Context: an optimization exercise on an open-source flow, tuned for small area, a short achievable clock period and few clock cycles. The choices shown serve that exercise and are no tape-out recipe. At most, simulation tests tie the RTL to the original design; equivalence was not proved. Some runs may be left out. An edit can pass the tests and still lose a function that they never use. Function not checked in runs 1, 13 and 14: the RTL went through the layout flow alone.

<file path="constraint.sdc">
create_clock -name core_clock -period 14.5 [get_ports {clk}]
set_input_delay 2.9000 -clock core_clock [delete_from_list [all_inputs] [get_ports {clk}]]
set_output_delay 2.9000 -clock core_clock [all_outputs]
set_load 0.01 [all_outputs]
</file>
<file path="flow/run.sh">
#!/bin/bash
# The standard layout (standard.sh: standard synthesis, floorplan,
# placement, CTS, routing), with one change: the buffers that global
# placement puts on every input and output port are buf_2 cells instead of
# the cell buffer_ports picks by default.
set -euo pipefail
export BUFFER_PORTS_ARGS="-buffer_cell sky130_fd_sc_hd__buf_2"
bash standard.sh > standard.log 2>&1
</file>
<file path="design.v">
module accelerator (
    input  wire clk,
    input  wire rst_n,
    input  wire in_valid,
    input  wire [31:0] in_data,
    output wire in_ready,
    output wire out_valid,
    output wire [31:0] out_data,
    input  wire out_ready
);
parameter MAX_SHAPES = 8;
parameter MAX_REGION_W = 64;
parameter MAX_REGION_H = 64;
parameter MAX_SHAPE_CELLS = 16;
localparam PH_HDR   = 2'd0;
localparam PH_SHDR  = 2'd1;
localparam PH_SDATA = 2'd2;
localparam PH_REG   = 2'd3;
reg  [1:0]  phase;
reg  [2:0]  idx;           
reg  [3:0]  sleft;         
reg  [6:0]  wl;            
reg  [15:0] rleft;         
reg  [1:0]  rsub;          
reg         busy;          
reg         ovalid;
reg  [15:0] count;
reg  [7:0]  cells [0:7];
reg  [31:0] r_data;
reg  [31:0] r_a;           
reg  [3:0]  r_a1w;
reg         r_v;
reg         r_wh, r_q1, r_q2, r_end;
wire accept = in_valid & ~busy;
assign in_ready  = ~busy;
assign out_valid = ovalid;
assign out_data  = {16'd0, count};
wire [7:0] rhc = r_data[23:16];
wire       r_ns_zero = (r_data[15:0] == 16'd0);
wire       r_nr_zero = (r_data[31:16] == 16'd0);
wire [3:0] r_ns_clamp = (r_data[15:4] != 12'd0 || r_data[3]) ? 4'd8 : {1'b0, r_data[2:0]};
reg [1:0]  nxt_phase;
reg [2:0]  nxt_idx;
reg [3:0]  nxt_sleft;
reg [6:0]  nxt_wl;
reg [15:0] nxt_rleft;
reg [1:0]  nxt_rsub;
reg        sdone;
always @(*) begin
    nxt_phase = phase; nxt_idx = idx; nxt_sleft = sleft; nxt_wl = wl;
    nxt_rleft = rleft; nxt_rsub = rsub;
    sdone = 1'b0;
    if (r_v) begin
        case (phase)
            PH_HDR: begin
                nxt_sleft = r_ns_clamp;
                nxt_rleft = r_data[31:16];
                nxt_idx   = 3'd0;
                nxt_rsub  = 2'd0;
                nxt_phase = !r_ns_zero ? PH_SHDR : (!r_nr_zero ? PH_REG : PH_HDR);
            end
            PH_SHDR, PH_SDATA: begin
                if (phase == PH_SHDR) begin
                    sdone = (rhc == 8'd0);
                    nxt_wl = {1'b0, rhc[7:2]} + {6'd0, (rhc[1:0] != 2'd0)};
                    nxt_phase = PH_SDATA;
                end else begin
                    sdone = (wl == 7'd1);
                    nxt_wl = wl - 7'd1;
                end
                if (sdone) begin
                    nxt_idx   = idx + 3'd1;
                    nxt_sleft = sleft - 4'd1;
                    nxt_phase = (sleft != 4'd1) ? PH_SHDR : ((rleft != 16'd0) ? PH_REG : PH_HDR);
                end
            end
            default: begin
                if (rsub == 2'd2) begin
                    nxt_rsub  = 2'd0;
                    nxt_rleft = rleft - 16'd1;
                    if (rleft == 16'd1)
                        nxt_phase = PH_HDR;
                end else begin
                    nxt_rsub = rsub + 2'd1;
                end
            end
        endcase
    end
end
wire in_ns_zero = (in_data[15:0] == 16'd0);
wire in_nr_zero = (in_data[31:16] == 16'd0);
wire in_hc_zero = (in_data[23:16] == 8'd0);
wire hdr_in_r  = r_v && (phase == PH_HDR);
wire rdec      = r_v && (phase == PH_REG) && (rsub == 2'd2);
wire sdec      = r_v && (phase == PH_SHDR || phase == PH_SDATA) && sdone;
wire n_last_shape = hdr_in_r ? (r_ns_clamp == 4'd1) : (sdec ? (sleft == 4'd2) : (sleft == 4'd1));
wire n_rl_zero = hdr_in_r ? r_nr_zero : (rdec ? (rleft == 16'd1) : (rleft == 16'd0));
wire n_rl_one  = hdr_in_r ? (r_data[31:16] == 16'd1) : (rdec ? (rleft == 16'd2) : (rleft == 16'd1));
wire n_wl_one  = (r_v && phase == PH_SHDR) ? (rhc[7:3] == 5'd0 && rhc[2:0] != 3'd0) || (rhc == 8'd4)
                                           : ((r_v && phase == PH_SDATA) ? (wl == 7'd2) : (wl == 7'd1));
wire n_reg = (nxt_phase == PH_REG);
wire t_wh = accept & n_reg & (nxt_rsub == 2'd0);
wire t_q1 = accept & n_reg & (nxt_rsub == 2'd1);
wire t_q2 = accept & n_reg & (nxt_rsub == 2'd2);
reg  end_if;
always @(*) begin
    case (nxt_phase)
        PH_HDR:   end_if = in_ns_zero & in_nr_zero;
        PH_SHDR:  end_if = in_hc_zero & n_last_shape & n_rl_zero;
        PH_SDATA: end_if = n_wl_one & n_last_shape & n_rl_zero;
        default:  end_if = (nxt_rsub == 2'd2) & n_rl_one;
    endcase
end
wire t_end = accept & end_if;
integer i;
wire [31:0] a_in = ({32{t_wh}} & {in_data[7:0], in_data[15:8], 8'd0, in_data[23:16]})
                 | ({32{t_q1}} & {cells[3], cells[2], cells[1], cells[0]})
                 | ({32{t_q2}} & {cells[7], cells[6], cells[5], cells[4]});
always @(posedge clk) begin
    r_data <= in_data;
    r_a    <= a_in;
    r_a1w  <= {4{t_wh}} & in_data[27:24];
    phase <= nxt_phase;
    idx   <= nxt_idx;
    sleft <= nxt_sleft;
    wl    <= nxt_wl;
    rleft <= nxt_rleft;
    rsub  <= nxt_rsub;
    if (r_v && phase == PH_SHDR)
        cells[idx] <= rhc;
    if (!rst_n) begin
        phase <= PH_HDR;
        r_v   <= 1'b0;
        busy  <= 1'b0;
        r_wh <= 1'b0; r_q1 <= 1'b0; r_q2 <= 1'b0; r_end <= 1'b0;
        for (i = 0; i < 8; i = i + 1)
            cells[i] <= 8'd0;
    end else begin
        r_v <= accept;
        r_wh <= t_wh; r_q1 <= t_q1; r_q2 <= t_q2; r_end <= t_end;
        if (t_end)
            busy <= 1'b1;
        else if (ovalid && out_ready)
            busy <= 1'b0;
    end
end
wire wh = r_wh;
wire [7:0] by0 = r_data[7:0];
wire [7:0] by1 = r_data[15:8];
wire [7:0] by2 = r_data[23:16];
wire [7:0] by3 = r_data[31:24];
wire [7:0] a0 = r_a[7:0];
wire [7:0] a1 = r_a[15:8];     
wire [7:0] a2 = r_a[23:16];
wire [7:0] a3 = r_a[31:24];
wire [3:0] a1w = r_a1w;     
wire [7:0] b0 = by0;
wire [7:0] b1 = by1;
wire [7:0] b2 = by2;
wire [7:0] b3 = by3;
wire pp1;
wire pp2;
wire pp3;
wire pp4;
wire pp5;
wire pp6;
wire pp7;
wire pp8;
wire pp9;
wire pp10;
wire pp11;
wire pp12;
wire pp13;
wire pp14;
wire pp15;
wire pp16;
wire pp17;
wire pp18;
wire pp19;
wire pp20;
wire pp21;
wire pp22;
wire pp23;
wire pp24;
wire pp25;
wire pp26;
wire pp27;
wire pp28;
wire pp29;
wire pp30;
wire pp31;
wire pp32;
wire pp33;
wire pp34;
wire pp35;
wire pp36;
wire pp37;
wire pp38;
wire pp39;
wire pp40;
wire pp41;
wire pp42;
wire pp43;
wire pp44;
wire pp45;
wire pp46;
wire pp47;
wire pp48;
wire pp49;
wire pp50;
wire pp51;
wire pp52;
wire pp53;
wire pp54;
wire pp55;
wire pp56;
wire pp57;
wire pp58;
wire pp59;
wire pp60;
wire pp61;
wire pp62;
wire pp63;
wire pp64;
wire pp65;
wire pp66;
wire pp67;
wire pp68;
wire pp69;
wire pp70;
wire pp71;
wire pp72;
wire pp73;
wire pp74;
wire pp75;
wire pp76;
wire pp77;
wire pp78;
wire pp79;
wire pp80;
wire pp81;
wire pp82;
wire pp83;
wire pp84;
wire pp85;
wire pp86;
wire pp87;
wire pp88;
wire pp89;
wire pp90;
wire pp91;
wire pp92;
wire pp93;
wire pp94;
wire pp95;
wire pp96;
wire pp97;
wire pp98;
wire pp99;
wire pp100;
wire pp101;
wire pp102;
wire pp103;
wire pp104;
wire pp105;
wire pp106;
wire pp107;
wire pp108;
wire pp109;
wire pp110;
wire pp111;
wire pp112;
wire pp113;
wire pp114;
wire pp115;
wire pp116;
wire pp117;
wire pp118;
wire pp119;
wire pp120;
wire pp121;
wire pp122;
wire pp123;
wire pp124;
wire pp125;
wire pp126;
wire pp127;
wire pp128;
wire gh129;
wire gk130;
wire gs131;
wire gc132;
wire gs133;
wire gc134;
wire gs135;
wire gc136;
wire gh137;
wire gk138;
wire gh139;
wire gk140;
wire gh141;
wire gk142;
wire gs143;
wire gc144;
wire gs145;
wire gc146;
wire gs147;
wire gc148;
wire gs149;
wire gc150;
wire gs151;
wire gc152;
wire gs153;
wire gc154;
wire gs155;
wire gc156;
wire gs157;
wire gc158;
wire gh159;
wire gk160;
wire gs161;
wire gc162;
wire gs163;
wire gc164;
wire gs165;
wire gc166;
wire gs167;
wire gc168;
wire gs169;
wire gc170;
wire gs171;
wire gc172;
wire gs173;
wire gc174;
wire gs175;
wire gc176;
wire gs177;
wire gc178;
wire gs179;
wire gc180;
wire gs181;
wire gc182;
wire gs183;
wire gc184;
wire gs185;
wire gc186;
wire gs187;
wire gc188;
wire gs189;
wire gc190;
wire gs191;
wire gc192;
wire gs193;
wire gc194;
wire gh195;
wire gk196;
wire gs197;
wire gc198;
wire gs199;
wire gc200;
wire gs201;
wire gc202;
wire gs203;
wire gc204;
wire gs205;
wire gc206;
wire gs207;
wire gc208;
wire gs209;
wire gc210;
wire gs211;
wire gc212;
wire gs213;
wire gc214;
wire gs215;
wire gc216;
wire gs217;
wire gc218;
wire gs219;
wire gc220;
wire gs221;
wire gc222;
wire gs223;
wire gc224;
wire gs225;
wire gc226;
wire gs227;
wire gc228;
wire gs229;
wire gc230;
wire gs231;
wire gc232;
wire gs233;
wire gc234;
wire gs235;
wire gc236;
wire gs237;
wire gc238;
wire gs239;
wire gc240;
wire gh241;
wire gk242;
wire gs243;
wire gc244;
wire gs245;
wire gc246;
wire gs247;
wire gc248;
wire gs249;
wire gc250;
wire gs251;
wire gc252;
wire gs253;
wire gc254;
wire gs255;
wire gc256;
wire gs257;
wire gc258;
wire gs259;
wire gc260;
wire gs261;
wire gc262;
wire gs263;
wire gc264;
wire gs265;
wire gc266;
wire gs267;
wire gc268;
wire gs269;
wire gc270;
wire gs271;
wire gc272;
wire gs273;
wire gc274;
wire gs275;
wire gc276;
wire gs277;
wire gc278;
wire gs279;
wire gc280;
wire gs281;
wire gc282;
wire gh283;
wire gk284;
wire gs285;
wire gc286;
wire gs287;
wire gc288;
wire gs289;
wire gc290;
wire gs291;
wire gc292;
wire gs293;
wire gc294;
wire gs295;
wire gc296;
wire gs297;
wire gc298;
wire gs299;
wire gc300;
wire gs301;
wire gc302;
wire gs303;
wire gc304;
wire gs305;
wire gc306;
wire gs307;
wire gc308;
wire gs309;
wire gc310;
wire gh311;
wire gk312;
wire gs313;
wire gc314;
wire gs315;
wire gc316;
wire gs317;
wire gc318;
wire gs319;
wire gc320;
wire gs321;
wire gc322;
wire gs323;
wire gc324;
wire gs325;
wire gc326;
wire gs327;
wire gc328;
wire gs329;
wire gc330;
wire gs331;
wire gc332;
wire gs333;
wire gc334;
wire gs335;
wire gc336;
wire gs337;
wire gc338;
wire pp339;
wire pp340;
wire pp341;
wire pp342;
wire pp343;
wire pp344;
wire pp345;
wire pp346;
wire pp347;
wire pp348;
wire pp349;
wire pp350;
wire pp351;
wire pp352;
wire pp353;
wire pp354;
wire pp355;
wire pp356;
wire pp357;
wire pp358;
wire pp359;
wire pp360;
wire pp361;
wire pp362;
wire pp363;
wire pp364;
wire pp365;
wire pp366;
wire pp367;
wire pp368;
wire pp369;
wire pp370;
wire pp371;
wire pp372;
wire pp373;
wire pp374;
wire pp375;
wire pp376;
wire pp377;
wire pp378;
wire pp379;
wire pp380;
wire pp381;
wire pp382;
wire pp383;
wire pp384;
wire pp385;
wire pp386;
wire pp387;
wire pp388;
wire pp389;
wire pp390;
wire pp391;
wire pp392;
wire pp393;
wire pp394;
wire pp395;
wire pp396;
wire pp397;
wire pp398;
wire pp399;
wire pp400;
wire pp401;
wire pp402;
wire pp403;
wire pp404;
wire pp405;
wire pp406;
wire pp407;
wire pp408;
wire pp409;
wire pp410;
wire pp411;
wire pp412;
wire pp413;
wire pp414;
wire pp415;
wire pp416;
wire pp417;
wire pp418;
wire pp419;
wire pp420;
wire pp421;
wire pp422;
wire pp423;
wire pp424;
wire pp425;
wire pp426;
wire pp427;
wire pp428;
wire pp429;
wire pp430;
wire pp431;
wire pp432;
wire pp433;
wire pp434;
wire pp435;
wire pp436;
wire pp437;
wire pp438;
wire pp439;
wire pp440;
wire pp441;
wire pp442;
wire pp443;
wire pp444;
wire pp445;
wire pp446;
wire pp447;
wire pp448;
wire pp449;
wire pp450;
wire pp451;
wire pp452;
wire pp453;
wire pp454;
wire pp455;
wire pp456;
wire pp457;
wire pp458;
wire pp459;
wire pp460;
wire pp461;
wire pp462;
wire pp463;
wire pp464;
wire pp465;
wire pp466;
wire pp467;
wire pp468;
wire pp469;
wire pp470;
wire pp471;
wire pp472;
wire pp473;
wire pp474;
wire pp475;
wire pp476;
wire mh477;
wire mk478;
wire ms479;
wire mc480;
wire ms481;
wire mc482;
wire ms483;
wire mc484;
wire mh485;
wire mk486;
wire mh487;
wire mk488;
wire mh489;
wire mk490;
wire ms491;
wire mc492;
wire ms493;
wire mc494;
wire ms495;
wire mc496;
wire ms497;
wire mc498;
wire ms499;
wire mc500;
wire ms501;
wire mc502;
wire ms503;
wire mc504;
wire ms505;
wire mc506;
wire mh507;
wire mk508;
wire ms509;
wire mc510;
wire ms511;
wire mc512;
wire ms513;
wire mc514;
wire ms515;
wire mc516;
wire ms517;
wire mc518;
wire ms519;
wire mc520;
wire ms521;
wire mc522;
wire ms523;
wire mc524;
wire ms525;
wire mc526;
wire ms527;
wire mc528;
wire ms529;
wire mc530;
wire ms531;
wire mc532;
wire ms533;
wire mc534;
wire ms535;
wire mc536;
wire ms537;
wire mc538;
wire ms539;
wire mc540;
wire ms541;
wire mc542;
wire mh543;
wire mk544;
wire ms545;
wire mc546;
wire ms547;
wire mc548;
wire ms549;
wire mc550;
wire ms551;
wire mc552;
wire ms553;
wire mc554;
wire ms555;
wire mc556;
wire ms557;
wire mc558;
wire ms559;
wire mc560;
wire ms561;
wire mc562;
wire ms563;
wire mc564;
wire ms565;
wire mc566;
wire ms567;
wire mc568;
wire ms569;
wire mc570;
wire ms571;
wire mc572;
wire ms573;
wire mc574;
wire ms575;
wire mc576;
wire ms577;
wire mc578;
wire ms579;
wire mc580;
wire ms581;
wire mc582;
wire ms583;
wire mc584;
wire ms585;
wire mc586;
wire ms587;
wire mc588;
wire mh589;
wire mk590;
wire ms591;
wire mc592;
wire ms593;
wire mc594;
wire ms595;
wire mc596;
wire ms597;
wire mc598;
wire ms599;
wire mc600;
wire ms601;
wire mc602;
wire ms603;
wire mc604;
wire ms605;
wire mc606;
wire ms607;
wire mc608;
wire ms609;
wire mc610;
wire ms611;
wire mc612;
wire ms613;
wire mc614;
wire ms615;
wire mc616;
wire ms617;
wire mc618;
wire ms619;
wire mc620;
wire ms621;
wire mc622;
wire ms623;
wire mc624;
wire ms625;
wire mc626;
wire ms627;
wire mc628;
wire ms629;
wire mc630;
wire mh631;
wire mk632;
wire ms633;
wire mc634;
wire ms635;
wire mc636;
wire ms637;
wire mc638;
wire ms639;
wire mc640;
wire ms641;
wire mc642;
wire ms643;
wire mc644;
wire ms645;
wire mc646;
wire ms647;
wire mc648;
wire ms649;
wire mc650;
wire ms651;
wire mc652;
wire ms653;
wire mc654;
wire ms655;
wire mc656;
wire ms657;
wire mc658;
wire mh659;
wire mk660;
wire mh661;
wire mk662;
wire ms663;
wire mc664;
wire ms665;
wire mc666;
wire ms667;
wire mc668;
wire ms669;
wire mc670;
wire ms671;
wire mc672;
wire ms673;
wire mc674;
wire ms675;
wire mc676;
wire ms677;
wire mc678;
wire ms679;
wire mc680;
wire ms681;
wire mc682;
wire ms683;
wire mc684;
wire ms685;
wire mc686;
wire ms687;
wire mc688;
wire mh689;
wire mk690;
wire ms691;
wire mc692;
wire gm693;
wire gm694;
wire gm695;
wire gm696;
wire gm697;
wire gm698;
wire gm699;
wire gm700;
wire gm701;
wire gm702;
wire gm703;
wire gm704;
wire gm705;
wire gm706;
wire gm707;
wire gm708;
wire gm709;
wire gm710;
wire gm711;
wire gm712;
wire gm713;
wire gm714;
wire gm715;
wire gm716;
wire gm717;
wire gm718;
wire gm719;
wire gm720;
wire gm721;
wire gm722;
wire gm723;
wire gm724;
wire gm725;
wire gm726;
wire gm727;
wire gm728;
wire gm729;
wire gm730;
wire gm731;
wire gm732;
assign pp1 = a2[0] & b2[0];
assign pp2 = a2[0] & b2[1];
assign pp3 = a2[0] & b2[2];
assign pp4 = a2[0] & b2[3];
assign pp5 = a2[0] & b2[4];
assign pp6 = a2[0] & b2[5];
assign pp7 = a2[0] & b2[6];
assign pp8 = a2[0] & b2[7];
assign pp9 = a2[1] & b2[0];
assign pp10 = a2[1] & b2[1];
assign pp11 = a2[1] & b2[2];
assign pp12 = a2[1] & b2[3];
assign pp13 = a2[1] & b2[4];
assign pp14 = a2[1] & b2[5];
assign pp15 = a2[1] & b2[6];
assign pp16 = a2[1] & b2[7];
assign pp17 = a2[2] & b2[0];
assign pp18 = a2[2] & b2[1];
assign pp19 = a2[2] & b2[2];
assign pp20 = a2[2] & b2[3];
assign pp21 = a2[2] & b2[4];
assign pp22 = a2[2] & b2[5];
assign pp23 = a2[2] & b2[6];
assign pp24 = a2[2] & b2[7];
assign pp25 = a2[3] & b2[0];
assign pp26 = a2[3] & b2[1];
assign pp27 = a2[3] & b2[2];
assign pp28 = a2[3] & b2[3];
assign pp29 = a2[3] & b2[4];
assign pp30 = a2[3] & b2[5];
assign pp31 = a2[3] & b2[6];
assign pp32 = a2[3] & b2[7];
assign pp33 = a2[4] & b2[0];
assign pp34 = a2[4] & b2[1];
assign pp35 = a2[4] & b2[2];
assign pp36 = a2[4] & b2[3];
assign pp37 = a2[4] & b2[4];
assign pp38 = a2[4] & b2[5];
assign pp39 = a2[4] & b2[6];
assign pp40 = a2[4] & b2[7];
assign pp41 = a2[5] & b2[0];
assign pp42 = a2[5] & b2[1];
assign pp43 = a2[5] & b2[2];
assign pp44 = a2[5] & b2[3];
assign pp45 = a2[5] & b2[4];
assign pp46 = a2[5] & b2[5];
assign pp47 = a2[5] & b2[6];
assign pp48 = a2[5] & b2[7];
assign pp49 = a2[6] & b2[0];
assign pp50 = a2[6] & b2[1];
assign pp51 = a2[6] & b2[2];
assign pp52 = a2[6] & b2[3];
assign pp53 = a2[6] & b2[4];
assign pp54 = a2[6] & b2[5];
assign pp55 = a2[6] & b2[6];
assign pp56 = a2[6] & b2[7];
assign pp57 = a2[7] & b2[0];
assign pp58 = a2[7] & b2[1];
assign pp59 = a2[7] & b2[2];
assign pp60 = a2[7] & b2[3];
assign pp61 = a2[7] & b2[4];
assign pp62 = a2[7] & b2[5];
assign pp63 = a2[7] & b2[6];
assign pp64 = a2[7] & b2[7];
assign pp65 = a3[0] & b3[0];
assign pp66 = a3[0] & b3[1];
assign pp67 = a3[0] & b3[2];
assign pp68 = a3[0] & b3[3];
assign pp69 = a3[0] & b3[4];
assign pp70 = a3[0] & b3[5];
assign pp71 = a3[0] & b3[6];
assign pp72 = a3[0] & b3[7];
assign pp73 = a3[1] & b3[0];
assign pp74 = a3[1] & b3[1];
assign pp75 = a3[1] & b3[2];
assign pp76 = a3[1] & b3[3];
assign pp77 = a3[1] & b3[4];
assign pp78 = a3[1] & b3[5];
assign pp79 = a3[1] & b3[6];
assign pp80 = a3[1] & b3[7];
assign pp81 = a3[2] & b3[0];
assign pp82 = a3[2] & b3[1];
assign pp83 = a3[2] & b3[2];
assign pp84 = a3[2] & b3[3];
assign pp85 = a3[2] & b3[4];
assign pp86 = a3[2] & b3[5];
assign pp87 = a3[2] & b3[6];
assign pp88 = a3[2] & b3[7];
assign pp89 = a3[3] & b3[0];
assign pp90 = a3[3] & b3[1];
assign pp91 = a3[3] & b3[2];
assign pp92 = a3[3] & b3[3];
assign pp93 = a3[3] & b3[4];
assign pp94 = a3[3] & b3[5];
assign pp95 = a3[3] & b3[6];
assign pp96 = a3[3] & b3[7];
assign pp97 = a3[4] & b3[0];
assign pp98 = a3[4] & b3[1];
assign pp99 = a3[4] & b3[2];
assign pp100 = a3[4] & b3[3];
assign pp101 = a3[4] & b3[4];
assign pp102 = a3[4] & b3[5];
assign pp103 = a3[4] & b3[6];
assign pp104 = a3[4] & b3[7];
assign pp105 = a3[5] & b3[0];
assign pp106 = a3[5] & b3[1];
assign pp107 = a3[5] & b3[2];
assign pp108 = a3[5] & b3[3];
assign pp109 = a3[5] & b3[4];
assign pp110 = a3[5] & b3[5];
assign pp111 = a3[5] & b3[6];
assign pp112 = a3[5] & b3[7];
assign pp113 = a3[6] & b3[0];
assign pp114 = a3[6] & b3[1];
assign pp115 = a3[6] & b3[2];
assign pp116 = a3[6] & b3[3];
assign pp117 = a3[6] & b3[4];
assign pp118 = a3[6] & b3[5];
assign pp119 = a3[6] & b3[6];
assign pp120 = a3[6] & b3[7];
assign pp121 = a3[7] & b3[0];
assign pp122 = a3[7] & b3[1];
assign pp123 = a3[7] & b3[2];
assign pp124 = a3[7] & b3[3];
assign pp125 = a3[7] & b3[4];
assign pp126 = a3[7] & b3[5];
assign pp127 = a3[7] & b3[6];
assign pp128 = a3[7] & b3[7];
day12_ha u_gh129 (.a(pp7), .b(pp14), .s(gh129), .co(gk130));
day12_fa u_gs131 (.a(pp8), .b(pp15), .c(pp22), .s(gs131), .co(gc132));
day12_fa u_gs133 (.a(pp29), .b(pp36), .c(pp43), .s(gs133), .co(gc134));
day12_fa u_gs135 (.a(pp16), .b(pp23), .c(pp30), .s(gs135), .co(gc136));
day12_ha u_gh137 (.a(pp37), .b(pp44), .s(gh137), .co(gk138));
day12_ha u_gh139 (.a(pp24), .b(pp31), .s(gh139), .co(gk140));
day12_ha u_gh141 (.a(pp5), .b(pp12), .s(gh141), .co(gk142));
day12_fa u_gs143 (.a(pp6), .b(pp13), .c(pp20), .s(gs143), .co(gc144));
day12_fa u_gs145 (.a(pp27), .b(pp34), .c(pp41), .s(gs145), .co(gc146));
day12_fa u_gs147 (.a(pp21), .b(pp28), .c(pp35), .s(gs147), .co(gc148));
day12_fa u_gs149 (.a(pp42), .b(pp49), .c(pp71), .s(gs149), .co(gc150));
day12_fa u_gs151 (.a(pp78), .b(pp85), .c(pp92), .s(gs151), .co(gc152));
day12_fa u_gs153 (.a(pp50), .b(pp57), .c(pp72), .s(gs153), .co(gc154));
day12_fa u_gs155 (.a(pp79), .b(pp86), .c(pp93), .s(gs155), .co(gc156));
day12_fa u_gs157 (.a(pp100), .b(pp107), .c(pp114), .s(gs157), .co(gc158));
day12_ha u_gh159 (.a(pp121), .b(gk130), .s(gh159), .co(gk160));
day12_fa u_gs161 (.a(pp51), .b(pp58), .c(pp80), .s(gs161), .co(gc162));
day12_fa u_gs163 (.a(pp87), .b(pp94), .c(pp101), .s(gs163), .co(gc164));
day12_fa u_gs165 (.a(pp108), .b(pp115), .c(pp122), .s(gs165), .co(gc166));
day12_fa u_gs167 (.a(gh137), .b(gc132), .c(gc134), .s(gs167), .co(gc168));
day12_fa u_gs169 (.a(pp38), .b(pp45), .c(pp52), .s(gs169), .co(gc170));
day12_fa u_gs171 (.a(pp59), .b(pp88), .c(pp95), .s(gs171), .co(gc172));
day12_fa u_gs173 (.a(pp102), .b(pp109), .c(pp116), .s(gs173), .co(gc174));
day12_fa u_gs175 (.a(pp123), .b(gk138), .c(gh139), .s(gs175), .co(gc176));
day12_fa u_gs177 (.a(pp32), .b(pp39), .c(pp46), .s(gs177), .co(gc178));
day12_fa u_gs179 (.a(pp53), .b(pp60), .c(pp96), .s(gs179), .co(gc180));
day12_fa u_gs181 (.a(pp103), .b(pp110), .c(pp117), .s(gs181), .co(gc182));
day12_fa u_gs183 (.a(pp40), .b(pp47), .c(pp54), .s(gs183), .co(gc184));
day12_fa u_gs185 (.a(pp4), .b(pp11), .c(pp18), .s(gs185), .co(gc186));
day12_fa u_gs187 (.a(pp19), .b(pp26), .c(pp33), .s(gs187), .co(gc188));
day12_fa u_gs189 (.a(pp69), .b(pp76), .c(pp83), .s(gs189), .co(gc190));
day12_fa u_gs191 (.a(pp70), .b(pp77), .c(pp84), .s(gs191), .co(gc192));
day12_fa u_gs193 (.a(pp91), .b(pp98), .c(pp105), .s(gs193), .co(gc194));
day12_ha u_gh195 (.a(gk142), .b(gs143), .s(gh195), .co(gk196));
day12_fa u_gs197 (.a(pp99), .b(pp106), .c(pp113), .s(gs197), .co(gc198));
day12_fa u_gs199 (.a(gh129), .b(gc144), .c(gc146), .s(gs199), .co(gc200));
day12_fa u_gs201 (.a(gs147), .b(gs149), .c(gs151), .s(gs201), .co(gc202));
day12_fa u_gs203 (.a(gc148), .b(gc150), .c(gc152), .s(gs203), .co(gc204));
day12_fa u_gs205 (.a(gs153), .b(gs155), .c(gs157), .s(gs205), .co(gc206));
day12_fa u_gs207 (.a(gs131), .b(gs133), .c(gh159), .s(gs207), .co(gc208));
day12_fa u_gs209 (.a(gc154), .b(gc156), .c(gc158), .s(gs209), .co(gc210));
day12_fa u_gs211 (.a(gs161), .b(gs163), .c(gs165), .s(gs211), .co(gc212));
day12_fa u_gs213 (.a(gs135), .b(gk160), .c(gs167), .s(gs213), .co(gc214));
day12_fa u_gs215 (.a(gc162), .b(gc164), .c(gc166), .s(gs215), .co(gc216));
day12_fa u_gs217 (.a(gs169), .b(gs171), .c(gs173), .s(gs217), .co(gc218));
day12_fa u_gs219 (.a(gc136), .b(gs175), .c(gc168), .s(gs219), .co(gc220));
day12_fa u_gs221 (.a(pp124), .b(gk140), .c(gc170), .s(gs221), .co(gc222));
day12_fa u_gs223 (.a(gc172), .b(gc174), .c(gs177), .s(gs223), .co(gc224));
day12_fa u_gs225 (.a(gs179), .b(gs181), .c(gc176), .s(gs225), .co(gc226));
day12_fa u_gs227 (.a(pp61), .b(pp104), .c(pp111), .s(gs227), .co(gc228));
day12_fa u_gs229 (.a(pp118), .b(pp125), .c(gc178), .s(gs229), .co(gc230));
day12_fa u_gs231 (.a(gc180), .b(gc182), .c(gs183), .s(gs231), .co(gc232));
day12_fa u_gs233 (.a(pp48), .b(pp55), .c(pp62), .s(gs233), .co(gc234));
day12_fa u_gs235 (.a(pp112), .b(pp119), .c(pp126), .s(gs235), .co(gc236));
day12_fa u_gs237 (.a(pp3), .b(pp10), .c(pp17), .s(gs237), .co(gc238));
day12_fa u_gs239 (.a(pp25), .b(pp68), .c(pp75), .s(gs239), .co(gc240));
day12_ha u_gh241 (.a(pp82), .b(pp89), .s(gh241), .co(gk242));
day12_fa u_gs243 (.a(pp90), .b(pp97), .c(gh141), .s(gs243), .co(gc244));
day12_fa u_gs245 (.a(gc186), .b(gs187), .c(gs189), .s(gs245), .co(gc246));
day12_fa u_gs247 (.a(gc188), .b(gc190), .c(gs191), .s(gs247), .co(gc248));
day12_fa u_gs249 (.a(gs193), .b(gs145), .c(gh195), .s(gs249), .co(gc250));
day12_fa u_gs251 (.a(gc192), .b(gc194), .c(gs197), .s(gs251), .co(gc252));
day12_fa u_gs253 (.a(gk196), .b(gs199), .c(gs201), .s(gs253), .co(gc254));
day12_fa u_gs255 (.a(gc198), .b(gc200), .c(gc202), .s(gs255), .co(gc256));
day12_fa u_gs257 (.a(gs203), .b(gs205), .c(gs207), .s(gs257), .co(gc258));
day12_fa u_gs259 (.a(gc204), .b(gc206), .c(gs209), .s(gs259), .co(gc260));
day12_fa u_gs261 (.a(gs211), .b(gc208), .c(gs213), .s(gs261), .co(gc262));
day12_fa u_gs263 (.a(gc210), .b(gc212), .c(gs215), .s(gs263), .co(gc264));
day12_fa u_gs265 (.a(gs217), .b(gc214), .c(gs219), .s(gs265), .co(gc266));
day12_fa u_gs267 (.a(gc216), .b(gc218), .c(gs221), .s(gs267), .co(gc268));
day12_fa u_gs269 (.a(gs223), .b(gs225), .c(gc220), .s(gs269), .co(gc270));
day12_fa u_gs271 (.a(gs227), .b(gc222), .c(gc224), .s(gs271), .co(gc272));
day12_fa u_gs273 (.a(gs229), .b(gs231), .c(gc226), .s(gs273), .co(gc274));
day12_fa u_gs275 (.a(gc228), .b(gs233), .c(gs235), .s(gs275), .co(gc276));
day12_fa u_gs277 (.a(gc184), .b(gc230), .c(gc232), .s(gs277), .co(gc278));
day12_fa u_gs279 (.a(pp56), .b(pp63), .c(pp120), .s(gs279), .co(gc280));
day12_fa u_gs281 (.a(pp127), .b(gc234), .c(gc236), .s(gs281), .co(gc282));
day12_ha u_gh283 (.a(pp2), .b(pp9), .s(gh283), .co(gk284));
day12_fa u_gs285 (.a(pp67), .b(pp74), .c(pp81), .s(gs285), .co(gc286));
day12_fa u_gs287 (.a(gh241), .b(gc238), .c(gs239), .s(gs287), .co(gc288));
day12_fa u_gs289 (.a(gk242), .b(gc240), .c(gs243), .s(gs289), .co(gc290));
day12_fa u_gs291 (.a(gc244), .b(gc246), .c(gs247), .s(gs291), .co(gc292));
day12_fa u_gs293 (.a(gc248), .b(gs251), .c(gc250), .s(gs293), .co(gc294));
day12_fa u_gs295 (.a(gc252), .b(gc254), .c(gs255), .s(gs295), .co(gc296));
day12_fa u_gs297 (.a(gc256), .b(gs259), .c(gc258), .s(gs297), .co(gc298));
day12_fa u_gs299 (.a(gc260), .b(gs263), .c(gc262), .s(gs299), .co(gc300));
day12_fa u_gs301 (.a(gc264), .b(gs267), .c(gc266), .s(gs301), .co(gc302));
day12_fa u_gs303 (.a(gc268), .b(gs271), .c(gs273), .s(gs303), .co(gc304));
day12_fa u_gs305 (.a(gs275), .b(gc272), .c(gs277), .s(gs305), .co(gc306));
day12_fa u_gs307 (.a(gs279), .b(gc276), .c(gs281), .s(gs307), .co(gc308));
day12_fa u_gs309 (.a(pp64), .b(pp128), .c(gc280), .s(gs309), .co(gc310));
day12_ha u_gh311 (.a(pp66), .b(pp73), .s(gh311), .co(gk312));
day12_fa u_gs313 (.a(gk284), .b(gs285), .c(gs237), .s(gs313), .co(gc314));
day12_fa u_gs315 (.a(gc286), .b(gs185), .c(gs287), .s(gs315), .co(gc316));
day12_fa u_gs317 (.a(gc288), .b(gs245), .c(gs289), .s(gs317), .co(gc318));
day12_fa u_gs319 (.a(gc290), .b(gs249), .c(gs291), .s(gs319), .co(gc320));
day12_fa u_gs321 (.a(gc292), .b(gs253), .c(gs293), .s(gs321), .co(gc322));
day12_fa u_gs323 (.a(gs257), .b(gc294), .c(gs295), .s(gs323), .co(gc324));
day12_fa u_gs325 (.a(gc296), .b(gs261), .c(gs297), .s(gs325), .co(gc326));
day12_fa u_gs327 (.a(gs265), .b(gc298), .c(gs299), .s(gs327), .co(gc328));
day12_fa u_gs329 (.a(gs269), .b(gc300), .c(gs301), .s(gs329), .co(gc330));
day12_fa u_gs331 (.a(gc270), .b(gs303), .c(gc302), .s(gs331), .co(gc332));
day12_fa u_gs333 (.a(gc274), .b(gs305), .c(gc304), .s(gs333), .co(gc334));
day12_fa u_gs335 (.a(gs307), .b(gc278), .c(gc306), .s(gs335), .co(gc336));
day12_fa u_gs337 (.a(gs309), .b(gc282), .c(gc308), .s(gs337), .co(gc338));
assign pp339 = a0[0] & b0[0];
assign pp340 = a1[0] & b1[0];
assign pp341 = a1w[0] & b1[0];
assign pp342 = a0[0] & b0[1];
assign pp343 = a1[0] & b1[1];
assign pp344 = a1w[0] & b1[1];
assign pp345 = a0[0] & b0[2];
assign pp346 = a1[0] & b1[2];
assign pp347 = a1w[0] & b1[2];
assign pp348 = a0[0] & b0[3];
assign pp349 = a1[0] & b1[3];
assign pp350 = a1w[0] & b1[3];
assign pp351 = a0[0] & b0[4];
assign pp352 = a1[0] & b1[4];
assign pp353 = a0[0] & b0[5];
assign pp354 = a1[0] & b1[5];
assign pp355 = a0[0] & b0[6];
assign pp356 = a1[0] & b1[6];
assign pp357 = a0[0] & b0[7];
assign pp358 = a1[0] & b1[7];
assign pp359 = a0[1] & b0[0];
assign pp360 = a1[1] & b1[0];
assign pp361 = a1w[1] & b1[0];
assign pp362 = a0[1] & b0[1];
assign pp363 = a1[1] & b1[1];
assign pp364 = a1w[1] & b1[1];
assign pp365 = a0[1] & b0[2];
assign pp366 = a1[1] & b1[2];
assign pp367 = a1w[1] & b1[2];
assign pp368 = a0[1] & b0[3];
assign pp369 = a1[1] & b1[3];
assign pp370 = a0[1] & b0[4];
assign pp371 = a1[1] & b1[4];
assign pp372 = a0[1] & b0[5];
assign pp373 = a1[1] & b1[5];
assign pp374 = a0[1] & b0[6];
assign pp375 = a1[1] & b1[6];
assign pp376 = a0[1] & b0[7];
assign pp377 = a1[1] & b1[7];
assign pp378 = a0[2] & b0[0];
assign pp379 = a1[2] & b1[0];
assign pp380 = a1w[2] & b1[0];
assign pp381 = a0[2] & b0[1];
assign pp382 = a1[2] & b1[1];
assign pp383 = a1w[2] & b1[1];
assign pp384 = a0[2] & b0[2];
assign pp385 = a1[2] & b1[2];
assign pp386 = a0[2] & b0[3];
assign pp387 = a1[2] & b1[3];
assign pp388 = a0[2] & b0[4];
assign pp389 = a1[2] & b1[4];
assign pp390 = a0[2] & b0[5];
assign pp391 = a1[2] & b1[5];
assign pp392 = a0[2] & b0[6];
assign pp393 = a1[2] & b1[6];
assign pp394 = a0[2] & b0[7];
assign pp395 = a1[2] & b1[7];
assign pp396 = a0[3] & b0[0];
assign pp397 = a1[3] & b1[0];
assign pp398 = a1w[3] & b1[0];
assign pp399 = a0[3] & b0[1];
assign pp400 = a1[3] & b1[1];
assign pp401 = a0[3] & b0[2];
assign pp402 = a1[3] & b1[2];
assign pp403 = a0[3] & b0[3];
assign pp404 = a1[3] & b1[3];
assign pp405 = a0[3] & b0[4];
assign pp406 = a1[3] & b1[4];
assign pp407 = a0[3] & b0[5];
assign pp408 = a1[3] & b1[5];
assign pp409 = a0[3] & b0[6];
assign pp410 = a1[3] & b1[6];
assign pp411 = a0[3] & b0[7];
assign pp412 = a1[3] & b1[7];
assign pp413 = a0[4] & b0[0];
assign pp414 = a1[4] & b1[0];
assign pp415 = a0[4] & b0[1];
assign pp416 = a1[4] & b1[1];
assign pp417 = a0[4] & b0[2];
assign pp418 = a1[4] & b1[2];
assign pp419 = a0[4] & b0[3];
assign pp420 = a1[4] & b1[3];
assign pp421 = a0[4] & b0[4];
assign pp422 = a1[4] & b1[4];
assign pp423 = a0[4] & b0[5];
assign pp424 = a1[4] & b1[5];
assign pp425 = a0[4] & b0[6];
assign pp426 = a1[4] & b1[6];
assign pp427 = a0[4] & b0[7];
assign pp428 = a1[4] & b1[7];
assign pp429 = a0[5] & b0[0];
assign pp430 = a1[5] & b1[0];
assign pp431 = a0[5] & b0[1];
assign pp432 = a1[5] & b1[1];
assign pp433 = a0[5] & b0[2];
assign pp434 = a1[5] & b1[2];
assign pp435 = a0[5] & b0[3];
assign pp436 = a1[5] & b1[3];
assign pp437 = a0[5] & b0[4];
assign pp438 = a1[5] & b1[4];
assign pp439 = a0[5] & b0[5];
assign pp440 = a1[5] & b1[5];
assign pp441 = a0[5] & b0[6];
assign pp442 = a1[5] & b1[6];
assign pp443 = a0[5] & b0[7];
assign pp444 = a1[5] & b1[7];
assign pp445 = a0[6] & b0[0];
assign pp446 = a1[6] & b1[0];
assign pp447 = a0[6] & b0[1];
assign pp448 = a1[6] & b1[1];
assign pp449 = a0[6] & b0[2];
assign pp450 = a1[6] & b1[2];
assign pp451 = a0[6] & b0[3];
assign pp452 = a1[6] & b1[3];
assign pp453 = a0[6] & b0[4];
assign pp454 = a1[6] & b1[4];
assign pp455 = a0[6] & b0[5];
assign pp456 = a1[6] & b1[5];
assign pp457 = a0[6] & b0[6];
assign pp458 = a1[6] & b1[6];
assign pp459 = a0[6] & b0[7];
assign pp460 = a1[6] & b1[7];
assign pp461 = a0[7] & b0[0];
assign pp462 = a1[7] & b1[0];
assign pp463 = a0[7] & b0[1];
assign pp464 = a1[7] & b1[1];
assign pp465 = a0[7] & b0[2];
assign pp466 = a1[7] & b1[2];
assign pp467 = a0[7] & b0[3];
assign pp468 = a1[7] & b1[3];
assign pp469 = a0[7] & b0[4];
assign pp470 = a1[7] & b1[4];
assign pp471 = a0[7] & b0[5];
assign pp472 = a1[7] & b1[5];
assign pp473 = a0[7] & b0[6];
assign pp474 = a1[7] & b1[6];
assign pp475 = a0[7] & b0[7];
assign pp476 = a1[7] & b1[7];
day12_ha u_mh477 (.a(pp355), .b(pp356), .s(mh477), .co(mk478));
day12_fa u_ms479 (.a(pp357), .b(pp358), .c(pp374), .s(ms479), .co(mc480));
day12_fa u_ms481 (.a(pp375), .b(pp390), .c(pp391), .s(ms481), .co(mc482));
day12_fa u_ms483 (.a(pp376), .b(pp377), .c(pp392), .s(ms483), .co(mc484));
day12_ha u_mh485 (.a(pp393), .b(pp407), .s(mh485), .co(mk486));
day12_ha u_mh487 (.a(pp394), .b(pp395), .s(mh487), .co(mk488));
day12_ha u_mh489 (.a(pp351), .b(pp352), .s(mh489), .co(mk490));
day12_fa u_ms491 (.a(pp353), .b(pp354), .c(pp370), .s(ms491), .co(mc492));
day12_fa u_ms493 (.a(pp371), .b(pp386), .c(pp387), .s(ms493), .co(mc494));
day12_fa u_ms495 (.a(pp372), .b(pp373), .c(pp388), .s(ms495), .co(mc496));
day12_fa u_ms497 (.a(pp389), .b(pp403), .c(pp404), .s(ms497), .co(mc498));
day12_fa u_ms499 (.a(pp417), .b(pp418), .c(pp431), .s(ms499), .co(mc500));
day12_fa u_ms501 (.a(pp405), .b(pp406), .c(pp419), .s(ms501), .co(mc502));
day12_fa u_ms503 (.a(pp420), .b(pp433), .c(pp434), .s(ms503), .co(mc504));
day12_fa u_ms505 (.a(pp447), .b(pp448), .c(pp461), .s(ms505), .co(mc506));
day12_ha u_mh507 (.a(pp462), .b(mk478), .s(mh507), .co(mk508));
day12_fa u_ms509 (.a(pp408), .b(pp421), .c(pp422), .s(ms509), .co(mc510));
day12_fa u_ms511 (.a(pp435), .b(pp436), .c(pp449), .s(ms511), .co(mc512));
day12_fa u_ms513 (.a(pp450), .b(pp463), .c(pp464), .s(ms513), .co(mc514));
day12_fa u_ms515 (.a(mh485), .b(mc480), .c(mc482), .s(ms515), .co(mc516));
day12_fa u_ms517 (.a(pp409), .b(pp410), .c(pp423), .s(ms517), .co(mc518));
day12_fa u_ms519 (.a(pp424), .b(pp437), .c(pp438), .s(ms519), .co(mc520));
day12_fa u_ms521 (.a(pp451), .b(pp452), .c(pp465), .s(ms521), .co(mc522));
day12_fa u_ms523 (.a(pp466), .b(mk486), .c(mh487), .s(ms523), .co(mc524));
day12_fa u_ms525 (.a(pp411), .b(pp412), .c(pp425), .s(ms525), .co(mc526));
day12_fa u_ms527 (.a(pp426), .b(pp439), .c(pp440), .s(ms527), .co(mc528));
day12_fa u_ms529 (.a(pp453), .b(pp454), .c(pp467), .s(ms529), .co(mc530));
day12_fa u_ms531 (.a(pp427), .b(pp428), .c(pp441), .s(ms531), .co(mc532));
day12_fa u_ms533 (.a(pp348), .b(pp349), .c(pp365), .s(ms533), .co(mc534));
day12_fa u_ms535 (.a(pp368), .b(pp369), .c(pp384), .s(ms535), .co(mc536));
day12_fa u_ms537 (.a(pp385), .b(pp399), .c(pp400), .s(ms537), .co(mc538));
day12_fa u_ms539 (.a(pp401), .b(pp402), .c(pp415), .s(ms539), .co(mc540));
day12_fa u_ms541 (.a(pp416), .b(pp429), .c(pp430), .s(ms541), .co(mc542));
day12_ha u_mh543 (.a(mk490), .b(ms491), .s(mh543), .co(mk544));
day12_fa u_ms545 (.a(pp432), .b(pp445), .c(pp446), .s(ms545), .co(mc546));
day12_fa u_ms547 (.a(mh477), .b(mc492), .c(mc494), .s(ms547), .co(mc548));
day12_fa u_ms549 (.a(ms495), .b(ms497), .c(ms499), .s(ms549), .co(mc550));
day12_fa u_ms551 (.a(mc496), .b(mc498), .c(mc500), .s(ms551), .co(mc552));
day12_fa u_ms553 (.a(ms501), .b(ms503), .c(ms505), .s(ms553), .co(mc554));
day12_fa u_ms555 (.a(ms479), .b(ms481), .c(mh507), .s(ms555), .co(mc556));
day12_fa u_ms557 (.a(mc502), .b(mc504), .c(mc506), .s(ms557), .co(mc558));
day12_fa u_ms559 (.a(ms509), .b(ms511), .c(ms513), .s(ms559), .co(mc560));
day12_fa u_ms561 (.a(ms483), .b(mk508), .c(ms515), .s(ms561), .co(mc562));
day12_fa u_ms563 (.a(mc510), .b(mc512), .c(mc514), .s(ms563), .co(mc564));
day12_fa u_ms565 (.a(ms517), .b(ms519), .c(ms521), .s(ms565), .co(mc566));
day12_fa u_ms567 (.a(mc484), .b(ms523), .c(mc516), .s(ms567), .co(mc568));
day12_fa u_ms569 (.a(pp468), .b(mk488), .c(mc518), .s(ms569), .co(mc570));
day12_fa u_ms571 (.a(mc520), .b(mc522), .c(ms525), .s(ms571), .co(mc572));
day12_fa u_ms573 (.a(ms527), .b(ms529), .c(mc524), .s(ms573), .co(mc574));
day12_fa u_ms575 (.a(pp442), .b(pp455), .c(pp456), .s(ms575), .co(mc576));
day12_fa u_ms577 (.a(pp469), .b(pp470), .c(mc526), .s(ms577), .co(mc578));
day12_fa u_ms579 (.a(mc528), .b(mc530), .c(ms531), .s(ms579), .co(mc580));
day12_fa u_ms581 (.a(pp443), .b(pp444), .c(pp457), .s(ms581), .co(mc582));
day12_fa u_ms583 (.a(pp458), .b(pp471), .c(pp472), .s(ms583), .co(mc584));
day12_fa u_ms585 (.a(pp345), .b(pp346), .c(pp362), .s(ms585), .co(mc586));
day12_fa u_ms587 (.a(pp366), .b(pp381), .c(pp382), .s(ms587), .co(mc588));
day12_ha u_mh589 (.a(pp396), .b(pp397), .s(mh589), .co(mk590));
day12_fa u_ms591 (.a(pp413), .b(pp414), .c(mh489), .s(ms591), .co(mc592));
day12_fa u_ms593 (.a(mc534), .b(ms535), .c(ms537), .s(ms593), .co(mc594));
day12_fa u_ms595 (.a(mc536), .b(mc538), .c(ms539), .s(ms595), .co(mc596));
day12_fa u_ms597 (.a(ms541), .b(ms493), .c(mh543), .s(ms597), .co(mc598));
day12_fa u_ms599 (.a(mc540), .b(mc542), .c(ms545), .s(ms599), .co(mc600));
day12_fa u_ms601 (.a(mk544), .b(ms547), .c(ms549), .s(ms601), .co(mc602));
day12_fa u_ms603 (.a(mc546), .b(mc548), .c(mc550), .s(ms603), .co(mc604));
day12_fa u_ms605 (.a(ms551), .b(ms553), .c(ms555), .s(ms605), .co(mc606));
day12_fa u_ms607 (.a(mc552), .b(mc554), .c(ms557), .s(ms607), .co(mc608));
day12_fa u_ms609 (.a(ms559), .b(mc556), .c(ms561), .s(ms609), .co(mc610));
day12_fa u_ms611 (.a(mc558), .b(mc560), .c(ms563), .s(ms611), .co(mc612));
day12_fa u_ms613 (.a(ms565), .b(mc562), .c(ms567), .s(ms613), .co(mc614));
day12_fa u_ms615 (.a(mc564), .b(mc566), .c(ms569), .s(ms615), .co(mc616));
day12_fa u_ms617 (.a(ms571), .b(ms573), .c(mc568), .s(ms617), .co(mc618));
day12_fa u_ms619 (.a(ms575), .b(mc570), .c(mc572), .s(ms619), .co(mc620));
day12_fa u_ms621 (.a(ms577), .b(ms579), .c(mc574), .s(ms621), .co(mc622));
day12_fa u_ms623 (.a(mc576), .b(ms581), .c(ms583), .s(ms623), .co(mc624));
day12_fa u_ms625 (.a(mc532), .b(mc578), .c(mc580), .s(ms625), .co(mc626));
day12_fa u_ms627 (.a(pp459), .b(pp460), .c(pp473), .s(ms627), .co(mc628));
day12_fa u_ms629 (.a(pp474), .b(mc582), .c(mc584), .s(ms629), .co(mc630));
day12_ha u_mh631 (.a(pp342), .b(pp343), .s(mh631), .co(mk632));
day12_fa u_ms633 (.a(pp363), .b(pp378), .c(pp379), .s(ms633), .co(mc634));
day12_fa u_ms635 (.a(mh589), .b(mc586), .c(ms587), .s(ms635), .co(mc636));
day12_fa u_ms637 (.a(mk590), .b(mc588), .c(ms591), .s(ms637), .co(mc638));
day12_fa u_ms639 (.a(mc592), .b(mc594), .c(ms595), .s(ms639), .co(mc640));
day12_fa u_ms641 (.a(mc596), .b(ms599), .c(mc598), .s(ms641), .co(mc642));
day12_fa u_ms643 (.a(mc600), .b(mc602), .c(ms603), .s(ms643), .co(mc644));
day12_fa u_ms645 (.a(mc604), .b(ms607), .c(mc606), .s(ms645), .co(mc646));
day12_fa u_ms647 (.a(mc608), .b(ms611), .c(mc610), .s(ms647), .co(mc648));
day12_fa u_ms649 (.a(mc612), .b(ms615), .c(mc614), .s(ms649), .co(mc650));
day12_fa u_ms651 (.a(mc616), .b(ms619), .c(ms621), .s(ms651), .co(mc652));
day12_fa u_ms653 (.a(ms623), .b(mc620), .c(ms625), .s(ms653), .co(mc654));
day12_fa u_ms655 (.a(ms627), .b(mc624), .c(ms629), .s(ms655), .co(mc656));
day12_fa u_ms657 (.a(pp475), .b(pp476), .c(mc628), .s(ms657), .co(mc658));
day12_ha u_mh659 (.a(pp350), .b(pp367), .s(mh659), .co(mk660));
day12_ha u_mh661 (.a(pp359), .b(pp360), .s(mh661), .co(mk662));
day12_fa u_ms663 (.a(mk632), .b(ms633), .c(ms585), .s(ms663), .co(mc664));
day12_fa u_ms665 (.a(mc634), .b(ms533), .c(ms635), .s(ms665), .co(mc666));
day12_fa u_ms667 (.a(mc636), .b(ms593), .c(ms637), .s(ms667), .co(mc668));
day12_fa u_ms669 (.a(mc638), .b(ms597), .c(ms639), .s(ms669), .co(mc670));
day12_fa u_ms671 (.a(mc640), .b(ms601), .c(ms641), .s(ms671), .co(mc672));
day12_fa u_ms673 (.a(ms605), .b(mc642), .c(ms643), .s(ms673), .co(mc674));
day12_fa u_ms675 (.a(mc644), .b(ms609), .c(ms645), .s(ms675), .co(mc676));
day12_fa u_ms677 (.a(ms613), .b(mc646), .c(ms647), .s(ms677), .co(mc678));
day12_fa u_ms679 (.a(ms617), .b(mc648), .c(ms649), .s(ms679), .co(mc680));
day12_fa u_ms681 (.a(mc618), .b(ms651), .c(mc650), .s(ms681), .co(mc682));
day12_fa u_ms683 (.a(mc622), .b(ms653), .c(mc652), .s(ms683), .co(mc684));
day12_fa u_ms685 (.a(ms655), .b(mc626), .c(mc654), .s(ms685), .co(mc686));
day12_fa u_ms687 (.a(ms657), .b(mc630), .c(mc656), .s(ms687), .co(mc688));
day12_ha u_mh689 (.a(pp347), .b(pp364), .s(mh689), .co(mk690));
day12_fa u_ms691 (.a(pp383), .b(pp398), .c(mh659), .s(ms691), .co(mc692));
assign gm693 = pp1 & ~wh;
assign gm694 = gh311 & ~wh;
assign gm695 = gk312 & ~wh;
assign gm696 = gc314 & ~wh;
assign gm697 = gc316 & ~wh;
assign gm698 = gc318 & ~wh;
assign gm699 = gc320 & ~wh;
assign gm700 = gc322 & ~wh;
assign gm701 = wh ? pp1 : gc324;
assign gm702 = wh ? gh311 : gc326;
assign gm703 = wh ? gk312 : gc328;
assign gm704 = wh ? gc314 : gc330;
assign gm705 = wh ? gc316 : gc332;
assign gm706 = wh ? gc318 : gc334;
assign gm707 = wh ? gc320 : gc336;
assign gm708 = wh ? gc322 : gc338;
assign gm709 = gc324 & wh;
assign gm710 = gc326 & wh;
assign gm711 = gc328 & wh;
assign gm712 = gc330 & wh;
assign gm713 = pp65 & ~wh;
assign gm714 = gh283 & ~wh;
assign gm715 = gs313 & ~wh;
assign gm716 = gs315 & ~wh;
assign gm717 = gs317 & ~wh;
assign gm718 = gs319 & ~wh;
assign gm719 = gs321 & ~wh;
assign gm720 = gs323 & ~wh;
assign gm721 = wh ? pp65 : gs325;
assign gm722 = wh ? gh283 : gs327;
assign gm723 = wh ? gs313 : gs329;
assign gm724 = wh ? gs315 : gs331;
assign gm725 = wh ? gs317 : gs333;
assign gm726 = wh ? gs319 : gs335;
assign gm727 = wh ? gs321 : gs337;
assign gm728 = wh ? gs323 : gc310;
assign gm729 = gs325 & wh;
assign gm730 = gs327 & wh;
assign gm731 = gs329 & wh;
assign gm732 = gs331 & wh;
wire [15:0] w_in = r_data[15:0];
wire [15:0] h_in = r_data[31:16];
reg big;
integer bi, bj;
always @(*) begin
    big = 1'b0;
    for (bi = 4; bi < 16; bi = bi + 1)
        for (bj = 19 - bi; bj < 16; bj = bj + 1)
            big = big | (w_in[bi] & h_in[bj]);
end
reg sg0_0;
reg sm0_0;
reg sg0_1;
reg sm0_1;
reg sg0_2;
reg sm0_2;
reg sg0_3;
reg sm0_3;
reg sg0_4;
reg sm0_4;
reg sg0_5;
reg sm0_5;
reg sg0_6;
reg sm0_6;
reg sg0_7;
reg sm0_7;
reg sg0_8;
reg sm0_8;
reg sg0_9;
reg sm0_9;
reg sg0_10;
reg sm0_10;
reg sg0_11;
reg sm0_11;
reg sg0_12;
reg sm0_12;
reg sg0_13;
reg sm0_13;
reg sg0_14;
reg sm0_14;
reg sg0_15;
reg sm0_15;
reg sg0_16;
reg sm0_16;
reg sg0_17;
reg sm0_17;
reg sg0_18;
reg sm0_18;
reg sg0_19;
reg sm0_19;
reg sg1_0;
reg sm1_0;
reg sg1_1;
reg sm1_1;
reg sg1_2;
reg sm1_2;
reg sg1_3;
reg sm1_3;
reg sg1_4;
reg sm1_4;
reg sg1_5;
reg sm1_5;
reg sg1_6;
reg sm1_6;
reg sg1_7;
reg sm1_7;
reg sg1_8;
reg sm1_8;
reg sg1_9;
reg sm1_9;
reg sg1_10;
reg sm1_10;
reg sg1_11;
reg sm1_11;
reg sg1_12;
reg sm1_12;
reg sg1_13;
reg sm1_13;
reg sg1_14;
reg sm1_14;
reg sg1_15;
reg sm1_15;
reg sg1_16;
reg sg1_17;
reg sm1_17;
reg sg1_18;
reg sm1_18;
reg sg1_19;
reg sm1_19;
reg         p_big;
reg         p_wh, p_q2, p_end;
always @(posedge clk) begin
    sg0_0 <= gm693;
    sm0_0 <= pp339;
    sg0_1 <= gm694;
    sm0_1 <= mh661;
    sg0_2 <= gm695;
    sm0_2 <= mk662;
    sg0_3 <= gm696;
    sm0_3 <= mc664;
    sg0_4 <= gm697;
    sm0_4 <= mc666;
    sg0_5 <= gm698;
    sm0_5 <= mc668;
    sg0_6 <= gm699;
    sm0_6 <= mc670;
    sg0_7 <= gm700;
    sm0_7 <= mc672;
    sg0_8 <= gm701;
    sm0_8 <= mc674;
    sg0_9 <= gm702;
    sm0_9 <= mc676;
    sg0_10 <= gm703;
    sm0_10 <= mc678;
    sg0_11 <= gm704;
    sm0_11 <= mc680;
    sg0_12 <= gm705;
    sm0_12 <= mc682;
    sg0_13 <= gm706;
    sm0_13 <= mc684;
    sg0_14 <= gm707;
    sm0_14 <= mc686;
    sg0_15 <= gm708;
    sm0_15 <= mc688;
    sg0_16 <= gm709;
    sm0_16 <= pp341;
    sg0_17 <= gm710;
    sm0_17 <= pp344;
    sg0_18 <= gm711;
    sm0_18 <= mh689;
    sg0_19 <= gm712;
    sm0_19 <= mk690;
    sg1_0 <= gm713;
    sm1_0 <= pp340;
    sg1_1 <= gm714;
    sm1_1 <= mh631;
    sg1_2 <= gm715;
    sm1_2 <= ms663;
    sg1_3 <= gm716;
    sm1_3 <= ms665;
    sg1_4 <= gm717;
    sm1_4 <= ms667;
    sg1_5 <= gm718;
    sm1_5 <= ms669;
    sg1_6 <= gm719;
    sm1_6 <= ms671;
    sg1_7 <= gm720;
    sm1_7 <= ms673;
    sg1_8 <= gm721;
    sm1_8 <= ms675;
    sg1_9 <= gm722;
    sm1_9 <= ms677;
    sg1_10 <= gm723;
    sm1_10 <= ms679;
    sg1_11 <= gm724;
    sm1_11 <= ms681;
    sg1_12 <= gm725;
    sm1_12 <= ms683;
    sg1_13 <= gm726;
    sm1_13 <= ms685;
    sg1_14 <= gm727;
    sm1_14 <= ms687;
    sg1_15 <= gm728;
    sm1_15 <= mc658;
    sg1_16 <= gm729;
    sg1_17 <= gm730;
    sm1_17 <= pp361;
    sg1_18 <= gm731;
    sm1_18 <= pp380;
    sg1_19 <= gm732;
    sm1_19 <= ms691;
    p_big <= big;
    if (!rst_n) begin
        p_wh <= 1'b0; p_q2 <= 1'b0; p_end <= 1'b0;
    end else begin
        p_wh <= r_wh; p_q2 <= r_q2; p_end <= r_end;
    end
end
reg  [19:0] acc;
wire [19:0] sum_s, sum_c;
wire bh1;
wire bk2;
wire bs3;
wire bc4;
wire bs5;
wire bc6;
wire bs7;
wire bc8;
wire bs9;
wire bc10;
wire bs11;
wire bc12;
wire bs13;
wire bc14;
wire bs15;
wire bc16;
wire bs17;
wire bc18;
wire bs19;
wire bc20;
wire bs21;
wire bc22;
wire bs23;
wire bc24;
wire bs25;
wire bc26;
wire bs27;
wire bc28;
wire bs29;
wire bc30;
wire bs31;
wire bc32;
wire bh33;
wire bk34;
wire bs35;
wire bc36;
wire bs37;
wire bc38;
wire bs39;
wire bc40;
wire bh41;
wire bk42;
wire bs43;
wire bc44;
wire bs45;
wire bc46;
wire bs47;
wire bc48;
wire bs49;
wire bc50;
wire bs51;
wire bc52;
wire bs53;
wire bc54;
wire bs55;
wire bc56;
wire bs57;
wire bc58;
wire bs59;
wire bc60;
wire bs61;
wire bc62;
wire bs63;
wire bc64;
wire bs65;
wire bc66;
wire bs67;
wire bc68;
wire bs69;
wire bc70;
wire bs71;
wire bc72;
wire bs73;
wire bc74;
wire bs75;
wire bc76;
wire bs77;
wire bc78;
wire bs79;
wire bc80;
wire bh81;
wire bk82;
wire bs83;
wire bc84;
wire bs85;
wire bc86;
wire bs87;
wire bc88;
wire bs89;
wire bc90;
wire bs91;
wire bc92;
wire bs93;
wire bc94;
wire bs95;
wire bc96;
wire bs97;
wire bc98;
wire bs99;
wire bc100;
wire bs101;
wire bc102;
wire bs103;
wire bc104;
wire bs105;
wire bc106;
wire bs107;
wire bc108;
wire bs109;
wire bc110;
wire bs111;
wire bc112;
wire bs113;
wire bc114;
wire bs115;
wire bc116;
wire bs117;
wire bc118;
wire bs119;
wire bc120;
day12_ha u_bh1 (.a(sg0_0), .b(sm0_0), .s(bh1), .co(bk2));
day12_fa u_bs3 (.a(sg0_1), .b(sm0_1), .c(sg1_1), .s(bs3), .co(bc4));
day12_fa u_bs5 (.a(sg0_2), .b(sm0_2), .c(sg1_2), .s(bs5), .co(bc6));
day12_fa u_bs7 (.a(sg0_3), .b(sm0_3), .c(sg1_3), .s(bs7), .co(bc8));
day12_fa u_bs9 (.a(sg0_4), .b(sm0_4), .c(sg1_4), .s(bs9), .co(bc10));
day12_fa u_bs11 (.a(sg0_5), .b(sm0_5), .c(sg1_5), .s(bs11), .co(bc12));
day12_fa u_bs13 (.a(sg0_6), .b(sm0_6), .c(sg1_6), .s(bs13), .co(bc14));
day12_fa u_bs15 (.a(sg0_7), .b(sm0_7), .c(sg1_7), .s(bs15), .co(bc16));
day12_fa u_bs17 (.a(sg0_8), .b(sm0_8), .c(sg1_8), .s(bs17), .co(bc18));
day12_fa u_bs19 (.a(sg0_9), .b(sm0_9), .c(sg1_9), .s(bs19), .co(bc20));
day12_fa u_bs21 (.a(sg0_10), .b(sm0_10), .c(sg1_10), .s(bs21), .co(bc22));
day12_fa u_bs23 (.a(sg0_11), .b(sm0_11), .c(sg1_11), .s(bs23), .co(bc24));
day12_fa u_bs25 (.a(sg0_12), .b(sm0_12), .c(sg1_12), .s(bs25), .co(bc26));
day12_fa u_bs27 (.a(sg0_13), .b(sm0_13), .c(sg1_13), .s(bs27), .co(bc28));
day12_fa u_bs29 (.a(sg0_14), .b(sm0_14), .c(sg1_14), .s(bs29), .co(bc30));
day12_fa u_bs31 (.a(sg0_15), .b(sm0_15), .c(sg1_15), .s(bs31), .co(bc32));
day12_ha u_bh33 (.a(sg0_16), .b(sm0_16), .s(bh33), .co(bk34));
day12_fa u_bs35 (.a(sg0_17), .b(sm0_17), .c(sg1_17), .s(bs35), .co(bc36));
day12_fa u_bs37 (.a(sg0_18), .b(sm0_18), .c(sg1_18), .s(bs37), .co(bc38));
day12_fa u_bs39 (.a(sg0_19), .b(sm0_19), .c(sg1_19), .s(bs39), .co(bc40));
day12_ha u_bh41 (.a(sg1_0), .b(sm1_0), .s(bh41), .co(bk42));
day12_fa u_bs43 (.a(sm1_1), .b(acc[1]), .c(bk2), .s(bs43), .co(bc44));
day12_fa u_bs45 (.a(sm1_2), .b(acc[2]), .c(bc4), .s(bs45), .co(bc46));
day12_fa u_bs47 (.a(sm1_3), .b(acc[3]), .c(bc6), .s(bs47), .co(bc48));
day12_fa u_bs49 (.a(sm1_4), .b(acc[4]), .c(bc8), .s(bs49), .co(bc50));
day12_fa u_bs51 (.a(sm1_5), .b(acc[5]), .c(bc10), .s(bs51), .co(bc52));
day12_fa u_bs53 (.a(sm1_6), .b(acc[6]), .c(bc12), .s(bs53), .co(bc54));
day12_fa u_bs55 (.a(sm1_7), .b(acc[7]), .c(bc14), .s(bs55), .co(bc56));
day12_fa u_bs57 (.a(sm1_8), .b(acc[8]), .c(bc16), .s(bs57), .co(bc58));
day12_fa u_bs59 (.a(sm1_9), .b(acc[9]), .c(bc18), .s(bs59), .co(bc60));
day12_fa u_bs61 (.a(sm1_10), .b(acc[10]), .c(bc20), .s(bs61), .co(bc62));
day12_fa u_bs63 (.a(sm1_11), .b(acc[11]), .c(bc22), .s(bs63), .co(bc64));
day12_fa u_bs65 (.a(sm1_12), .b(acc[12]), .c(bc24), .s(bs65), .co(bc66));
day12_fa u_bs67 (.a(sm1_13), .b(acc[13]), .c(bc26), .s(bs67), .co(bc68));
day12_fa u_bs69 (.a(sm1_14), .b(acc[14]), .c(bc28), .s(bs69), .co(bc70));
day12_fa u_bs71 (.a(sm1_15), .b(acc[15]), .c(bc30), .s(bs71), .co(bc72));
day12_fa u_bs73 (.a(sg1_16), .b(acc[16]), .c(bh33), .s(bs73), .co(bc74));
day12_fa u_bs75 (.a(sm1_17), .b(acc[17]), .c(bk34), .s(bs75), .co(bc76));
day12_fa u_bs77 (.a(sm1_18), .b(acc[18]), .c(bc36), .s(bs77), .co(bc78));
day12_fa u_bs79 (.a(sm1_19), .b(acc[19]), .c(bc38), .s(bs79), .co(bc80));
day12_ha u_bh81 (.a(acc[0]), .b(bh41), .s(bh81), .co(bk82));
day12_fa u_bs83 (.a(bk42), .b(bs3), .c(bs43), .s(bs83), .co(bc84));
day12_fa u_bs85 (.a(bs5), .b(bc44), .c(bs45), .s(bs85), .co(bc86));
day12_fa u_bs87 (.a(bs7), .b(bc46), .c(bs47), .s(bs87), .co(bc88));
day12_fa u_bs89 (.a(bs9), .b(bc48), .c(bs49), .s(bs89), .co(bc90));
day12_fa u_bs91 (.a(bs11), .b(bc50), .c(bs51), .s(bs91), .co(bc92));
day12_fa u_bs93 (.a(bs13), .b(bc52), .c(bs53), .s(bs93), .co(bc94));
day12_fa u_bs95 (.a(bs15), .b(bc54), .c(bs55), .s(bs95), .co(bc96));
day12_fa u_bs97 (.a(bs17), .b(bc56), .c(bs57), .s(bs97), .co(bc98));
day12_fa u_bs99 (.a(bs19), .b(bc58), .c(bs59), .s(bs99), .co(bc100));
day12_fa u_bs101 (.a(bs21), .b(bc60), .c(bs61), .s(bs101), .co(bc102));
day12_fa u_bs103 (.a(bs23), .b(bc62), .c(bs63), .s(bs103), .co(bc104));
day12_fa u_bs105 (.a(bs25), .b(bc64), .c(bs65), .s(bs105), .co(bc106));
day12_fa u_bs107 (.a(bs27), .b(bc66), .c(bs67), .s(bs107), .co(bc108));
day12_fa u_bs109 (.a(bs29), .b(bc68), .c(bs69), .s(bs109), .co(bc110));
day12_fa u_bs111 (.a(bs31), .b(bc70), .c(bs71), .s(bs111), .co(bc112));
day12_fa u_bs113 (.a(bc32), .b(bs73), .c(bc72), .s(bs113), .co(bc114));
day12_fa u_bs115 (.a(bs35), .b(bc74), .c(bs75), .s(bs115), .co(bc116));
day12_fa u_bs117 (.a(bs37), .b(bc76), .c(bs77), .s(bs117), .co(bc118));
day12_fa u_bs119 (.a(bs39), .b(bc78), .c(bs79), .s(bs119), .co(bc120));
assign sum_s = {bc118, bc116, bc114, bc112, bc110, bc108, bc106, bc104, bc102, bc100, bc98, bc96, bc94, bc92, bc90, bc88, bc86, bc84, bk82, bh81};
assign sum_c = {bs119, bs117, bs115, bs113, bs111, bs109, bs107, bs105, bs103, bs101, bs99, bs97, bs95, bs93, bs91, bs89, bs87, bs85, bs83, bh1};
wire [19:0] sum = sum_s + sum_c;
reg         satf;
wire        fit = p_q2 & (satf | sum[19]);
reg         f_fit, f_end;
always @(posedge clk) begin
    if (!rst_n || p_q2)
        acc <= 20'd0;
    else if (p_wh)
        acc <= ~sum;
    else
        acc <= sum;
    if (p_wh)
        satf <= p_big | sum[19];
    f_fit <= fit;
    if (r_v && phase == PH_HDR)
        count <= 16'd0;
    else
        count <= count + {15'd0, f_fit};
    if (!rst_n) begin
        ovalid <= 1'b0;
        f_end <= 1'b0;
    end else begin
        f_end <= p_end;
        if (f_end)
            ovalid <= 1'b1;
        else if (ovalid && out_ready)
            ovalid <= 1'b0;
    end
end
endmodule
module day12_fa (
    input  wire a,
    input  wire b,
    input  wire c,
    output wire s,
    output wire co
);
assign s  = a ^ b ^ c;
assign co = (a & b) | (c & (a ^ b));
endmodule
module day12_ha (
    input  wire a,
    input  wire b,
    output wire s,
    output wire co
);
assign s  = a ^ b;
assign co = a & b;
endmodule
`timescale 1ns / 1ps
module day12_top #(
    parameter MAX_REGION_W = 64,
    parameter MAX_REGION_H = 64
) (
    input  wire clk,
    input  wire rst_n,
    input  wire in_valid,
    input  wire [31:0] in_data,
    output wire in_ready,
    output wire out_valid,
    output wire [31:0] out_data,
    input  wire out_ready
);
accelerator #(
    .MAX_REGION_W(MAX_REGION_W),
    .MAX_REGION_H(MAX_REGION_H)
) accel (
    .clk(clk),
    .rst_n(rst_n),
    .in_valid(in_valid),
    .in_data(in_data),
    .in_ready(in_ready),
    .out_valid(out_valid),
    .out_data(out_data),
    .out_ready(out_ready)
);
endmodule
</file>
<file path="standard.sh">
#!/bin/bash
# synth_recipe.tcl (not shown) runs the flow's synth.tcl, then flattens the netlist and writes it again
# the make line also repeats each setting of config.mk as NAME=value (left out here)
make -C /OpenROAD-flow-scripts/flow DESIGN_CONFIG=/design/flow/config.mk WORK_HOME=/design/flow/orfs CLKGATE_MAP_FILE= SYNTH_SCRIPT=/design/flow/synth_recipe.tcl "${@:-finish}"
</file>
<file path="config.mk">
export PLATFORM = sky130hd
export DESIGN_NAME = day12_top
export DESIGN_NICKNAME = day12_top
export VERILOG_FILES = /design/flow/design.v
export SDC_FILE = /design/flow/constraint.sdc
export NUM_CORES = 4
export LEC_CHECK = 0
export CAP_MARGIN = 20
export CORE_MARGIN = 2
export CORE_UTILIZATION = 60
export CTS_CLUSTER_DIAMETER = 80
export CTS_CLUSTER_SIZE = 24
export SLEW_MARGIN = 20
export SYNTH_HIERARCHICAL = 1
</file>
Fig. 1: run 1, routing congestion map
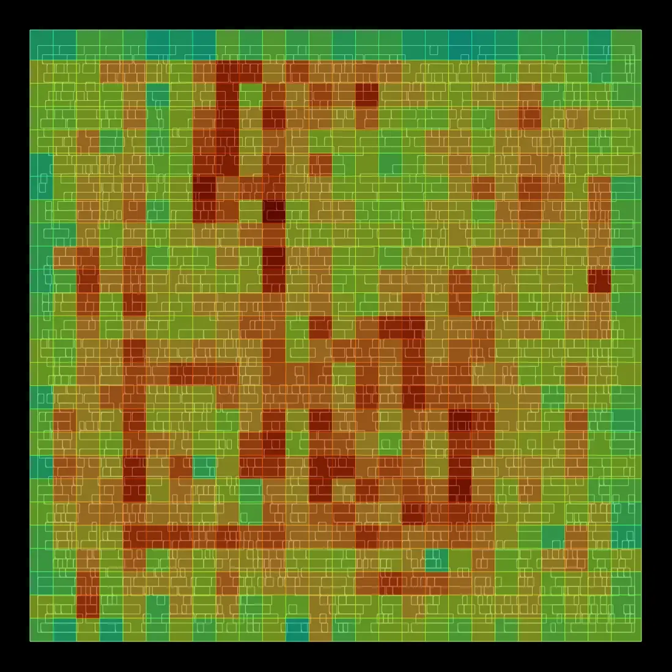
Core Util, Final: 65.1%
final routed wire length divided by cell count: 22.0 um
GR peak layer: met2

Fig. 2: run 1, sequential cells grouped by signal name
Other sequential cells in the stronger grey, the rest of the logic in the fainter grey.
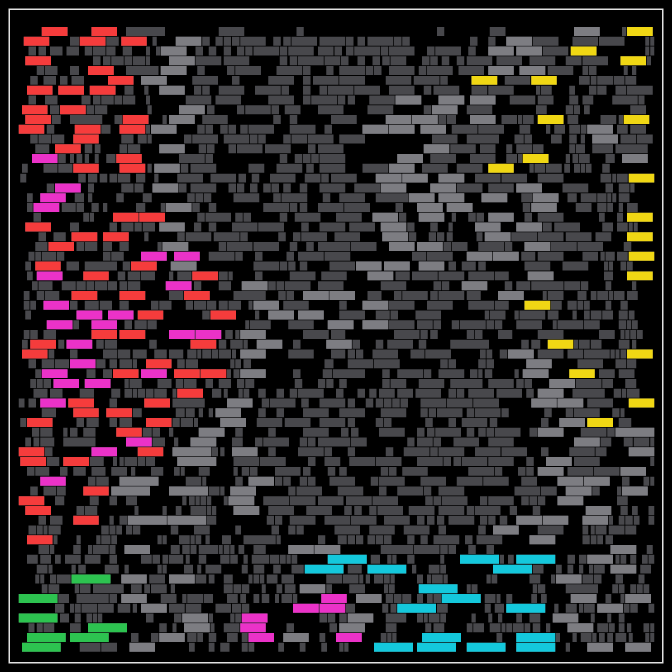
| signal | colour | flops |
|---|---|---|
| accel.acc | yellow | 20 |
| accel.wl | green | 7 |
| accel.cells | red | 64 |
| accel.rleft | cyan | 16 |
| accel.r_data | magenta | 32 |

Fig. 3: run 1, cell sizes after repair
Bar = 50 um.
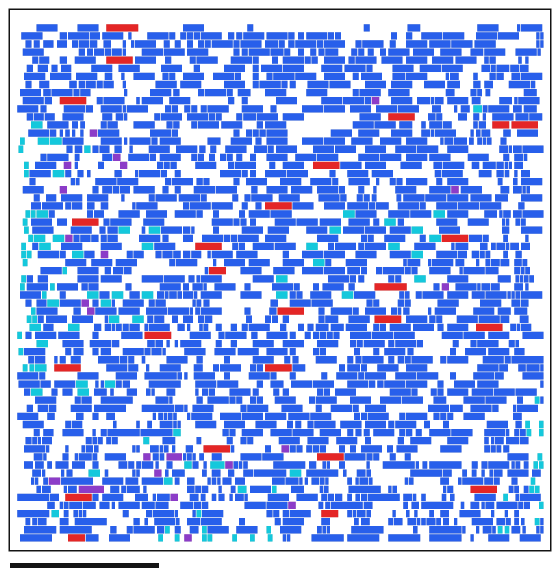
| size | colour | cells | share | most used |
|---|---|---|---|---|
| x3 and x4 | purple | 22 | 1.3% | buf_4 |
| x6 and larger | red | 25 | 1.5% | clkbuf_16 |
| x1 and smaller | blue | 1569 | 91% | and2_1 |
| x2 | cyan | 105 | 6.1% | buf_2 |
synthesis-to-layout area growth: 6.18%
design area: 20100 sq um
least setup slack across all paths after layout: 10.20 ns
non-clock buffer instance count of the final layout: 70

==> metrics.log, run 1 <==
INFO  metric fin_skew = 0.0258 ns
INFO  metric first_pass_iters = 5
INFO  metric antennaDiodeCount = 0
INFO  metric cts_hold_buffers = 0
INFO  metric hold_viol = 0
INFO  metric dpl.cell_count = between 2k and 2.5k
INFO  metric grt_max_degree = 78
INFO  metric finish.cell_count_without_fillers = around 2.1k
INFO  metric floorplan.initialDensity = 61.3%
INFO  metric hold_path_depth = 1
INFO  metric global_route.usage.total = 29.2%
INFO  metric route.vias.total = roughly 12k
INFO  metric max_cap_violations = 0
INFO  metric clock_area_share = 3.16%
INFO  metric yosys-top-cells-area = dfxtp_1 (28%), fa_1 (26%), and2_1 (9.5%), edfxtp_1 (4.9%), ha_1 (4.4%)
INFO  metric cp.buffers_inverters = 1
INFO  metric critical-path-top-cell-by-count = nor4_1
INFO  metric clkLatencyLatePin = 0.53 ns
INFO  metric totalWireLength = 46.5 mm
INFO  metric first_global_vias = 12.9k
INFO  metric post_synth_inst_count = 1692
INFO  metric boundaryPins = 70
INFO  metric outcome = complete, no violations
INFO  metric port_buffers = 53
INFO  metric tritoncts = done
INFO  metric synth-xor-area-share = approximately 3.2%
Fig. 4: run 1, logic cells by family
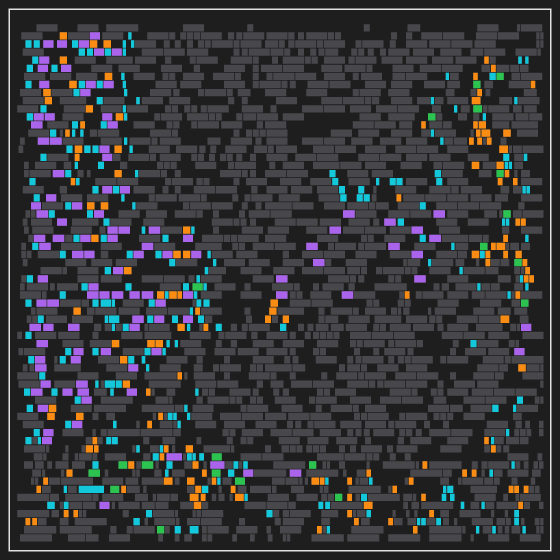

## Run 2: what changed since run 1
--- a/design.v
+++ b/design.v
@@ -96,7 +96,7 @@
 wire n_last_shape = hdr_in_r ? (r_ns_clamp == 4'd1) : (sdec ? (sleft == 4'd2) : (sleft == 4'd1));
 wire n_rl_zero = hdr_in_r ? r_nr_zero : (rdec ? (rleft == 16'd1) : (rleft == 16'd0));
 wire n_rl_one  = hdr_in_r ? (r_data[31:16] == 16'd1) : (rdec ? (rleft == 16'd2) : (rleft == 16'd1));
-wire n_wl_one  = (r_v && phase == PH_SHDR) ? (rhc[7:3] == 5'd0 && rhc[2:0] != 3'd0) || (rhc == 8'd4)
+wire n_wl_one  = (r_v && phase == PH_SHDR) ? (rhc[7:2] == 6'd0 && rhc[1:0] != 2'd0) || (rhc == 8'd4)
                                            : ((r_v && phase == PH_SDATA) ? (wl == 7'd2) : (wl == 7'd1));
 wire n_reg = (nxt_phase == PH_REG);
 wire t_wh = accept & n_reg & (nxt_rsub == 2'd0);
@@ -1775,8 +1775,13 @@
 reg         satf;
 wire        fit = p_q2 & (satf | sum[19]);
 reg         f_fit, f_end;
+reg inreg;
 always @(posedge clk) begin
     if (!rst_n || p_q2)
+        inreg <= 1'b0;
+    else if (p_wh)
+        inreg <= 1'b1;
+    if (!rst_n || p_q2 || !(inreg || p_wh))
         acc <= 20'd0;
     else if (p_wh)
         acc <= ~sum;
--- a/config.mk
+++ b/config.mk
@@ -8,7 +8,5 @@
 export CAP_MARGIN = 20
 export CORE_MARGIN = 2
 export CORE_UTILIZATION = 60
-export CTS_CLUSTER_DIAMETER = 80
-export CTS_CLUSTER_SIZE = 24
 export SLEW_MARGIN = 20
 export SYNTH_HIERARCHICAL = 1
Fig. 5: run 2, logic cells by family
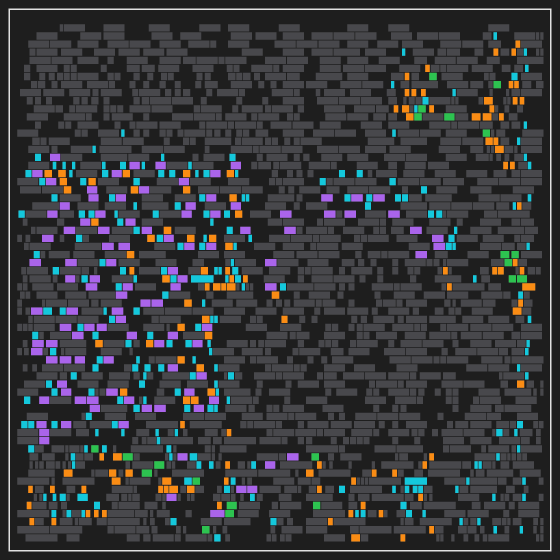
| family | colour | cells | most used |
|---|---|---|---|
| aoi and oai cells | orange | 121 | o21ai_0 |
| non-inverting ao/oa cells | green | 21 | o21a_1 |
| nor cells | cyan | 216 | nor2_1 |
| mux cells | purple | 107 | mux2i_1 |
most common cell after layout, fill and taps aside: and2_1
non-filler instance count after layout: 2140
share of cell area taken by multi-input logic gates: 59.4%

Fig. 6: run 2, routing congestion map
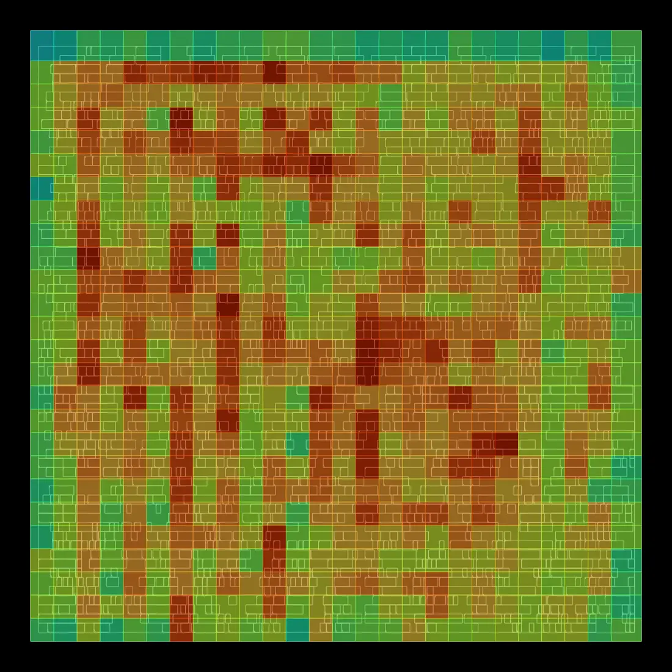
global routing usage on met1: 42.4%
GR Util met3: 6.10%
Core Util, Final: 66.8%
final routed wire length divided by cell count: 22.3 um

==> metrics.log, run 2 <==
INFO  metric outcome = complete, no violations
INFO  metric tritoncts = done
INFO  metric first_pass_iters = 6 (+1)
INFO  metric max-slew-margin-rel = 36.7%
INFO  metric boundaryPins = 70 (unchanged)
INFO  metric cp.buffers_inverters = 1 (unchanged)
INFO  metric fin_area = 20600 sq um (+2.7%)
INFO  metric antennaDiodeCount = 0 (unchanged)
INFO  metric path_class = input pin to flip-flop
INFO  metric preCtsSetupSlack = a little under 10 ns
INFO  metric yosys-top-cells-area = dfxtp_1 (28%), fa_1 (26%), and2_1 (9.3%), edfxtp_1 (4.9%), ha_1 (4.4%)
INFO  metric final_critical_path_setup_slack = 10.24 ns (+0.0404 ns)
INFO  metric first_pass_grt_wire_length = about 75 mm
INFO  metric fin_skew = 0.0158 ns (-0.00998 ns)
INFO  metric hold_viol = 0 (unchanged)
INFO  metric dpl.cell_count = 2079 (-0.29%)
INFO  metric synth-xor-area-share = 3.43% (+0.23 points)
INFO  metric cts_hold_buffers = 0 (unchanged)
INFO  metric clock_area_share = 5.62% (+2.5 points)
INFO  metric critical-path-top-cell-by-count = nor4_1
INFO  metric signal_buffers = 70 (unchanged)
INFO  metric hold_path_depth = 1 (unchanged)
INFO  metric floorplan.initialDensity = 61.3% (about the same)
INFO  metric first_global_vias = 13.0k (+1.3%)
INFO  metric global_route.peak_usage_layer = met2
Testbench counts for the RTL of run 2, summed over its fixed seeds: cycles 41,753.
Fig. 7: run 2, metal layers overlaid
Bar = 50 um. Only two layers are drawn.
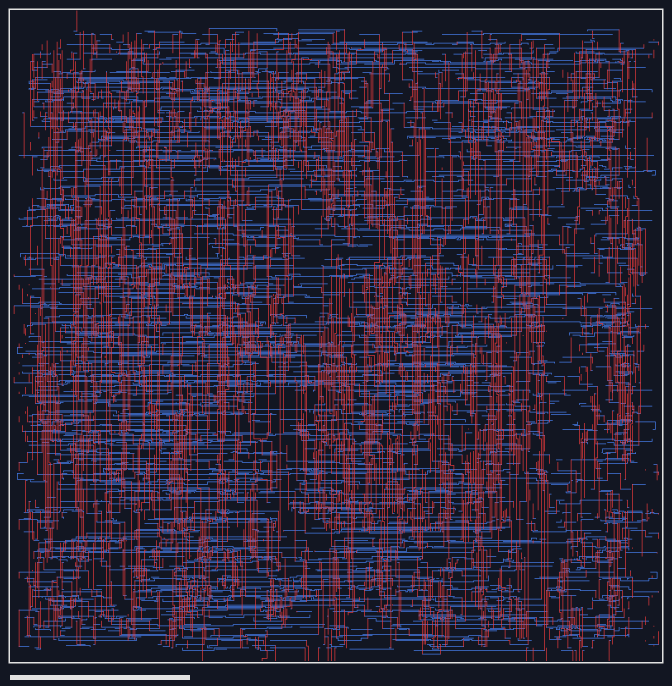
| layer | colour | wire length |
|---|---|---|
| M1 | blue | 22.0 mm |
| M2 | red | 21.7 mm |
total routing usage reported by global routing: 30.0%
via count of the routed design: 12.3k
final routed wirelength across all metal layers: 47.6 mm

Fig. 8: run 2, sequential cells grouped by signal name
Other sequential cells in the stronger grey, the rest of the logic in the fainter grey.
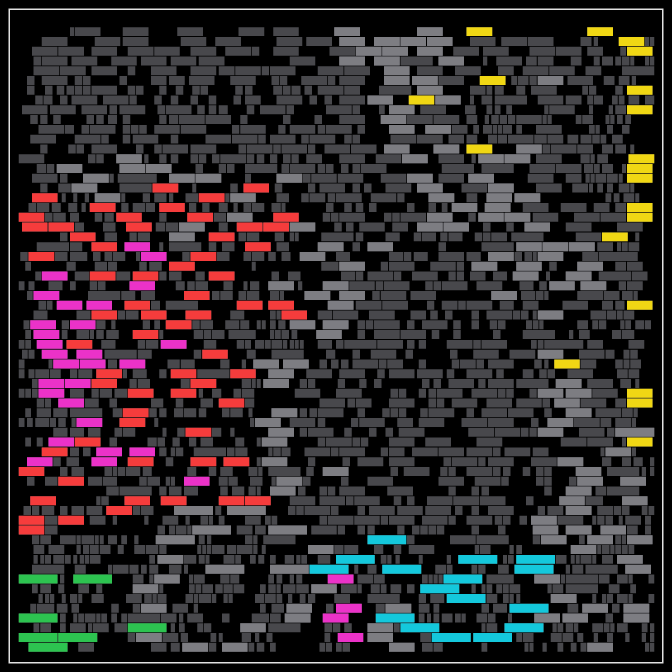

## Run 3: what changed since run 2
--- a/design.v
+++ b/design.v
@@ -31,8 +31,10 @@
 reg  [3:0]  r_a1w;
 reg         r_v;
 reg         r_wh, r_q1, r_q2, r_end;
-wire accept = in_valid & ~busy;
-assign in_ready  = ~busy;
+reg         pstall;        
+reg         nrdy;          
+wire accept = in_valid & ~nrdy;
+assign in_ready  = ~nrdy;
 assign out_valid = ovalid;
 assign out_data  = {16'd0, count};
 wire [7:0] rhc = r_data[23:16];
@@ -87,9 +89,6 @@
         endcase
     end
 end
-wire in_ns_zero = (in_data[15:0] == 16'd0);
-wire in_nr_zero = (in_data[31:16] == 16'd0);
-wire in_hc_zero = (in_data[23:16] == 8'd0);
 wire hdr_in_r  = r_v && (phase == PH_HDR);
 wire rdec      = r_v && (phase == PH_REG) && (rsub == 2'd2);
 wire sdec      = r_v && (phase == PH_SHDR || phase == PH_SDATA) && sdone;
@@ -105,13 +104,15 @@
 reg  end_if;
 always @(*) begin
     case (nxt_phase)
-        PH_HDR:   end_if = in_ns_zero & in_nr_zero;
-        PH_SHDR:  end_if = in_hc_zero & n_last_shape & n_rl_zero;
+        PH_HDR, PH_SHDR: end_if = 1'b0;
         PH_SDATA: end_if = n_wl_one & n_last_shape & n_rl_zero;
         default:  end_if = (nxt_rsub == 2'd2) & n_rl_one;
     endcase
 end
-wire t_end = accept & end_if;
+wire t_end   = accept & end_if;
+wire t_maybe = accept & ((nxt_phase == PH_HDR) | ((nxt_phase == PH_SHDR) & n_last_shape & n_rl_zero));
+wire late_end = pstall & ((phase == PH_HDR) ? (r_ns_zero & r_nr_zero) : (rhc == 8'd0));
+wire busy_nxt = t_end | late_end | (busy & ~(ovalid & out_ready));
 integer i;
 wire [31:0] a_in = ({32{t_wh}} & {in_data[7:0], in_data[15:8], 8'd0, in_data[23:16]})
                  | ({32{t_q1}} & {cells[3], cells[2], cells[1], cells[0]})
@@ -132,16 +133,17 @@
         phase <= PH_HDR;
         r_v   <= 1'b0;
         busy  <= 1'b0;
+        pstall <= 1'b0;
+        nrdy  <= 1'b0;
         r_wh <= 1'b0; r_q1 <= 1'b0; r_q2 <= 1'b0; r_end <= 1'b0;
         for (i = 0; i < 8; i = i + 1)
             cells[i] <= 8'd0;
     end else begin
         r_v <= accept;
         r_wh <= t_wh; r_q1 <= t_q1; r_q2 <= t_q2; r_end <= t_end;
-        if (t_end)
-            busy <= 1'b1;
-        else if (ovalid && out_ready)
-            busy <= 1'b0;
+        busy   <= busy_nxt;
+        pstall <= t_maybe;
+        nrdy   <= busy_nxt | t_maybe;
     end
 end
 wire wh = r_wh;
@@ -1584,7 +1586,7 @@
     if (!rst_n) begin
         p_wh <= 1'b0; p_q2 <= 1'b0; p_end <= 1'b0;
     end else begin
-        p_wh <= r_wh; p_q2 <= r_q2; p_end <= r_end;
+        p_wh <= r_wh; p_q2 <= r_q2; p_end <= r_end | late_end;
     end
 end
 reg  [19:0] acc;
--- a/config.mk
+++ b/config.mk
@@ -8,5 +8,8 @@
 export CAP_MARGIN = 20
 export CORE_MARGIN = 2
 export CORE_UTILIZATION = 60
+export CTS_BUF_LIST = sky130_fd_sc_hd__clkbuf_8
+export CTS_CLUSTER_DIAMETER = 60
+export CTS_CLUSTER_SIZE = 20
 export SLEW_MARGIN = 20
 export SYNTH_HIERARCHICAL = 1
Fig. 9: run 3, sequential cells grouped by signal name
Other sequential cells in the stronger grey, the rest of the logic in the fainter grey.
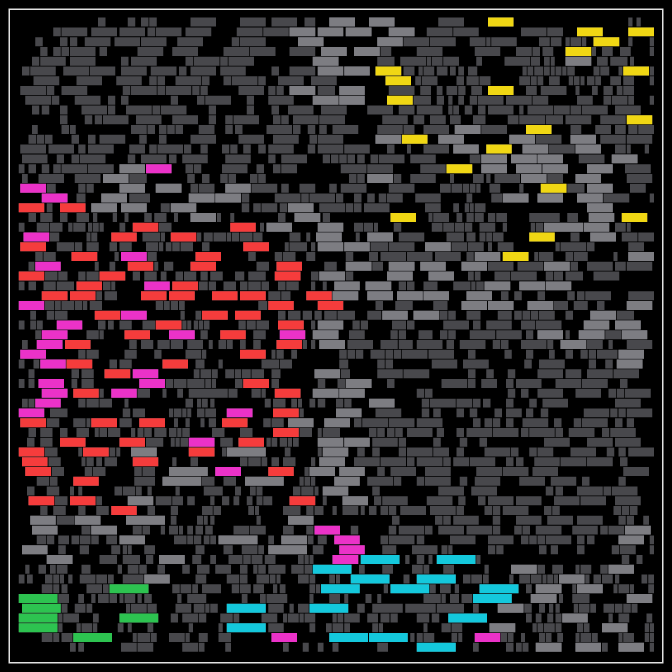
| signal | colour | flops |
|---|---|---|
| accel.rleft | cyan | 16 |
| accel.cells | red | 64 |
| accel.r_data | magenta | 32 |
| accel.wl | green | 7 |
| accel.acc | yellow | 20 |
Core Util, Final: 64.3%
area occupied by registers: 6260 sq um

Fig. 10: run 3, metal layers overlaid
Bar = 50 um. Only two layers are drawn.
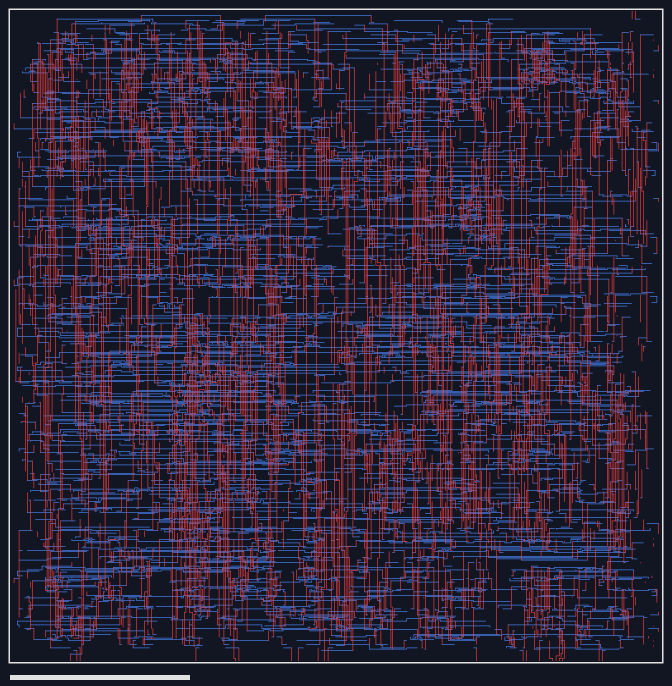
| layer | colour | wire length |
|---|---|---|
| M1 | blue | 22.0 mm |
| M2 | red | 21.6 mm |

Fig. 11: run 3, logic cells by family
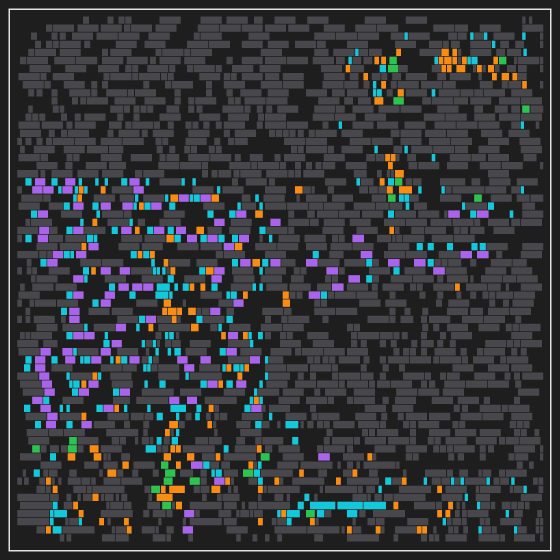
| family | colour | cells | most used |
|---|---|---|---|
| aoi and oai cells | orange | 130 | a21oi_1 |
| nor cells | cyan | 234 | nor2_1 |
| mux cells | purple | 103 | mux2i_1 |
| non-inverting ao/oa cells | green | 20 | o21a_1 |
non-filler instance count after layout: 2150
share of cell area taken by multi-input logic gates: 60.7%

==> metrics.log, run 3 <==
INFO  metric synth_cell_type_count = 74
INFO  metric hold_viol = 0 (unchanged)
INFO  metric cp_cell_sequence = fa_1 -> fa_1 -> fa_1 -> ha_1 -> a21o_1 -> a21oi_1 -> a21oi_1 -> a2bb2oi_1 -> a221o_1 -> a41oi_1 -> a211oi_2 -> xnor2_1 -> or2_1
INFO  metric top_register = accel.cells
INFO  metric cts_hold_buffers = 0 (unchanged)
INFO  metric first_pass_iters = 5 (-1)
INFO  metric routed_via_density = 5.67
INFO  metric path_class = flip-flop to flip-flop
INFO  metric global_route.usage.total = 30.2% (+0.24 points)
INFO  metric clkLatencyLatePin = 0.60 ns
INFO  metric post-synth-top-count-cell = and2_1
INFO  metric cp.buffers_inverters = 0 (-1)
INFO  metric numCtsBuffers = 28
INFO  metric critical-path-top-cell-by-count = fa_1
INFO  metric boundaryPins = 70 (unchanged)
INFO  metric outcome = complete, no violations
INFO  metric route.detailed.wl_per_inst = 22.3 um (+0.17%)
INFO  metric signal_buffers = 72 (+2.9%)
INFO  metric grtUsageMet1 = 44.6% (+2.2 points)
INFO  metric root_buffer = clkbuf_8
INFO  metric hold_path_depth = 1 (unchanged)
INFO  metric critical_path.startpoint = accel.sg0_2
INFO  metric drv_slew = 0
INFO  metric die_area = 33000 sq um
INFO  metric inv_count = 24
INFO  metric dominant_cells = multi-input gates
INFO  metric first_pass_grt_wire_length = 75.2 mm (+0.42%)
INFO  metric globalRouteMet2Util = around 47%
INFO  metric totalWireLength = 47.9 mm (+0.64%)
INFO  metric fin_area = 20100 sq um (-2.3%)
INFO  metric die_width = 182 um
INFO  metric max-slew-margin-rel = 25.1% (-12 points)
INFO  metric max_cap_violations = 0
INFO  metric final_critical_path_setup_slack = 10.15 ns (-0.0846 ns)
INFO  metric fin_skew = 0.0330 ns (+0.0172 ns)
INFO  metric antennaDiodeCount = 1 (+1)
INFO  metric final_common_cell = and2_1
INFO  metric tritoncts = done
INFO  metric synth-xor-area-share = 3.55% (+0.12 points)
INFO  metric dpl.cell_count = 2098 (+0.91%)
INFO  metric first_global_vias = 12.7k (-2.5%)
INFO  metric global_route.peak_usage_layer = met2
INFO  metric route.vias.total = 12.2k (-0.77%)
INFO  metric yosys-top-cells-area = dfxtp_1 (28%), fa_1 (26%), and2_1 (9.6%), edfxtp_1 (4.9%), mux2i_1 (4.6%)
INFO  metric timing.setup.tns = 0 ns
INFO  metric num-multi-input-gates = about 1.3k
INFO  metric core_area = 31300 sq um
INFO  metric grt.met3_usage = 4.23% (-1.9 points)
INFO  metric preCtsSetupSlack = 10.18 ns (+0.540 ns)
INFO  metric floorplan.initialDensity = 60.4% (-0.89 points)
INFO  metric clock_area_share = 3.22% (-2.4 points)
Testbench counts for the RTL of run 3, summed over its fixed seeds: cycles 41,785.
Fig. 12: run 3, routing congestion map
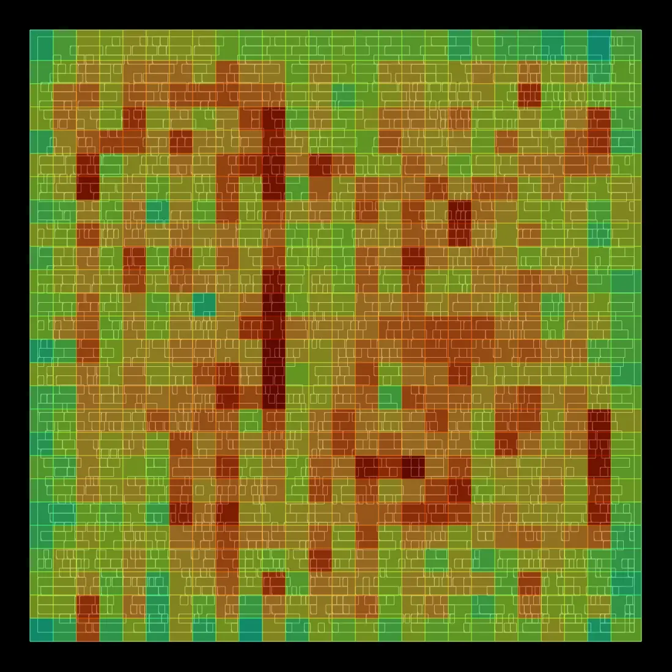

## Run 4: what changed since run 3
--- a/config.mk
+++ b/config.mk
@@ -8,8 +8,5 @@
 export CAP_MARGIN = 20
 export CORE_MARGIN = 2
 export CORE_UTILIZATION = 60
-export CTS_BUF_LIST = sky130_fd_sc_hd__clkbuf_8
-export CTS_CLUSTER_DIAMETER = 60
-export CTS_CLUSTER_SIZE = 20
 export SLEW_MARGIN = 20
 export SYNTH_HIERARCHICAL = 1
Fig. 13: run 4, routing congestion map
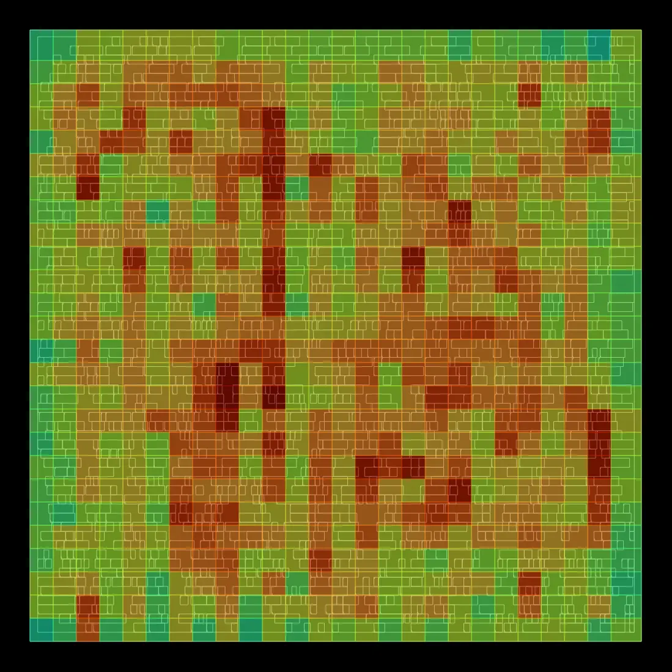
global routing usage on met1: 44.0%
total routing usage reported by global routing: 30.6%
Core Util, Final: 65.8%
routing usage on met2: 47.4%
GR Util met3: 5.62%

Fig. 14: run 4, cell sizes after repair
Bar = 50 um.
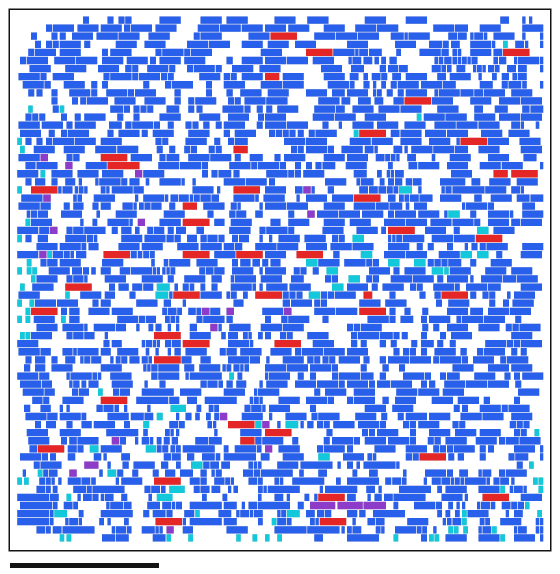
| size | colour | cells | share | most used |
|---|---|---|---|---|
| x3 and x4 | purple | 23 | 1.3% | buf_4 |
| x2 | cyan | 93 | 5.3% | buf_2 |
| x1 and smaller | blue | 1594 | 91% | and2_1 |
| x6 and larger | red | 45 | 2.6% | clkbuf_16 |
design area: 20600 sq um
synthesis-to-layout area growth: 8.91%

Fig. 15: run 4, metal layers overlaid
Bar = 50 um. Only two layers are drawn.
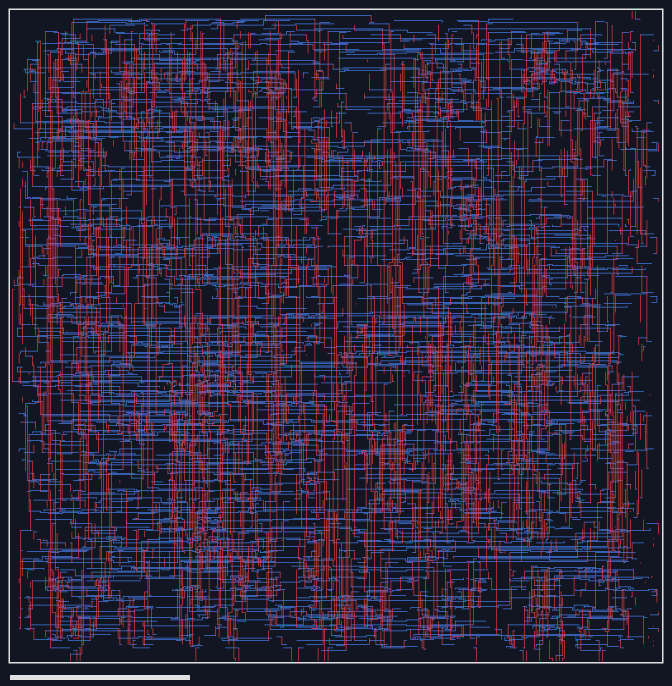
| layer | colour | wire length |
|---|---|---|
| M2 | red | 21.8 mm |
| M1 | blue | 21.6 mm |
final routed wire length divided by cell count: 22.5 um
final routed wirelength across all metal layers: 48.4 mm
via count of the routed design: 12.3k

==> metrics.log, run 4 <==
INFO  metric tritoncts = done
INFO  metric global_route.peak_usage_layer = met2
INFO  metric root_buffer = clkbuf_16
INFO  metric cp.buffers_inverters = 0 (unchanged)
INFO  metric clock_area_share = 5.45% (+2.2 points)
INFO  metric critical_path.startpoint = accel.sg0_2
INFO  metric fin_skew = 0.0277 ns (-0.00532 ns)
INFO  metric cp_cell_sequence = fa_1 -> fa_1 -> fa_1 -> ha_1 -> a21o_1 -> a21oi_1 -> a21oi_1 -> a2bb2oi_1 -> a221o_1 -> a41oi_1 -> a211oi_2 -> xnor2_1 -> or2_1
INFO  metric path_class = flip-flop to flip-flop
INFO  metric finish.cell_count_without_fillers = 2157 (+0.33%)
INFO  metric boundaryPins = 70 (unchanged)
INFO  metric hold_path_depth = 1 (unchanged)
INFO  metric cts_hold_buffers = 0 (unchanged)
INFO  metric critical-path-top-cell-by-count = fa_1
INFO  metric first_pass_grt_wire_length = 75.8 mm (+0.76%)
INFO  metric numCtsBuffers = 34 (+21%)
INFO  metric yosys-top-cells-area = dfxtp_1 (28%), fa_1 (26%), and2_1 (9.6%), edfxtp_1 (4.9%), mux2i_1 (4.6%)
INFO  metric num-multi-input-gates = 1303 (unchanged)
INFO  metric seq_area = 6260 sq um (unchanged)
INFO  metric core_area = 31300 sq um (unchanged)
INFO  metric top_register = accel.cells
INFO  metric drv_slew = 0 (unchanged)
INFO  metric dpl.cell_count = 2098 (unchanged)
INFO  metric die_area = 33000 sq um (unchanged)
INFO  metric inv_count = 24 (unchanged)
INFO  metric synth_cell_type_count = 74 (unchanged)
INFO  metric clkLatencyLatePin = 0.52 ns (-0.08 ns)
INFO  metric outcome = complete, no violations
INFO  metric floorplan.initialDensity = 60.4% (unchanged)
INFO  metric signal_buffers = 72 (unchanged)
INFO  metric share_of_cell_area_taken_by_multi_input_logic_gates = 59.3% (-1.4 points)
INFO  metric routed_via_density = 5.68 (+0.22%)
INFO  metric antennaDiodeCount = 0 (-1)
INFO  metric first_pass_iters = 6 (+1)
INFO  metric final_common_cell = and2_1
Fig. 16: run 4, logic cells by family
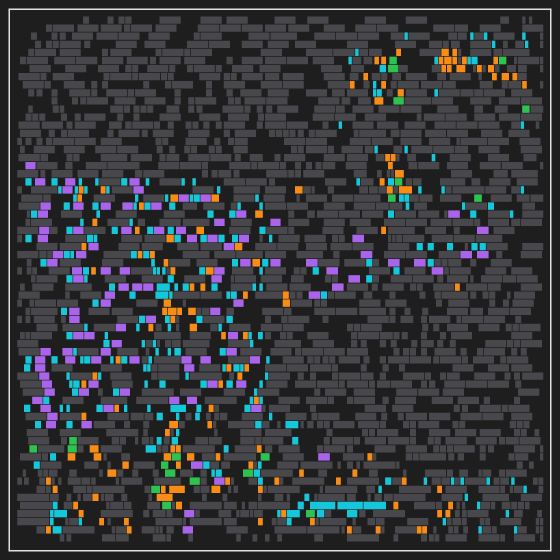

## Run 5: what changed since run 4
--- a/config.mk
+++ b/config.mk
@@ -8,5 +8,7 @@
 export CAP_MARGIN = 20
 export CORE_MARGIN = 2
 export CORE_UTILIZATION = 60
+export CTS_CLUSTER_DIAMETER = 80
+export CTS_CLUSTER_SIZE = 24
 export SLEW_MARGIN = 20
 export SYNTH_HIERARCHICAL = 1
Fig. 17: run 5, logic cells by family
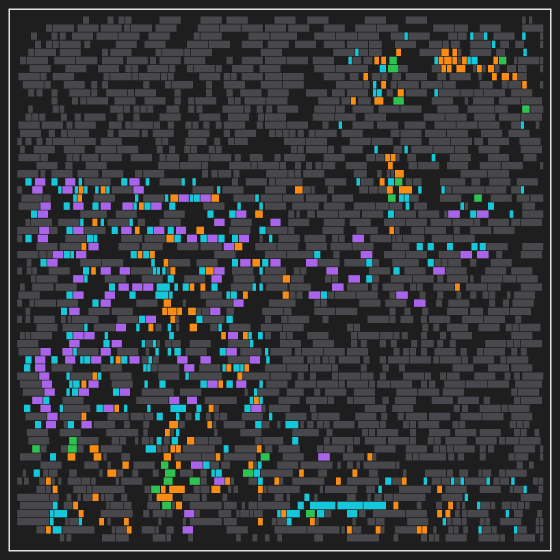
| family | colour | cells | most used |
|---|---|---|---|
| nor cells | cyan | 234 | nor2_1 |
| mux cells | purple | 103 | mux2i_1 |
| non-inverting ao/oa cells | green | 20 | o21a_1 |
| aoi and oai cells | orange | 130 | a21oi_1 |
share of cell area taken by multi-input logic gates: 60.8%
non-filler instance count after layout: 2130

Fig. 18: run 5, metal layers overlaid
Bar = 50 um. Only two layers are drawn.
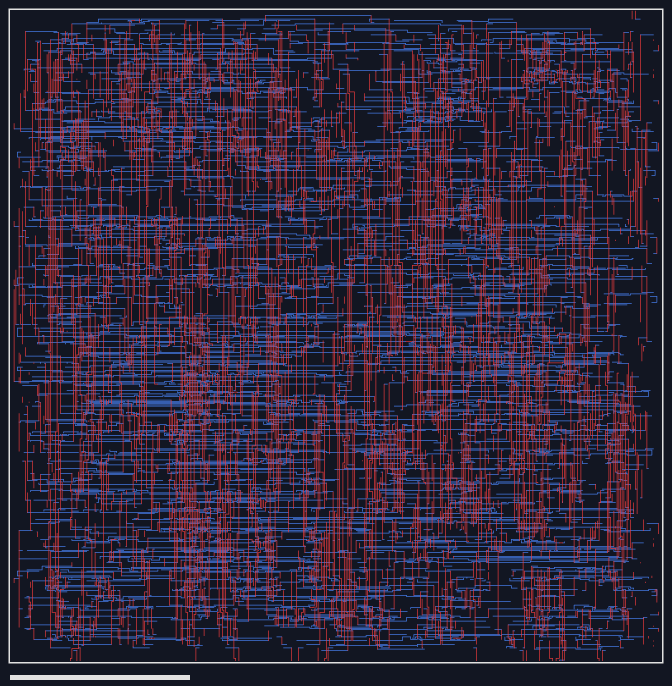
| layer | colour | wire length |
|---|---|---|
| M2 | red | 21.8 mm |
| M1 | blue | 22.3 mm |

==> metrics.log, run 5 <==
INFO  metric floorplan.initialDensity = 60.4% (unchanged)
INFO  metric antennaDiodeCount = 0 (unchanged)
INFO  metric globalRouteMet2Util = 47.6% (+0.14 points)
INFO  metric numCtsBuffers = 19 (-44%)
INFO  metric boundaryPins = 70 (unchanged)
INFO  metric seq_area = 6260 sq um (unchanged)
INFO  metric first_pass_iters = 5 (-1)
INFO  metric cts_hold_buffers = 0 (unchanged)
INFO  metric path_class = flip-flop to flip-flop
INFO  metric critical_path.startpoint = accel.sg0_2
INFO  metric root_buffer = clkbuf_16
INFO  metric die_area = 33000 sq um (unchanged)
INFO  metric drv_slew = 0 (unchanged)
INFO  metric hold_path_depth = 1 (unchanged)
INFO  metric totalWireLength = 48.0 mm (-0.97%)
INFO  metric grtUsageMet1 = 44.8% (+0.78 points)
INFO  metric cp.buffers_inverters = 0 (unchanged)
INFO  metric global_route.peak_usage_layer = met2
INFO  metric routed_via_density = 5.72 (+0.71%)
INFO  metric outcome = complete, no violations
INFO  metric clkLatencyLatePin = 0.52 ns (about the same)
INFO  metric yosys-top-cells-area = dfxtp_1 (28%), fa_1 (26%), and2_1 (9.6%), edfxtp_1 (4.9%), mux2i_1 (4.6%)
INFO  metric num-multi-input-gates = 1303 (unchanged)
INFO  metric signal_buffers = 72 (unchanged)
INFO  metric clock_area_share = 3.14% (-2.3 points)
INFO  metric top_register = accel.cells
INFO  metric synthToLayoutAreaGrowth = 6.31%
INFO  metric core_area = 31300 sq um (unchanged)
INFO  metric inv_count = 24 (unchanged)
INFO  metric global_route.usage.total = 30.1% (-0.48 points)
INFO  metric tritoncts = done
INFO  metric critical-path-top-cell-by-count = fa_1
INFO  metric final_common_cell = and2_1
Fig. 19: run 5, sequential cells grouped by signal name
Other sequential cells in the stronger grey, the rest of the logic in the fainter grey.
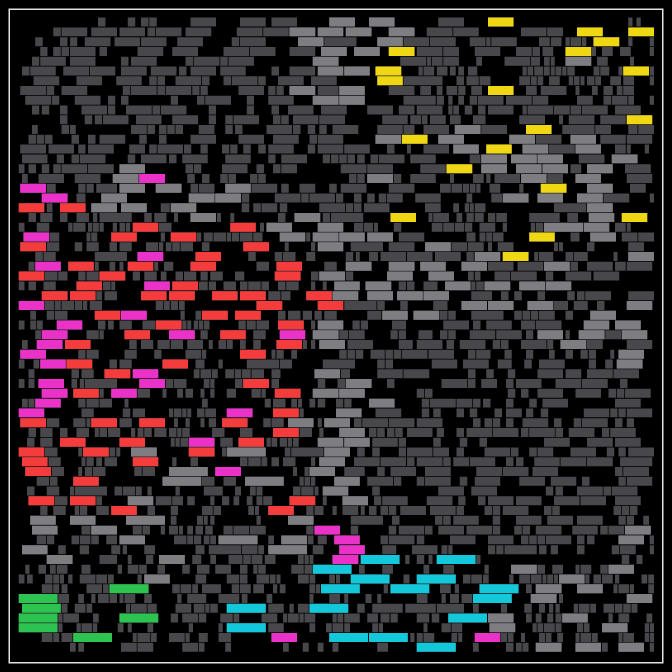
| signal | colour | flops |
|---|---|---|
| accel.acc | yellow | 20 |
| accel.cells | red | 64 |
| accel.rleft | cyan | 16 |
| accel.r_data | magenta | 32 |
| accel.wl | green | 7 |
not coloured: 158
proportion of cell area occupied by registers: 31.1%
Core Util, Final: 64.2%

Fig. 20: run 5, cell sizes after repair
Bar = 50 um.
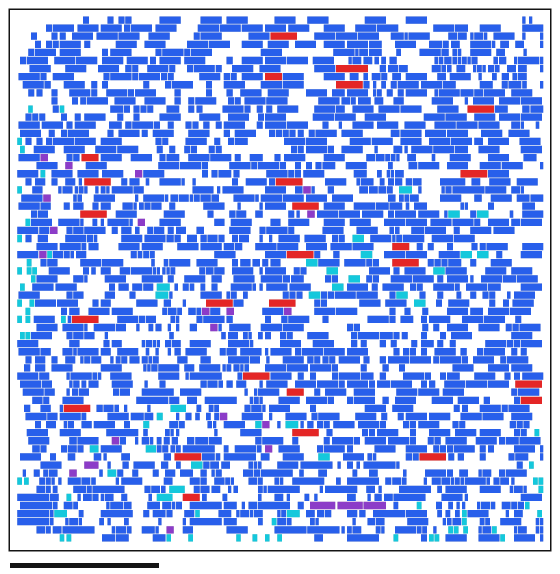

## Run 6: what changed since run 5
--- a/design.v
+++ b/design.v
@@ -1589,8 +1589,8 @@
         p_wh <= r_wh; p_q2 <= r_q2; p_end <= r_end | late_end;
     end
 end
-reg  [19:0] acc;
-wire [19:0] sum_s, sum_c;
+reg  [20:0] acc;
+wire [20:0] sum_s, sum_c;
 wire bh1;
 wire bk2;
 wire bs3;
@@ -1711,6 +1711,8 @@
 wire bc118;
 wire bs119;
 wire bc120;
+wire bs121;
+wire bc122;
 day12_ha u_bh1 (.a(sg0_0), .b(sm0_0), .s(bh1), .co(bk2));
 day12_fa u_bs3 (.a(sg0_1), .b(sm0_1), .c(sg1_1), .s(bs3), .co(bc4));
 day12_fa u_bs5 (.a(sg0_2), .b(sm0_2), .c(sg1_2), .s(bs5), .co(bc6));
@@ -1771,11 +1773,12 @@
 day12_fa u_bs115 (.a(bs35), .b(bc74), .c(bs75), .s(bs115), .co(bc116));
 day12_fa u_bs117 (.a(bs37), .b(bc76), .c(bs77), .s(bs117), .co(bc118));
 day12_fa u_bs119 (.a(bs39), .b(bc78), .c(bs79), .s(bs119), .co(bc120));
-assign sum_s = {bc118, bc116, bc114, bc112, bc110, bc108, bc106, bc104, bc102, bc100, bc98, bc96, bc94, bc92, bc90, bc88, bc86, bc84, bk82, bh81};
-assign sum_c = {bs119, bs117, bs115, bs113, bs111, bs109, bs107, bs105, bs103, bs101, bs99, bs97, bs95, bs93, bs91, bs89, bs87, bs85, bs83, bh1};
-wire [19:0] sum = sum_s + sum_c;
-reg         satf;
-wire        fit = p_q2 & (satf | sum[19]);
+day12_fa u_bs121 (.a(acc[20]), .b(bc40), .c(bc80), .s(bs121), .co(bc122));
+assign sum_s = {bc120, bc118, bc116, bc114, bc112, bc110, bc108, bc106, bc104, bc102, bc100, bc98, bc96, bc94, bc92, bc90, bc88, bc86, bc84, bk82, bh81};
+assign sum_c = {bs121, bs119, bs117, bs115, bs113, bs111, bs109, bs107, bs105, bs103, bs101, bs99, bs97, bs95, bs93, bs91, bs89, bs87, bs85, bs83, bh1};
+wire [20:0] sum = sum_s + sum_c;
+reg         bigf;
+wire        fit = p_q2 & (bigf | sum[20]);
 reg         f_fit, f_end;
 reg inreg;
 always @(posedge clk) begin
@@ -1784,13 +1787,13 @@
     else if (p_wh)
         inreg <= 1'b1;
     if (!rst_n || p_q2 || !(inreg || p_wh))
-        acc <= 20'd0;
+        acc <= 21'd0;
     else if (p_wh)
         acc <= ~sum;
     else
         acc <= sum;
     if (p_wh)
-        satf <= p_big | sum[19];
+        bigf <= p_big;
     f_fit <= fit;
     if (r_v && phase == PH_HDR)
         count <= 16'd0;
--- a/config.mk
+++ b/config.mk
@@ -7,7 +7,7 @@
 export LEC_CHECK = 0
 export CAP_MARGIN = 20
 export CORE_MARGIN = 2
-export CORE_UTILIZATION = 60
+export CORE_UTILIZATION = 70
 export CTS_CLUSTER_DIAMETER = 80
 export CTS_CLUSTER_SIZE = 24
 export SLEW_MARGIN = 20
Fig. 21: run 6, cell sizes after repair
Bar = 50 um.
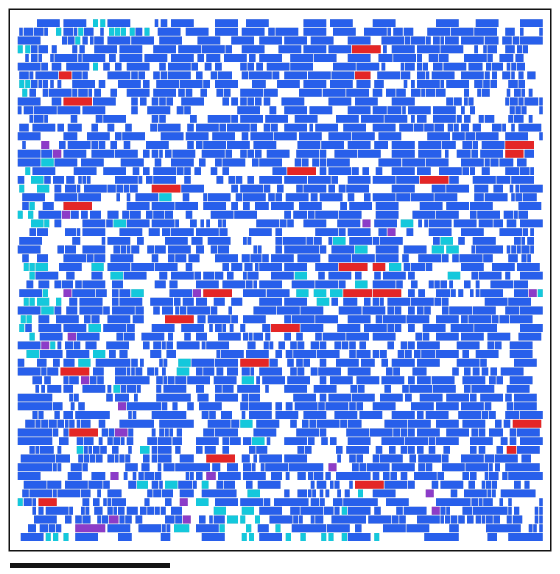
| size | colour | cells | share | most used |
|---|---|---|---|---|
| x2 | cyan | 101 | 5.9% | buf_2 |
| x3 and x4 | purple | 22 | 1.3% | buf_4 |
| x6 and larger | red | 25 | 1.5% | clkbuf_16 |
| x1 and smaller | blue | 1573 | 91% | and2_1 |
non-clock buffer instance count of the final layout: 71
least setup slack across all paths after layout: 10.36 ns

Fig. 22: run 6, sequential cells grouped by signal name
Other sequential cells in the stronger grey, the rest of the logic in the fainter grey.
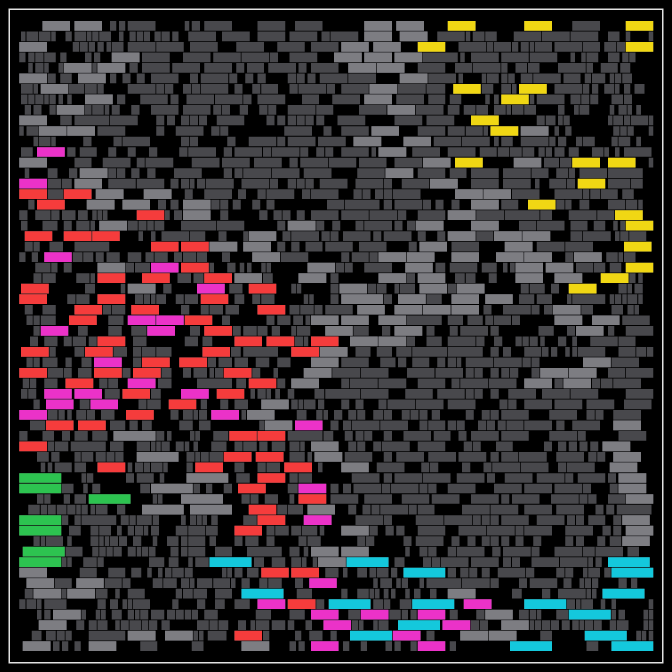
| signal | colour | flops |
|---|---|---|
| accel.rleft | cyan | 16 |
| accel.cells | red | 64 |
| accel.wl | green | 7 |
| accel.r_data | magenta | 32 |
| accel.acc | yellow | 21 |
not coloured: 158
Core Util, Final: 74.6%

Fig. 23: run 6, metal layers overlaid
Bar = 50 um. Only two layers are drawn.
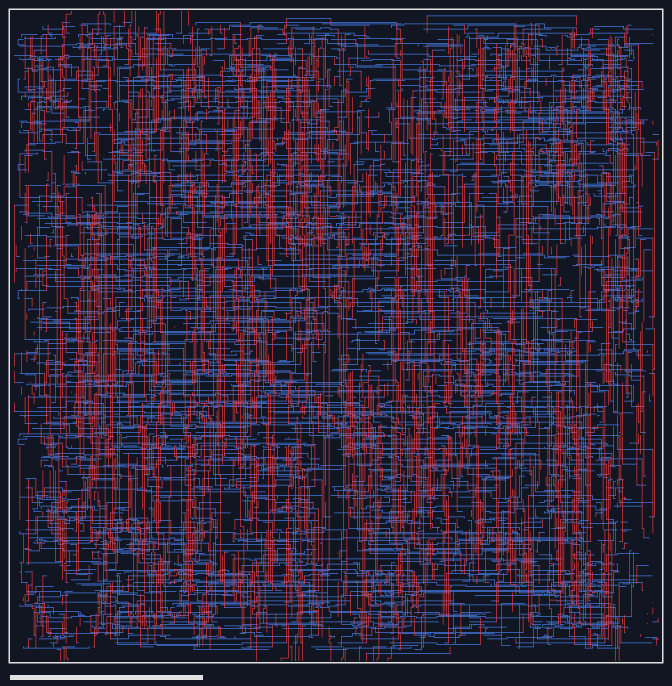
| layer | colour | wire length |
|---|---|---|
| M2 | red | 22.1 mm |
| M1 | blue | 19900 um |
via count of the routed design: 12.4k
final routed wire length divided by cell count: 22.3 um

==> metrics.log, run 6 <==
INFO  metric numCtsBuffers = 18 (-1)
INFO  metric yosys_warnings = 7
INFO  metric drv_slew = 0 (unchanged)
INFO  metric global_route.usage.total = 33.7% (+3.6 points)
INFO  metric clock_area_share = 2.89% (-0.25 points)
INFO  metric cp.buffers_inverters = 1 (+1)
INFO  metric root_buffer = clkbuf_16
INFO  metric critical_path.startpoint = accel.count[2]
INFO  metric boundaryPins = 70 (unchanged)
INFO  metric routed_via_density = 6.04 (+5.6%)
INFO  metric path_class = flip-flop to output pin
INFO  metric top_register = accel.cells
INFO  metric finish.cell_count_without_fillers = 2062 (-3.2%)
INFO  metric outcome = complete, no violations
INFO  metric seqAreaFraction = 31.4% (+0.26 points)
INFO  metric antennaDiodeCount = 0 (unchanged)
INFO  metric synthToLayoutAreaGrowth = 5.39%
INFO  metric yosys-top-cells-area = dfxtp_1 (28%), fa_1 (26%), and2_1 (9.5%), edfxtp_1 (4.9%), ha_1 (4.2%)
INFO  metric globalRouteMet2Util = 56.1% (+8.5 points)
INFO  metric inv_count = 26 (+8.3%)
INFO  metric hold_path_depth = 0 (-1)
INFO  metric largestRegisters = accel.cells x64, accel.r_a x32, accel.r_data x32
INFO  metric share_of_cell_area_taken_by_multi_input_logic_gates = 61.1% (+0.34 points)
INFO  metric clkLatencyLatePin = 0.53 ns (about the same)
INFO  metric global_route.peak_usage_layer = met2
INFO  metric tritoncts = done
INFO  metric grtUsageMet1 = 46.8% (+2.1 points)
INFO  metric floorplan.initialDensity = 70.8% (+10 points)
INFO  metric totalWireLength = 46.0 mm (-4.0%)
INFO  metric first_pass_iters = 5 (unchanged)
INFO  metric seq_area = 6280 sq um (+0.32%)
INFO  metric regToRegStartpoint = accel.r_data[20]
Testbench counts for the RTL of run 6, summed over its fixed seeds: cycles 41,785.
Fig. 24: run 6, routing congestion map
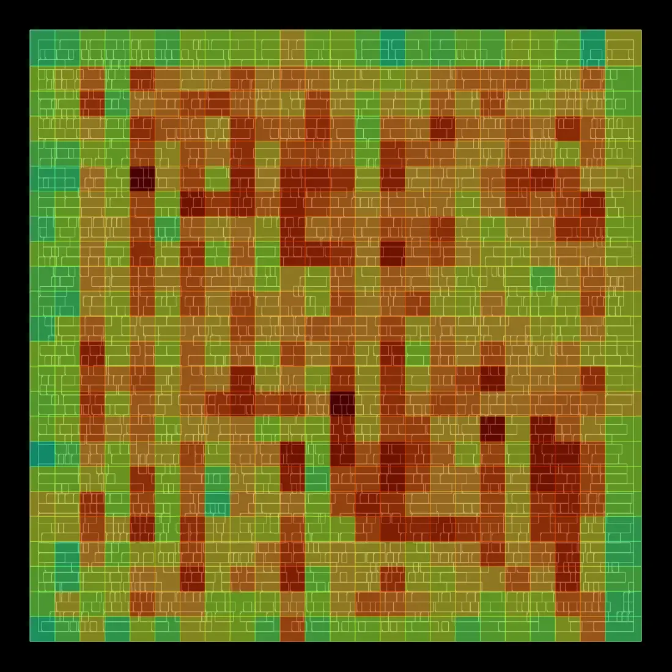

## Run 7: what changed since run 6
--- a/config.mk
+++ b/config.mk
@@ -5,9 +5,10 @@
 export SDC_FILE = /design/flow/constraint.sdc
 export NUM_CORES = 4
 export LEC_CHECK = 0
+export ABC_AREA = 1
 export CAP_MARGIN = 20
 export CORE_MARGIN = 2
-export CORE_UTILIZATION = 70
+export CORE_UTILIZATION = 60
 export CTS_CLUSTER_DIAMETER = 80
 export CTS_CLUSTER_SIZE = 24
 export SLEW_MARGIN = 20
Fig. 25: run 7, routing congestion map
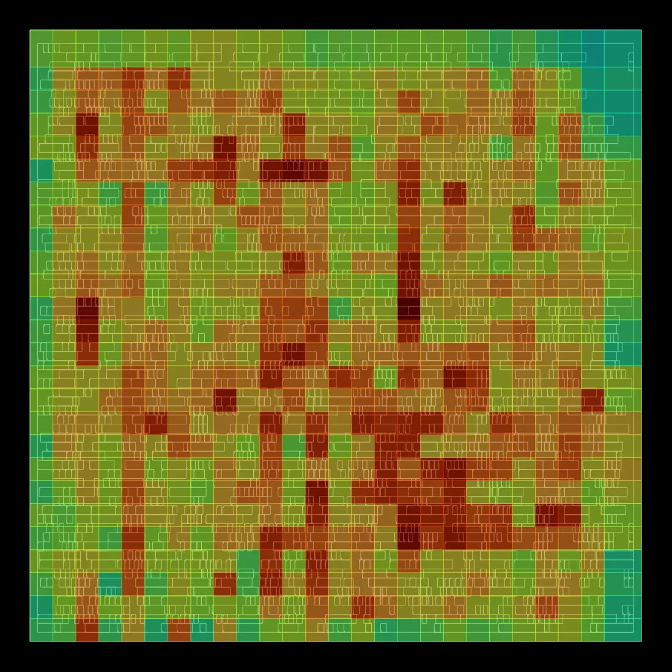
total routing usage reported by global routing: 31.6%
routing usage on met2: 50.5%
Core Util, Final: 64.1%
final routed wire length divided by cell count: 19.3 um

Fig. 26: run 7, cell sizes after repair
Bar = 50 um.
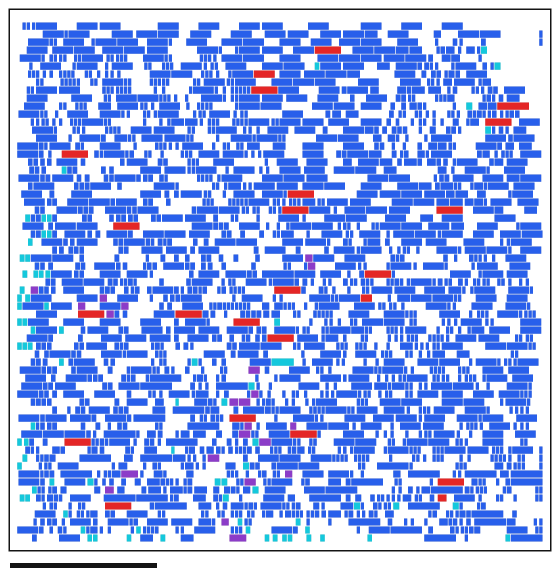
| size | colour | cells | share | most used |
|---|---|---|---|---|
| x3 and x4 | purple | 22 | 0.98% | buf_4 |
| x6 and larger | red | 23 | 1.0% | clkbuf_16 |
| x1 and smaller | blue | 2114 | 95% | nand2_1 |
| x2 | cyan | 76 | 3.4% | buf_2 |

==> metrics.log, run 7 <==
INFO  metric boundaryPins = 70 (unchanged)
INFO  metric seqAreaFraction = 31.0% (-0.41 points)
INFO  metric root_buffer = clkbuf_16
INFO  metric yosys_warnings = 7 (unchanged)
INFO  metric cp.buffers_inverters = 5 (+4)
INFO  metric hold_path_depth = 0 (unchanged)
INFO  metric critical_path.startpoint = rst_n
INFO  metric tritoncts = done
INFO  metric first_pass_iters = 7 (+2)
INFO  metric routed_via_density = 5.48 (-9.2%)
INFO  metric floorplan.initialDensity = 61.2% (-9.6 points)
INFO  metric path_class = input pin to flip-flop
INFO  metric antennaDiodeCount = 0 (unchanged)
INFO  metric totalWireLength = 51.0 mm (+11%)
INFO  metric outcome = complete, no violations
INFO  metric route.vias.total = 14.5k (+16%)
INFO  metric largestRegisters = accel.cells x64, accel.r_a x32, accel.r_data x32
INFO  metric drv_slew = 0 (unchanged)
INFO  metric regToRegStartpoint = accel.r_data[20]
INFO  metric signal_buffers = 64 (-9.9%)
INFO  metric finish.cell_count_without_fillers = 2637 (+28%)
INFO  metric final_critical_path_setup_slack = 10.10 ns (-0.265 ns)
INFO  metric clkLatencyLatePin = 0.52 ns (about the same)
INFO  metric numCtsBuffers = 18 (unchanged)
Fig. 27: run 7, metal layers overlaid
Bar = 50 um. Only two layers are drawn.
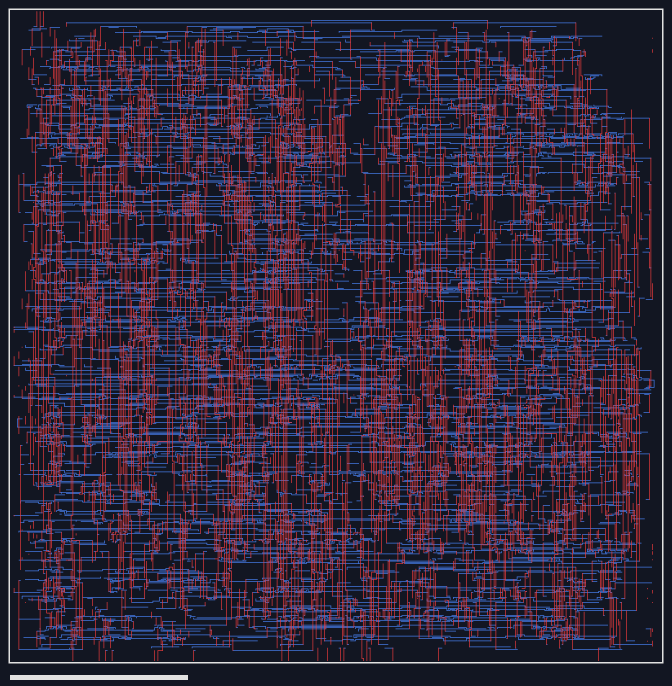
| layer | colour | wire length |
|---|---|---|
| M2 | red | 23.1 mm |
| M1 | blue | 22.3 mm |

Fig. 28: run 7, logic cells by family
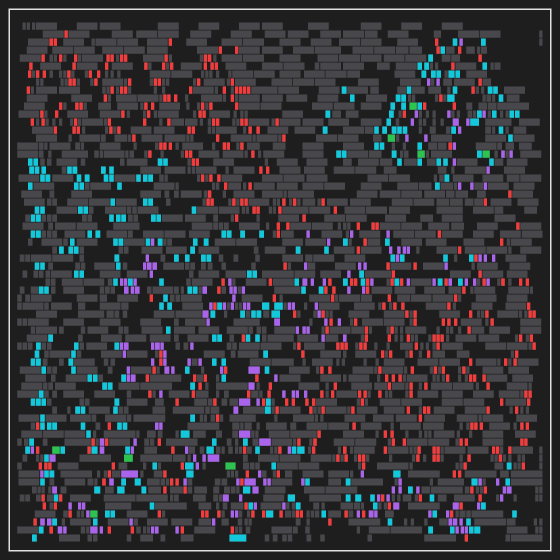

## Run 8: what changed since run 7
--- a/config.mk
+++ b/config.mk
@@ -5,7 +5,6 @@
 export SDC_FILE = /design/flow/constraint.sdc
 export NUM_CORES = 4
 export LEC_CHECK = 0
-export ABC_AREA = 1
 export CAP_MARGIN = 20
 export CORE_MARGIN = 2
 export CORE_UTILIZATION = 60
Fig. 29: run 8, logic cells by family
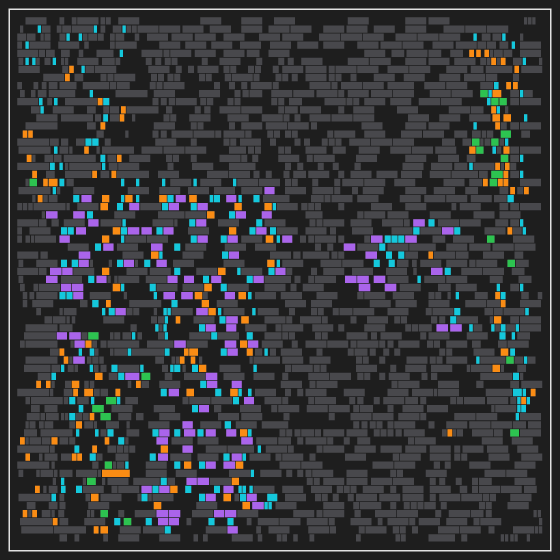
| family | colour | cells | most used |
|---|---|---|---|
| aoi and oai cells | orange | 121 | o21ai_0 |
| mux cells | purple | 105 | mux2i_1 |
| nor cells | cyan | 222 | nor2_1 |
| non-inverting ao/oa cells | green | 24 | a21o_1 |
non-filler instance count after layout: 2131
share of cell area taken by multi-input logic gates: 60.6%

Fig. 30: run 8, metal layers overlaid
Bar = 50 um. Only two layers are drawn.
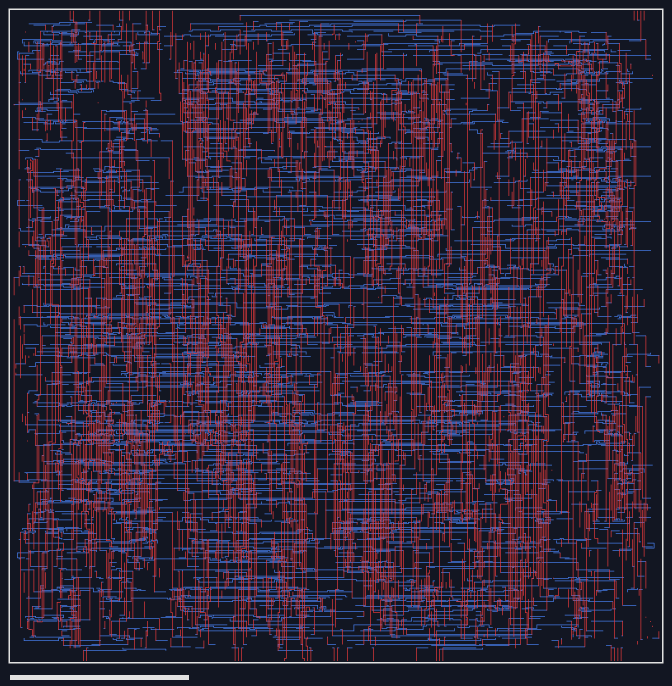
| layer | colour | wire length |
|---|---|---|
| M1 | blue | 20.3 mm |
| M2 | red | 23.4 mm |
final routed wirelength across all metal layers: 48.5 mm
total routing usage reported by global routing: 30.4%
via count of the routed design: 12.2k
final routed wire length divided by cell count: 22.8 um

Fig. 31: run 8, sequential cells grouped by signal name
Other sequential cells in the stronger grey, the rest of the logic in the fainter grey.
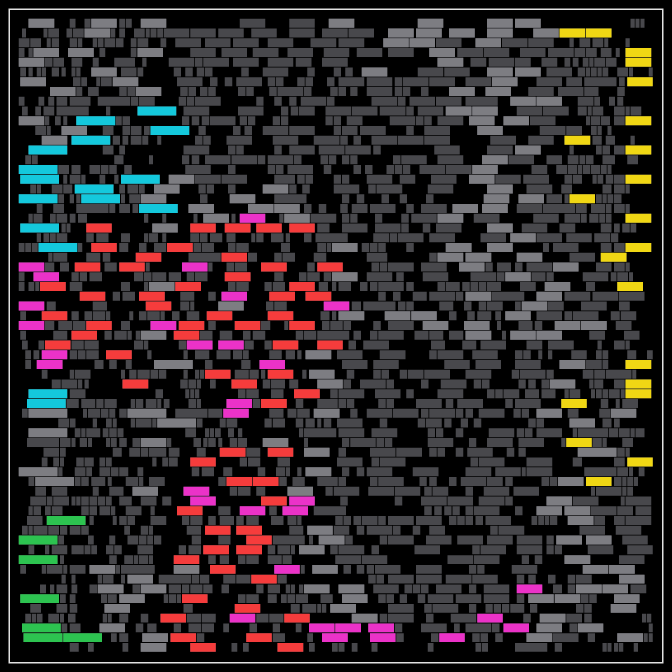
| signal | colour | flops |
|---|---|---|
| accel.rleft | cyan | 16 |
| accel.acc | yellow | 21 |
| accel.cells | red | 64 |
| accel.wl | green | 7 |
| accel.r_data | magenta | 32 |
not coloured: 158

==> metrics.log, run 8 <==
INFO  metric top_signal_layer_used = met4
INFO  metric drv_slew = 0 (unchanged)
INFO  metric antennaDiodeCount = 0 (unchanged)
INFO  metric root_buffer = clkbuf_16
INFO  metric floorplan.initialDensity = 60.6% (-0.60 points)
INFO  metric critical_path.startpoint = accel.count[2]
INFO  metric fp-row-count = 65
INFO  metric height_of_the_chip = 182 um
INFO  metric final_common_cell = and2_1
INFO  metric yosys_warnings = 7 (unchanged)
INFO  metric nWellTaps = approximately 400
INFO  metric required = between 10 and 15 ns
INFO  metric die_width = approximately 180 um
INFO  metric synth-async-reset-ratio = 0%
INFO  metric clkLatencyLatePin = 0.55 ns (+0.03 ns)
INFO  metric regToRegStartpoint = accel.r_data[23]
INFO  metric boundaryPins = 70 (unchanged)
INFO  metric source_of_the_worst_hold_timing_path = accel.p_end
INFO  metric synth_seq_cells = 298
INFO  metric numCtsBuffers = 20 (+2)
INFO  metric path_class = flip-flop to output pin
INFO  metric outcome = complete, no violations
INFO  metric largestRegisters = accel.cells x64, accel.r_a x32, accel.r_data x32
INFO  metric globalRouteMet2Util = 52.0% (+1.5 points)
INFO  metric synth-xor-area-share = 3.63%
INFO  metric signal_buffers = 73 (+14%)
INFO  metric routed_via_density = 5.73 (+4.6%)
INFO  metric cts_hold_buffers = 0
INFO  metric hold_path_depth = 1 (+1)
INFO  metric tritoncts = done
INFO  metric first_pass_iters = 5 (-2)
INFO  metric synth_top_cell_area_share = 28.2%
INFO  metric post_synth_inst_count = 1700
INFO  metric cp.buffers_inverters = 1 (-4)
INFO  metric seqAreaFraction = 31.1% (+0.13 points)
INFO  metric post-route-util = 64.5% (+0.39 points)
INFO  metric r2r_cells = 9
Fig. 32: run 8, cell sizes after repair
Bar = 50 um.
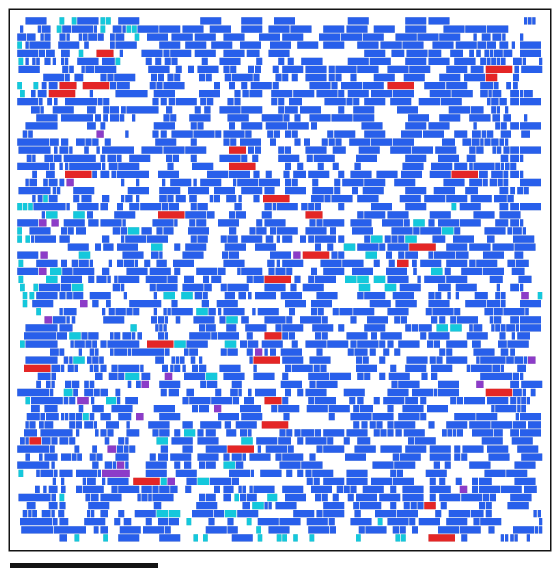

## Run 9: what changed since run 8
--- a/design.v
+++ b/design.v
@@ -892,6 +892,42 @@
 wire gm730;
 wire gm731;
 wire gm732;
+wire fs733;
+wire fc734;
+wire fs735;
+wire fc736;
+wire fs737;
+wire fc738;
+wire fs739;
+wire fc740;
+wire fs741;
+wire fc742;
+wire fs743;
+wire fc744;
+wire fs745;
+wire fc746;
+wire fs747;
+wire fc748;
+wire fs749;
+wire fc750;
+wire fs751;
+wire fc752;
+wire fs753;
+wire fc754;
+wire fs755;
+wire fc756;
+wire fs757;
+wire fc758;
+wire fs759;
+wire fc760;
+wire fs761;
+wire fc762;
+wire fs763;
+wire fc764;
+wire fs765;
+wire fc766;
+wire fs767;
+wire fc768;
 assign pp1 = a2[0] & b2[0];
 assign pp2 = a2[0] & b2[1];
 assign pp3 = a2[0] & b2[2];
@@ -1411,6 +1447,24 @@
 assign gm730 = gs327 & wh;
 assign gm731 = gs329 & wh;
 assign gm732 = gs331 & wh;
+day12_fa u_fs733 (.a(pp339), .b(pp340), .c(gm693), .s(fs733), .co(fc734));
+day12_fa u_fs735 (.a(mh661), .b(mh631), .c(gm694), .s(fs735), .co(fc736));
+day12_fa u_fs737 (.a(gm714), .b(fc734), .c(fs735), .s(fs737), .co(fc738));
+day12_fa u_fs739 (.a(mk662), .b(gm695), .c(ms663), .s(fs739), .co(fc740));
+day12_fa u_fs741 (.a(fc736), .b(gm715), .c(fs739), .s(fs741), .co(fc742));
+day12_fa u_fs743 (.a(mc664), .b(gm696), .c(ms665), .s(fs743), .co(fc744));
+day12_fa u_fs745 (.a(fc740), .b(gm716), .c(fc742), .s(fs745), .co(fc746));
+day12_fa u_fs747 (.a(mc666), .b(ms667), .c(gm697), .s(fs747), .co(fc748));
+day12_fa u_fs749 (.a(fc744), .b(gm717), .c(fs747), .s(fs749), .co(fc750));
+day12_fa u_fs751 (.a(mc668), .b(ms669), .c(gm698), .s(fs751), .co(fc752));
+day12_fa u_fs753 (.a(gm718), .b(fc748), .c(fs751), .s(fs753), .co(fc754));
+day12_fa u_fs755 (.a(mc670), .b(ms671), .c(gm699), .s(fs755), .co(fc756));
+day12_fa u_fs757 (.a(gm719), .b(fc752), .c(fs755), .s(fs757), .co(fc758));
+day12_fa u_fs759 (.a(mc672), .b(ms673), .c(gm700), .s(fs759), .co(fc760));
+day12_fa u_fs761 (.a(mc674), .b(ms675), .c(gm701), .s(fs761), .co(fc762));
+day12_fa u_fs763 (.a(ms685), .b(mc684), .c(gm726), .s(fs763), .co(fc764));
+day12_fa u_fs765 (.a(ms687), .b(mc686), .c(gm727), .s(fs765), .co(fc766));
+day12_fa u_fs767 (.a(mc658), .b(mc688), .c(gm708), .s(fs767), .co(fc768));
 wire [15:0] w_in = r_data[15:0];
 wire [15:0] h_in = r_data[31:16];
 reg big;
@@ -1421,167 +1475,131 @@
         for (bj = 19 - bi; bj < 16; bj = bj + 1)
             big = big | (w_in[bi] & h_in[bj]);
 end
-reg sg0_0;
-reg sm0_0;
-reg sg0_1;
-reg sm0_1;
-reg sg0_2;
-reg sm0_2;
-reg sg0_3;
-reg sm0_3;
-reg sg0_4;
-reg sm0_4;
-reg sg0_5;
-reg sm0_5;
-reg sg0_6;
-reg sm0_6;
-reg sg0_7;
-reg sm0_7;
-reg sg0_8;
-reg sm0_8;
-reg sg0_9;
-reg sm0_9;
-reg sg0_10;
-reg sm0_10;
-reg sg0_11;
-reg sm0_11;
-reg sg0_12;
-reg sm0_12;
-reg sg0_13;
-reg sm0_13;
-reg sg0_14;
-reg sm0_14;
-reg sg0_15;
-reg sm0_15;
-reg sg0_16;
-reg sm0_16;
-reg sg0_17;
-reg sm0_17;
-reg sg0_18;
-reg sm0_18;
-reg sg0_19;
-reg sm0_19;
-reg sg1_0;
-reg sm1_0;
-reg sg1_1;
-reg sm1_1;
-reg sg1_2;
-reg sm1_2;
-reg sg1_3;
-reg sm1_3;
-reg sg1_4;
-reg sm1_4;
-reg sg1_5;
-reg sm1_5;
-reg sg1_6;
-reg sm1_6;
-reg sg1_7;
-reg sm1_7;
-reg sg1_8;
-reg sm1_8;
-reg sg1_9;
-reg sm1_9;
-reg sg1_10;
-reg sm1_10;
-reg sg1_11;
-reg sm1_11;
-reg sg1_12;
-reg sm1_12;
-reg sg1_13;
-reg sm1_13;
-reg sg1_14;
-reg sm1_14;
-reg sg1_15;
-reg sm1_15;
-reg sg1_16;
-reg sg1_17;
-reg sm1_17;
-reg sg1_18;
-reg sm1_18;
-reg sg1_19;
-reg sm1_19;
+reg sr0_0;
+reg sr1_0;
+reg sr0_1;
+reg sr0_2;
+reg sr1_2;
+reg sr0_3;
+reg sr1_3;
+reg sr0_4;
+reg sr1_4;
+reg sr0_5;
+reg sr1_5;
+reg sr0_6;
+reg sr1_6;
+reg sr0_7;
+reg sr1_7;
+reg sr2_7;
+reg sr3_7;
+reg sr0_8;
+reg sr1_8;
+reg sr2_8;
+reg sr0_9;
+reg sr1_9;
+reg sr2_9;
+reg sr3_9;
+reg sr4_9;
+reg sr0_10;
+reg sr1_10;
+reg sr2_10;
+reg sr3_10;
+reg sr0_11;
+reg sr1_11;
+reg sr2_11;
+reg sr3_11;
+reg sr0_12;
+reg sr1_12;
+reg sr2_12;
+reg sr3_12;
+reg sr0_13;
+reg sr1_13;
+reg sr0_14;
+reg sr1_14;
+reg sr2_14;
+reg sr0_15;
+reg sr1_15;
+reg sr2_15;
+reg sr0_16;
+reg sr1_16;
+reg sr2_16;
+reg sr3_16;
+reg sr0_17;
+reg sr1_17;
+reg sr2_17;
+reg sr3_17;
+reg sr0_18;
+reg sr1_18;
+reg sr2_18;
+reg sr3_18;
+reg sr0_19;
+reg sr1_19;
+reg sr2_19;
+reg sr3_19;
 reg         p_big;
 reg         p_wh, p_q2, p_end;
 always @(posedge clk) begin
-    sg0_0 <= gm693;
-    sm0_0 <= pp339;
-    sg0_1 <= gm694;
-    sm0_1 <= mh661;
-    sg0_2 <= gm695;
-    sm0_2 <= mk662;
-    sg0_3 <= gm696;
-    sm0_3 <= mc664;
-    sg0_4 <= gm697;
-    sm0_4 <= mc666;
-    sg0_5 <= gm698;
-    sm0_5 <= mc668;
-    sg0_6 <= gm699;
-    sm0_6 <= mc670;
-    sg0_7 <= gm700;
-    sm0_7 <= mc672;
-    sg0_8 <= gm701;
-    sm0_8 <= mc674;
-    sg0_9 <= gm702;
-    sm0_9 <= mc676;
-    sg0_10 <= gm703;
-    sm0_10 <= mc678;
-    sg0_11 <= gm704;
-    sm0_11 <= mc680;
-    sg0_12 <= gm705;
-    sm0_12 <= mc682;
-    sg0_13 <= gm706;
-    sm0_13 <= mc684;
-    sg0_14 <= gm707;
-    sm0_14 <= mc686;
-    sg0_15 <= gm708;
-    sm0_15 <= mc688;
-    sg0_16 <= gm709;
-    sm0_16 <= pp341;
-    sg0_17 <= gm710;
-    sm0_17 <= pp344;
-    sg0_18 <= gm711;
-    sm0_18 <= mh689;
-    sg0_19 <= gm712;
-    sm0_19 <= mk690;
-    sg1_0 <= gm713;
-    sm1_0 <= pp340;
-    sg1_1 <= gm714;
-    sm1_1 <= mh631;
-    sg1_2 <= gm715;
-    sm1_2 <= ms663;
-    sg1_3 <= gm716;
-    sm1_3 <= ms665;
-    sg1_4 <= gm717;
-    sm1_4 <= ms667;
-    sg1_5 <= gm718;
-    sm1_5 <= ms669;
-    sg1_6 <= gm719;
-    sm1_6 <= ms671;
-    sg1_7 <= gm720;
-    sm1_7 <= ms673;
-    sg1_8 <= gm721;
-    sm1_8 <= ms675;
-    sg1_9 <= gm722;
-    sm1_9 <= ms677;
-    sg1_10 <= gm723;
-    sm1_10 <= ms679;
-    sg1_11 <= gm724;
-    sm1_11 <= ms681;
-    sg1_12 <= gm725;
-    sm1_12 <= ms683;
-    sg1_13 <= gm726;
-    sm1_13 <= ms685;
-    sg1_14 <= gm727;
-    sm1_14 <= ms687;
-    sg1_15 <= gm728;
-    sm1_15 <= mc658;
-    sg1_16 <= gm729;
-    sg1_17 <= gm730;
-    sm1_17 <= pp361;
-    sg1_18 <= gm731;
-    sm1_18 <= pp380;
-    sg1_19 <= gm732;
-    sm1_19 <= ms691;
+    sr0_0 <= gm713;
+    sr1_0 <= fs733;
+    sr0_1 <= fs737;
+    sr0_2 <= fc738;
+    sr1_2 <= fs741;
+    sr0_3 <= fs743;
+    sr1_3 <= fs745;
+    sr0_4 <= fc746;
+    sr1_4 <= fs749;
+    sr0_5 <= fc750;
+    sr1_5 <= fs753;
+    sr0_6 <= fc754;
+    sr1_6 <= fs757;
+    sr0_7 <= gm720;
+    sr1_7 <= fc756;
+    sr2_7 <= fs759;
+    sr3_7 <= fc758;
+    sr0_8 <= gm721;
+    sr1_8 <= fc760;
+    sr2_8 <= fs761;
+    sr0_9 <= mc676;
+    sr1_9 <= gm702;
+    sr2_9 <= ms677;
+    sr3_9 <= gm722;
+    sr4_9 <= fc762;
+    sr0_10 <= mc678;
+    sr1_10 <= ms679;
+    sr2_10 <= gm703;
+    sr3_10 <= gm723;
+    sr0_11 <= mc680;
+    sr1_11 <= ms681;
+    sr2_11 <= gm704;
+    sr3_11 <= gm724;
+    sr0_12 <= ms683;
+    sr1_12 <= mc682;
+    sr2_12 <= gm725;
+    sr3_12 <= gm705;
+    sr0_13 <= gm706;
+    sr1_13 <= fs763;
+    sr0_14 <= gm707;
+    sr1_14 <= fs765;
+    sr2_14 <= fc764;
+    sr0_15 <= gm728;
+    sr1_15 <= fc766;
+    sr2_15 <= fs767;
+    sr0_16 <= pp341;
+    sr1_16 <= gm709;
+    sr2_16 <= gm729;
+    sr3_16 <= fc768;
+    sr0_17 <= pp344;
+    sr1_17 <= pp361;
+    sr2_17 <= gm710;
+    sr3_17 <= gm730;
+    sr0_18 <= pp380;
+    sr1_18 <= mh689;
+    sr2_18 <= gm711;
+    sr3_18 <= gm731;
+    sr0_19 <= mk690;
+    sr1_19 <= ms691;
+    sr2_19 <= gm712;
+    sr3_19 <= gm732;
     p_big <= big;
     if (!rst_n) begin
         p_wh <= 1'b0; p_q2 <= 1'b0; p_end <= 1'b0;
@@ -1593,46 +1611,46 @@
 wire [20:0] sum_s, sum_c;
 wire bh1;
 wire bk2;
-wire bs3;
-wire bc4;
+wire bh3;
+wire bk4;
 wire bs5;
 wire bc6;
-wire bs7;
-wire bc8;
+wire bh7;
+wire bk8;
 wire bs9;
 wire bc10;
-wire bs11;
-wire bc12;
+wire bh11;
+wire bk12;
 wire bs13;
 wire bc14;
-wire bs15;
-wire bc16;
+wire bh15;
+wire bk16;
 wire bs17;
 wire bc18;
-wire bs19;
-wire bc20;
-wire bs21;
-wire bc22;
-wire bs23;
-wire bc24;
-wire bs25;
-wire bc26;
+wire bh19;
+wire bk20;
+wire bh21;
+wire bk22;
+wire bh23;
+wire bk24;
+wire bh25;
+wire bk26;
 wire bs27;
 wire bc28;
 wire bs29;
 wire bc30;
 wire bs31;
 wire bc32;
-wire bh33;
-wire bk34;
-wire bs35;
-wire bc36;
+wire bs33;
+wire bc34;
+wire bh35;
+wire bk36;
 wire bs37;
 wire bc38;
 wire bs39;
 wire bc40;
-wire bh41;
-wire bk42;
+wire bs41;
+wire bc42;
 wire bs43;
 wire bc44;
 wire bs45;
@@ -1651,10 +1669,10 @@
 wire bc58;
 wire bs59;
 wire bc60;
-wire bs61;
-wire bc62;
-wire bs63;
-wire bc64;
+wire bh61;
+wire bk62;
+wire bh63;
+wire bk64;
 wire bs65;
 wire bc66;
 wire bs67;
@@ -1671,8 +1689,8 @@
 wire bc78;
 wire bs79;
 wire bc80;
-wire bh81;
-wire bk82;
+wire bs81;
+wire bc82;
 wire bs83;
 wire bc84;
 wire bs85;
@@ -1693,89 +1711,59 @@
 wire bc100;
 wire bs101;
 wire bc102;
-wire bs103;
-wire bc104;
-wire bs105;
-wire bc106;
-wire bs107;
-wire bc108;
-wire bs109;
-wire bc110;
-wire bs111;
-wire bc112;
-wire bs113;
-wire bc114;
-wire bs115;
-wire bc116;
-wire bs117;
-wire bc118;
-wire bs119;
-wire bc120;
-wire bs121;
-wire bc122;
-day12_ha u_bh1 (.a(sg0_0), .b(sm0_0), .s(bh1), .co(bk2));
-day12_fa u_bs3 (.a(sg0_1), .b(sm0_1), .c(sg1_1), .s(bs3), .co(bc4));
-day12_fa u_bs5 (.a(sg0_2), .b(sm0_2), .c(sg1_2), .s(bs5), .co(bc6));
-day12_fa u_bs7 (.a(sg0_3), .b(sm0_3), .c(sg1_3), .s(bs7), .co(bc8));
-day12_fa u_bs9 (.a(sg0_4), .b(sm0_4), .c(sg1_4), .s(bs9), .co(bc10));
-day12_fa u_bs11 (.a(sg0_5), .b(sm0_5), .c(sg1_5), .s(bs11), .co(bc12));
-day12_fa u_bs13 (.a(sg0_6), .b(sm0_6), .c(sg1_6), .s(bs13), .co(bc14));
-day12_fa u_bs15 (.a(sg0_7), .b(sm0_7), .c(sg1_7), .s(bs15), .co(bc16));
-day12_fa u_bs17 (.a(sg0_8), .b(sm0_8), .c(sg1_8), .s(bs17), .co(bc18));
-day12_fa u_bs19 (.a(sg0_9), .b(sm0_9), .c(sg1_9), .s(bs19), .co(bc20));
-day12_fa u_bs21 (.a(sg0_10), .b(sm0_10), .c(sg1_10), .s(bs21), .co(bc22));
-day12_fa u_bs23 (.a(sg0_11), .b(sm0_11), .c(sg1_11), .s(bs23), .co(bc24));
-day12_fa u_bs25 (.a(sg0_12), .b(sm0_12), .c(sg1_12), .s(bs25), .co(bc26));
-day12_fa u_bs27 (.a(sg0_13), .b(sm0_13), .c(sg1_13), .s(bs27), .co(bc28));
-day12_fa u_bs29 (.a(sg0_14), .b(sm0_14), .c(sg1_14), .s(bs29), .co(bc30));
-day12_fa u_bs31 (.a(sg0_15), .b(sm0_15), .c(sg1_15), .s(bs31), .co(bc32));
-day12_ha u_bh33 (.a(sg0_16), .b(sm0_16), .s(bh33), .co(bk34));
-day12_fa u_bs35 (.a(sg0_17), .b(sm0_17), .c(sg1_17), .s(bs35), .co(bc36));
-day12_fa u_bs37 (.a(sg0_18), .b(sm0_18), .c(sg1_18), .s(bs37), .co(bc38));
-day12_fa u_bs39 (.a(sg0_19), .b(sm0_19), .c(sg1_19), .s(bs39), .co(bc40));
-day12_ha u_bh41 (.a(sg1_0), .b(sm1_0), .s(bh41), .co(bk42));
-day12_fa u_bs43 (.a(sm1_1), .b(acc[1]), .c(bk2), .s(bs43), .co(bc44));
-day12_fa u_bs45 (.a(sm1_2), .b(acc[2]), .c(bc4), .s(bs45), .co(bc46));
-day12_fa u_bs47 (.a(sm1_3), .b(acc[3]), .c(bc6), .s(bs47), .co(bc48));
-day12_fa u_bs49 (.a(sm1_4), .b(acc[4]), .c(bc8), .s(bs49), .co(bc50));
-day12_fa u_bs51 (.a(sm1_5), .b(acc[5]), .c(bc10), .s(bs51), .co(bc52));
-day12_fa u_bs53 (.a(sm1_6), .b(acc[6]), .c(bc12), .s(bs53), .co(bc54));
-day12_fa u_bs55 (.a(sm1_7), .b(acc[7]), .c(bc14), .s(bs55), .co(bc56));
-day12_fa u_bs57 (.a(sm1_8), .b(acc[8]), .c(bc16), .s(bs57), .co(bc58));
-day12_fa u_bs59 (.a(sm1_9), .b(acc[9]), .c(bc18), .s(bs59), .co(bc60));
-day12_fa u_bs61 (.a(sm1_10), .b(acc[10]), .c(bc20), .s(bs61), .co(bc62));
-day12_fa u_bs63 (.a(sm1_11), .b(acc[11]), .c(bc22), .s(bs63), .co(bc64));
-day12_fa u_bs65 (.a(sm1_12), .b(acc[12]), .c(bc24), .s(bs65), .co(bc66));
-day12_fa u_bs67 (.a(sm1_13), .b(acc[13]), .c(bc26), .s(bs67), .co(bc68));
-day12_fa u_bs69 (.a(sm1_14), .b(acc[14]), .c(bc28), .s(bs69), .co(bc70));
-day12_fa u_bs71 (.a(sm1_15), .b(acc[15]), .c(bc30), .s(bs71), .co(bc72));
-day12_fa u_bs73 (.a(sg1_16), .b(acc[16]), .c(bh33), .s(bs73), .co(bc74));
-day12_fa u_bs75 (.a(sm1_17), .b(acc[17]), .c(bk34), .s(bs75), .co(bc76));
-day12_fa u_bs77 (.a(sm1_18), .b(acc[18]), .c(bc36), .s(bs77), .co(bc78));
-day12_fa u_bs79 (.a(sm1_19), .b(acc[19]), .c(bc38), .s(bs79), .co(bc80));
-day12_ha u_bh81 (.a(acc[0]), .b(bh41), .s(bh81), .co(bk82));
-day12_fa u_bs83 (.a(bk42), .b(bs3), .c(bs43), .s(bs83), .co(bc84));
-day12_fa u_bs85 (.a(bs5), .b(bc44), .c(bs45), .s(bs85), .co(bc86));
-day12_fa u_bs87 (.a(bs7), .b(bc46), .c(bs47), .s(bs87), .co(bc88));
-day12_fa u_bs89 (.a(bs9), .b(bc48), .c(bs49), .s(bs89), .co(bc90));
-day12_fa u_bs91 (.a(bs11), .b(bc50), .c(bs51), .s(bs91), .co(bc92));
-day12_fa u_bs93 (.a(bs13), .b(bc52), .c(bs53), .s(bs93), .co(bc94));
-day12_fa u_bs95 (.a(bs15), .b(bc54), .c(bs55), .s(bs95), .co(bc96));
-day12_fa u_bs97 (.a(bs17), .b(bc56), .c(bs57), .s(bs97), .co(bc98));
-day12_fa u_bs99 (.a(bs19), .b(bc58), .c(bs59), .s(bs99), .co(bc100));
-day12_fa u_bs101 (.a(bs21), .b(bc60), .c(bs61), .s(bs101), .co(bc102));
-day12_fa u_bs103 (.a(bs23), .b(bc62), .c(bs63), .s(bs103), .co(bc104));
-day12_fa u_bs105 (.a(bs25), .b(bc64), .c(bs65), .s(bs105), .co(bc106));
-day12_fa u_bs107 (.a(bs27), .b(bc66), .c(bs67), .s(bs107), .co(bc108));
-day12_fa u_bs109 (.a(bs29), .b(bc68), .c(bs69), .s(bs109), .co(bc110));
-day12_fa u_bs111 (.a(bs31), .b(bc70), .c(bs71), .s(bs111), .co(bc112));
-day12_fa u_bs113 (.a(bc32), .b(bs73), .c(bc72), .s(bs113), .co(bc114));
-day12_fa u_bs115 (.a(bs35), .b(bc74), .c(bs75), .s(bs115), .co(bc116));
-day12_fa u_bs117 (.a(bs37), .b(bc76), .c(bs77), .s(bs117), .co(bc118));
-day12_fa u_bs119 (.a(bs39), .b(bc78), .c(bs79), .s(bs119), .co(bc120));
-day12_fa u_bs121 (.a(acc[20]), .b(bc40), .c(bc80), .s(bs121), .co(bc122));
-assign sum_s = {bc120, bc118, bc116, bc114, bc112, bc110, bc108, bc106, bc104, bc102, bc100, bc98, bc96, bc94, bc92, bc90, bc88, bc86, bc84, bk82, bh81};
-assign sum_c = {bs121, bs119, bs117, bs115, bs113, bs111, bs109, bs107, bs105, bs103, bs101, bs99, bs97, bs95, bs93, bs91, bs89, bs87, bs85, bs83, bh1};
+day12_ha u_bh1 (.a(sr0_7), .b(sr1_7), .s(bh1), .co(bk2));
+day12_ha u_bh3 (.a(sr0_8), .b(sr1_8), .s(bh3), .co(bk4));
+day12_fa u_bs5 (.a(sr0_9), .b(sr1_9), .c(sr2_9), .s(bs5), .co(bc6));
+day12_ha u_bh7 (.a(sr3_9), .b(sr4_9), .s(bh7), .co(bk8));
+day12_fa u_bs9 (.a(sr0_10), .b(sr1_10), .c(sr2_10), .s(bs9), .co(bc10));
+day12_ha u_bh11 (.a(sr3_10), .b(acc[10]), .s(bh11), .co(bk12));
+day12_fa u_bs13 (.a(sr0_11), .b(sr1_11), .c(sr2_11), .s(bs13), .co(bc14));
+day12_ha u_bh15 (.a(sr3_11), .b(acc[11]), .s(bh15), .co(bk16));
+day12_fa u_bs17 (.a(sr0_12), .b(sr1_12), .c(sr2_12), .s(bs17), .co(bc18));
+day12_ha u_bh19 (.a(sr3_12), .b(acc[12]), .s(bh19), .co(bk20));
+day12_ha u_bh21 (.a(sr0_13), .b(sr1_13), .s(bh21), .co(bk22));
+day12_ha u_bh23 (.a(sr0_14), .b(sr1_14), .s(bh23), .co(bk24));
+day12_ha u_bh25 (.a(sr0_15), .b(sr1_15), .s(bh25), .co(bk26));
+day12_fa u_bs27 (.a(sr0_16), .b(sr1_16), .c(sr2_16), .s(bs27), .co(bc28));
+day12_fa u_bs29 (.a(sr0_17), .b(sr1_17), .c(sr2_17), .s(bs29), .co(bc30));
+day12_fa u_bs31 (.a(sr0_18), .b(sr1_18), .c(sr2_18), .s(bs31), .co(bc32));
+day12_fa u_bs33 (.a(sr0_19), .b(sr1_19), .c(sr2_19), .s(bs33), .co(bc34));
+day12_ha u_bh35 (.a(sr2_7), .b(sr3_7), .s(bh35), .co(bk36));
+day12_fa u_bs37 (.a(sr2_8), .b(acc[8]), .c(bk2), .s(bs37), .co(bc38));
+day12_fa u_bs39 (.a(acc[9]), .b(bk4), .c(bh7), .s(bs39), .co(bc40));
+day12_fa u_bs41 (.a(bk8), .b(bh11), .c(bc6), .s(bs41), .co(bc42));
+day12_fa u_bs43 (.a(bk12), .b(bh15), .c(bc10), .s(bs43), .co(bc44));
+day12_fa u_bs45 (.a(bk16), .b(bh19), .c(bc14), .s(bs45), .co(bc46));
+day12_fa u_bs47 (.a(acc[13]), .b(bk20), .c(bh21), .s(bs47), .co(bc48));
+day12_fa u_bs49 (.a(sr2_14), .b(acc[14]), .c(bk22), .s(bs49), .co(bc50));
+day12_fa u_bs51 (.a(sr2_15), .b(acc[15]), .c(bk24), .s(bs51), .co(bc52));
+day12_fa u_bs53 (.a(sr3_16), .b(acc[16]), .c(bk26), .s(bs53), .co(bc54));
+day12_fa u_bs55 (.a(sr3_17), .b(acc[17]), .c(bc28), .s(bs55), .co(bc56));
+day12_fa u_bs57 (.a(sr3_18), .b(acc[18]), .c(bc30), .s(bs57), .co(bc58));
+day12_fa u_bs59 (.a(sr3_19), .b(acc[19]), .c(bc32), .s(bs59), .co(bc60));
+day12_ha u_bh61 (.a(sr0_0), .b(sr1_0), .s(bh61), .co(bk62));
+day12_ha u_bh63 (.a(sr0_1), .b(acc[1]), .s(bh63), .co(bk64));
+day12_fa u_bs65 (.a(sr0_2), .b(sr1_2), .c(acc[2]), .s(bs65), .co(bc66));
+day12_fa u_bs67 (.a(sr0_3), .b(sr1_3), .c(acc[3]), .s(bs67), .co(bc68));
+day12_fa u_bs69 (.a(sr0_4), .b(sr1_4), .c(acc[4]), .s(bs69), .co(bc70));
+day12_fa u_bs71 (.a(sr0_5), .b(sr1_5), .c(acc[5]), .s(bs71), .co(bc72));
+day12_fa u_bs73 (.a(sr0_6), .b(sr1_6), .c(acc[6]), .s(bs73), .co(bc74));
+day12_fa u_bs75 (.a(acc[7]), .b(bh35), .c(bh1), .s(bs75), .co(bc76));
+day12_fa u_bs77 (.a(bk36), .b(bh3), .c(bs37), .s(bs77), .co(bc78));
+day12_fa u_bs79 (.a(bs5), .b(bc38), .c(bs39), .s(bs79), .co(bc80));
+day12_fa u_bs81 (.a(bs9), .b(bc40), .c(bs41), .s(bs81), .co(bc82));
+day12_fa u_bs83 (.a(bs13), .b(bc42), .c(bs43), .s(bs83), .co(bc84));
+day12_fa u_bs85 (.a(bs17), .b(bc44), .c(bs45), .s(bs85), .co(bc86));
+day12_fa u_bs87 (.a(bc18), .b(bs47), .c(bc46), .s(bs87), .co(bc88));
+day12_fa u_bs89 (.a(bh23), .b(bc48), .c(bs49), .s(bs89), .co(bc90));
+day12_fa u_bs91 (.a(bh25), .b(bc50), .c(bs51), .s(bs91), .co(bc92));
+day12_fa u_bs93 (.a(bs27), .b(bc52), .c(bs53), .s(bs93), .co(bc94));
+day12_fa u_bs95 (.a(bs29), .b(bc54), .c(bs55), .s(bs95), .co(bc96));
+day12_fa u_bs97 (.a(bs31), .b(bc56), .c(bs57), .s(bs97), .co(bc98));
+day12_fa u_bs99 (.a(bs33), .b(bc58), .c(bs59), .s(bs99), .co(bc100));
+day12_fa u_bs101 (.a(acc[20]), .b(bc34), .c(bc60), .s(bs101), .co(bc102));
+assign sum_s = {bc100, bc98, bc96, bc94, bc92, bc90, bc88, bc86, bc84, bc82, bc80, bc78, bc76, bc74, bc72, bc70, bc68, bc66, bk64, bk62, bh61};
+assign sum_c = {bs101, bs99, bs97, bs95, bs93, bs91, bs89, bs87, bs85, bs83, bs81, bs79, bs77, bs75, bs73, bs71, bs69, bs67, bs65, bh63, acc[0]};
 wire [20:0] sum = sum_s + sum_c;
 reg         bigf;
 wire        fit = p_q2 & (bigf | sum[20]);
Fig. 33: run 9, cell sizes after repair
Bar = 50 um.
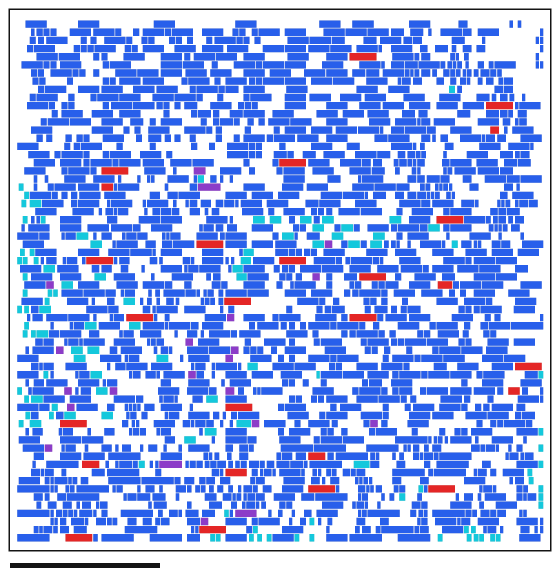
| size | colour | cells | share | most used |
|---|---|---|---|---|
| x6 and larger | red | 26 | 1.5% | clkbuf_16 |
| x1 and smaller | blue | 1572 | 91% | and2_1 |
| x2 | cyan | 106 | 6.1% | buf_2 |
| x3 and x4 | purple | 21 | 1.2% | buf_4 |
non-clock buffer instance count of the final layout: 69
design area: 19700 sq um
least setup slack across all paths after layout: 10.34 ns
synthesis-to-layout area growth: 6.03%

Fig. 34: run 9, metal layers overlaid
Bar = 50 um. Only two layers are drawn.
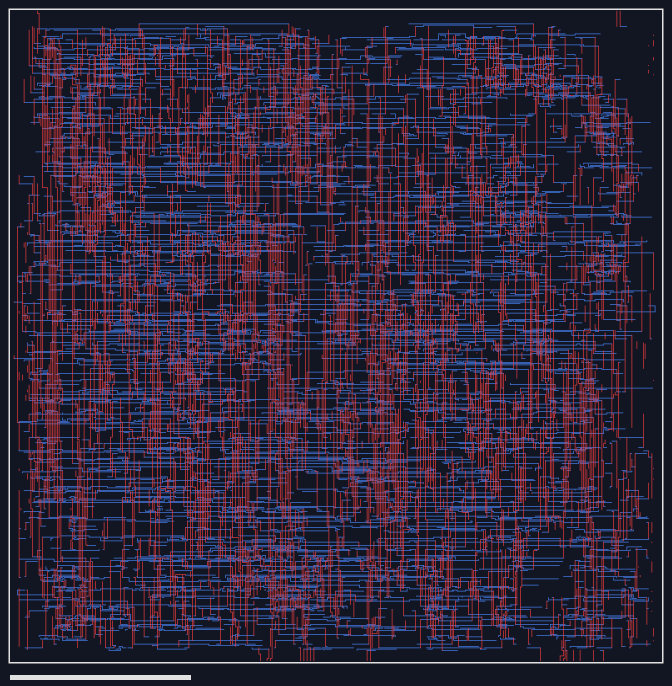
| layer | colour | wire length |
|---|---|---|
| M2 | red | 21.9 mm |
| M1 | blue | 21.9 mm |
final routed wire length divided by cell count: 22.5 um
total routing usage reported by global routing: 30.0%

==> metrics.log, run 9 <==
INFO  metric outcome = complete, no violations
INFO  metric clk_pin_slew = 0.09 ns
INFO  metric post_synth_inst_count = 1705 (+0.29%)
INFO  metric die_width = 180 um (-0.94%)
INFO  metric placed_cell_area = 19100 sq um
INFO  metric regToRegStartpoint = accel.r_data[27]
INFO  metric yosys_warnings = 7 (unchanged)
INFO  metric synth-xor-area-share = 3.67% (+0.037 points)
INFO  metric synth-async-reset-ratio = 0% (unchanged)
INFO  metric clkLatencyLatePin = 0.53 ns (-0.02 ns)
INFO  metric critical_path.startpoint = accel.r_data[27]
INFO  metric totalWireLength = 47.7 mm (-1.6%)
INFO  metric path_class = flip-flop to flip-flop
INFO  metric required = 14.91 ns (+3.31 ns)
INFO  metric seqAreaFraction = 30.0% (-1.1 points)
INFO  metric top_signal_layer_used = met4
INFO  metric holdPathEnd = accel.f_end
INFO  metric globalRouteMet2Util = 47.6% (-4.4 points)
INFO  metric final_common_cell = and2_1
INFO  metric tritoncts = done
INFO  metric floorplan.initialDensity = 60.9% (+0.25 points)
INFO  metric synth_fa_ha_area_share = 31.8%
INFO  metric r2r_cells = 9 (unchanged)
INFO  metric post-route-util = 64.5% (+0.077 points)
INFO  metric cts_hold_buffers = 0 (unchanged)
INFO  metric height_of_the_chip = 180 um (-0.94%)
INFO  metric drv_slew = 0 (unchanged)
INFO  metric drtIter0Drc = 942
INFO  metric synth_top_cell_area_share = 27.0% (-1.2 points)
INFO  metric antennaDiodeCount = 1 (+1)
INFO  metric share_of_cell_area_taken_by_multi_input_logic_gates = 62.1% (+1.5 points)
INFO  metric finish.cell_count_without_fillers = 2122 (-0.42%)
INFO  metric dominant_cells = multi-input gates
INFO  metric root_buffer = clkbuf_16
INFO  metric source_of_the_worst_hold_timing_path = accel.p_end
INFO  metric cp.buffers_inverters = 1 (unchanged)
INFO  metric largestRegisters = accel.cells x64, accel.r_a x32, accel.r_data x32
INFO  metric numCtsBuffers = 18 (-10%)
INFO  metric seq_area = 5920 sq um
INFO  metric ctsLongestPathBuffers = 3
INFO  metric routed_via_density = 5.79 (+1.1%)
INFO  metric boundaryPins = 70 (unchanged)
INFO  metric worstReg2RegEnd = accel.sr2_8
INFO  metric synth-compound-area-share = between 5 and 6%
INFO  metric fp-row-count = 64 (-1.5%)
INFO  metric synth_seq_cells = 280 (-6.0%)
INFO  metric synth_cell_type_count = 64
INFO  metric first_pass_iters = 5 (unchanged)
INFO  metric max_slew.worst_pin.slew = 1.09 ns
INFO  metric nWellTaps = 396 (-1.5%)
INFO  metric hold_path_depth = 1 (unchanged)
INFO  metric route.vias.total = 12.3k (+0.63%)
Testbench counts for the RTL of run 9, summed over its fixed seeds: cycles 41,785.
Fig. 35: run 9, logic cells by family
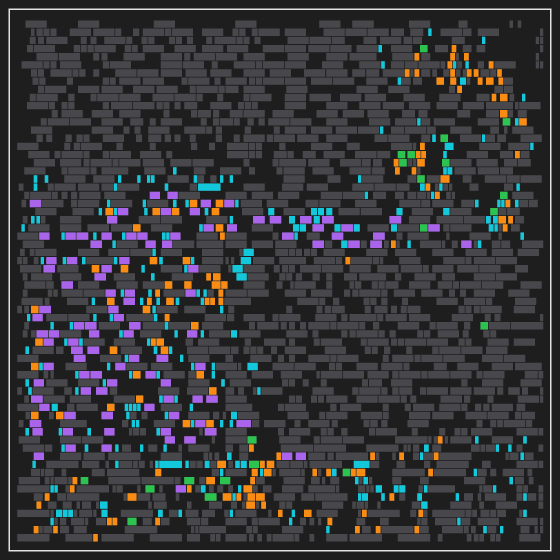
| family | colour | cells | most used |
|---|---|---|---|
| mux cells | purple | 103 | mux2i_1 |
| non-inverting ao/oa cells | green | 21 | o21a_1 |
| nor cells | cyan | 226 | nor2_1 |
| aoi and oai cells | orange | 132 | o21ai_0 |

Fig. 36: run 9, routing congestion map
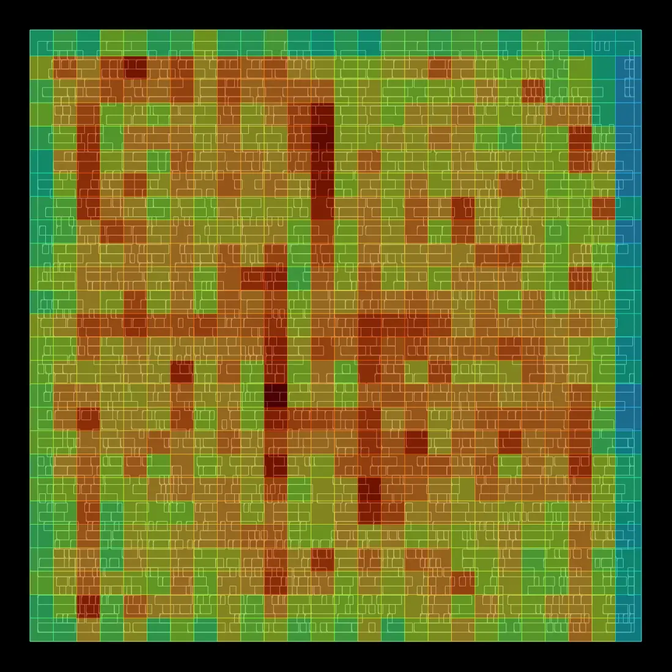

## Run 10: what changed since run 9
--- a/config.mk
+++ b/config.mk
@@ -7,7 +7,7 @@
 export LEC_CHECK = 0
 export CAP_MARGIN = 20
 export CORE_MARGIN = 2
-export CORE_UTILIZATION = 60
+export CORE_UTILIZATION = 80
 export CTS_CLUSTER_DIAMETER = 80
 export CTS_CLUSTER_SIZE = 24
 export SLEW_MARGIN = 20
Fig. 37: run 10, routing congestion map
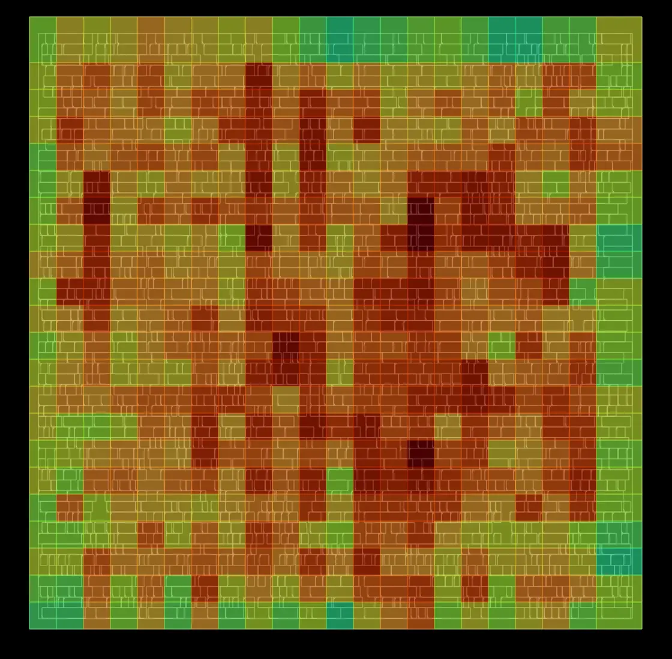
final routed wire length divided by cell count: 24.0 um
Core Util, Final: 85.8%
global routing usage on met1: 56.0%
routing usage on met2: 65.0%
total routing usage reported by global routing: 40.9%

Fig. 38: run 10, logic cells by family
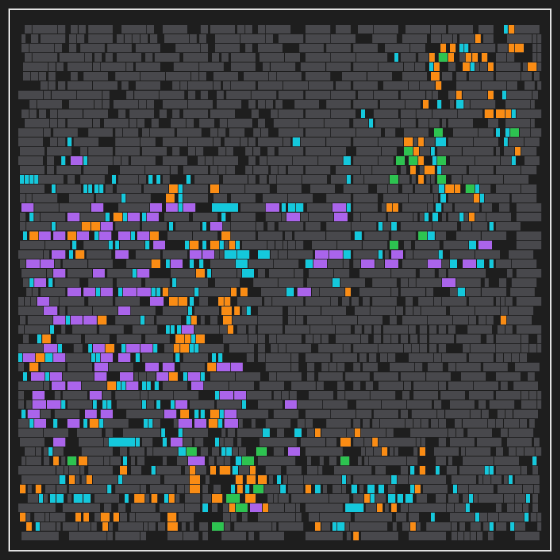
| family | colour | cells | most used |
|---|---|---|---|
| non-inverting ao/oa cells | green | 21 | o21a_1 |
| aoi and oai cells | orange | 132 | o21ai_0 |
| nor cells | cyan | 226 | nor2_1 |
| mux cells | purple | 103 | mux2i_1 |

==> metrics.log, run 10 <==
INFO  metric ctsLongestPathBuffers = 3 (unchanged)
INFO  metric signal_buffers = 68 (-1.4%)
INFO  metric holdPathEnd = accel.p_q2
INFO  metric root_buffer = clkbuf_16
INFO  metric finish.cell_count_without_fillers = 2006 (-5.5%)
INFO  metric dominant_cells = multi-input gates
INFO  metric fp-row-count = 55 (-14%)
INFO  metric numCtsBuffers = 16 (-2)
INFO  metric critical_path.startpoint = accel.r_data[27]
INFO  metric worstReg2RegEnd = accel.sr2_8
INFO  metric clkLatencyLatePin = 0.51 ns (-0.02 ns)
INFO  metric cts_hold_buffers = 0 (unchanged)
INFO  metric r2r_cells = 9 (unchanged)
INFO  metric top_signal_layer_used = met4
INFO  metric routed_via_density = 6.51 (+12%)
INFO  metric boundaryPins = 70 (unchanged)
INFO  metric first_pass_iters = 6 (+1)
INFO  metric synth_cell_type_count = 64 (unchanged)
INFO  metric synth_fa_ha_area_share = 31.8% (unchanged)
INFO  metric antennaDiodeCount = 1 (unchanged)
INFO  metric source_of_the_worst_hold_timing_path = accel.r_q2
INFO  metric path_class = flip-flop to flip-flop
INFO  metric synth-async-reset-ratio = 0% (unchanged)
INFO  metric outcome = complete, no violations
INFO  metric largestRegisters = accel.cells x64, accel.r_a x32, accel.r_data x32
INFO  metric die_width = 157 um (-13%)
INFO  metric cp.buffers_inverters = 1 (unchanged)
INFO  metric tritoncts = done
INFO  metric route.vias.total = 13.1k (+6.3%)
INFO  metric clk_pin_slew = 0.09 ns (about the same)
INFO  metric regToRegStartpoint = accel.r_data[27]
Fig. 39: run 10, sequential cells grouped by signal name
Other sequential cells in the stronger grey, the rest of the logic in the fainter grey.
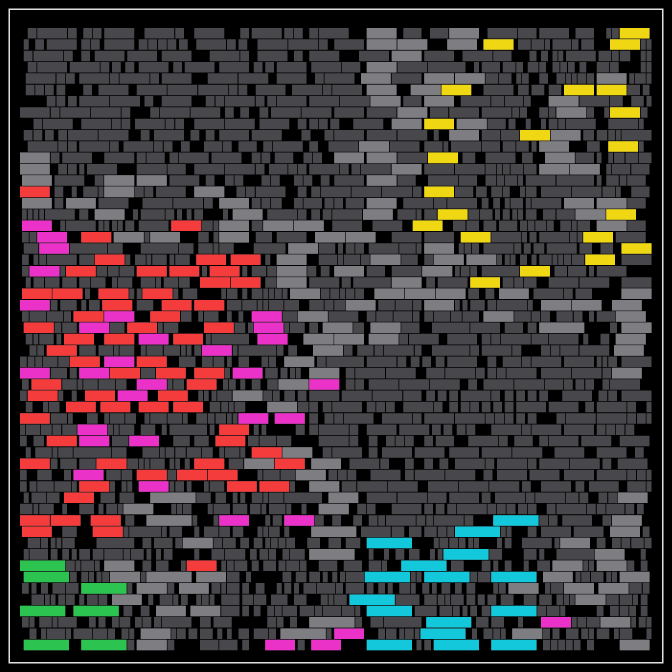
| signal | colour | flops |
|---|---|---|
| accel.acc | yellow | 21 |
| accel.r_data | magenta | 32 |
| accel.cells | red | 64 |
| accel.rleft | cyan | 16 |
| accel.wl | green | 7 |
not coloured: 140
proportion of cell area occupied by registers: 30.4%
area occupied by registers: 5920 sq um

Fig. 40: run 10, metal layers overlaid
Bar = 50 um. Only two layers are drawn.
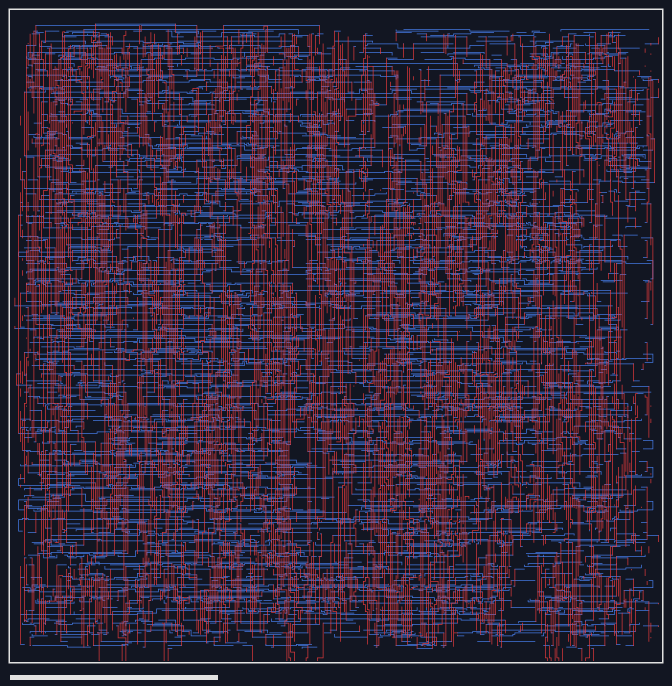

## Run 11: what changed since run 10
--- a/config.mk
+++ b/config.mk
@@ -7,7 +7,7 @@
 export LEC_CHECK = 0
 export CAP_MARGIN = 20
 export CORE_MARGIN = 2
-export CORE_UTILIZATION = 80
+export CORE_UTILIZATION = 70
 export CTS_CLUSTER_DIAMETER = 80
 export CTS_CLUSTER_SIZE = 24
 export SLEW_MARGIN = 20
Fig. 41: run 11, metal layers overlaid
Bar = 50 um. Only two layers are drawn.
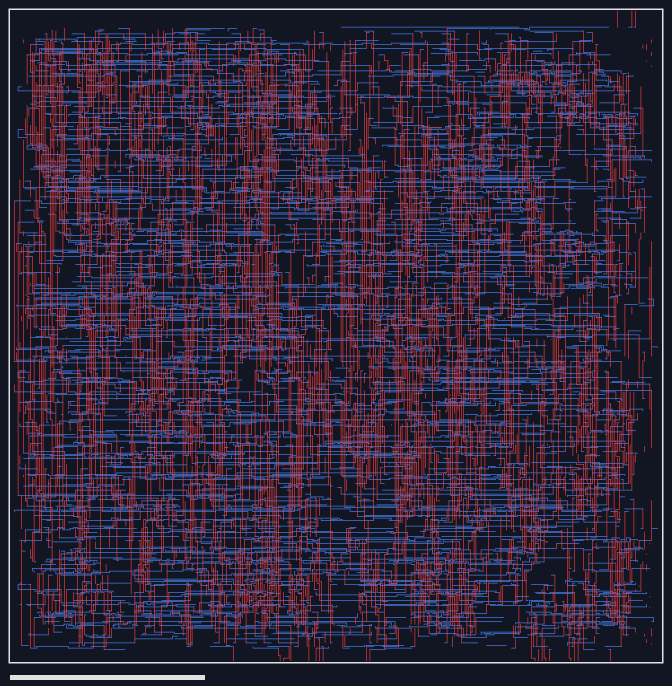
| layer | colour | wire length |
|---|---|---|
| M2 | red | 21.2 mm |
| M1 | blue | 19900 um |

Fig. 42: run 11, routing congestion map
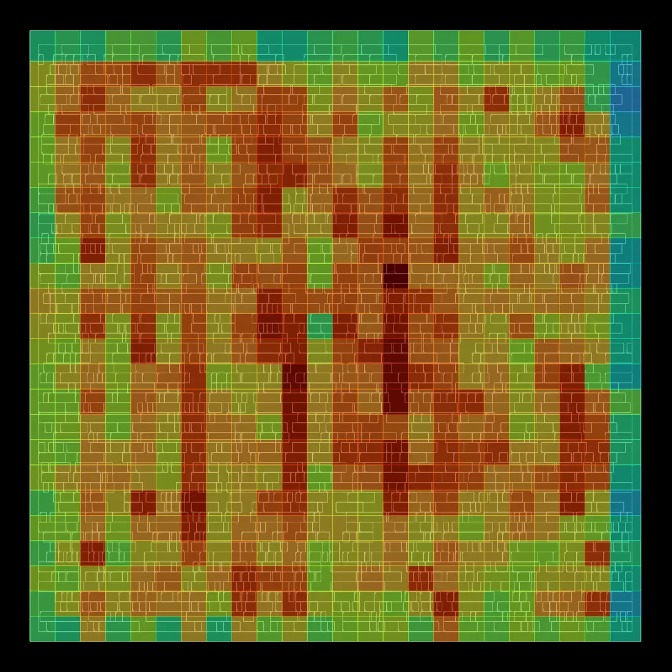
global routing usage on met1: 50.6%
final routed wire length divided by cell count: 22.8 um

Fig. 43: run 11, sequential cells grouped by signal name
Other sequential cells in the stronger grey, the rest of the logic in the fainter grey.
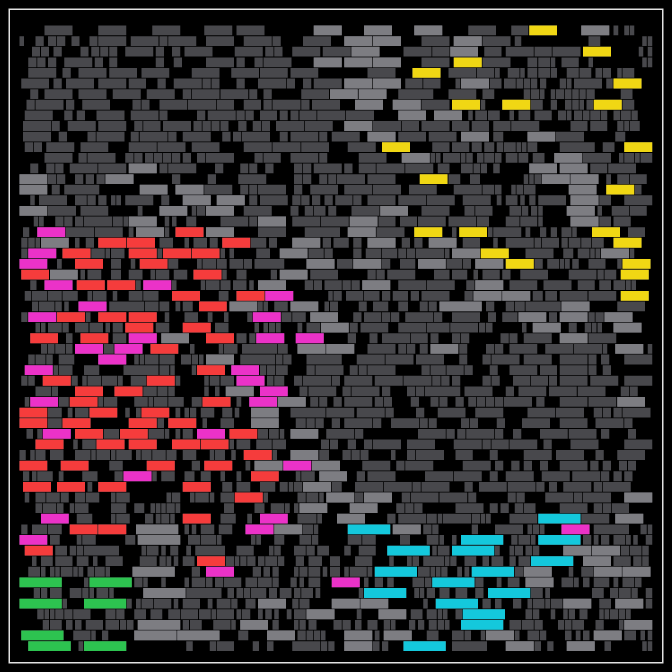
| signal | colour | flops |
|---|---|---|
| accel.cells | red | 64 |
| accel.wl | green | 7 |
| accel.r_data | magenta | 32 |
| accel.acc | yellow | 21 |
| accel.rleft | cyan | 16 |
not coloured: 140

==> metrics.log, run 11 <==
INFO  metric outcome = complete, no violations
INFO  metric global_route.usage.total = 34.8% (-6.1 points)
INFO  metric root_buffer = clkbuf_16
INFO  metric clk_pin_slew = 0.10 ns (about the same)
INFO  metric critical_path.startpoint = accel.r_a[20]
INFO  metric fp-row-count = 59 (+7.3%)
INFO  metric worstReg2RegEnd = accel.sr2_8
INFO  metric die_width = 167 um (+6.7%)
INFO  metric largestRegisters = accel.cells x64, accel.r_a x32, accel.r_data x32
INFO  metric signal_buffers = 68 (unchanged)
INFO  metric post-route-util = 74.9% (-11 points)
INFO  metric clkLatencyLatePin = 0.52 ns (about the same)
INFO  metric globalRouteMet2Util = 54.3% (-11 points)
INFO  metric routed_via_density = 6.10 (-6.3%)
INFO  metric tritoncts = done
INFO  metric finish.cell_count_without_fillers = 2054 (+2.4%)
INFO  metric seqAreaFraction = 30.3% (-0.068 points)
INFO  metric regToRegStartpoint = accel.r_a[20]
INFO  metric synth-async-reset-ratio = 0% (unchanged)
INFO  metric boundaryPins = 70 (unchanged)
INFO  metric seq_area = 5920 sq um (unchanged)
INFO  metric first_pass_iters = 7 (+1)
INFO  metric cts_hold_buffers = 0 (unchanged)
INFO  metric top_signal_layer_used = met4
INFO  metric r2r_cells = 9 (unchanged)
INFO  metric dominant_cells = multi-input gates
Fig. 44: run 11, cell sizes after repair
Bar = 50 um.
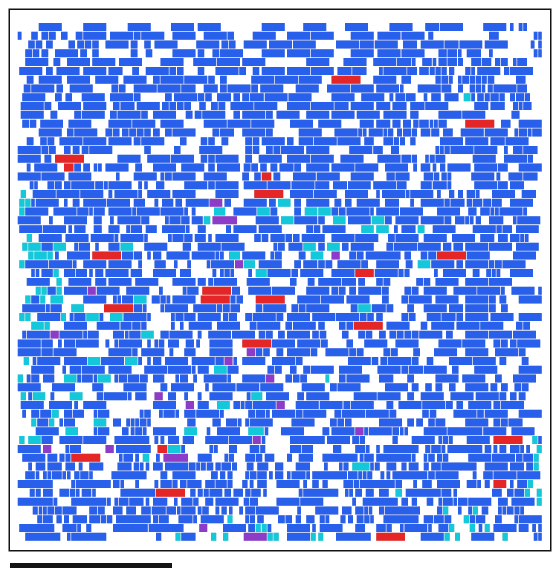

## Run 12: what changed since run 11
--- a/config.mk
+++ b/config.mk
@@ -8,7 +8,7 @@
 export CAP_MARGIN = 20
 export CORE_MARGIN = 2
 export CORE_UTILIZATION = 70
-export CTS_CLUSTER_DIAMETER = 80
-export CTS_CLUSTER_SIZE = 24
+export CTS_CLUSTER_DIAMETER = 100
+export CTS_CLUSTER_SIZE = 30
 export SLEW_MARGIN = 20
 export SYNTH_HIERARCHICAL = 1
Fig. 45: run 12, cell sizes after repair
Bar = 50 um.
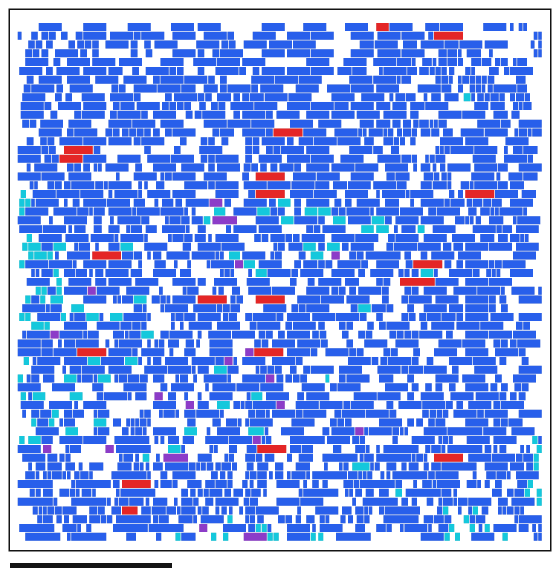
| size | colour | cells | share | most used |
|---|---|---|---|---|
| x3 and x4 | purple | 19 | 1.1% | buf_4 |
| x6 and larger | red | 19 | 1.1% | clkbuf_16 |
| x2 | cyan | 105 | 6.1% | buf_2 |
| x1 and smaller | blue | 1573 | 92% | and2_1 |

Fig. 46: run 12, logic cells by family
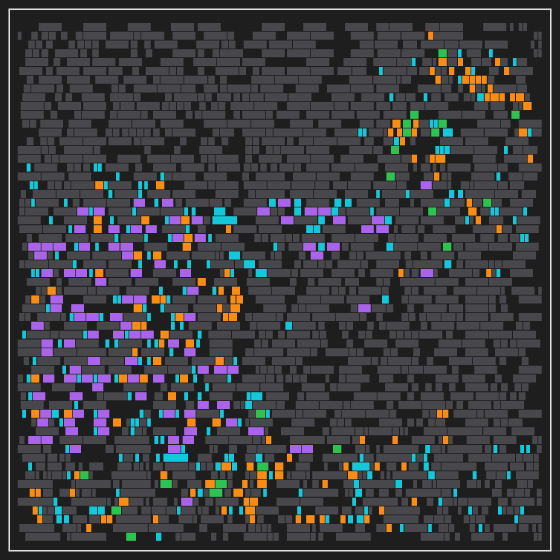
| family | colour | cells | most used |
|---|---|---|---|
| aoi and oai cells | orange | 132 | o21ai_0 |
| mux cells | purple | 103 | mux2i_1 |
| nor cells | cyan | 226 | nor2_1 |
| non-inverting ao/oa cells | green | 21 | o21a_1 |

Fig. 47: run 12, routing congestion map
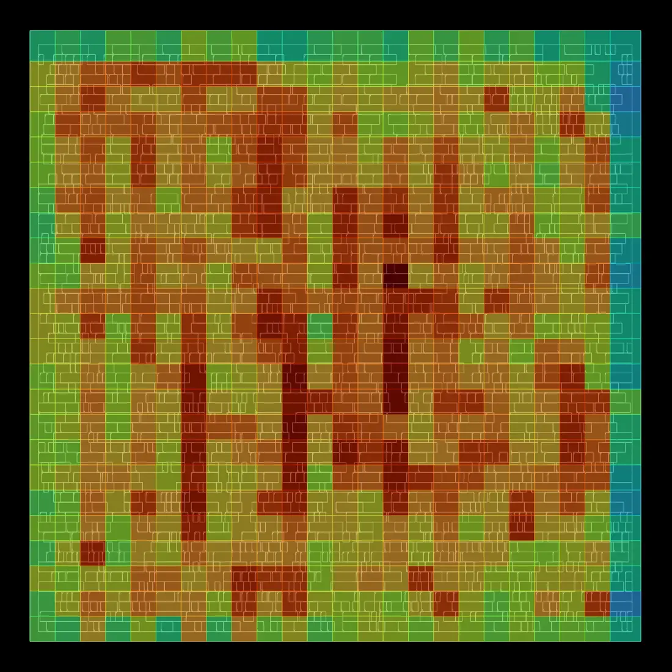
routing usage on met2: 54.1%
final routed wire length divided by cell count: 22.9 um

==> metrics.log, run 12 <==
INFO  metric outcome = complete, no violations
INFO  metric finish.cell_count_without_fillers = 2051 (-0.15%)
INFO  metric boundaryPins = 70 (unchanged)
INFO  metric routed_via_density = 6.14 (+0.66%)
INFO  metric fp-row-count = 59 (unchanged)
INFO  metric tritoncts = done
INFO  metric antennaDiodeCount = 0
INFO  metric timing.final.crit_share = 29.2%
INFO  metric worstReg2RegEnd = accel.sr2_8
INFO  metric drv_slew = 0
INFO  metric global_route.usage.total = 34.9% (+0.080 points)
INFO  metric seqAreaFraction = 30.3% (about the same)
INFO  metric hold_viol = 0
INFO  metric yosys_warnings = 7
INFO  metric die_width = 167 um (unchanged)
INFO  metric clkLatencyLatePin = 0.53 ns (about the same)
INFO  metric synth-async-reset-ratio = 0% (unchanged)
INFO  metric synth-edff-count = 31
INFO  metric post-route-util = 74.9% (about the same)
INFO  metric ctsLongestPathBuffers = 3
INFO  metric cts_resized = 0
INFO  metric fin_worst_hold_slack = 0.446 ns
INFO  metric detailroute.wirelength.met3 = roughly 3.8 mm
INFO  metric crit_arrival = approximately 4.6 ns
INFO  metric grtUsageMet1 = 50.4% (-0.15 points)
INFO  metric synth_cell_type_count = 64
INFO  metric cts_hold_buffers = 0 (unchanged)
INFO  metric clk_pin_slew = 0.12 ns (+0.02 ns)
INFO  metric clockBufferCount = 18
INFO  metric dominant_cells = multi-input gates
INFO  metric wl_met1 = around 20 mm
INFO  metric rsz_0062_raised_after_global_routing = false
INFO  metric grt_max_degree = between 60 and 70
INFO  metric largestRegisters = accel.cells x64, accel.r_a x32, accel.r_data x32
INFO  metric signal_buffers = 68 (unchanged)
INFO  metric root_buffer = clkbuf_16
INFO  metric numSequentialCells = 280
INFO  metric first_pass_iters = 7 (unchanged)
INFO  metric critical_path.startpoint = accel.r_a[20]
INFO  metric category_of_the_worst_setup_path_launch_point = flip-flop
INFO  metric seq_area = 5920 sq um (unchanged)
INFO  metric top_signal_layer_used = met5
INFO  metric regToRegStartpoint = accel.r_a[20]
INFO  metric num-multi-input-gates = 1320
INFO  metric top_register = accel.cells
INFO  metric timing.critical_path.max_delay_family = adder cells
INFO  metric r2r_cells = 9 (unchanged)
INFO  metric synth_fa_ha_area_share = between 30% and 40%
Fig. 48: run 12, metal layers overlaid
Bar = 50 um. Only two layers are drawn.
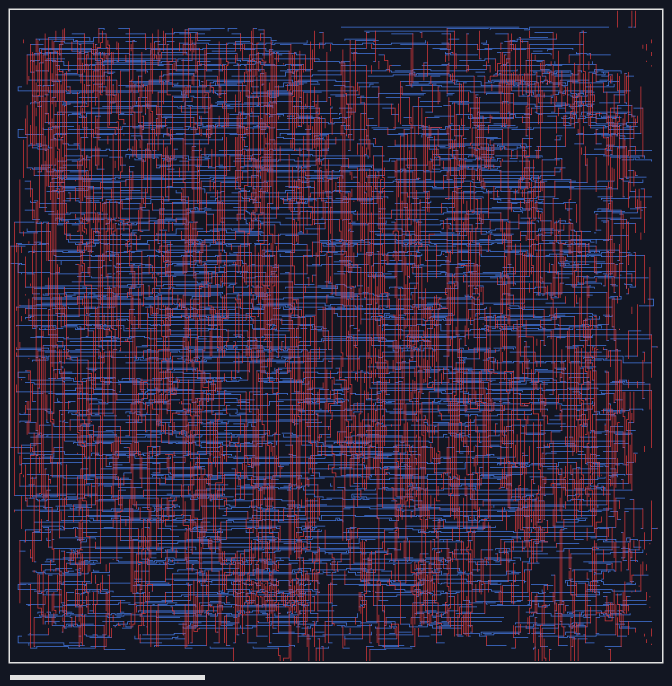

## Run 13: what changed since run 12
--- a/design.v
+++ b/design.v
@@ -914,20 +914,6 @@
 wire fc752;
 wire fs753;
 wire fc754;
-wire fs755;
-wire fc756;
-wire fs757;
-wire fc758;
-wire fs759;
-wire fc760;
-wire fs761;
-wire fc762;
-wire fs763;
-wire fc764;
-wire fs765;
-wire fc766;
-wire fs767;
-wire fc768;
 assign pp1 = a2[0] & b2[0];
 assign pp2 = a2[0] & b2[1];
 assign pp3 = a2[0] & b2[2];
@@ -1455,16 +1441,9 @@
 day12_fa u_fs743 (.a(mc664), .b(gm696), .c(ms665), .s(fs743), .co(fc744));
 day12_fa u_fs745 (.a(fc740), .b(gm716), .c(fc742), .s(fs745), .co(fc746));
 day12_fa u_fs747 (.a(mc666), .b(ms667), .c(gm697), .s(fs747), .co(fc748));
-day12_fa u_fs749 (.a(fc744), .b(gm717), .c(fs747), .s(fs749), .co(fc750));
+day12_fa u_fs749 (.a(fc744), .b(gm717), .c(fc746), .s(fs749), .co(fc750));
 day12_fa u_fs751 (.a(mc668), .b(ms669), .c(gm698), .s(fs751), .co(fc752));
-day12_fa u_fs753 (.a(gm718), .b(fc748), .c(fs751), .s(fs753), .co(fc754));
-day12_fa u_fs755 (.a(mc670), .b(ms671), .c(gm699), .s(fs755), .co(fc756));
-day12_fa u_fs757 (.a(gm719), .b(fc752), .c(fs755), .s(fs757), .co(fc758));
-day12_fa u_fs759 (.a(mc672), .b(ms673), .c(gm700), .s(fs759), .co(fc760));
-day12_fa u_fs761 (.a(mc674), .b(ms675), .c(gm701), .s(fs761), .co(fc762));
-day12_fa u_fs763 (.a(ms685), .b(mc684), .c(gm726), .s(fs763), .co(fc764));
-day12_fa u_fs765 (.a(ms687), .b(mc686), .c(gm727), .s(fs765), .co(fc766));
-day12_fa u_fs767 (.a(mc658), .b(mc688), .c(gm708), .s(fs767), .co(fc768));
+day12_fa u_fs753 (.a(mc670), .b(ms671), .c(gm699), .s(fs753), .co(fc754));
 wire [15:0] w_in = r_data[15:0];
 wire [15:0] h_in = r_data[31:16];
 reg big;
@@ -1486,20 +1465,24 @@
 reg sr1_4;
 reg sr0_5;
 reg sr1_5;
+reg sr2_5;
+reg sr3_5;
 reg sr0_6;
 reg sr1_6;
+reg sr2_6;
 reg sr0_7;
 reg sr1_7;
 reg sr2_7;
 reg sr3_7;
+reg sr4_7;
 reg sr0_8;
 reg sr1_8;
 reg sr2_8;
+reg sr3_8;
 reg sr0_9;
 reg sr1_9;
 reg sr2_9;
 reg sr3_9;
-reg sr4_9;
 reg sr0_10;
 reg sr1_10;
 reg sr2_10;
@@ -1514,16 +1497,19 @@
 reg sr3_12;
 reg sr0_13;
 reg sr1_13;
+reg sr2_13;
+reg sr3_13;
 reg sr0_14;
 reg sr1_14;
 reg sr2_14;
+reg sr3_14;
 reg sr0_15;
 reg sr1_15;
 reg sr2_15;
+reg sr3_15;
 reg sr0_16;
 reg sr1_16;
 reg sr2_16;
-reg sr3_16;
 reg sr0_17;
 reg sr1_17;
 reg sr2_17;
@@ -1546,24 +1532,28 @@
     sr1_2 <= fs741;
     sr0_3 <= fs743;
     sr1_3 <= fs745;
-    sr0_4 <= fc746;
+    sr0_4 <= fs747;
     sr1_4 <= fs749;
-    sr0_5 <= fc750;
-    sr1_5 <= fs753;
-    sr0_6 <= fc754;
-    sr1_6 <= fs757;
-    sr0_7 <= gm720;
-    sr1_7 <= fc756;
-    sr2_7 <= fs759;
-    sr3_7 <= fc758;
-    sr0_8 <= gm721;
-    sr1_8 <= fc760;
-    sr2_8 <= fs761;
+    sr0_5 <= gm718;
+    sr1_5 <= fc748;
+    sr2_5 <= fs751;
+    sr3_5 <= fc750;
+    sr0_6 <= gm719;
+    sr1_6 <= fc752;
+    sr2_6 <= fs753;
+    sr0_7 <= mc672;
+    sr1_7 <= ms673;
+    sr2_7 <= gm700;
+    sr3_7 <= gm720;
+    sr4_7 <= fc754;
+    sr0_8 <= mc674;
+    sr1_8 <= ms675;
+    sr2_8 <= gm701;
+    sr3_8 <= gm721;
     sr0_9 <= mc676;
-    sr1_9 <= gm702;
-    sr2_9 <= ms677;
+    sr1_9 <= ms677;
+    sr2_9 <= gm702;
     sr3_9 <= gm722;
-    sr4_9 <= fc762;
     sr0_10 <= mc678;
     sr1_10 <= ms679;
     sr2_10 <= gm703;
@@ -1576,18 +1566,21 @@
     sr1_12 <= mc682;
     sr2_12 <= gm725;
     sr3_12 <= gm705;
-    sr0_13 <= gm706;
-    sr1_13 <= fs763;
-    sr0_14 <= gm707;
-    sr1_14 <= fs765;
-    sr2_14 <= fc764;
-    sr0_15 <= gm728;
-    sr1_15 <= fc766;
-    sr2_15 <= fs767;
+    sr0_13 <= ms685;
+    sr1_13 <= mc684;
+    sr2_13 <= gm726;
+    sr3_13 <= gm706;
+    sr0_14 <= ms687;
+    sr1_14 <= mc686;
+    sr2_14 <= gm727;
+    sr3_14 <= gm707;
+    sr0_15 <= mc658;
+    sr1_15 <= mc688;
+    sr2_15 <= gm708;
+    sr3_15 <= gm728;
     sr0_16 <= pp341;
     sr1_16 <= gm709;
     sr2_16 <= gm729;
-    sr3_16 <= fc768;
     sr0_17 <= pp344;
     sr1_17 <= pp361;
     sr2_17 <= gm710;
@@ -1629,26 +1622,26 @@
 wire bc18;
 wire bh19;
 wire bk20;
-wire bh21;
-wire bk22;
+wire bs21;
+wire bc22;
 wire bh23;
 wire bk24;
-wire bh25;
-wire bk26;
-wire bs27;
-wire bc28;
+wire bs25;
+wire bc26;
+wire bh27;
+wire bk28;
 wire bs29;
 wire bc30;
-wire bs31;
-wire bc32;
+wire bh31;
+wire bk32;
 wire bs33;
 wire bc34;
 wire bh35;
 wire bk36;
 wire bs37;
 wire bc38;
-wire bs39;
-wire bc40;
+wire bh39;
+wire bk40;
 wire bs41;
 wire bc42;
 wire bs43;
@@ -1657,8 +1650,8 @@
 wire bc46;
 wire bs47;
 wire bc48;
-wire bs49;
-wire bc50;
+wire bh49;
+wire bk50;
 wire bs51;
 wire bc52;
 wire bs53;
@@ -1669,10 +1662,10 @@
 wire bc58;
 wire bs59;
 wire bc60;
-wire bh61;
-wire bk62;
-wire bh63;
-wire bk64;
+wire bs61;
+wire bc62;
+wire bs63;
+wire bc64;
 wire bs65;
 wire bc66;
 wire bs67;
@@ -1687,10 +1680,10 @@
 wire bc76;
 wire bs77;
 wire bc78;
-wire bs79;
-wire bc80;
-wire bs81;
-wire bc82;
+wire bh79;
+wire bk80;
+wire bh81;
+wire bk82;
 wire bs83;
 wire bc84;
 wire bs85;
@@ -1711,59 +1704,86 @@
 wire bc100;
 wire bs101;
 wire bc102;
-day12_ha u_bh1 (.a(sr0_7), .b(sr1_7), .s(bh1), .co(bk2));
-day12_ha u_bh3 (.a(sr0_8), .b(sr1_8), .s(bh3), .co(bk4));
-day12_fa u_bs5 (.a(sr0_9), .b(sr1_9), .c(sr2_9), .s(bs5), .co(bc6));
-day12_ha u_bh7 (.a(sr3_9), .b(sr4_9), .s(bh7), .co(bk8));
-day12_fa u_bs9 (.a(sr0_10), .b(sr1_10), .c(sr2_10), .s(bs9), .co(bc10));
-day12_ha u_bh11 (.a(sr3_10), .b(acc[10]), .s(bh11), .co(bk12));
-day12_fa u_bs13 (.a(sr0_11), .b(sr1_11), .c(sr2_11), .s(bs13), .co(bc14));
-day12_ha u_bh15 (.a(sr3_11), .b(acc[11]), .s(bh15), .co(bk16));
-day12_fa u_bs17 (.a(sr0_12), .b(sr1_12), .c(sr2_12), .s(bs17), .co(bc18));
-day12_ha u_bh19 (.a(sr3_12), .b(acc[12]), .s(bh19), .co(bk20));
-day12_ha u_bh21 (.a(sr0_13), .b(sr1_13), .s(bh21), .co(bk22));
-day12_ha u_bh23 (.a(sr0_14), .b(sr1_14), .s(bh23), .co(bk24));
-day12_ha u_bh25 (.a(sr0_15), .b(sr1_15), .s(bh25), .co(bk26));
-day12_fa u_bs27 (.a(sr0_16), .b(sr1_16), .c(sr2_16), .s(bs27), .co(bc28));
-day12_fa u_bs29 (.a(sr0_17), .b(sr1_17), .c(sr2_17), .s(bs29), .co(bc30));
-day12_fa u_bs31 (.a(sr0_18), .b(sr1_18), .c(sr2_18), .s(bs31), .co(bc32));
-day12_fa u_bs33 (.a(sr0_19), .b(sr1_19), .c(sr2_19), .s(bs33), .co(bc34));
-day12_ha u_bh35 (.a(sr2_7), .b(sr3_7), .s(bh35), .co(bk36));
-day12_fa u_bs37 (.a(sr2_8), .b(acc[8]), .c(bk2), .s(bs37), .co(bc38));
-day12_fa u_bs39 (.a(acc[9]), .b(bk4), .c(bh7), .s(bs39), .co(bc40));
-day12_fa u_bs41 (.a(bk8), .b(bh11), .c(bc6), .s(bs41), .co(bc42));
-day12_fa u_bs43 (.a(bk12), .b(bh15), .c(bc10), .s(bs43), .co(bc44));
-day12_fa u_bs45 (.a(bk16), .b(bh19), .c(bc14), .s(bs45), .co(bc46));
-day12_fa u_bs47 (.a(acc[13]), .b(bk20), .c(bh21), .s(bs47), .co(bc48));
-day12_fa u_bs49 (.a(sr2_14), .b(acc[14]), .c(bk22), .s(bs49), .co(bc50));
-day12_fa u_bs51 (.a(sr2_15), .b(acc[15]), .c(bk24), .s(bs51), .co(bc52));
-day12_fa u_bs53 (.a(sr3_16), .b(acc[16]), .c(bk26), .s(bs53), .co(bc54));
-day12_fa u_bs55 (.a(sr3_17), .b(acc[17]), .c(bc28), .s(bs55), .co(bc56));
-day12_fa u_bs57 (.a(sr3_18), .b(acc[18]), .c(bc30), .s(bs57), .co(bc58));
-day12_fa u_bs59 (.a(sr3_19), .b(acc[19]), .c(bc32), .s(bs59), .co(bc60));
-day12_ha u_bh61 (.a(sr0_0), .b(sr1_0), .s(bh61), .co(bk62));
-day12_ha u_bh63 (.a(sr0_1), .b(acc[1]), .s(bh63), .co(bk64));
-day12_fa u_bs65 (.a(sr0_2), .b(sr1_2), .c(acc[2]), .s(bs65), .co(bc66));
-day12_fa u_bs67 (.a(sr0_3), .b(sr1_3), .c(acc[3]), .s(bs67), .co(bc68));
-day12_fa u_bs69 (.a(sr0_4), .b(sr1_4), .c(acc[4]), .s(bs69), .co(bc70));
-day12_fa u_bs71 (.a(sr0_5), .b(sr1_5), .c(acc[5]), .s(bs71), .co(bc72));
-day12_fa u_bs73 (.a(sr0_6), .b(sr1_6), .c(acc[6]), .s(bs73), .co(bc74));
-day12_fa u_bs75 (.a(acc[7]), .b(bh35), .c(bh1), .s(bs75), .co(bc76));
-day12_fa u_bs77 (.a(bk36), .b(bh3), .c(bs37), .s(bs77), .co(bc78));
-day12_fa u_bs79 (.a(bs5), .b(bc38), .c(bs39), .s(bs79), .co(bc80));
-day12_fa u_bs81 (.a(bs9), .b(bc40), .c(bs41), .s(bs81), .co(bc82));
-day12_fa u_bs83 (.a(bs13), .b(bc42), .c(bs43), .s(bs83), .co(bc84));
-day12_fa u_bs85 (.a(bs17), .b(bc44), .c(bs45), .s(bs85), .co(bc86));
-day12_fa u_bs87 (.a(bc18), .b(bs47), .c(bc46), .s(bs87), .co(bc88));
-day12_fa u_bs89 (.a(bh23), .b(bc48), .c(bs49), .s(bs89), .co(bc90));
-day12_fa u_bs91 (.a(bh25), .b(bc50), .c(bs51), .s(bs91), .co(bc92));
-day12_fa u_bs93 (.a(bs27), .b(bc52), .c(bs53), .s(bs93), .co(bc94));
-day12_fa u_bs95 (.a(bs29), .b(bc54), .c(bs55), .s(bs95), .co(bc96));
-day12_fa u_bs97 (.a(bs31), .b(bc56), .c(bs57), .s(bs97), .co(bc98));
-day12_fa u_bs99 (.a(bs33), .b(bc58), .c(bs59), .s(bs99), .co(bc100));
-day12_fa u_bs101 (.a(acc[20]), .b(bc34), .c(bc60), .s(bs101), .co(bc102));
-assign sum_s = {bc100, bc98, bc96, bc94, bc92, bc90, bc88, bc86, bc84, bc82, bc80, bc78, bc76, bc74, bc72, bc70, bc68, bc66, bk64, bk62, bh61};
-assign sum_c = {bs101, bs99, bs97, bs95, bs93, bs91, bs89, bs87, bs85, bs83, bs81, bs79, bs77, bs75, bs73, bs71, bs69, bs67, bs65, bh63, acc[0]};
+wire bs103;
+wire bc104;
+wire bs105;
+wire bc106;
+wire bs107;
+wire bc108;
+wire bs109;
+wire bc110;
+wire bs111;
+wire bc112;
+wire bs113;
+wire bc114;
+wire bs115;
+wire bc116;
+wire bs117;
+wire bc118;
+wire bs119;
+wire bc120;
+day12_ha u_bh1 (.a(sr0_5), .b(sr1_5), .s(bh1), .co(bk2));
+day12_ha u_bh3 (.a(sr0_6), .b(sr1_6), .s(bh3), .co(bk4));
+day12_fa u_bs5 (.a(sr0_7), .b(sr1_7), .c(sr2_7), .s(bs5), .co(bc6));
+day12_ha u_bh7 (.a(sr3_7), .b(sr4_7), .s(bh7), .co(bk8));
+day12_fa u_bs9 (.a(sr0_8), .b(sr1_8), .c(sr2_8), .s(bs9), .co(bc10));
+day12_ha u_bh11 (.a(sr3_8), .b(acc[8]), .s(bh11), .co(bk12));
+day12_fa u_bs13 (.a(sr0_9), .b(sr1_9), .c(sr2_9), .s(bs13), .co(bc14));
+day12_ha u_bh15 (.a(sr3_9), .b(acc[9]), .s(bh15), .co(bk16));
+day12_fa u_bs17 (.a(sr0_10), .b(sr1_10), .c(sr2_10), .s(bs17), .co(bc18));
+day12_ha u_bh19 (.a(sr3_10), .b(acc[10]), .s(bh19), .co(bk20));
+day12_fa u_bs21 (.a(sr0_11), .b(sr1_11), .c(sr2_11), .s(bs21), .co(bc22));
+day12_ha u_bh23 (.a(sr3_11), .b(acc[11]), .s(bh23), .co(bk24));
+day12_fa u_bs25 (.a(sr0_12), .b(sr1_12), .c(sr2_12), .s(bs25), .co(bc26));
+day12_ha u_bh27 (.a(sr3_12), .b(acc[12]), .s(bh27), .co(bk28));
+day12_fa u_bs29 (.a(sr0_13), .b(sr1_13), .c(sr2_13), .s(bs29), .co(bc30));
+day12_ha u_bh31 (.a(sr3_13), .b(acc[13]), .s(bh31), .co(bk32));
+day12_fa u_bs33 (.a(sr0_14), .b(sr1_14), .c(sr2_14), .s(bs33), .co(bc34));
+day12_ha u_bh35 (.a(sr3_14), .b(acc[14]), .s(bh35), .co(bk36));
+day12_fa u_bs37 (.a(sr0_15), .b(sr1_15), .c(sr2_15), .s(bs37), .co(bc38));
+day12_ha u_bh39 (.a(sr3_15), .b(acc[15]), .s(bh39), .co(bk40));
+day12_fa u_bs41 (.a(sr0_16), .b(sr1_16), .c(sr2_16), .s(bs41), .co(bc42));
+day12_fa u_bs43 (.a(sr0_17), .b(sr1_17), .c(sr2_17), .s(bs43), .co(bc44));
+day12_fa u_bs45 (.a(sr0_18), .b(sr1_18), .c(sr2_18), .s(bs45), .co(bc46));
+day12_fa u_bs47 (.a(sr0_19), .b(sr1_19), .c(sr2_19), .s(bs47), .co(bc48));
+day12_ha u_bh49 (.a(sr2_5), .b(sr3_5), .s(bh49), .co(bk50));
+day12_fa u_bs51 (.a(sr2_6), .b(acc[6]), .c(bk2), .s(bs51), .co(bc52));
+day12_fa u_bs53 (.a(acc[7]), .b(bk4), .c(bh7), .s(bs53), .co(bc54));
+day12_fa u_bs55 (.a(bk8), .b(bh11), .c(bc6), .s(bs55), .co(bc56));
+day12_fa u_bs57 (.a(bk12), .b(bh15), .c(bc10), .s(bs57), .co(bc58));
+day12_fa u_bs59 (.a(bk16), .b(bh19), .c(bc14), .s(bs59), .co(bc60));
+day12_fa u_bs61 (.a(bk20), .b(bh23), .c(bc18), .s(bs61), .co(bc62));
+day12_fa u_bs63 (.a(bk24), .b(bh27), .c(bc22), .s(bs63), .co(bc64));
+day12_fa u_bs65 (.a(bk28), .b(bh31), .c(bc26), .s(bs65), .co(bc66));
+day12_fa u_bs67 (.a(bk32), .b(bh35), .c(bc30), .s(bs67), .co(bc68));
+day12_fa u_bs69 (.a(bk36), .b(bh39), .c(bc34), .s(bs69), .co(bc70));
+day12_fa u_bs71 (.a(acc[16]), .b(bk40), .c(bc38), .s(bs71), .co(bc72));
+day12_fa u_bs73 (.a(sr3_17), .b(acc[17]), .c(bc42), .s(bs73), .co(bc74));
+day12_fa u_bs75 (.a(sr3_18), .b(acc[18]), .c(bc44), .s(bs75), .co(bc76));
+day12_fa u_bs77 (.a(sr3_19), .b(acc[19]), .c(bc46), .s(bs77), .co(bc78));
+day12_ha u_bh79 (.a(sr0_0), .b(sr1_0), .s(bh79), .co(bk80));
+day12_ha u_bh81 (.a(sr0_1), .b(acc[1]), .s(bh81), .co(bk82));
+day12_fa u_bs83 (.a(sr0_2), .b(sr1_2), .c(acc[2]), .s(bs83), .co(bc84));
+day12_fa u_bs85 (.a(sr0_3), .b(sr1_3), .c(acc[3]), .s(bs85), .co(bc86));
+day12_fa u_bs87 (.a(sr0_4), .b(sr1_4), .c(acc[4]), .s(bs87), .co(bc88));
+day12_fa u_bs89 (.a(acc[5]), .b(bh49), .c(bh1), .s(bs89), .co(bc90));
+day12_fa u_bs91 (.a(bk50), .b(bh3), .c(bs51), .s(bs91), .co(bc92));
+day12_fa u_bs93 (.a(bs5), .b(bc52), .c(bs53), .s(bs93), .co(bc94));
+day12_fa u_bs95 (.a(bs9), .b(bc54), .c(bs55), .s(bs95), .co(bc96));
+day12_fa u_bs97 (.a(bs13), .b(bc56), .c(bs57), .s(bs97), .co(bc98));
+day12_fa u_bs99 (.a(bs17), .b(bc58), .c(bs59), .s(bs99), .co(bc100));
+day12_fa u_bs101 (.a(bs21), .b(bc60), .c(bs61), .s(bs101), .co(bc102));
+day12_fa u_bs103 (.a(bs25), .b(bc62), .c(bs63), .s(bs103), .co(bc104));
+day12_fa u_bs105 (.a(bs29), .b(bc64), .c(bs65), .s(bs105), .co(bc106));
+day12_fa u_bs107 (.a(bs33), .b(bc66), .c(bs67), .s(bs107), .co(bc108));
+day12_fa u_bs109 (.a(bs37), .b(bc68), .c(bs69), .s(bs109), .co(bc110));
+day12_fa u_bs111 (.a(bs41), .b(bc70), .c(bs71), .s(bs111), .co(bc112));
+day12_fa u_bs113 (.a(bs43), .b(bc72), .c(bs73), .s(bs113), .co(bc114));
+day12_fa u_bs115 (.a(bs45), .b(bc74), .c(bs75), .s(bs115), .co(bc116));
+day12_fa u_bs117 (.a(bs47), .b(bc76), .c(bs77), .s(bs117), .co(bc118));
+day12_fa u_bs119 (.a(acc[20]), .b(bc48), .c(bc78), .s(bs119), .co(bc120));
+assign sum_s = {bc118, bc116, bc114, bc112, bc110, bc108, bc106, bc104, bc102, bc100, bc98, bc96, bc94, bc92, bc90, bc88, bc86, bc84, bk82, bk80, bh79};
+assign sum_c = {bs119, bs117, bs115, bs113, bs111, bs109, bs107, bs105, bs103, bs101, bs99, bs97, bs95, bs93, bs91, bs89, bs87, bs85, bs83, bh81, acc[0]};
 wire [20:0] sum = sum_s + sum_c;
 reg         bigf;
 wire        fit = p_q2 & (bigf | sum[20]);
--- a/config.mk
+++ b/config.mk
@@ -8,7 +8,7 @@
 export CAP_MARGIN = 20
 export CORE_MARGIN = 2
 export CORE_UTILIZATION = 70
-export CTS_CLUSTER_DIAMETER = 100
-export CTS_CLUSTER_SIZE = 30
+export CTS_CLUSTER_DIAMETER = 80
+export CTS_CLUSTER_SIZE = 24
 export SLEW_MARGIN = 20
 export SYNTH_HIERARCHICAL = 1
Fig. 49: run 13, metal layers overlaid
Bar = 50 um. Only two layers are drawn.
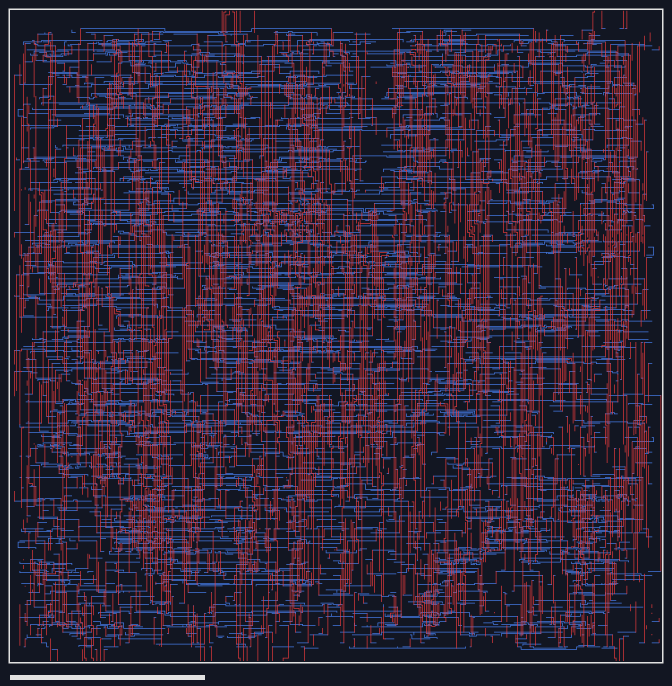
| layer | colour | wire length |
|---|---|---|
| M2 | red | 22.5 mm |
| M1 | blue | 18200 um |

Fig. 50: run 13, logic cells by family
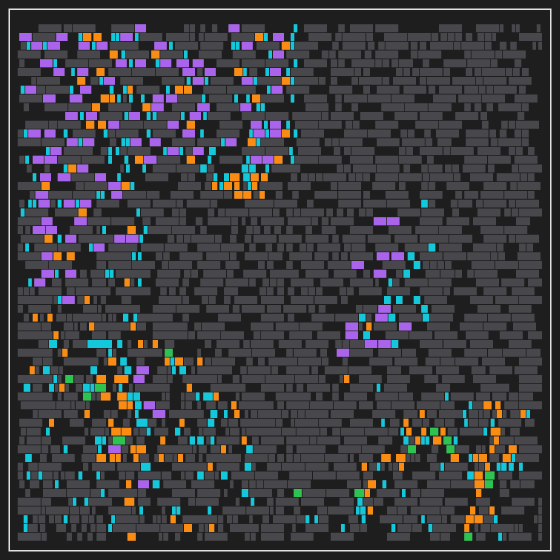
| family | colour | cells | most used |
|---|---|---|---|
| nor cells | cyan | 233 | nor2_1 |
| non-inverting ao/oa cells | green | 14 | a21o_1 |
| aoi and oai cells | orange | 131 | o21ai_0 |
| mux cells | purple | 106 | mux2i_1 |
non-filler instance count after layout: 2058
share of cell area taken by multi-input logic gates: 62.1%

Fig. 51: run 13, cell sizes after repair
Bar = 50 um.
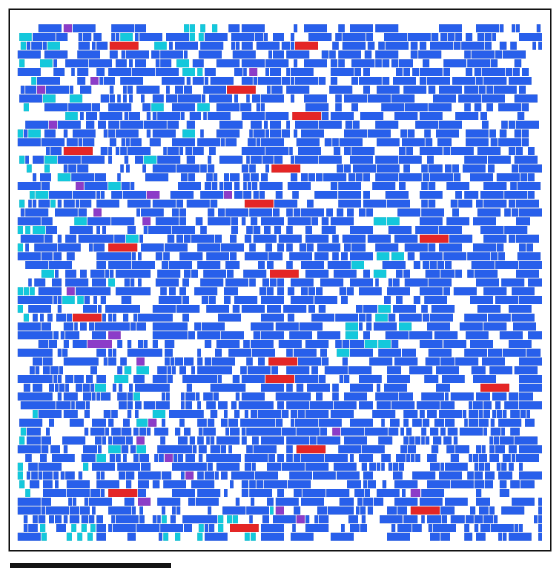
| size | colour | cells | share | most used |
|---|---|---|---|---|
| x6 and larger | red | 18 | 1.0% | clkbuf_16 |
| x3 and x4 | purple | 23 | 1.3% | buf_4 |
| x1 and smaller | blue | 1577 | 92% | and2_1 |
| x2 | cyan | 104 | 6.0% | buf_2 |

==> metrics.log, run 13 <==
INFO  metric outcome = complete, no violations
INFO  metric ctsLongestPathBuffers = 3 (unchanged)
INFO  metric synth_cell_type_count = 61 (-4.7%)
INFO  metric top_signal_layer_used = met4
INFO  metric cts_resized = 0 (unchanged)
INFO  metric timing.final.crit_share = 28.8% (-0.36 points)
INFO  metric fin_worst_hold_slack = 0.422 ns (-0.0241 ns)
INFO  metric tritoncts = done
INFO  metric crit_end = accel.acc[19]
INFO  metric seqAreaFraction = 30.8% (+0.49 points)
INFO  metric cts_hold_buffers = 0 (unchanged)
INFO  metric globalRouteMet2Util = 56.7% (+2.5 points)
INFO  metric first_pass_iters = 16 (+9)
INFO  metric regToRegStartpoint = accel.sr0_7
INFO  metric numSequentialCells = 287 (+2.5%)
INFO  metric dominant_cells = multi-input gates
INFO  metric top_register = accel.cells
INFO  metric detailroute.wirelength.met3 = 3.20 mm (-16%)
INFO  metric timing.critical_path.max_delay_family = adder cells
INFO  metric post-route-util = 75.3% (+0.34 points)
INFO  metric rsz_0062_raised_after_global_routing = false
INFO  metric r2r_cells = 12 (+3)
INFO  metric synth-async-reset-ratio = 0% (unchanged)
INFO  metric routed_via_density = 6.06 (-1.2%)
INFO  metric signal_buffers = 71 (+4.4%)
INFO  metric fp-row-count = 59 (unchanged)
INFO  metric num-multi-input-gates = 1313 (-0.53%)
INFO  metric grt_max_degree = 71 (+2.9%)
INFO  metric clk_pin_slew = 0.09 ns (-0.03 ns)
INFO  metric clkLatencyLatePin = 0.51 ns (-0.02 ns)
INFO  metric antennaDiodeCount = 1 (+1)
INFO  metric hold_viol = 0 (unchanged)
INFO  metric boundaryPins = 70 (unchanged)
INFO  metric critical_path.startpoint = accel.sr0_7
Fig. 52: run 13, sequential cells grouped by signal name
Other sequential cells in the stronger grey, the rest of the logic in the fainter grey.
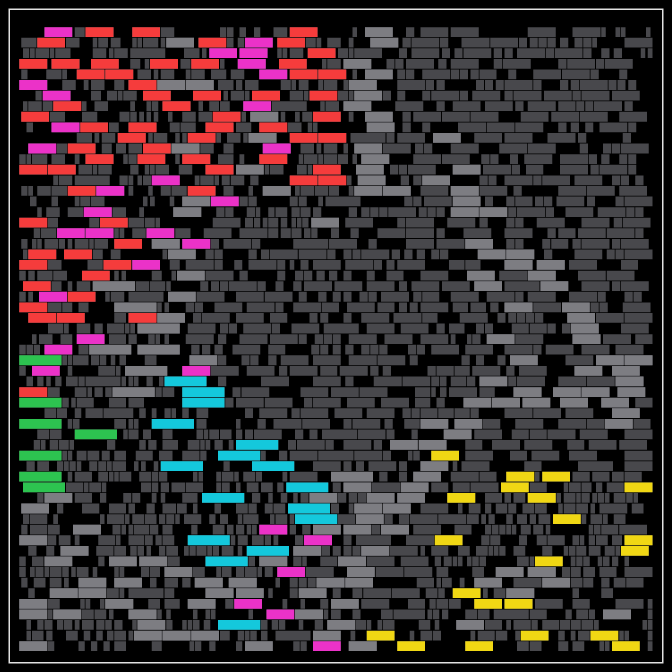

## Run 14: what changed since run 13
--- a/design.v
+++ b/design.v
@@ -29,6 +29,7 @@
 reg  [31:0] r_data;
 reg  [31:0] r_a;           
 reg  [3:0]  r_a1w;
+reg         r_big;
 reg         r_v;
 reg         r_wh, r_q1, r_q2, r_end;
 reg         pstall;        
@@ -121,6 +122,7 @@
     r_data <= in_data;
     r_a    <= a_in;
     r_a1w  <= {4{t_wh}} & in_data[27:24];
+    r_big  <= big;
     phase <= nxt_phase;
     idx   <= nxt_idx;
     sleft <= nxt_sleft;
@@ -1444,8 +1446,8 @@
 day12_fa u_fs749 (.a(fc744), .b(gm717), .c(fc746), .s(fs749), .co(fc750));
 day12_fa u_fs751 (.a(mc668), .b(ms669), .c(gm698), .s(fs751), .co(fc752));
 day12_fa u_fs753 (.a(mc670), .b(ms671), .c(gm699), .s(fs753), .co(fc754));
-wire [15:0] w_in = r_data[15:0];
-wire [15:0] h_in = r_data[31:16];
+wire [15:0] w_in = in_data[15:0];
+wire [15:0] h_in = in_data[31:16];
 reg big;
 integer bi, bj;
 always @(*) begin
@@ -1593,7 +1595,7 @@
     sr1_19 <= ms691;
     sr2_19 <= gm712;
     sr3_19 <= gm732;
-    p_big <= big;
+    p_big <= r_big;
     if (!rst_n) begin
         p_wh <= 1'b0; p_q2 <= 1'b0; p_end <= 1'b0;
     end else begin
Fig. 53: run 14, sequential cells grouped by signal name
Other sequential cells in the stronger grey, the rest of the logic in the fainter grey.
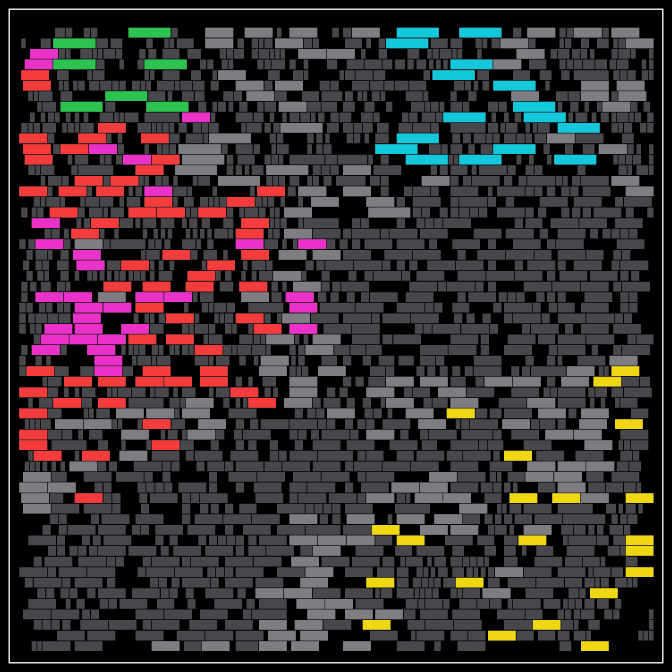
| signal | colour | flops |
|---|---|---|
| accel.cells | red | 64 |
| accel.r_data | magenta | 32 |
| accel.rleft | cyan | 16 |
| accel.acc | yellow | 21 |
| accel.wl | green | 7 |
area occupied by registers: 6080 sq um
proportion of cell area occupied by registers: 30.8%
Core Util, Final: 75.2%

Fig. 54: run 14, routing congestion map
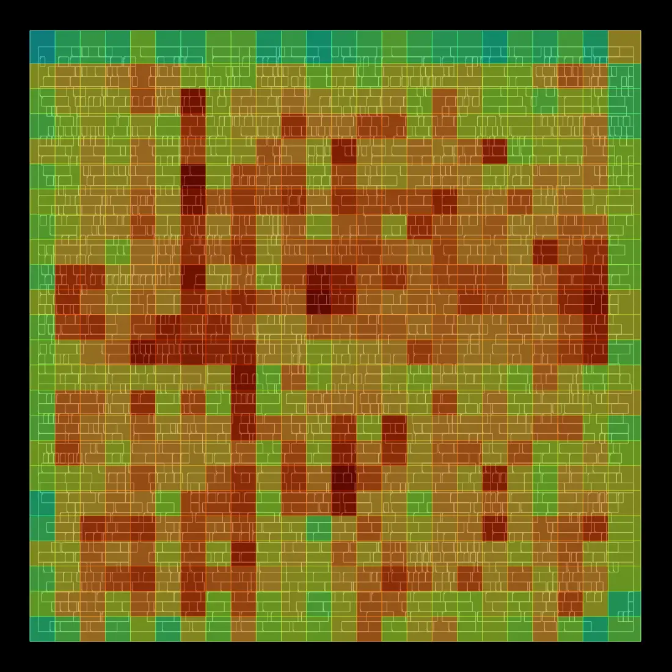
GR Util met3: 6.67%
global routing usage on met1: 50.9%
total routing usage reported by global routing: 34.8%

Fig. 55: run 14, metal layers overlaid
Bar = 50 um. Only two layers are drawn.
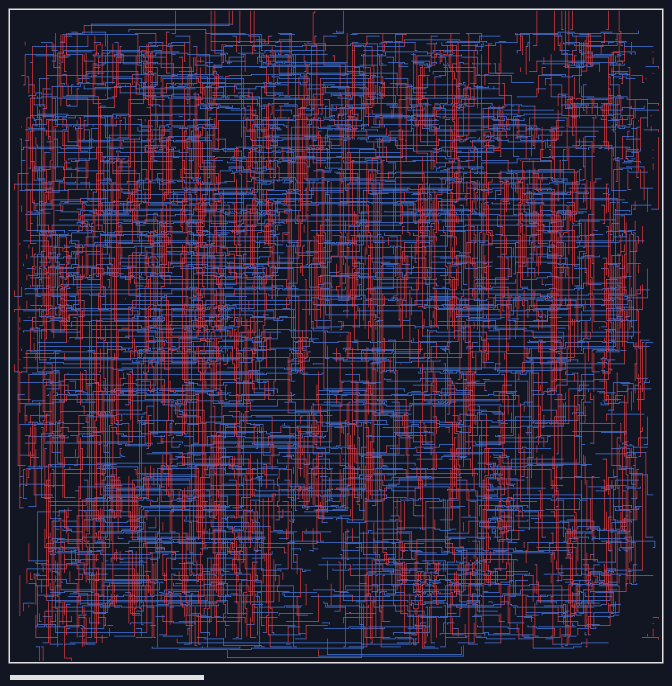
| layer | colour | wire length |
|---|---|---|
| M2 | red | 21.5 mm |
| M1 | blue | 20.1 mm |
via count of the routed design: 12.8k
final routed wirelength across all metal layers: 47.0 mm
final routed wire length divided by cell count: 22.3 um

==> metrics.log, run 14 <==
INFO  metric regToRegStartpoint = accel.phase[0]
INFO  metric clkLatencyLatePin = 0.51 ns (about the same)
INFO  metric r2r_cells = 9 (-3)
INFO  metric cts_hold_buffers = 0 (unchanged)
INFO  metric tritoncts = done
INFO  metric grt_max_degree = 70 (-1.4%)
INFO  metric top_signal_layer_used = met4
INFO  metric numSequentialCells = 288 (+0.35%)
INFO  metric crit_end = accel.acc[19]
INFO  metric finish.cell_count_without_fillers = 2105 (+2.3%)
INFO  metric outcome = complete, no violations
INFO  metric globalRouteMet2Util = 54.4% (-2.3 points)
INFO  metric share_of_cell_area_taken_by_multi_input_logic_gates = 61.9% (-0.16 points)
INFO  metric largestRegisters = accel.cells x64, accel.r_a x32, accel.r_data x32
INFO  metric ctsLongestPathBuffers = 3 (unchanged)
INFO  metric synth_cell_type_count = 74 (+21%)
INFO  metric detailroute.wirelength.met3 = 4.24 mm (+33%)
INFO  metric synth-async-reset-ratio = 0% (unchanged)
INFO  metric cts_resized = 0 (unchanged)
INFO  metric hold_viol = 0 (unchanged)
INFO  metric fp-row-count = 59 (unchanged)
INFO  metric timing.critical_path.max_delay_family = simple AND/OR/NAND/NOR gates
INFO  metric timing.final.crit_share = 33.0% (+4.2 points)
INFO  metric top_register = accel.cells
INFO  metric first_pass_iters = 8 (-8)
INFO  metric antennaDiodeCount = 0 (-1)
INFO  metric clk_pin_slew = 0.09 ns (about the same)
INFO  metric rsz_0062_raised_after_global_routing = false
INFO  metric dominant_cells = multi-input gates
INFO  metric signal_buffers = 68 (-4.2%)
INFO  metric num-multi-input-gates = 1359 (+3.5%)
INFO  metric synth-compound-area-share = between 5 and 6%
INFO  metric boundaryPins = 70 (unchanged)
INFO  metric routed_via_density = 6.10 (+0.59%)

-- separate check: timing with driven ports --
Ports are ideal in the flow. The routed layouts listed here were re-timed in OpenROAD. Step 1 sets driving cells, clkbuf_16 on the clock port and buf_2 on the other inputs (assumed; they add their load-dependent delay and slew). Step 2 moves the port delays by t, midway between the first and last clock arrival at a register: inputs arrive t later, outputs are due t later. That takes back most of the time a late clock gives input paths. Slacks: ideal / step 1 / step 2; pairs: ideal / step 1.
| run | t, ns | slack for setup (ns) | hold WS [ns] | worst setup path at the end | clock arrival spread, ns |
|---|---|---|---|---|---|
| run 1 | 0.577 | 10.196 / 10.233 / 9.655 | 0.423 / 0.423 / 0.423 | input to register | 0.026 / 0.025 |
| run 2 | 0.562 | 10.236 / 10.270 / 9.708 | 0.433 / 0.433 / 0.433 | input to register | 0.017 / 0.017 |
| run 3 | 0.639 | 10.152 / 10.152 / 10.152 | 0.447 / 0.447 / 0.447 | register to register | 0.033 / 0.033 |
| run 4 | 0.563 | 10.189 / 10.189 / 10.189 | 0.435 / 0.435 / 0.435 | input to register | 0.028 / 0.028 |
| run 5 | 0.560 | 10.181 / 10.181 / 10.181 | 0.444 / 0.444 / 0.444 | register to register | 0.032 / 0.031 |
| run 6 | 0.572 | 10.362 / 10.306 / 10.001 | 0.417 / 0.417 / 0.417 | input to register | 0.026 / 0.026 |
| run 7 | 0.560 | 10.096 / 10.132 / 9.572 | 0.412 / 0.412 / 0.412 | input to register | 0.025 / 0.025 |
| run 8 | 0.588 | 10.360 / 10.307 / 9.976 | 0.443 / 0.443 / 0.443 | input to register | 0.022 / 0.022 |
| run 9 | 0.575 | 10.344 / 10.344 / 9.995 | 0.437 / 0.437 / 0.437 | input to register | 0.021 / 0.021 |
| run 10 | 0.551 | 10.312 / 10.312 / 9.960 | 0.457 / 0.457 / 0.457 | input to register | 0.022 / 0.022 |
| run 11 | 0.565 | 10.304 / 10.304 / 9.986 | 0.440 / 0.440 / 0.440 | input to register | 0.012 / 0.012 |
| run 12 | 0.565 | 10.267 / 10.267 / 9.980 | 0.446 / 0.446 / 0.446 | input to register | 0.038 / 0.039 |
| run 13 | 0.551 | 10.319 / 10.319 / 10.229 | 0.422 / 0.422 / 0.422 | input to register | 0.025 / 0.024 |
| run 14 | 0.552 | 9.713 / 9.745 / 9.193 | 0.351 / 0.351 / 0.351 | input to register | 0.025 / 0.024 |
After both steps setup and hold are still met in every run listed. The setup slack of run 1, which loses most, moves by +0.037 ns with the drivers and by -0.541 ns with both steps.
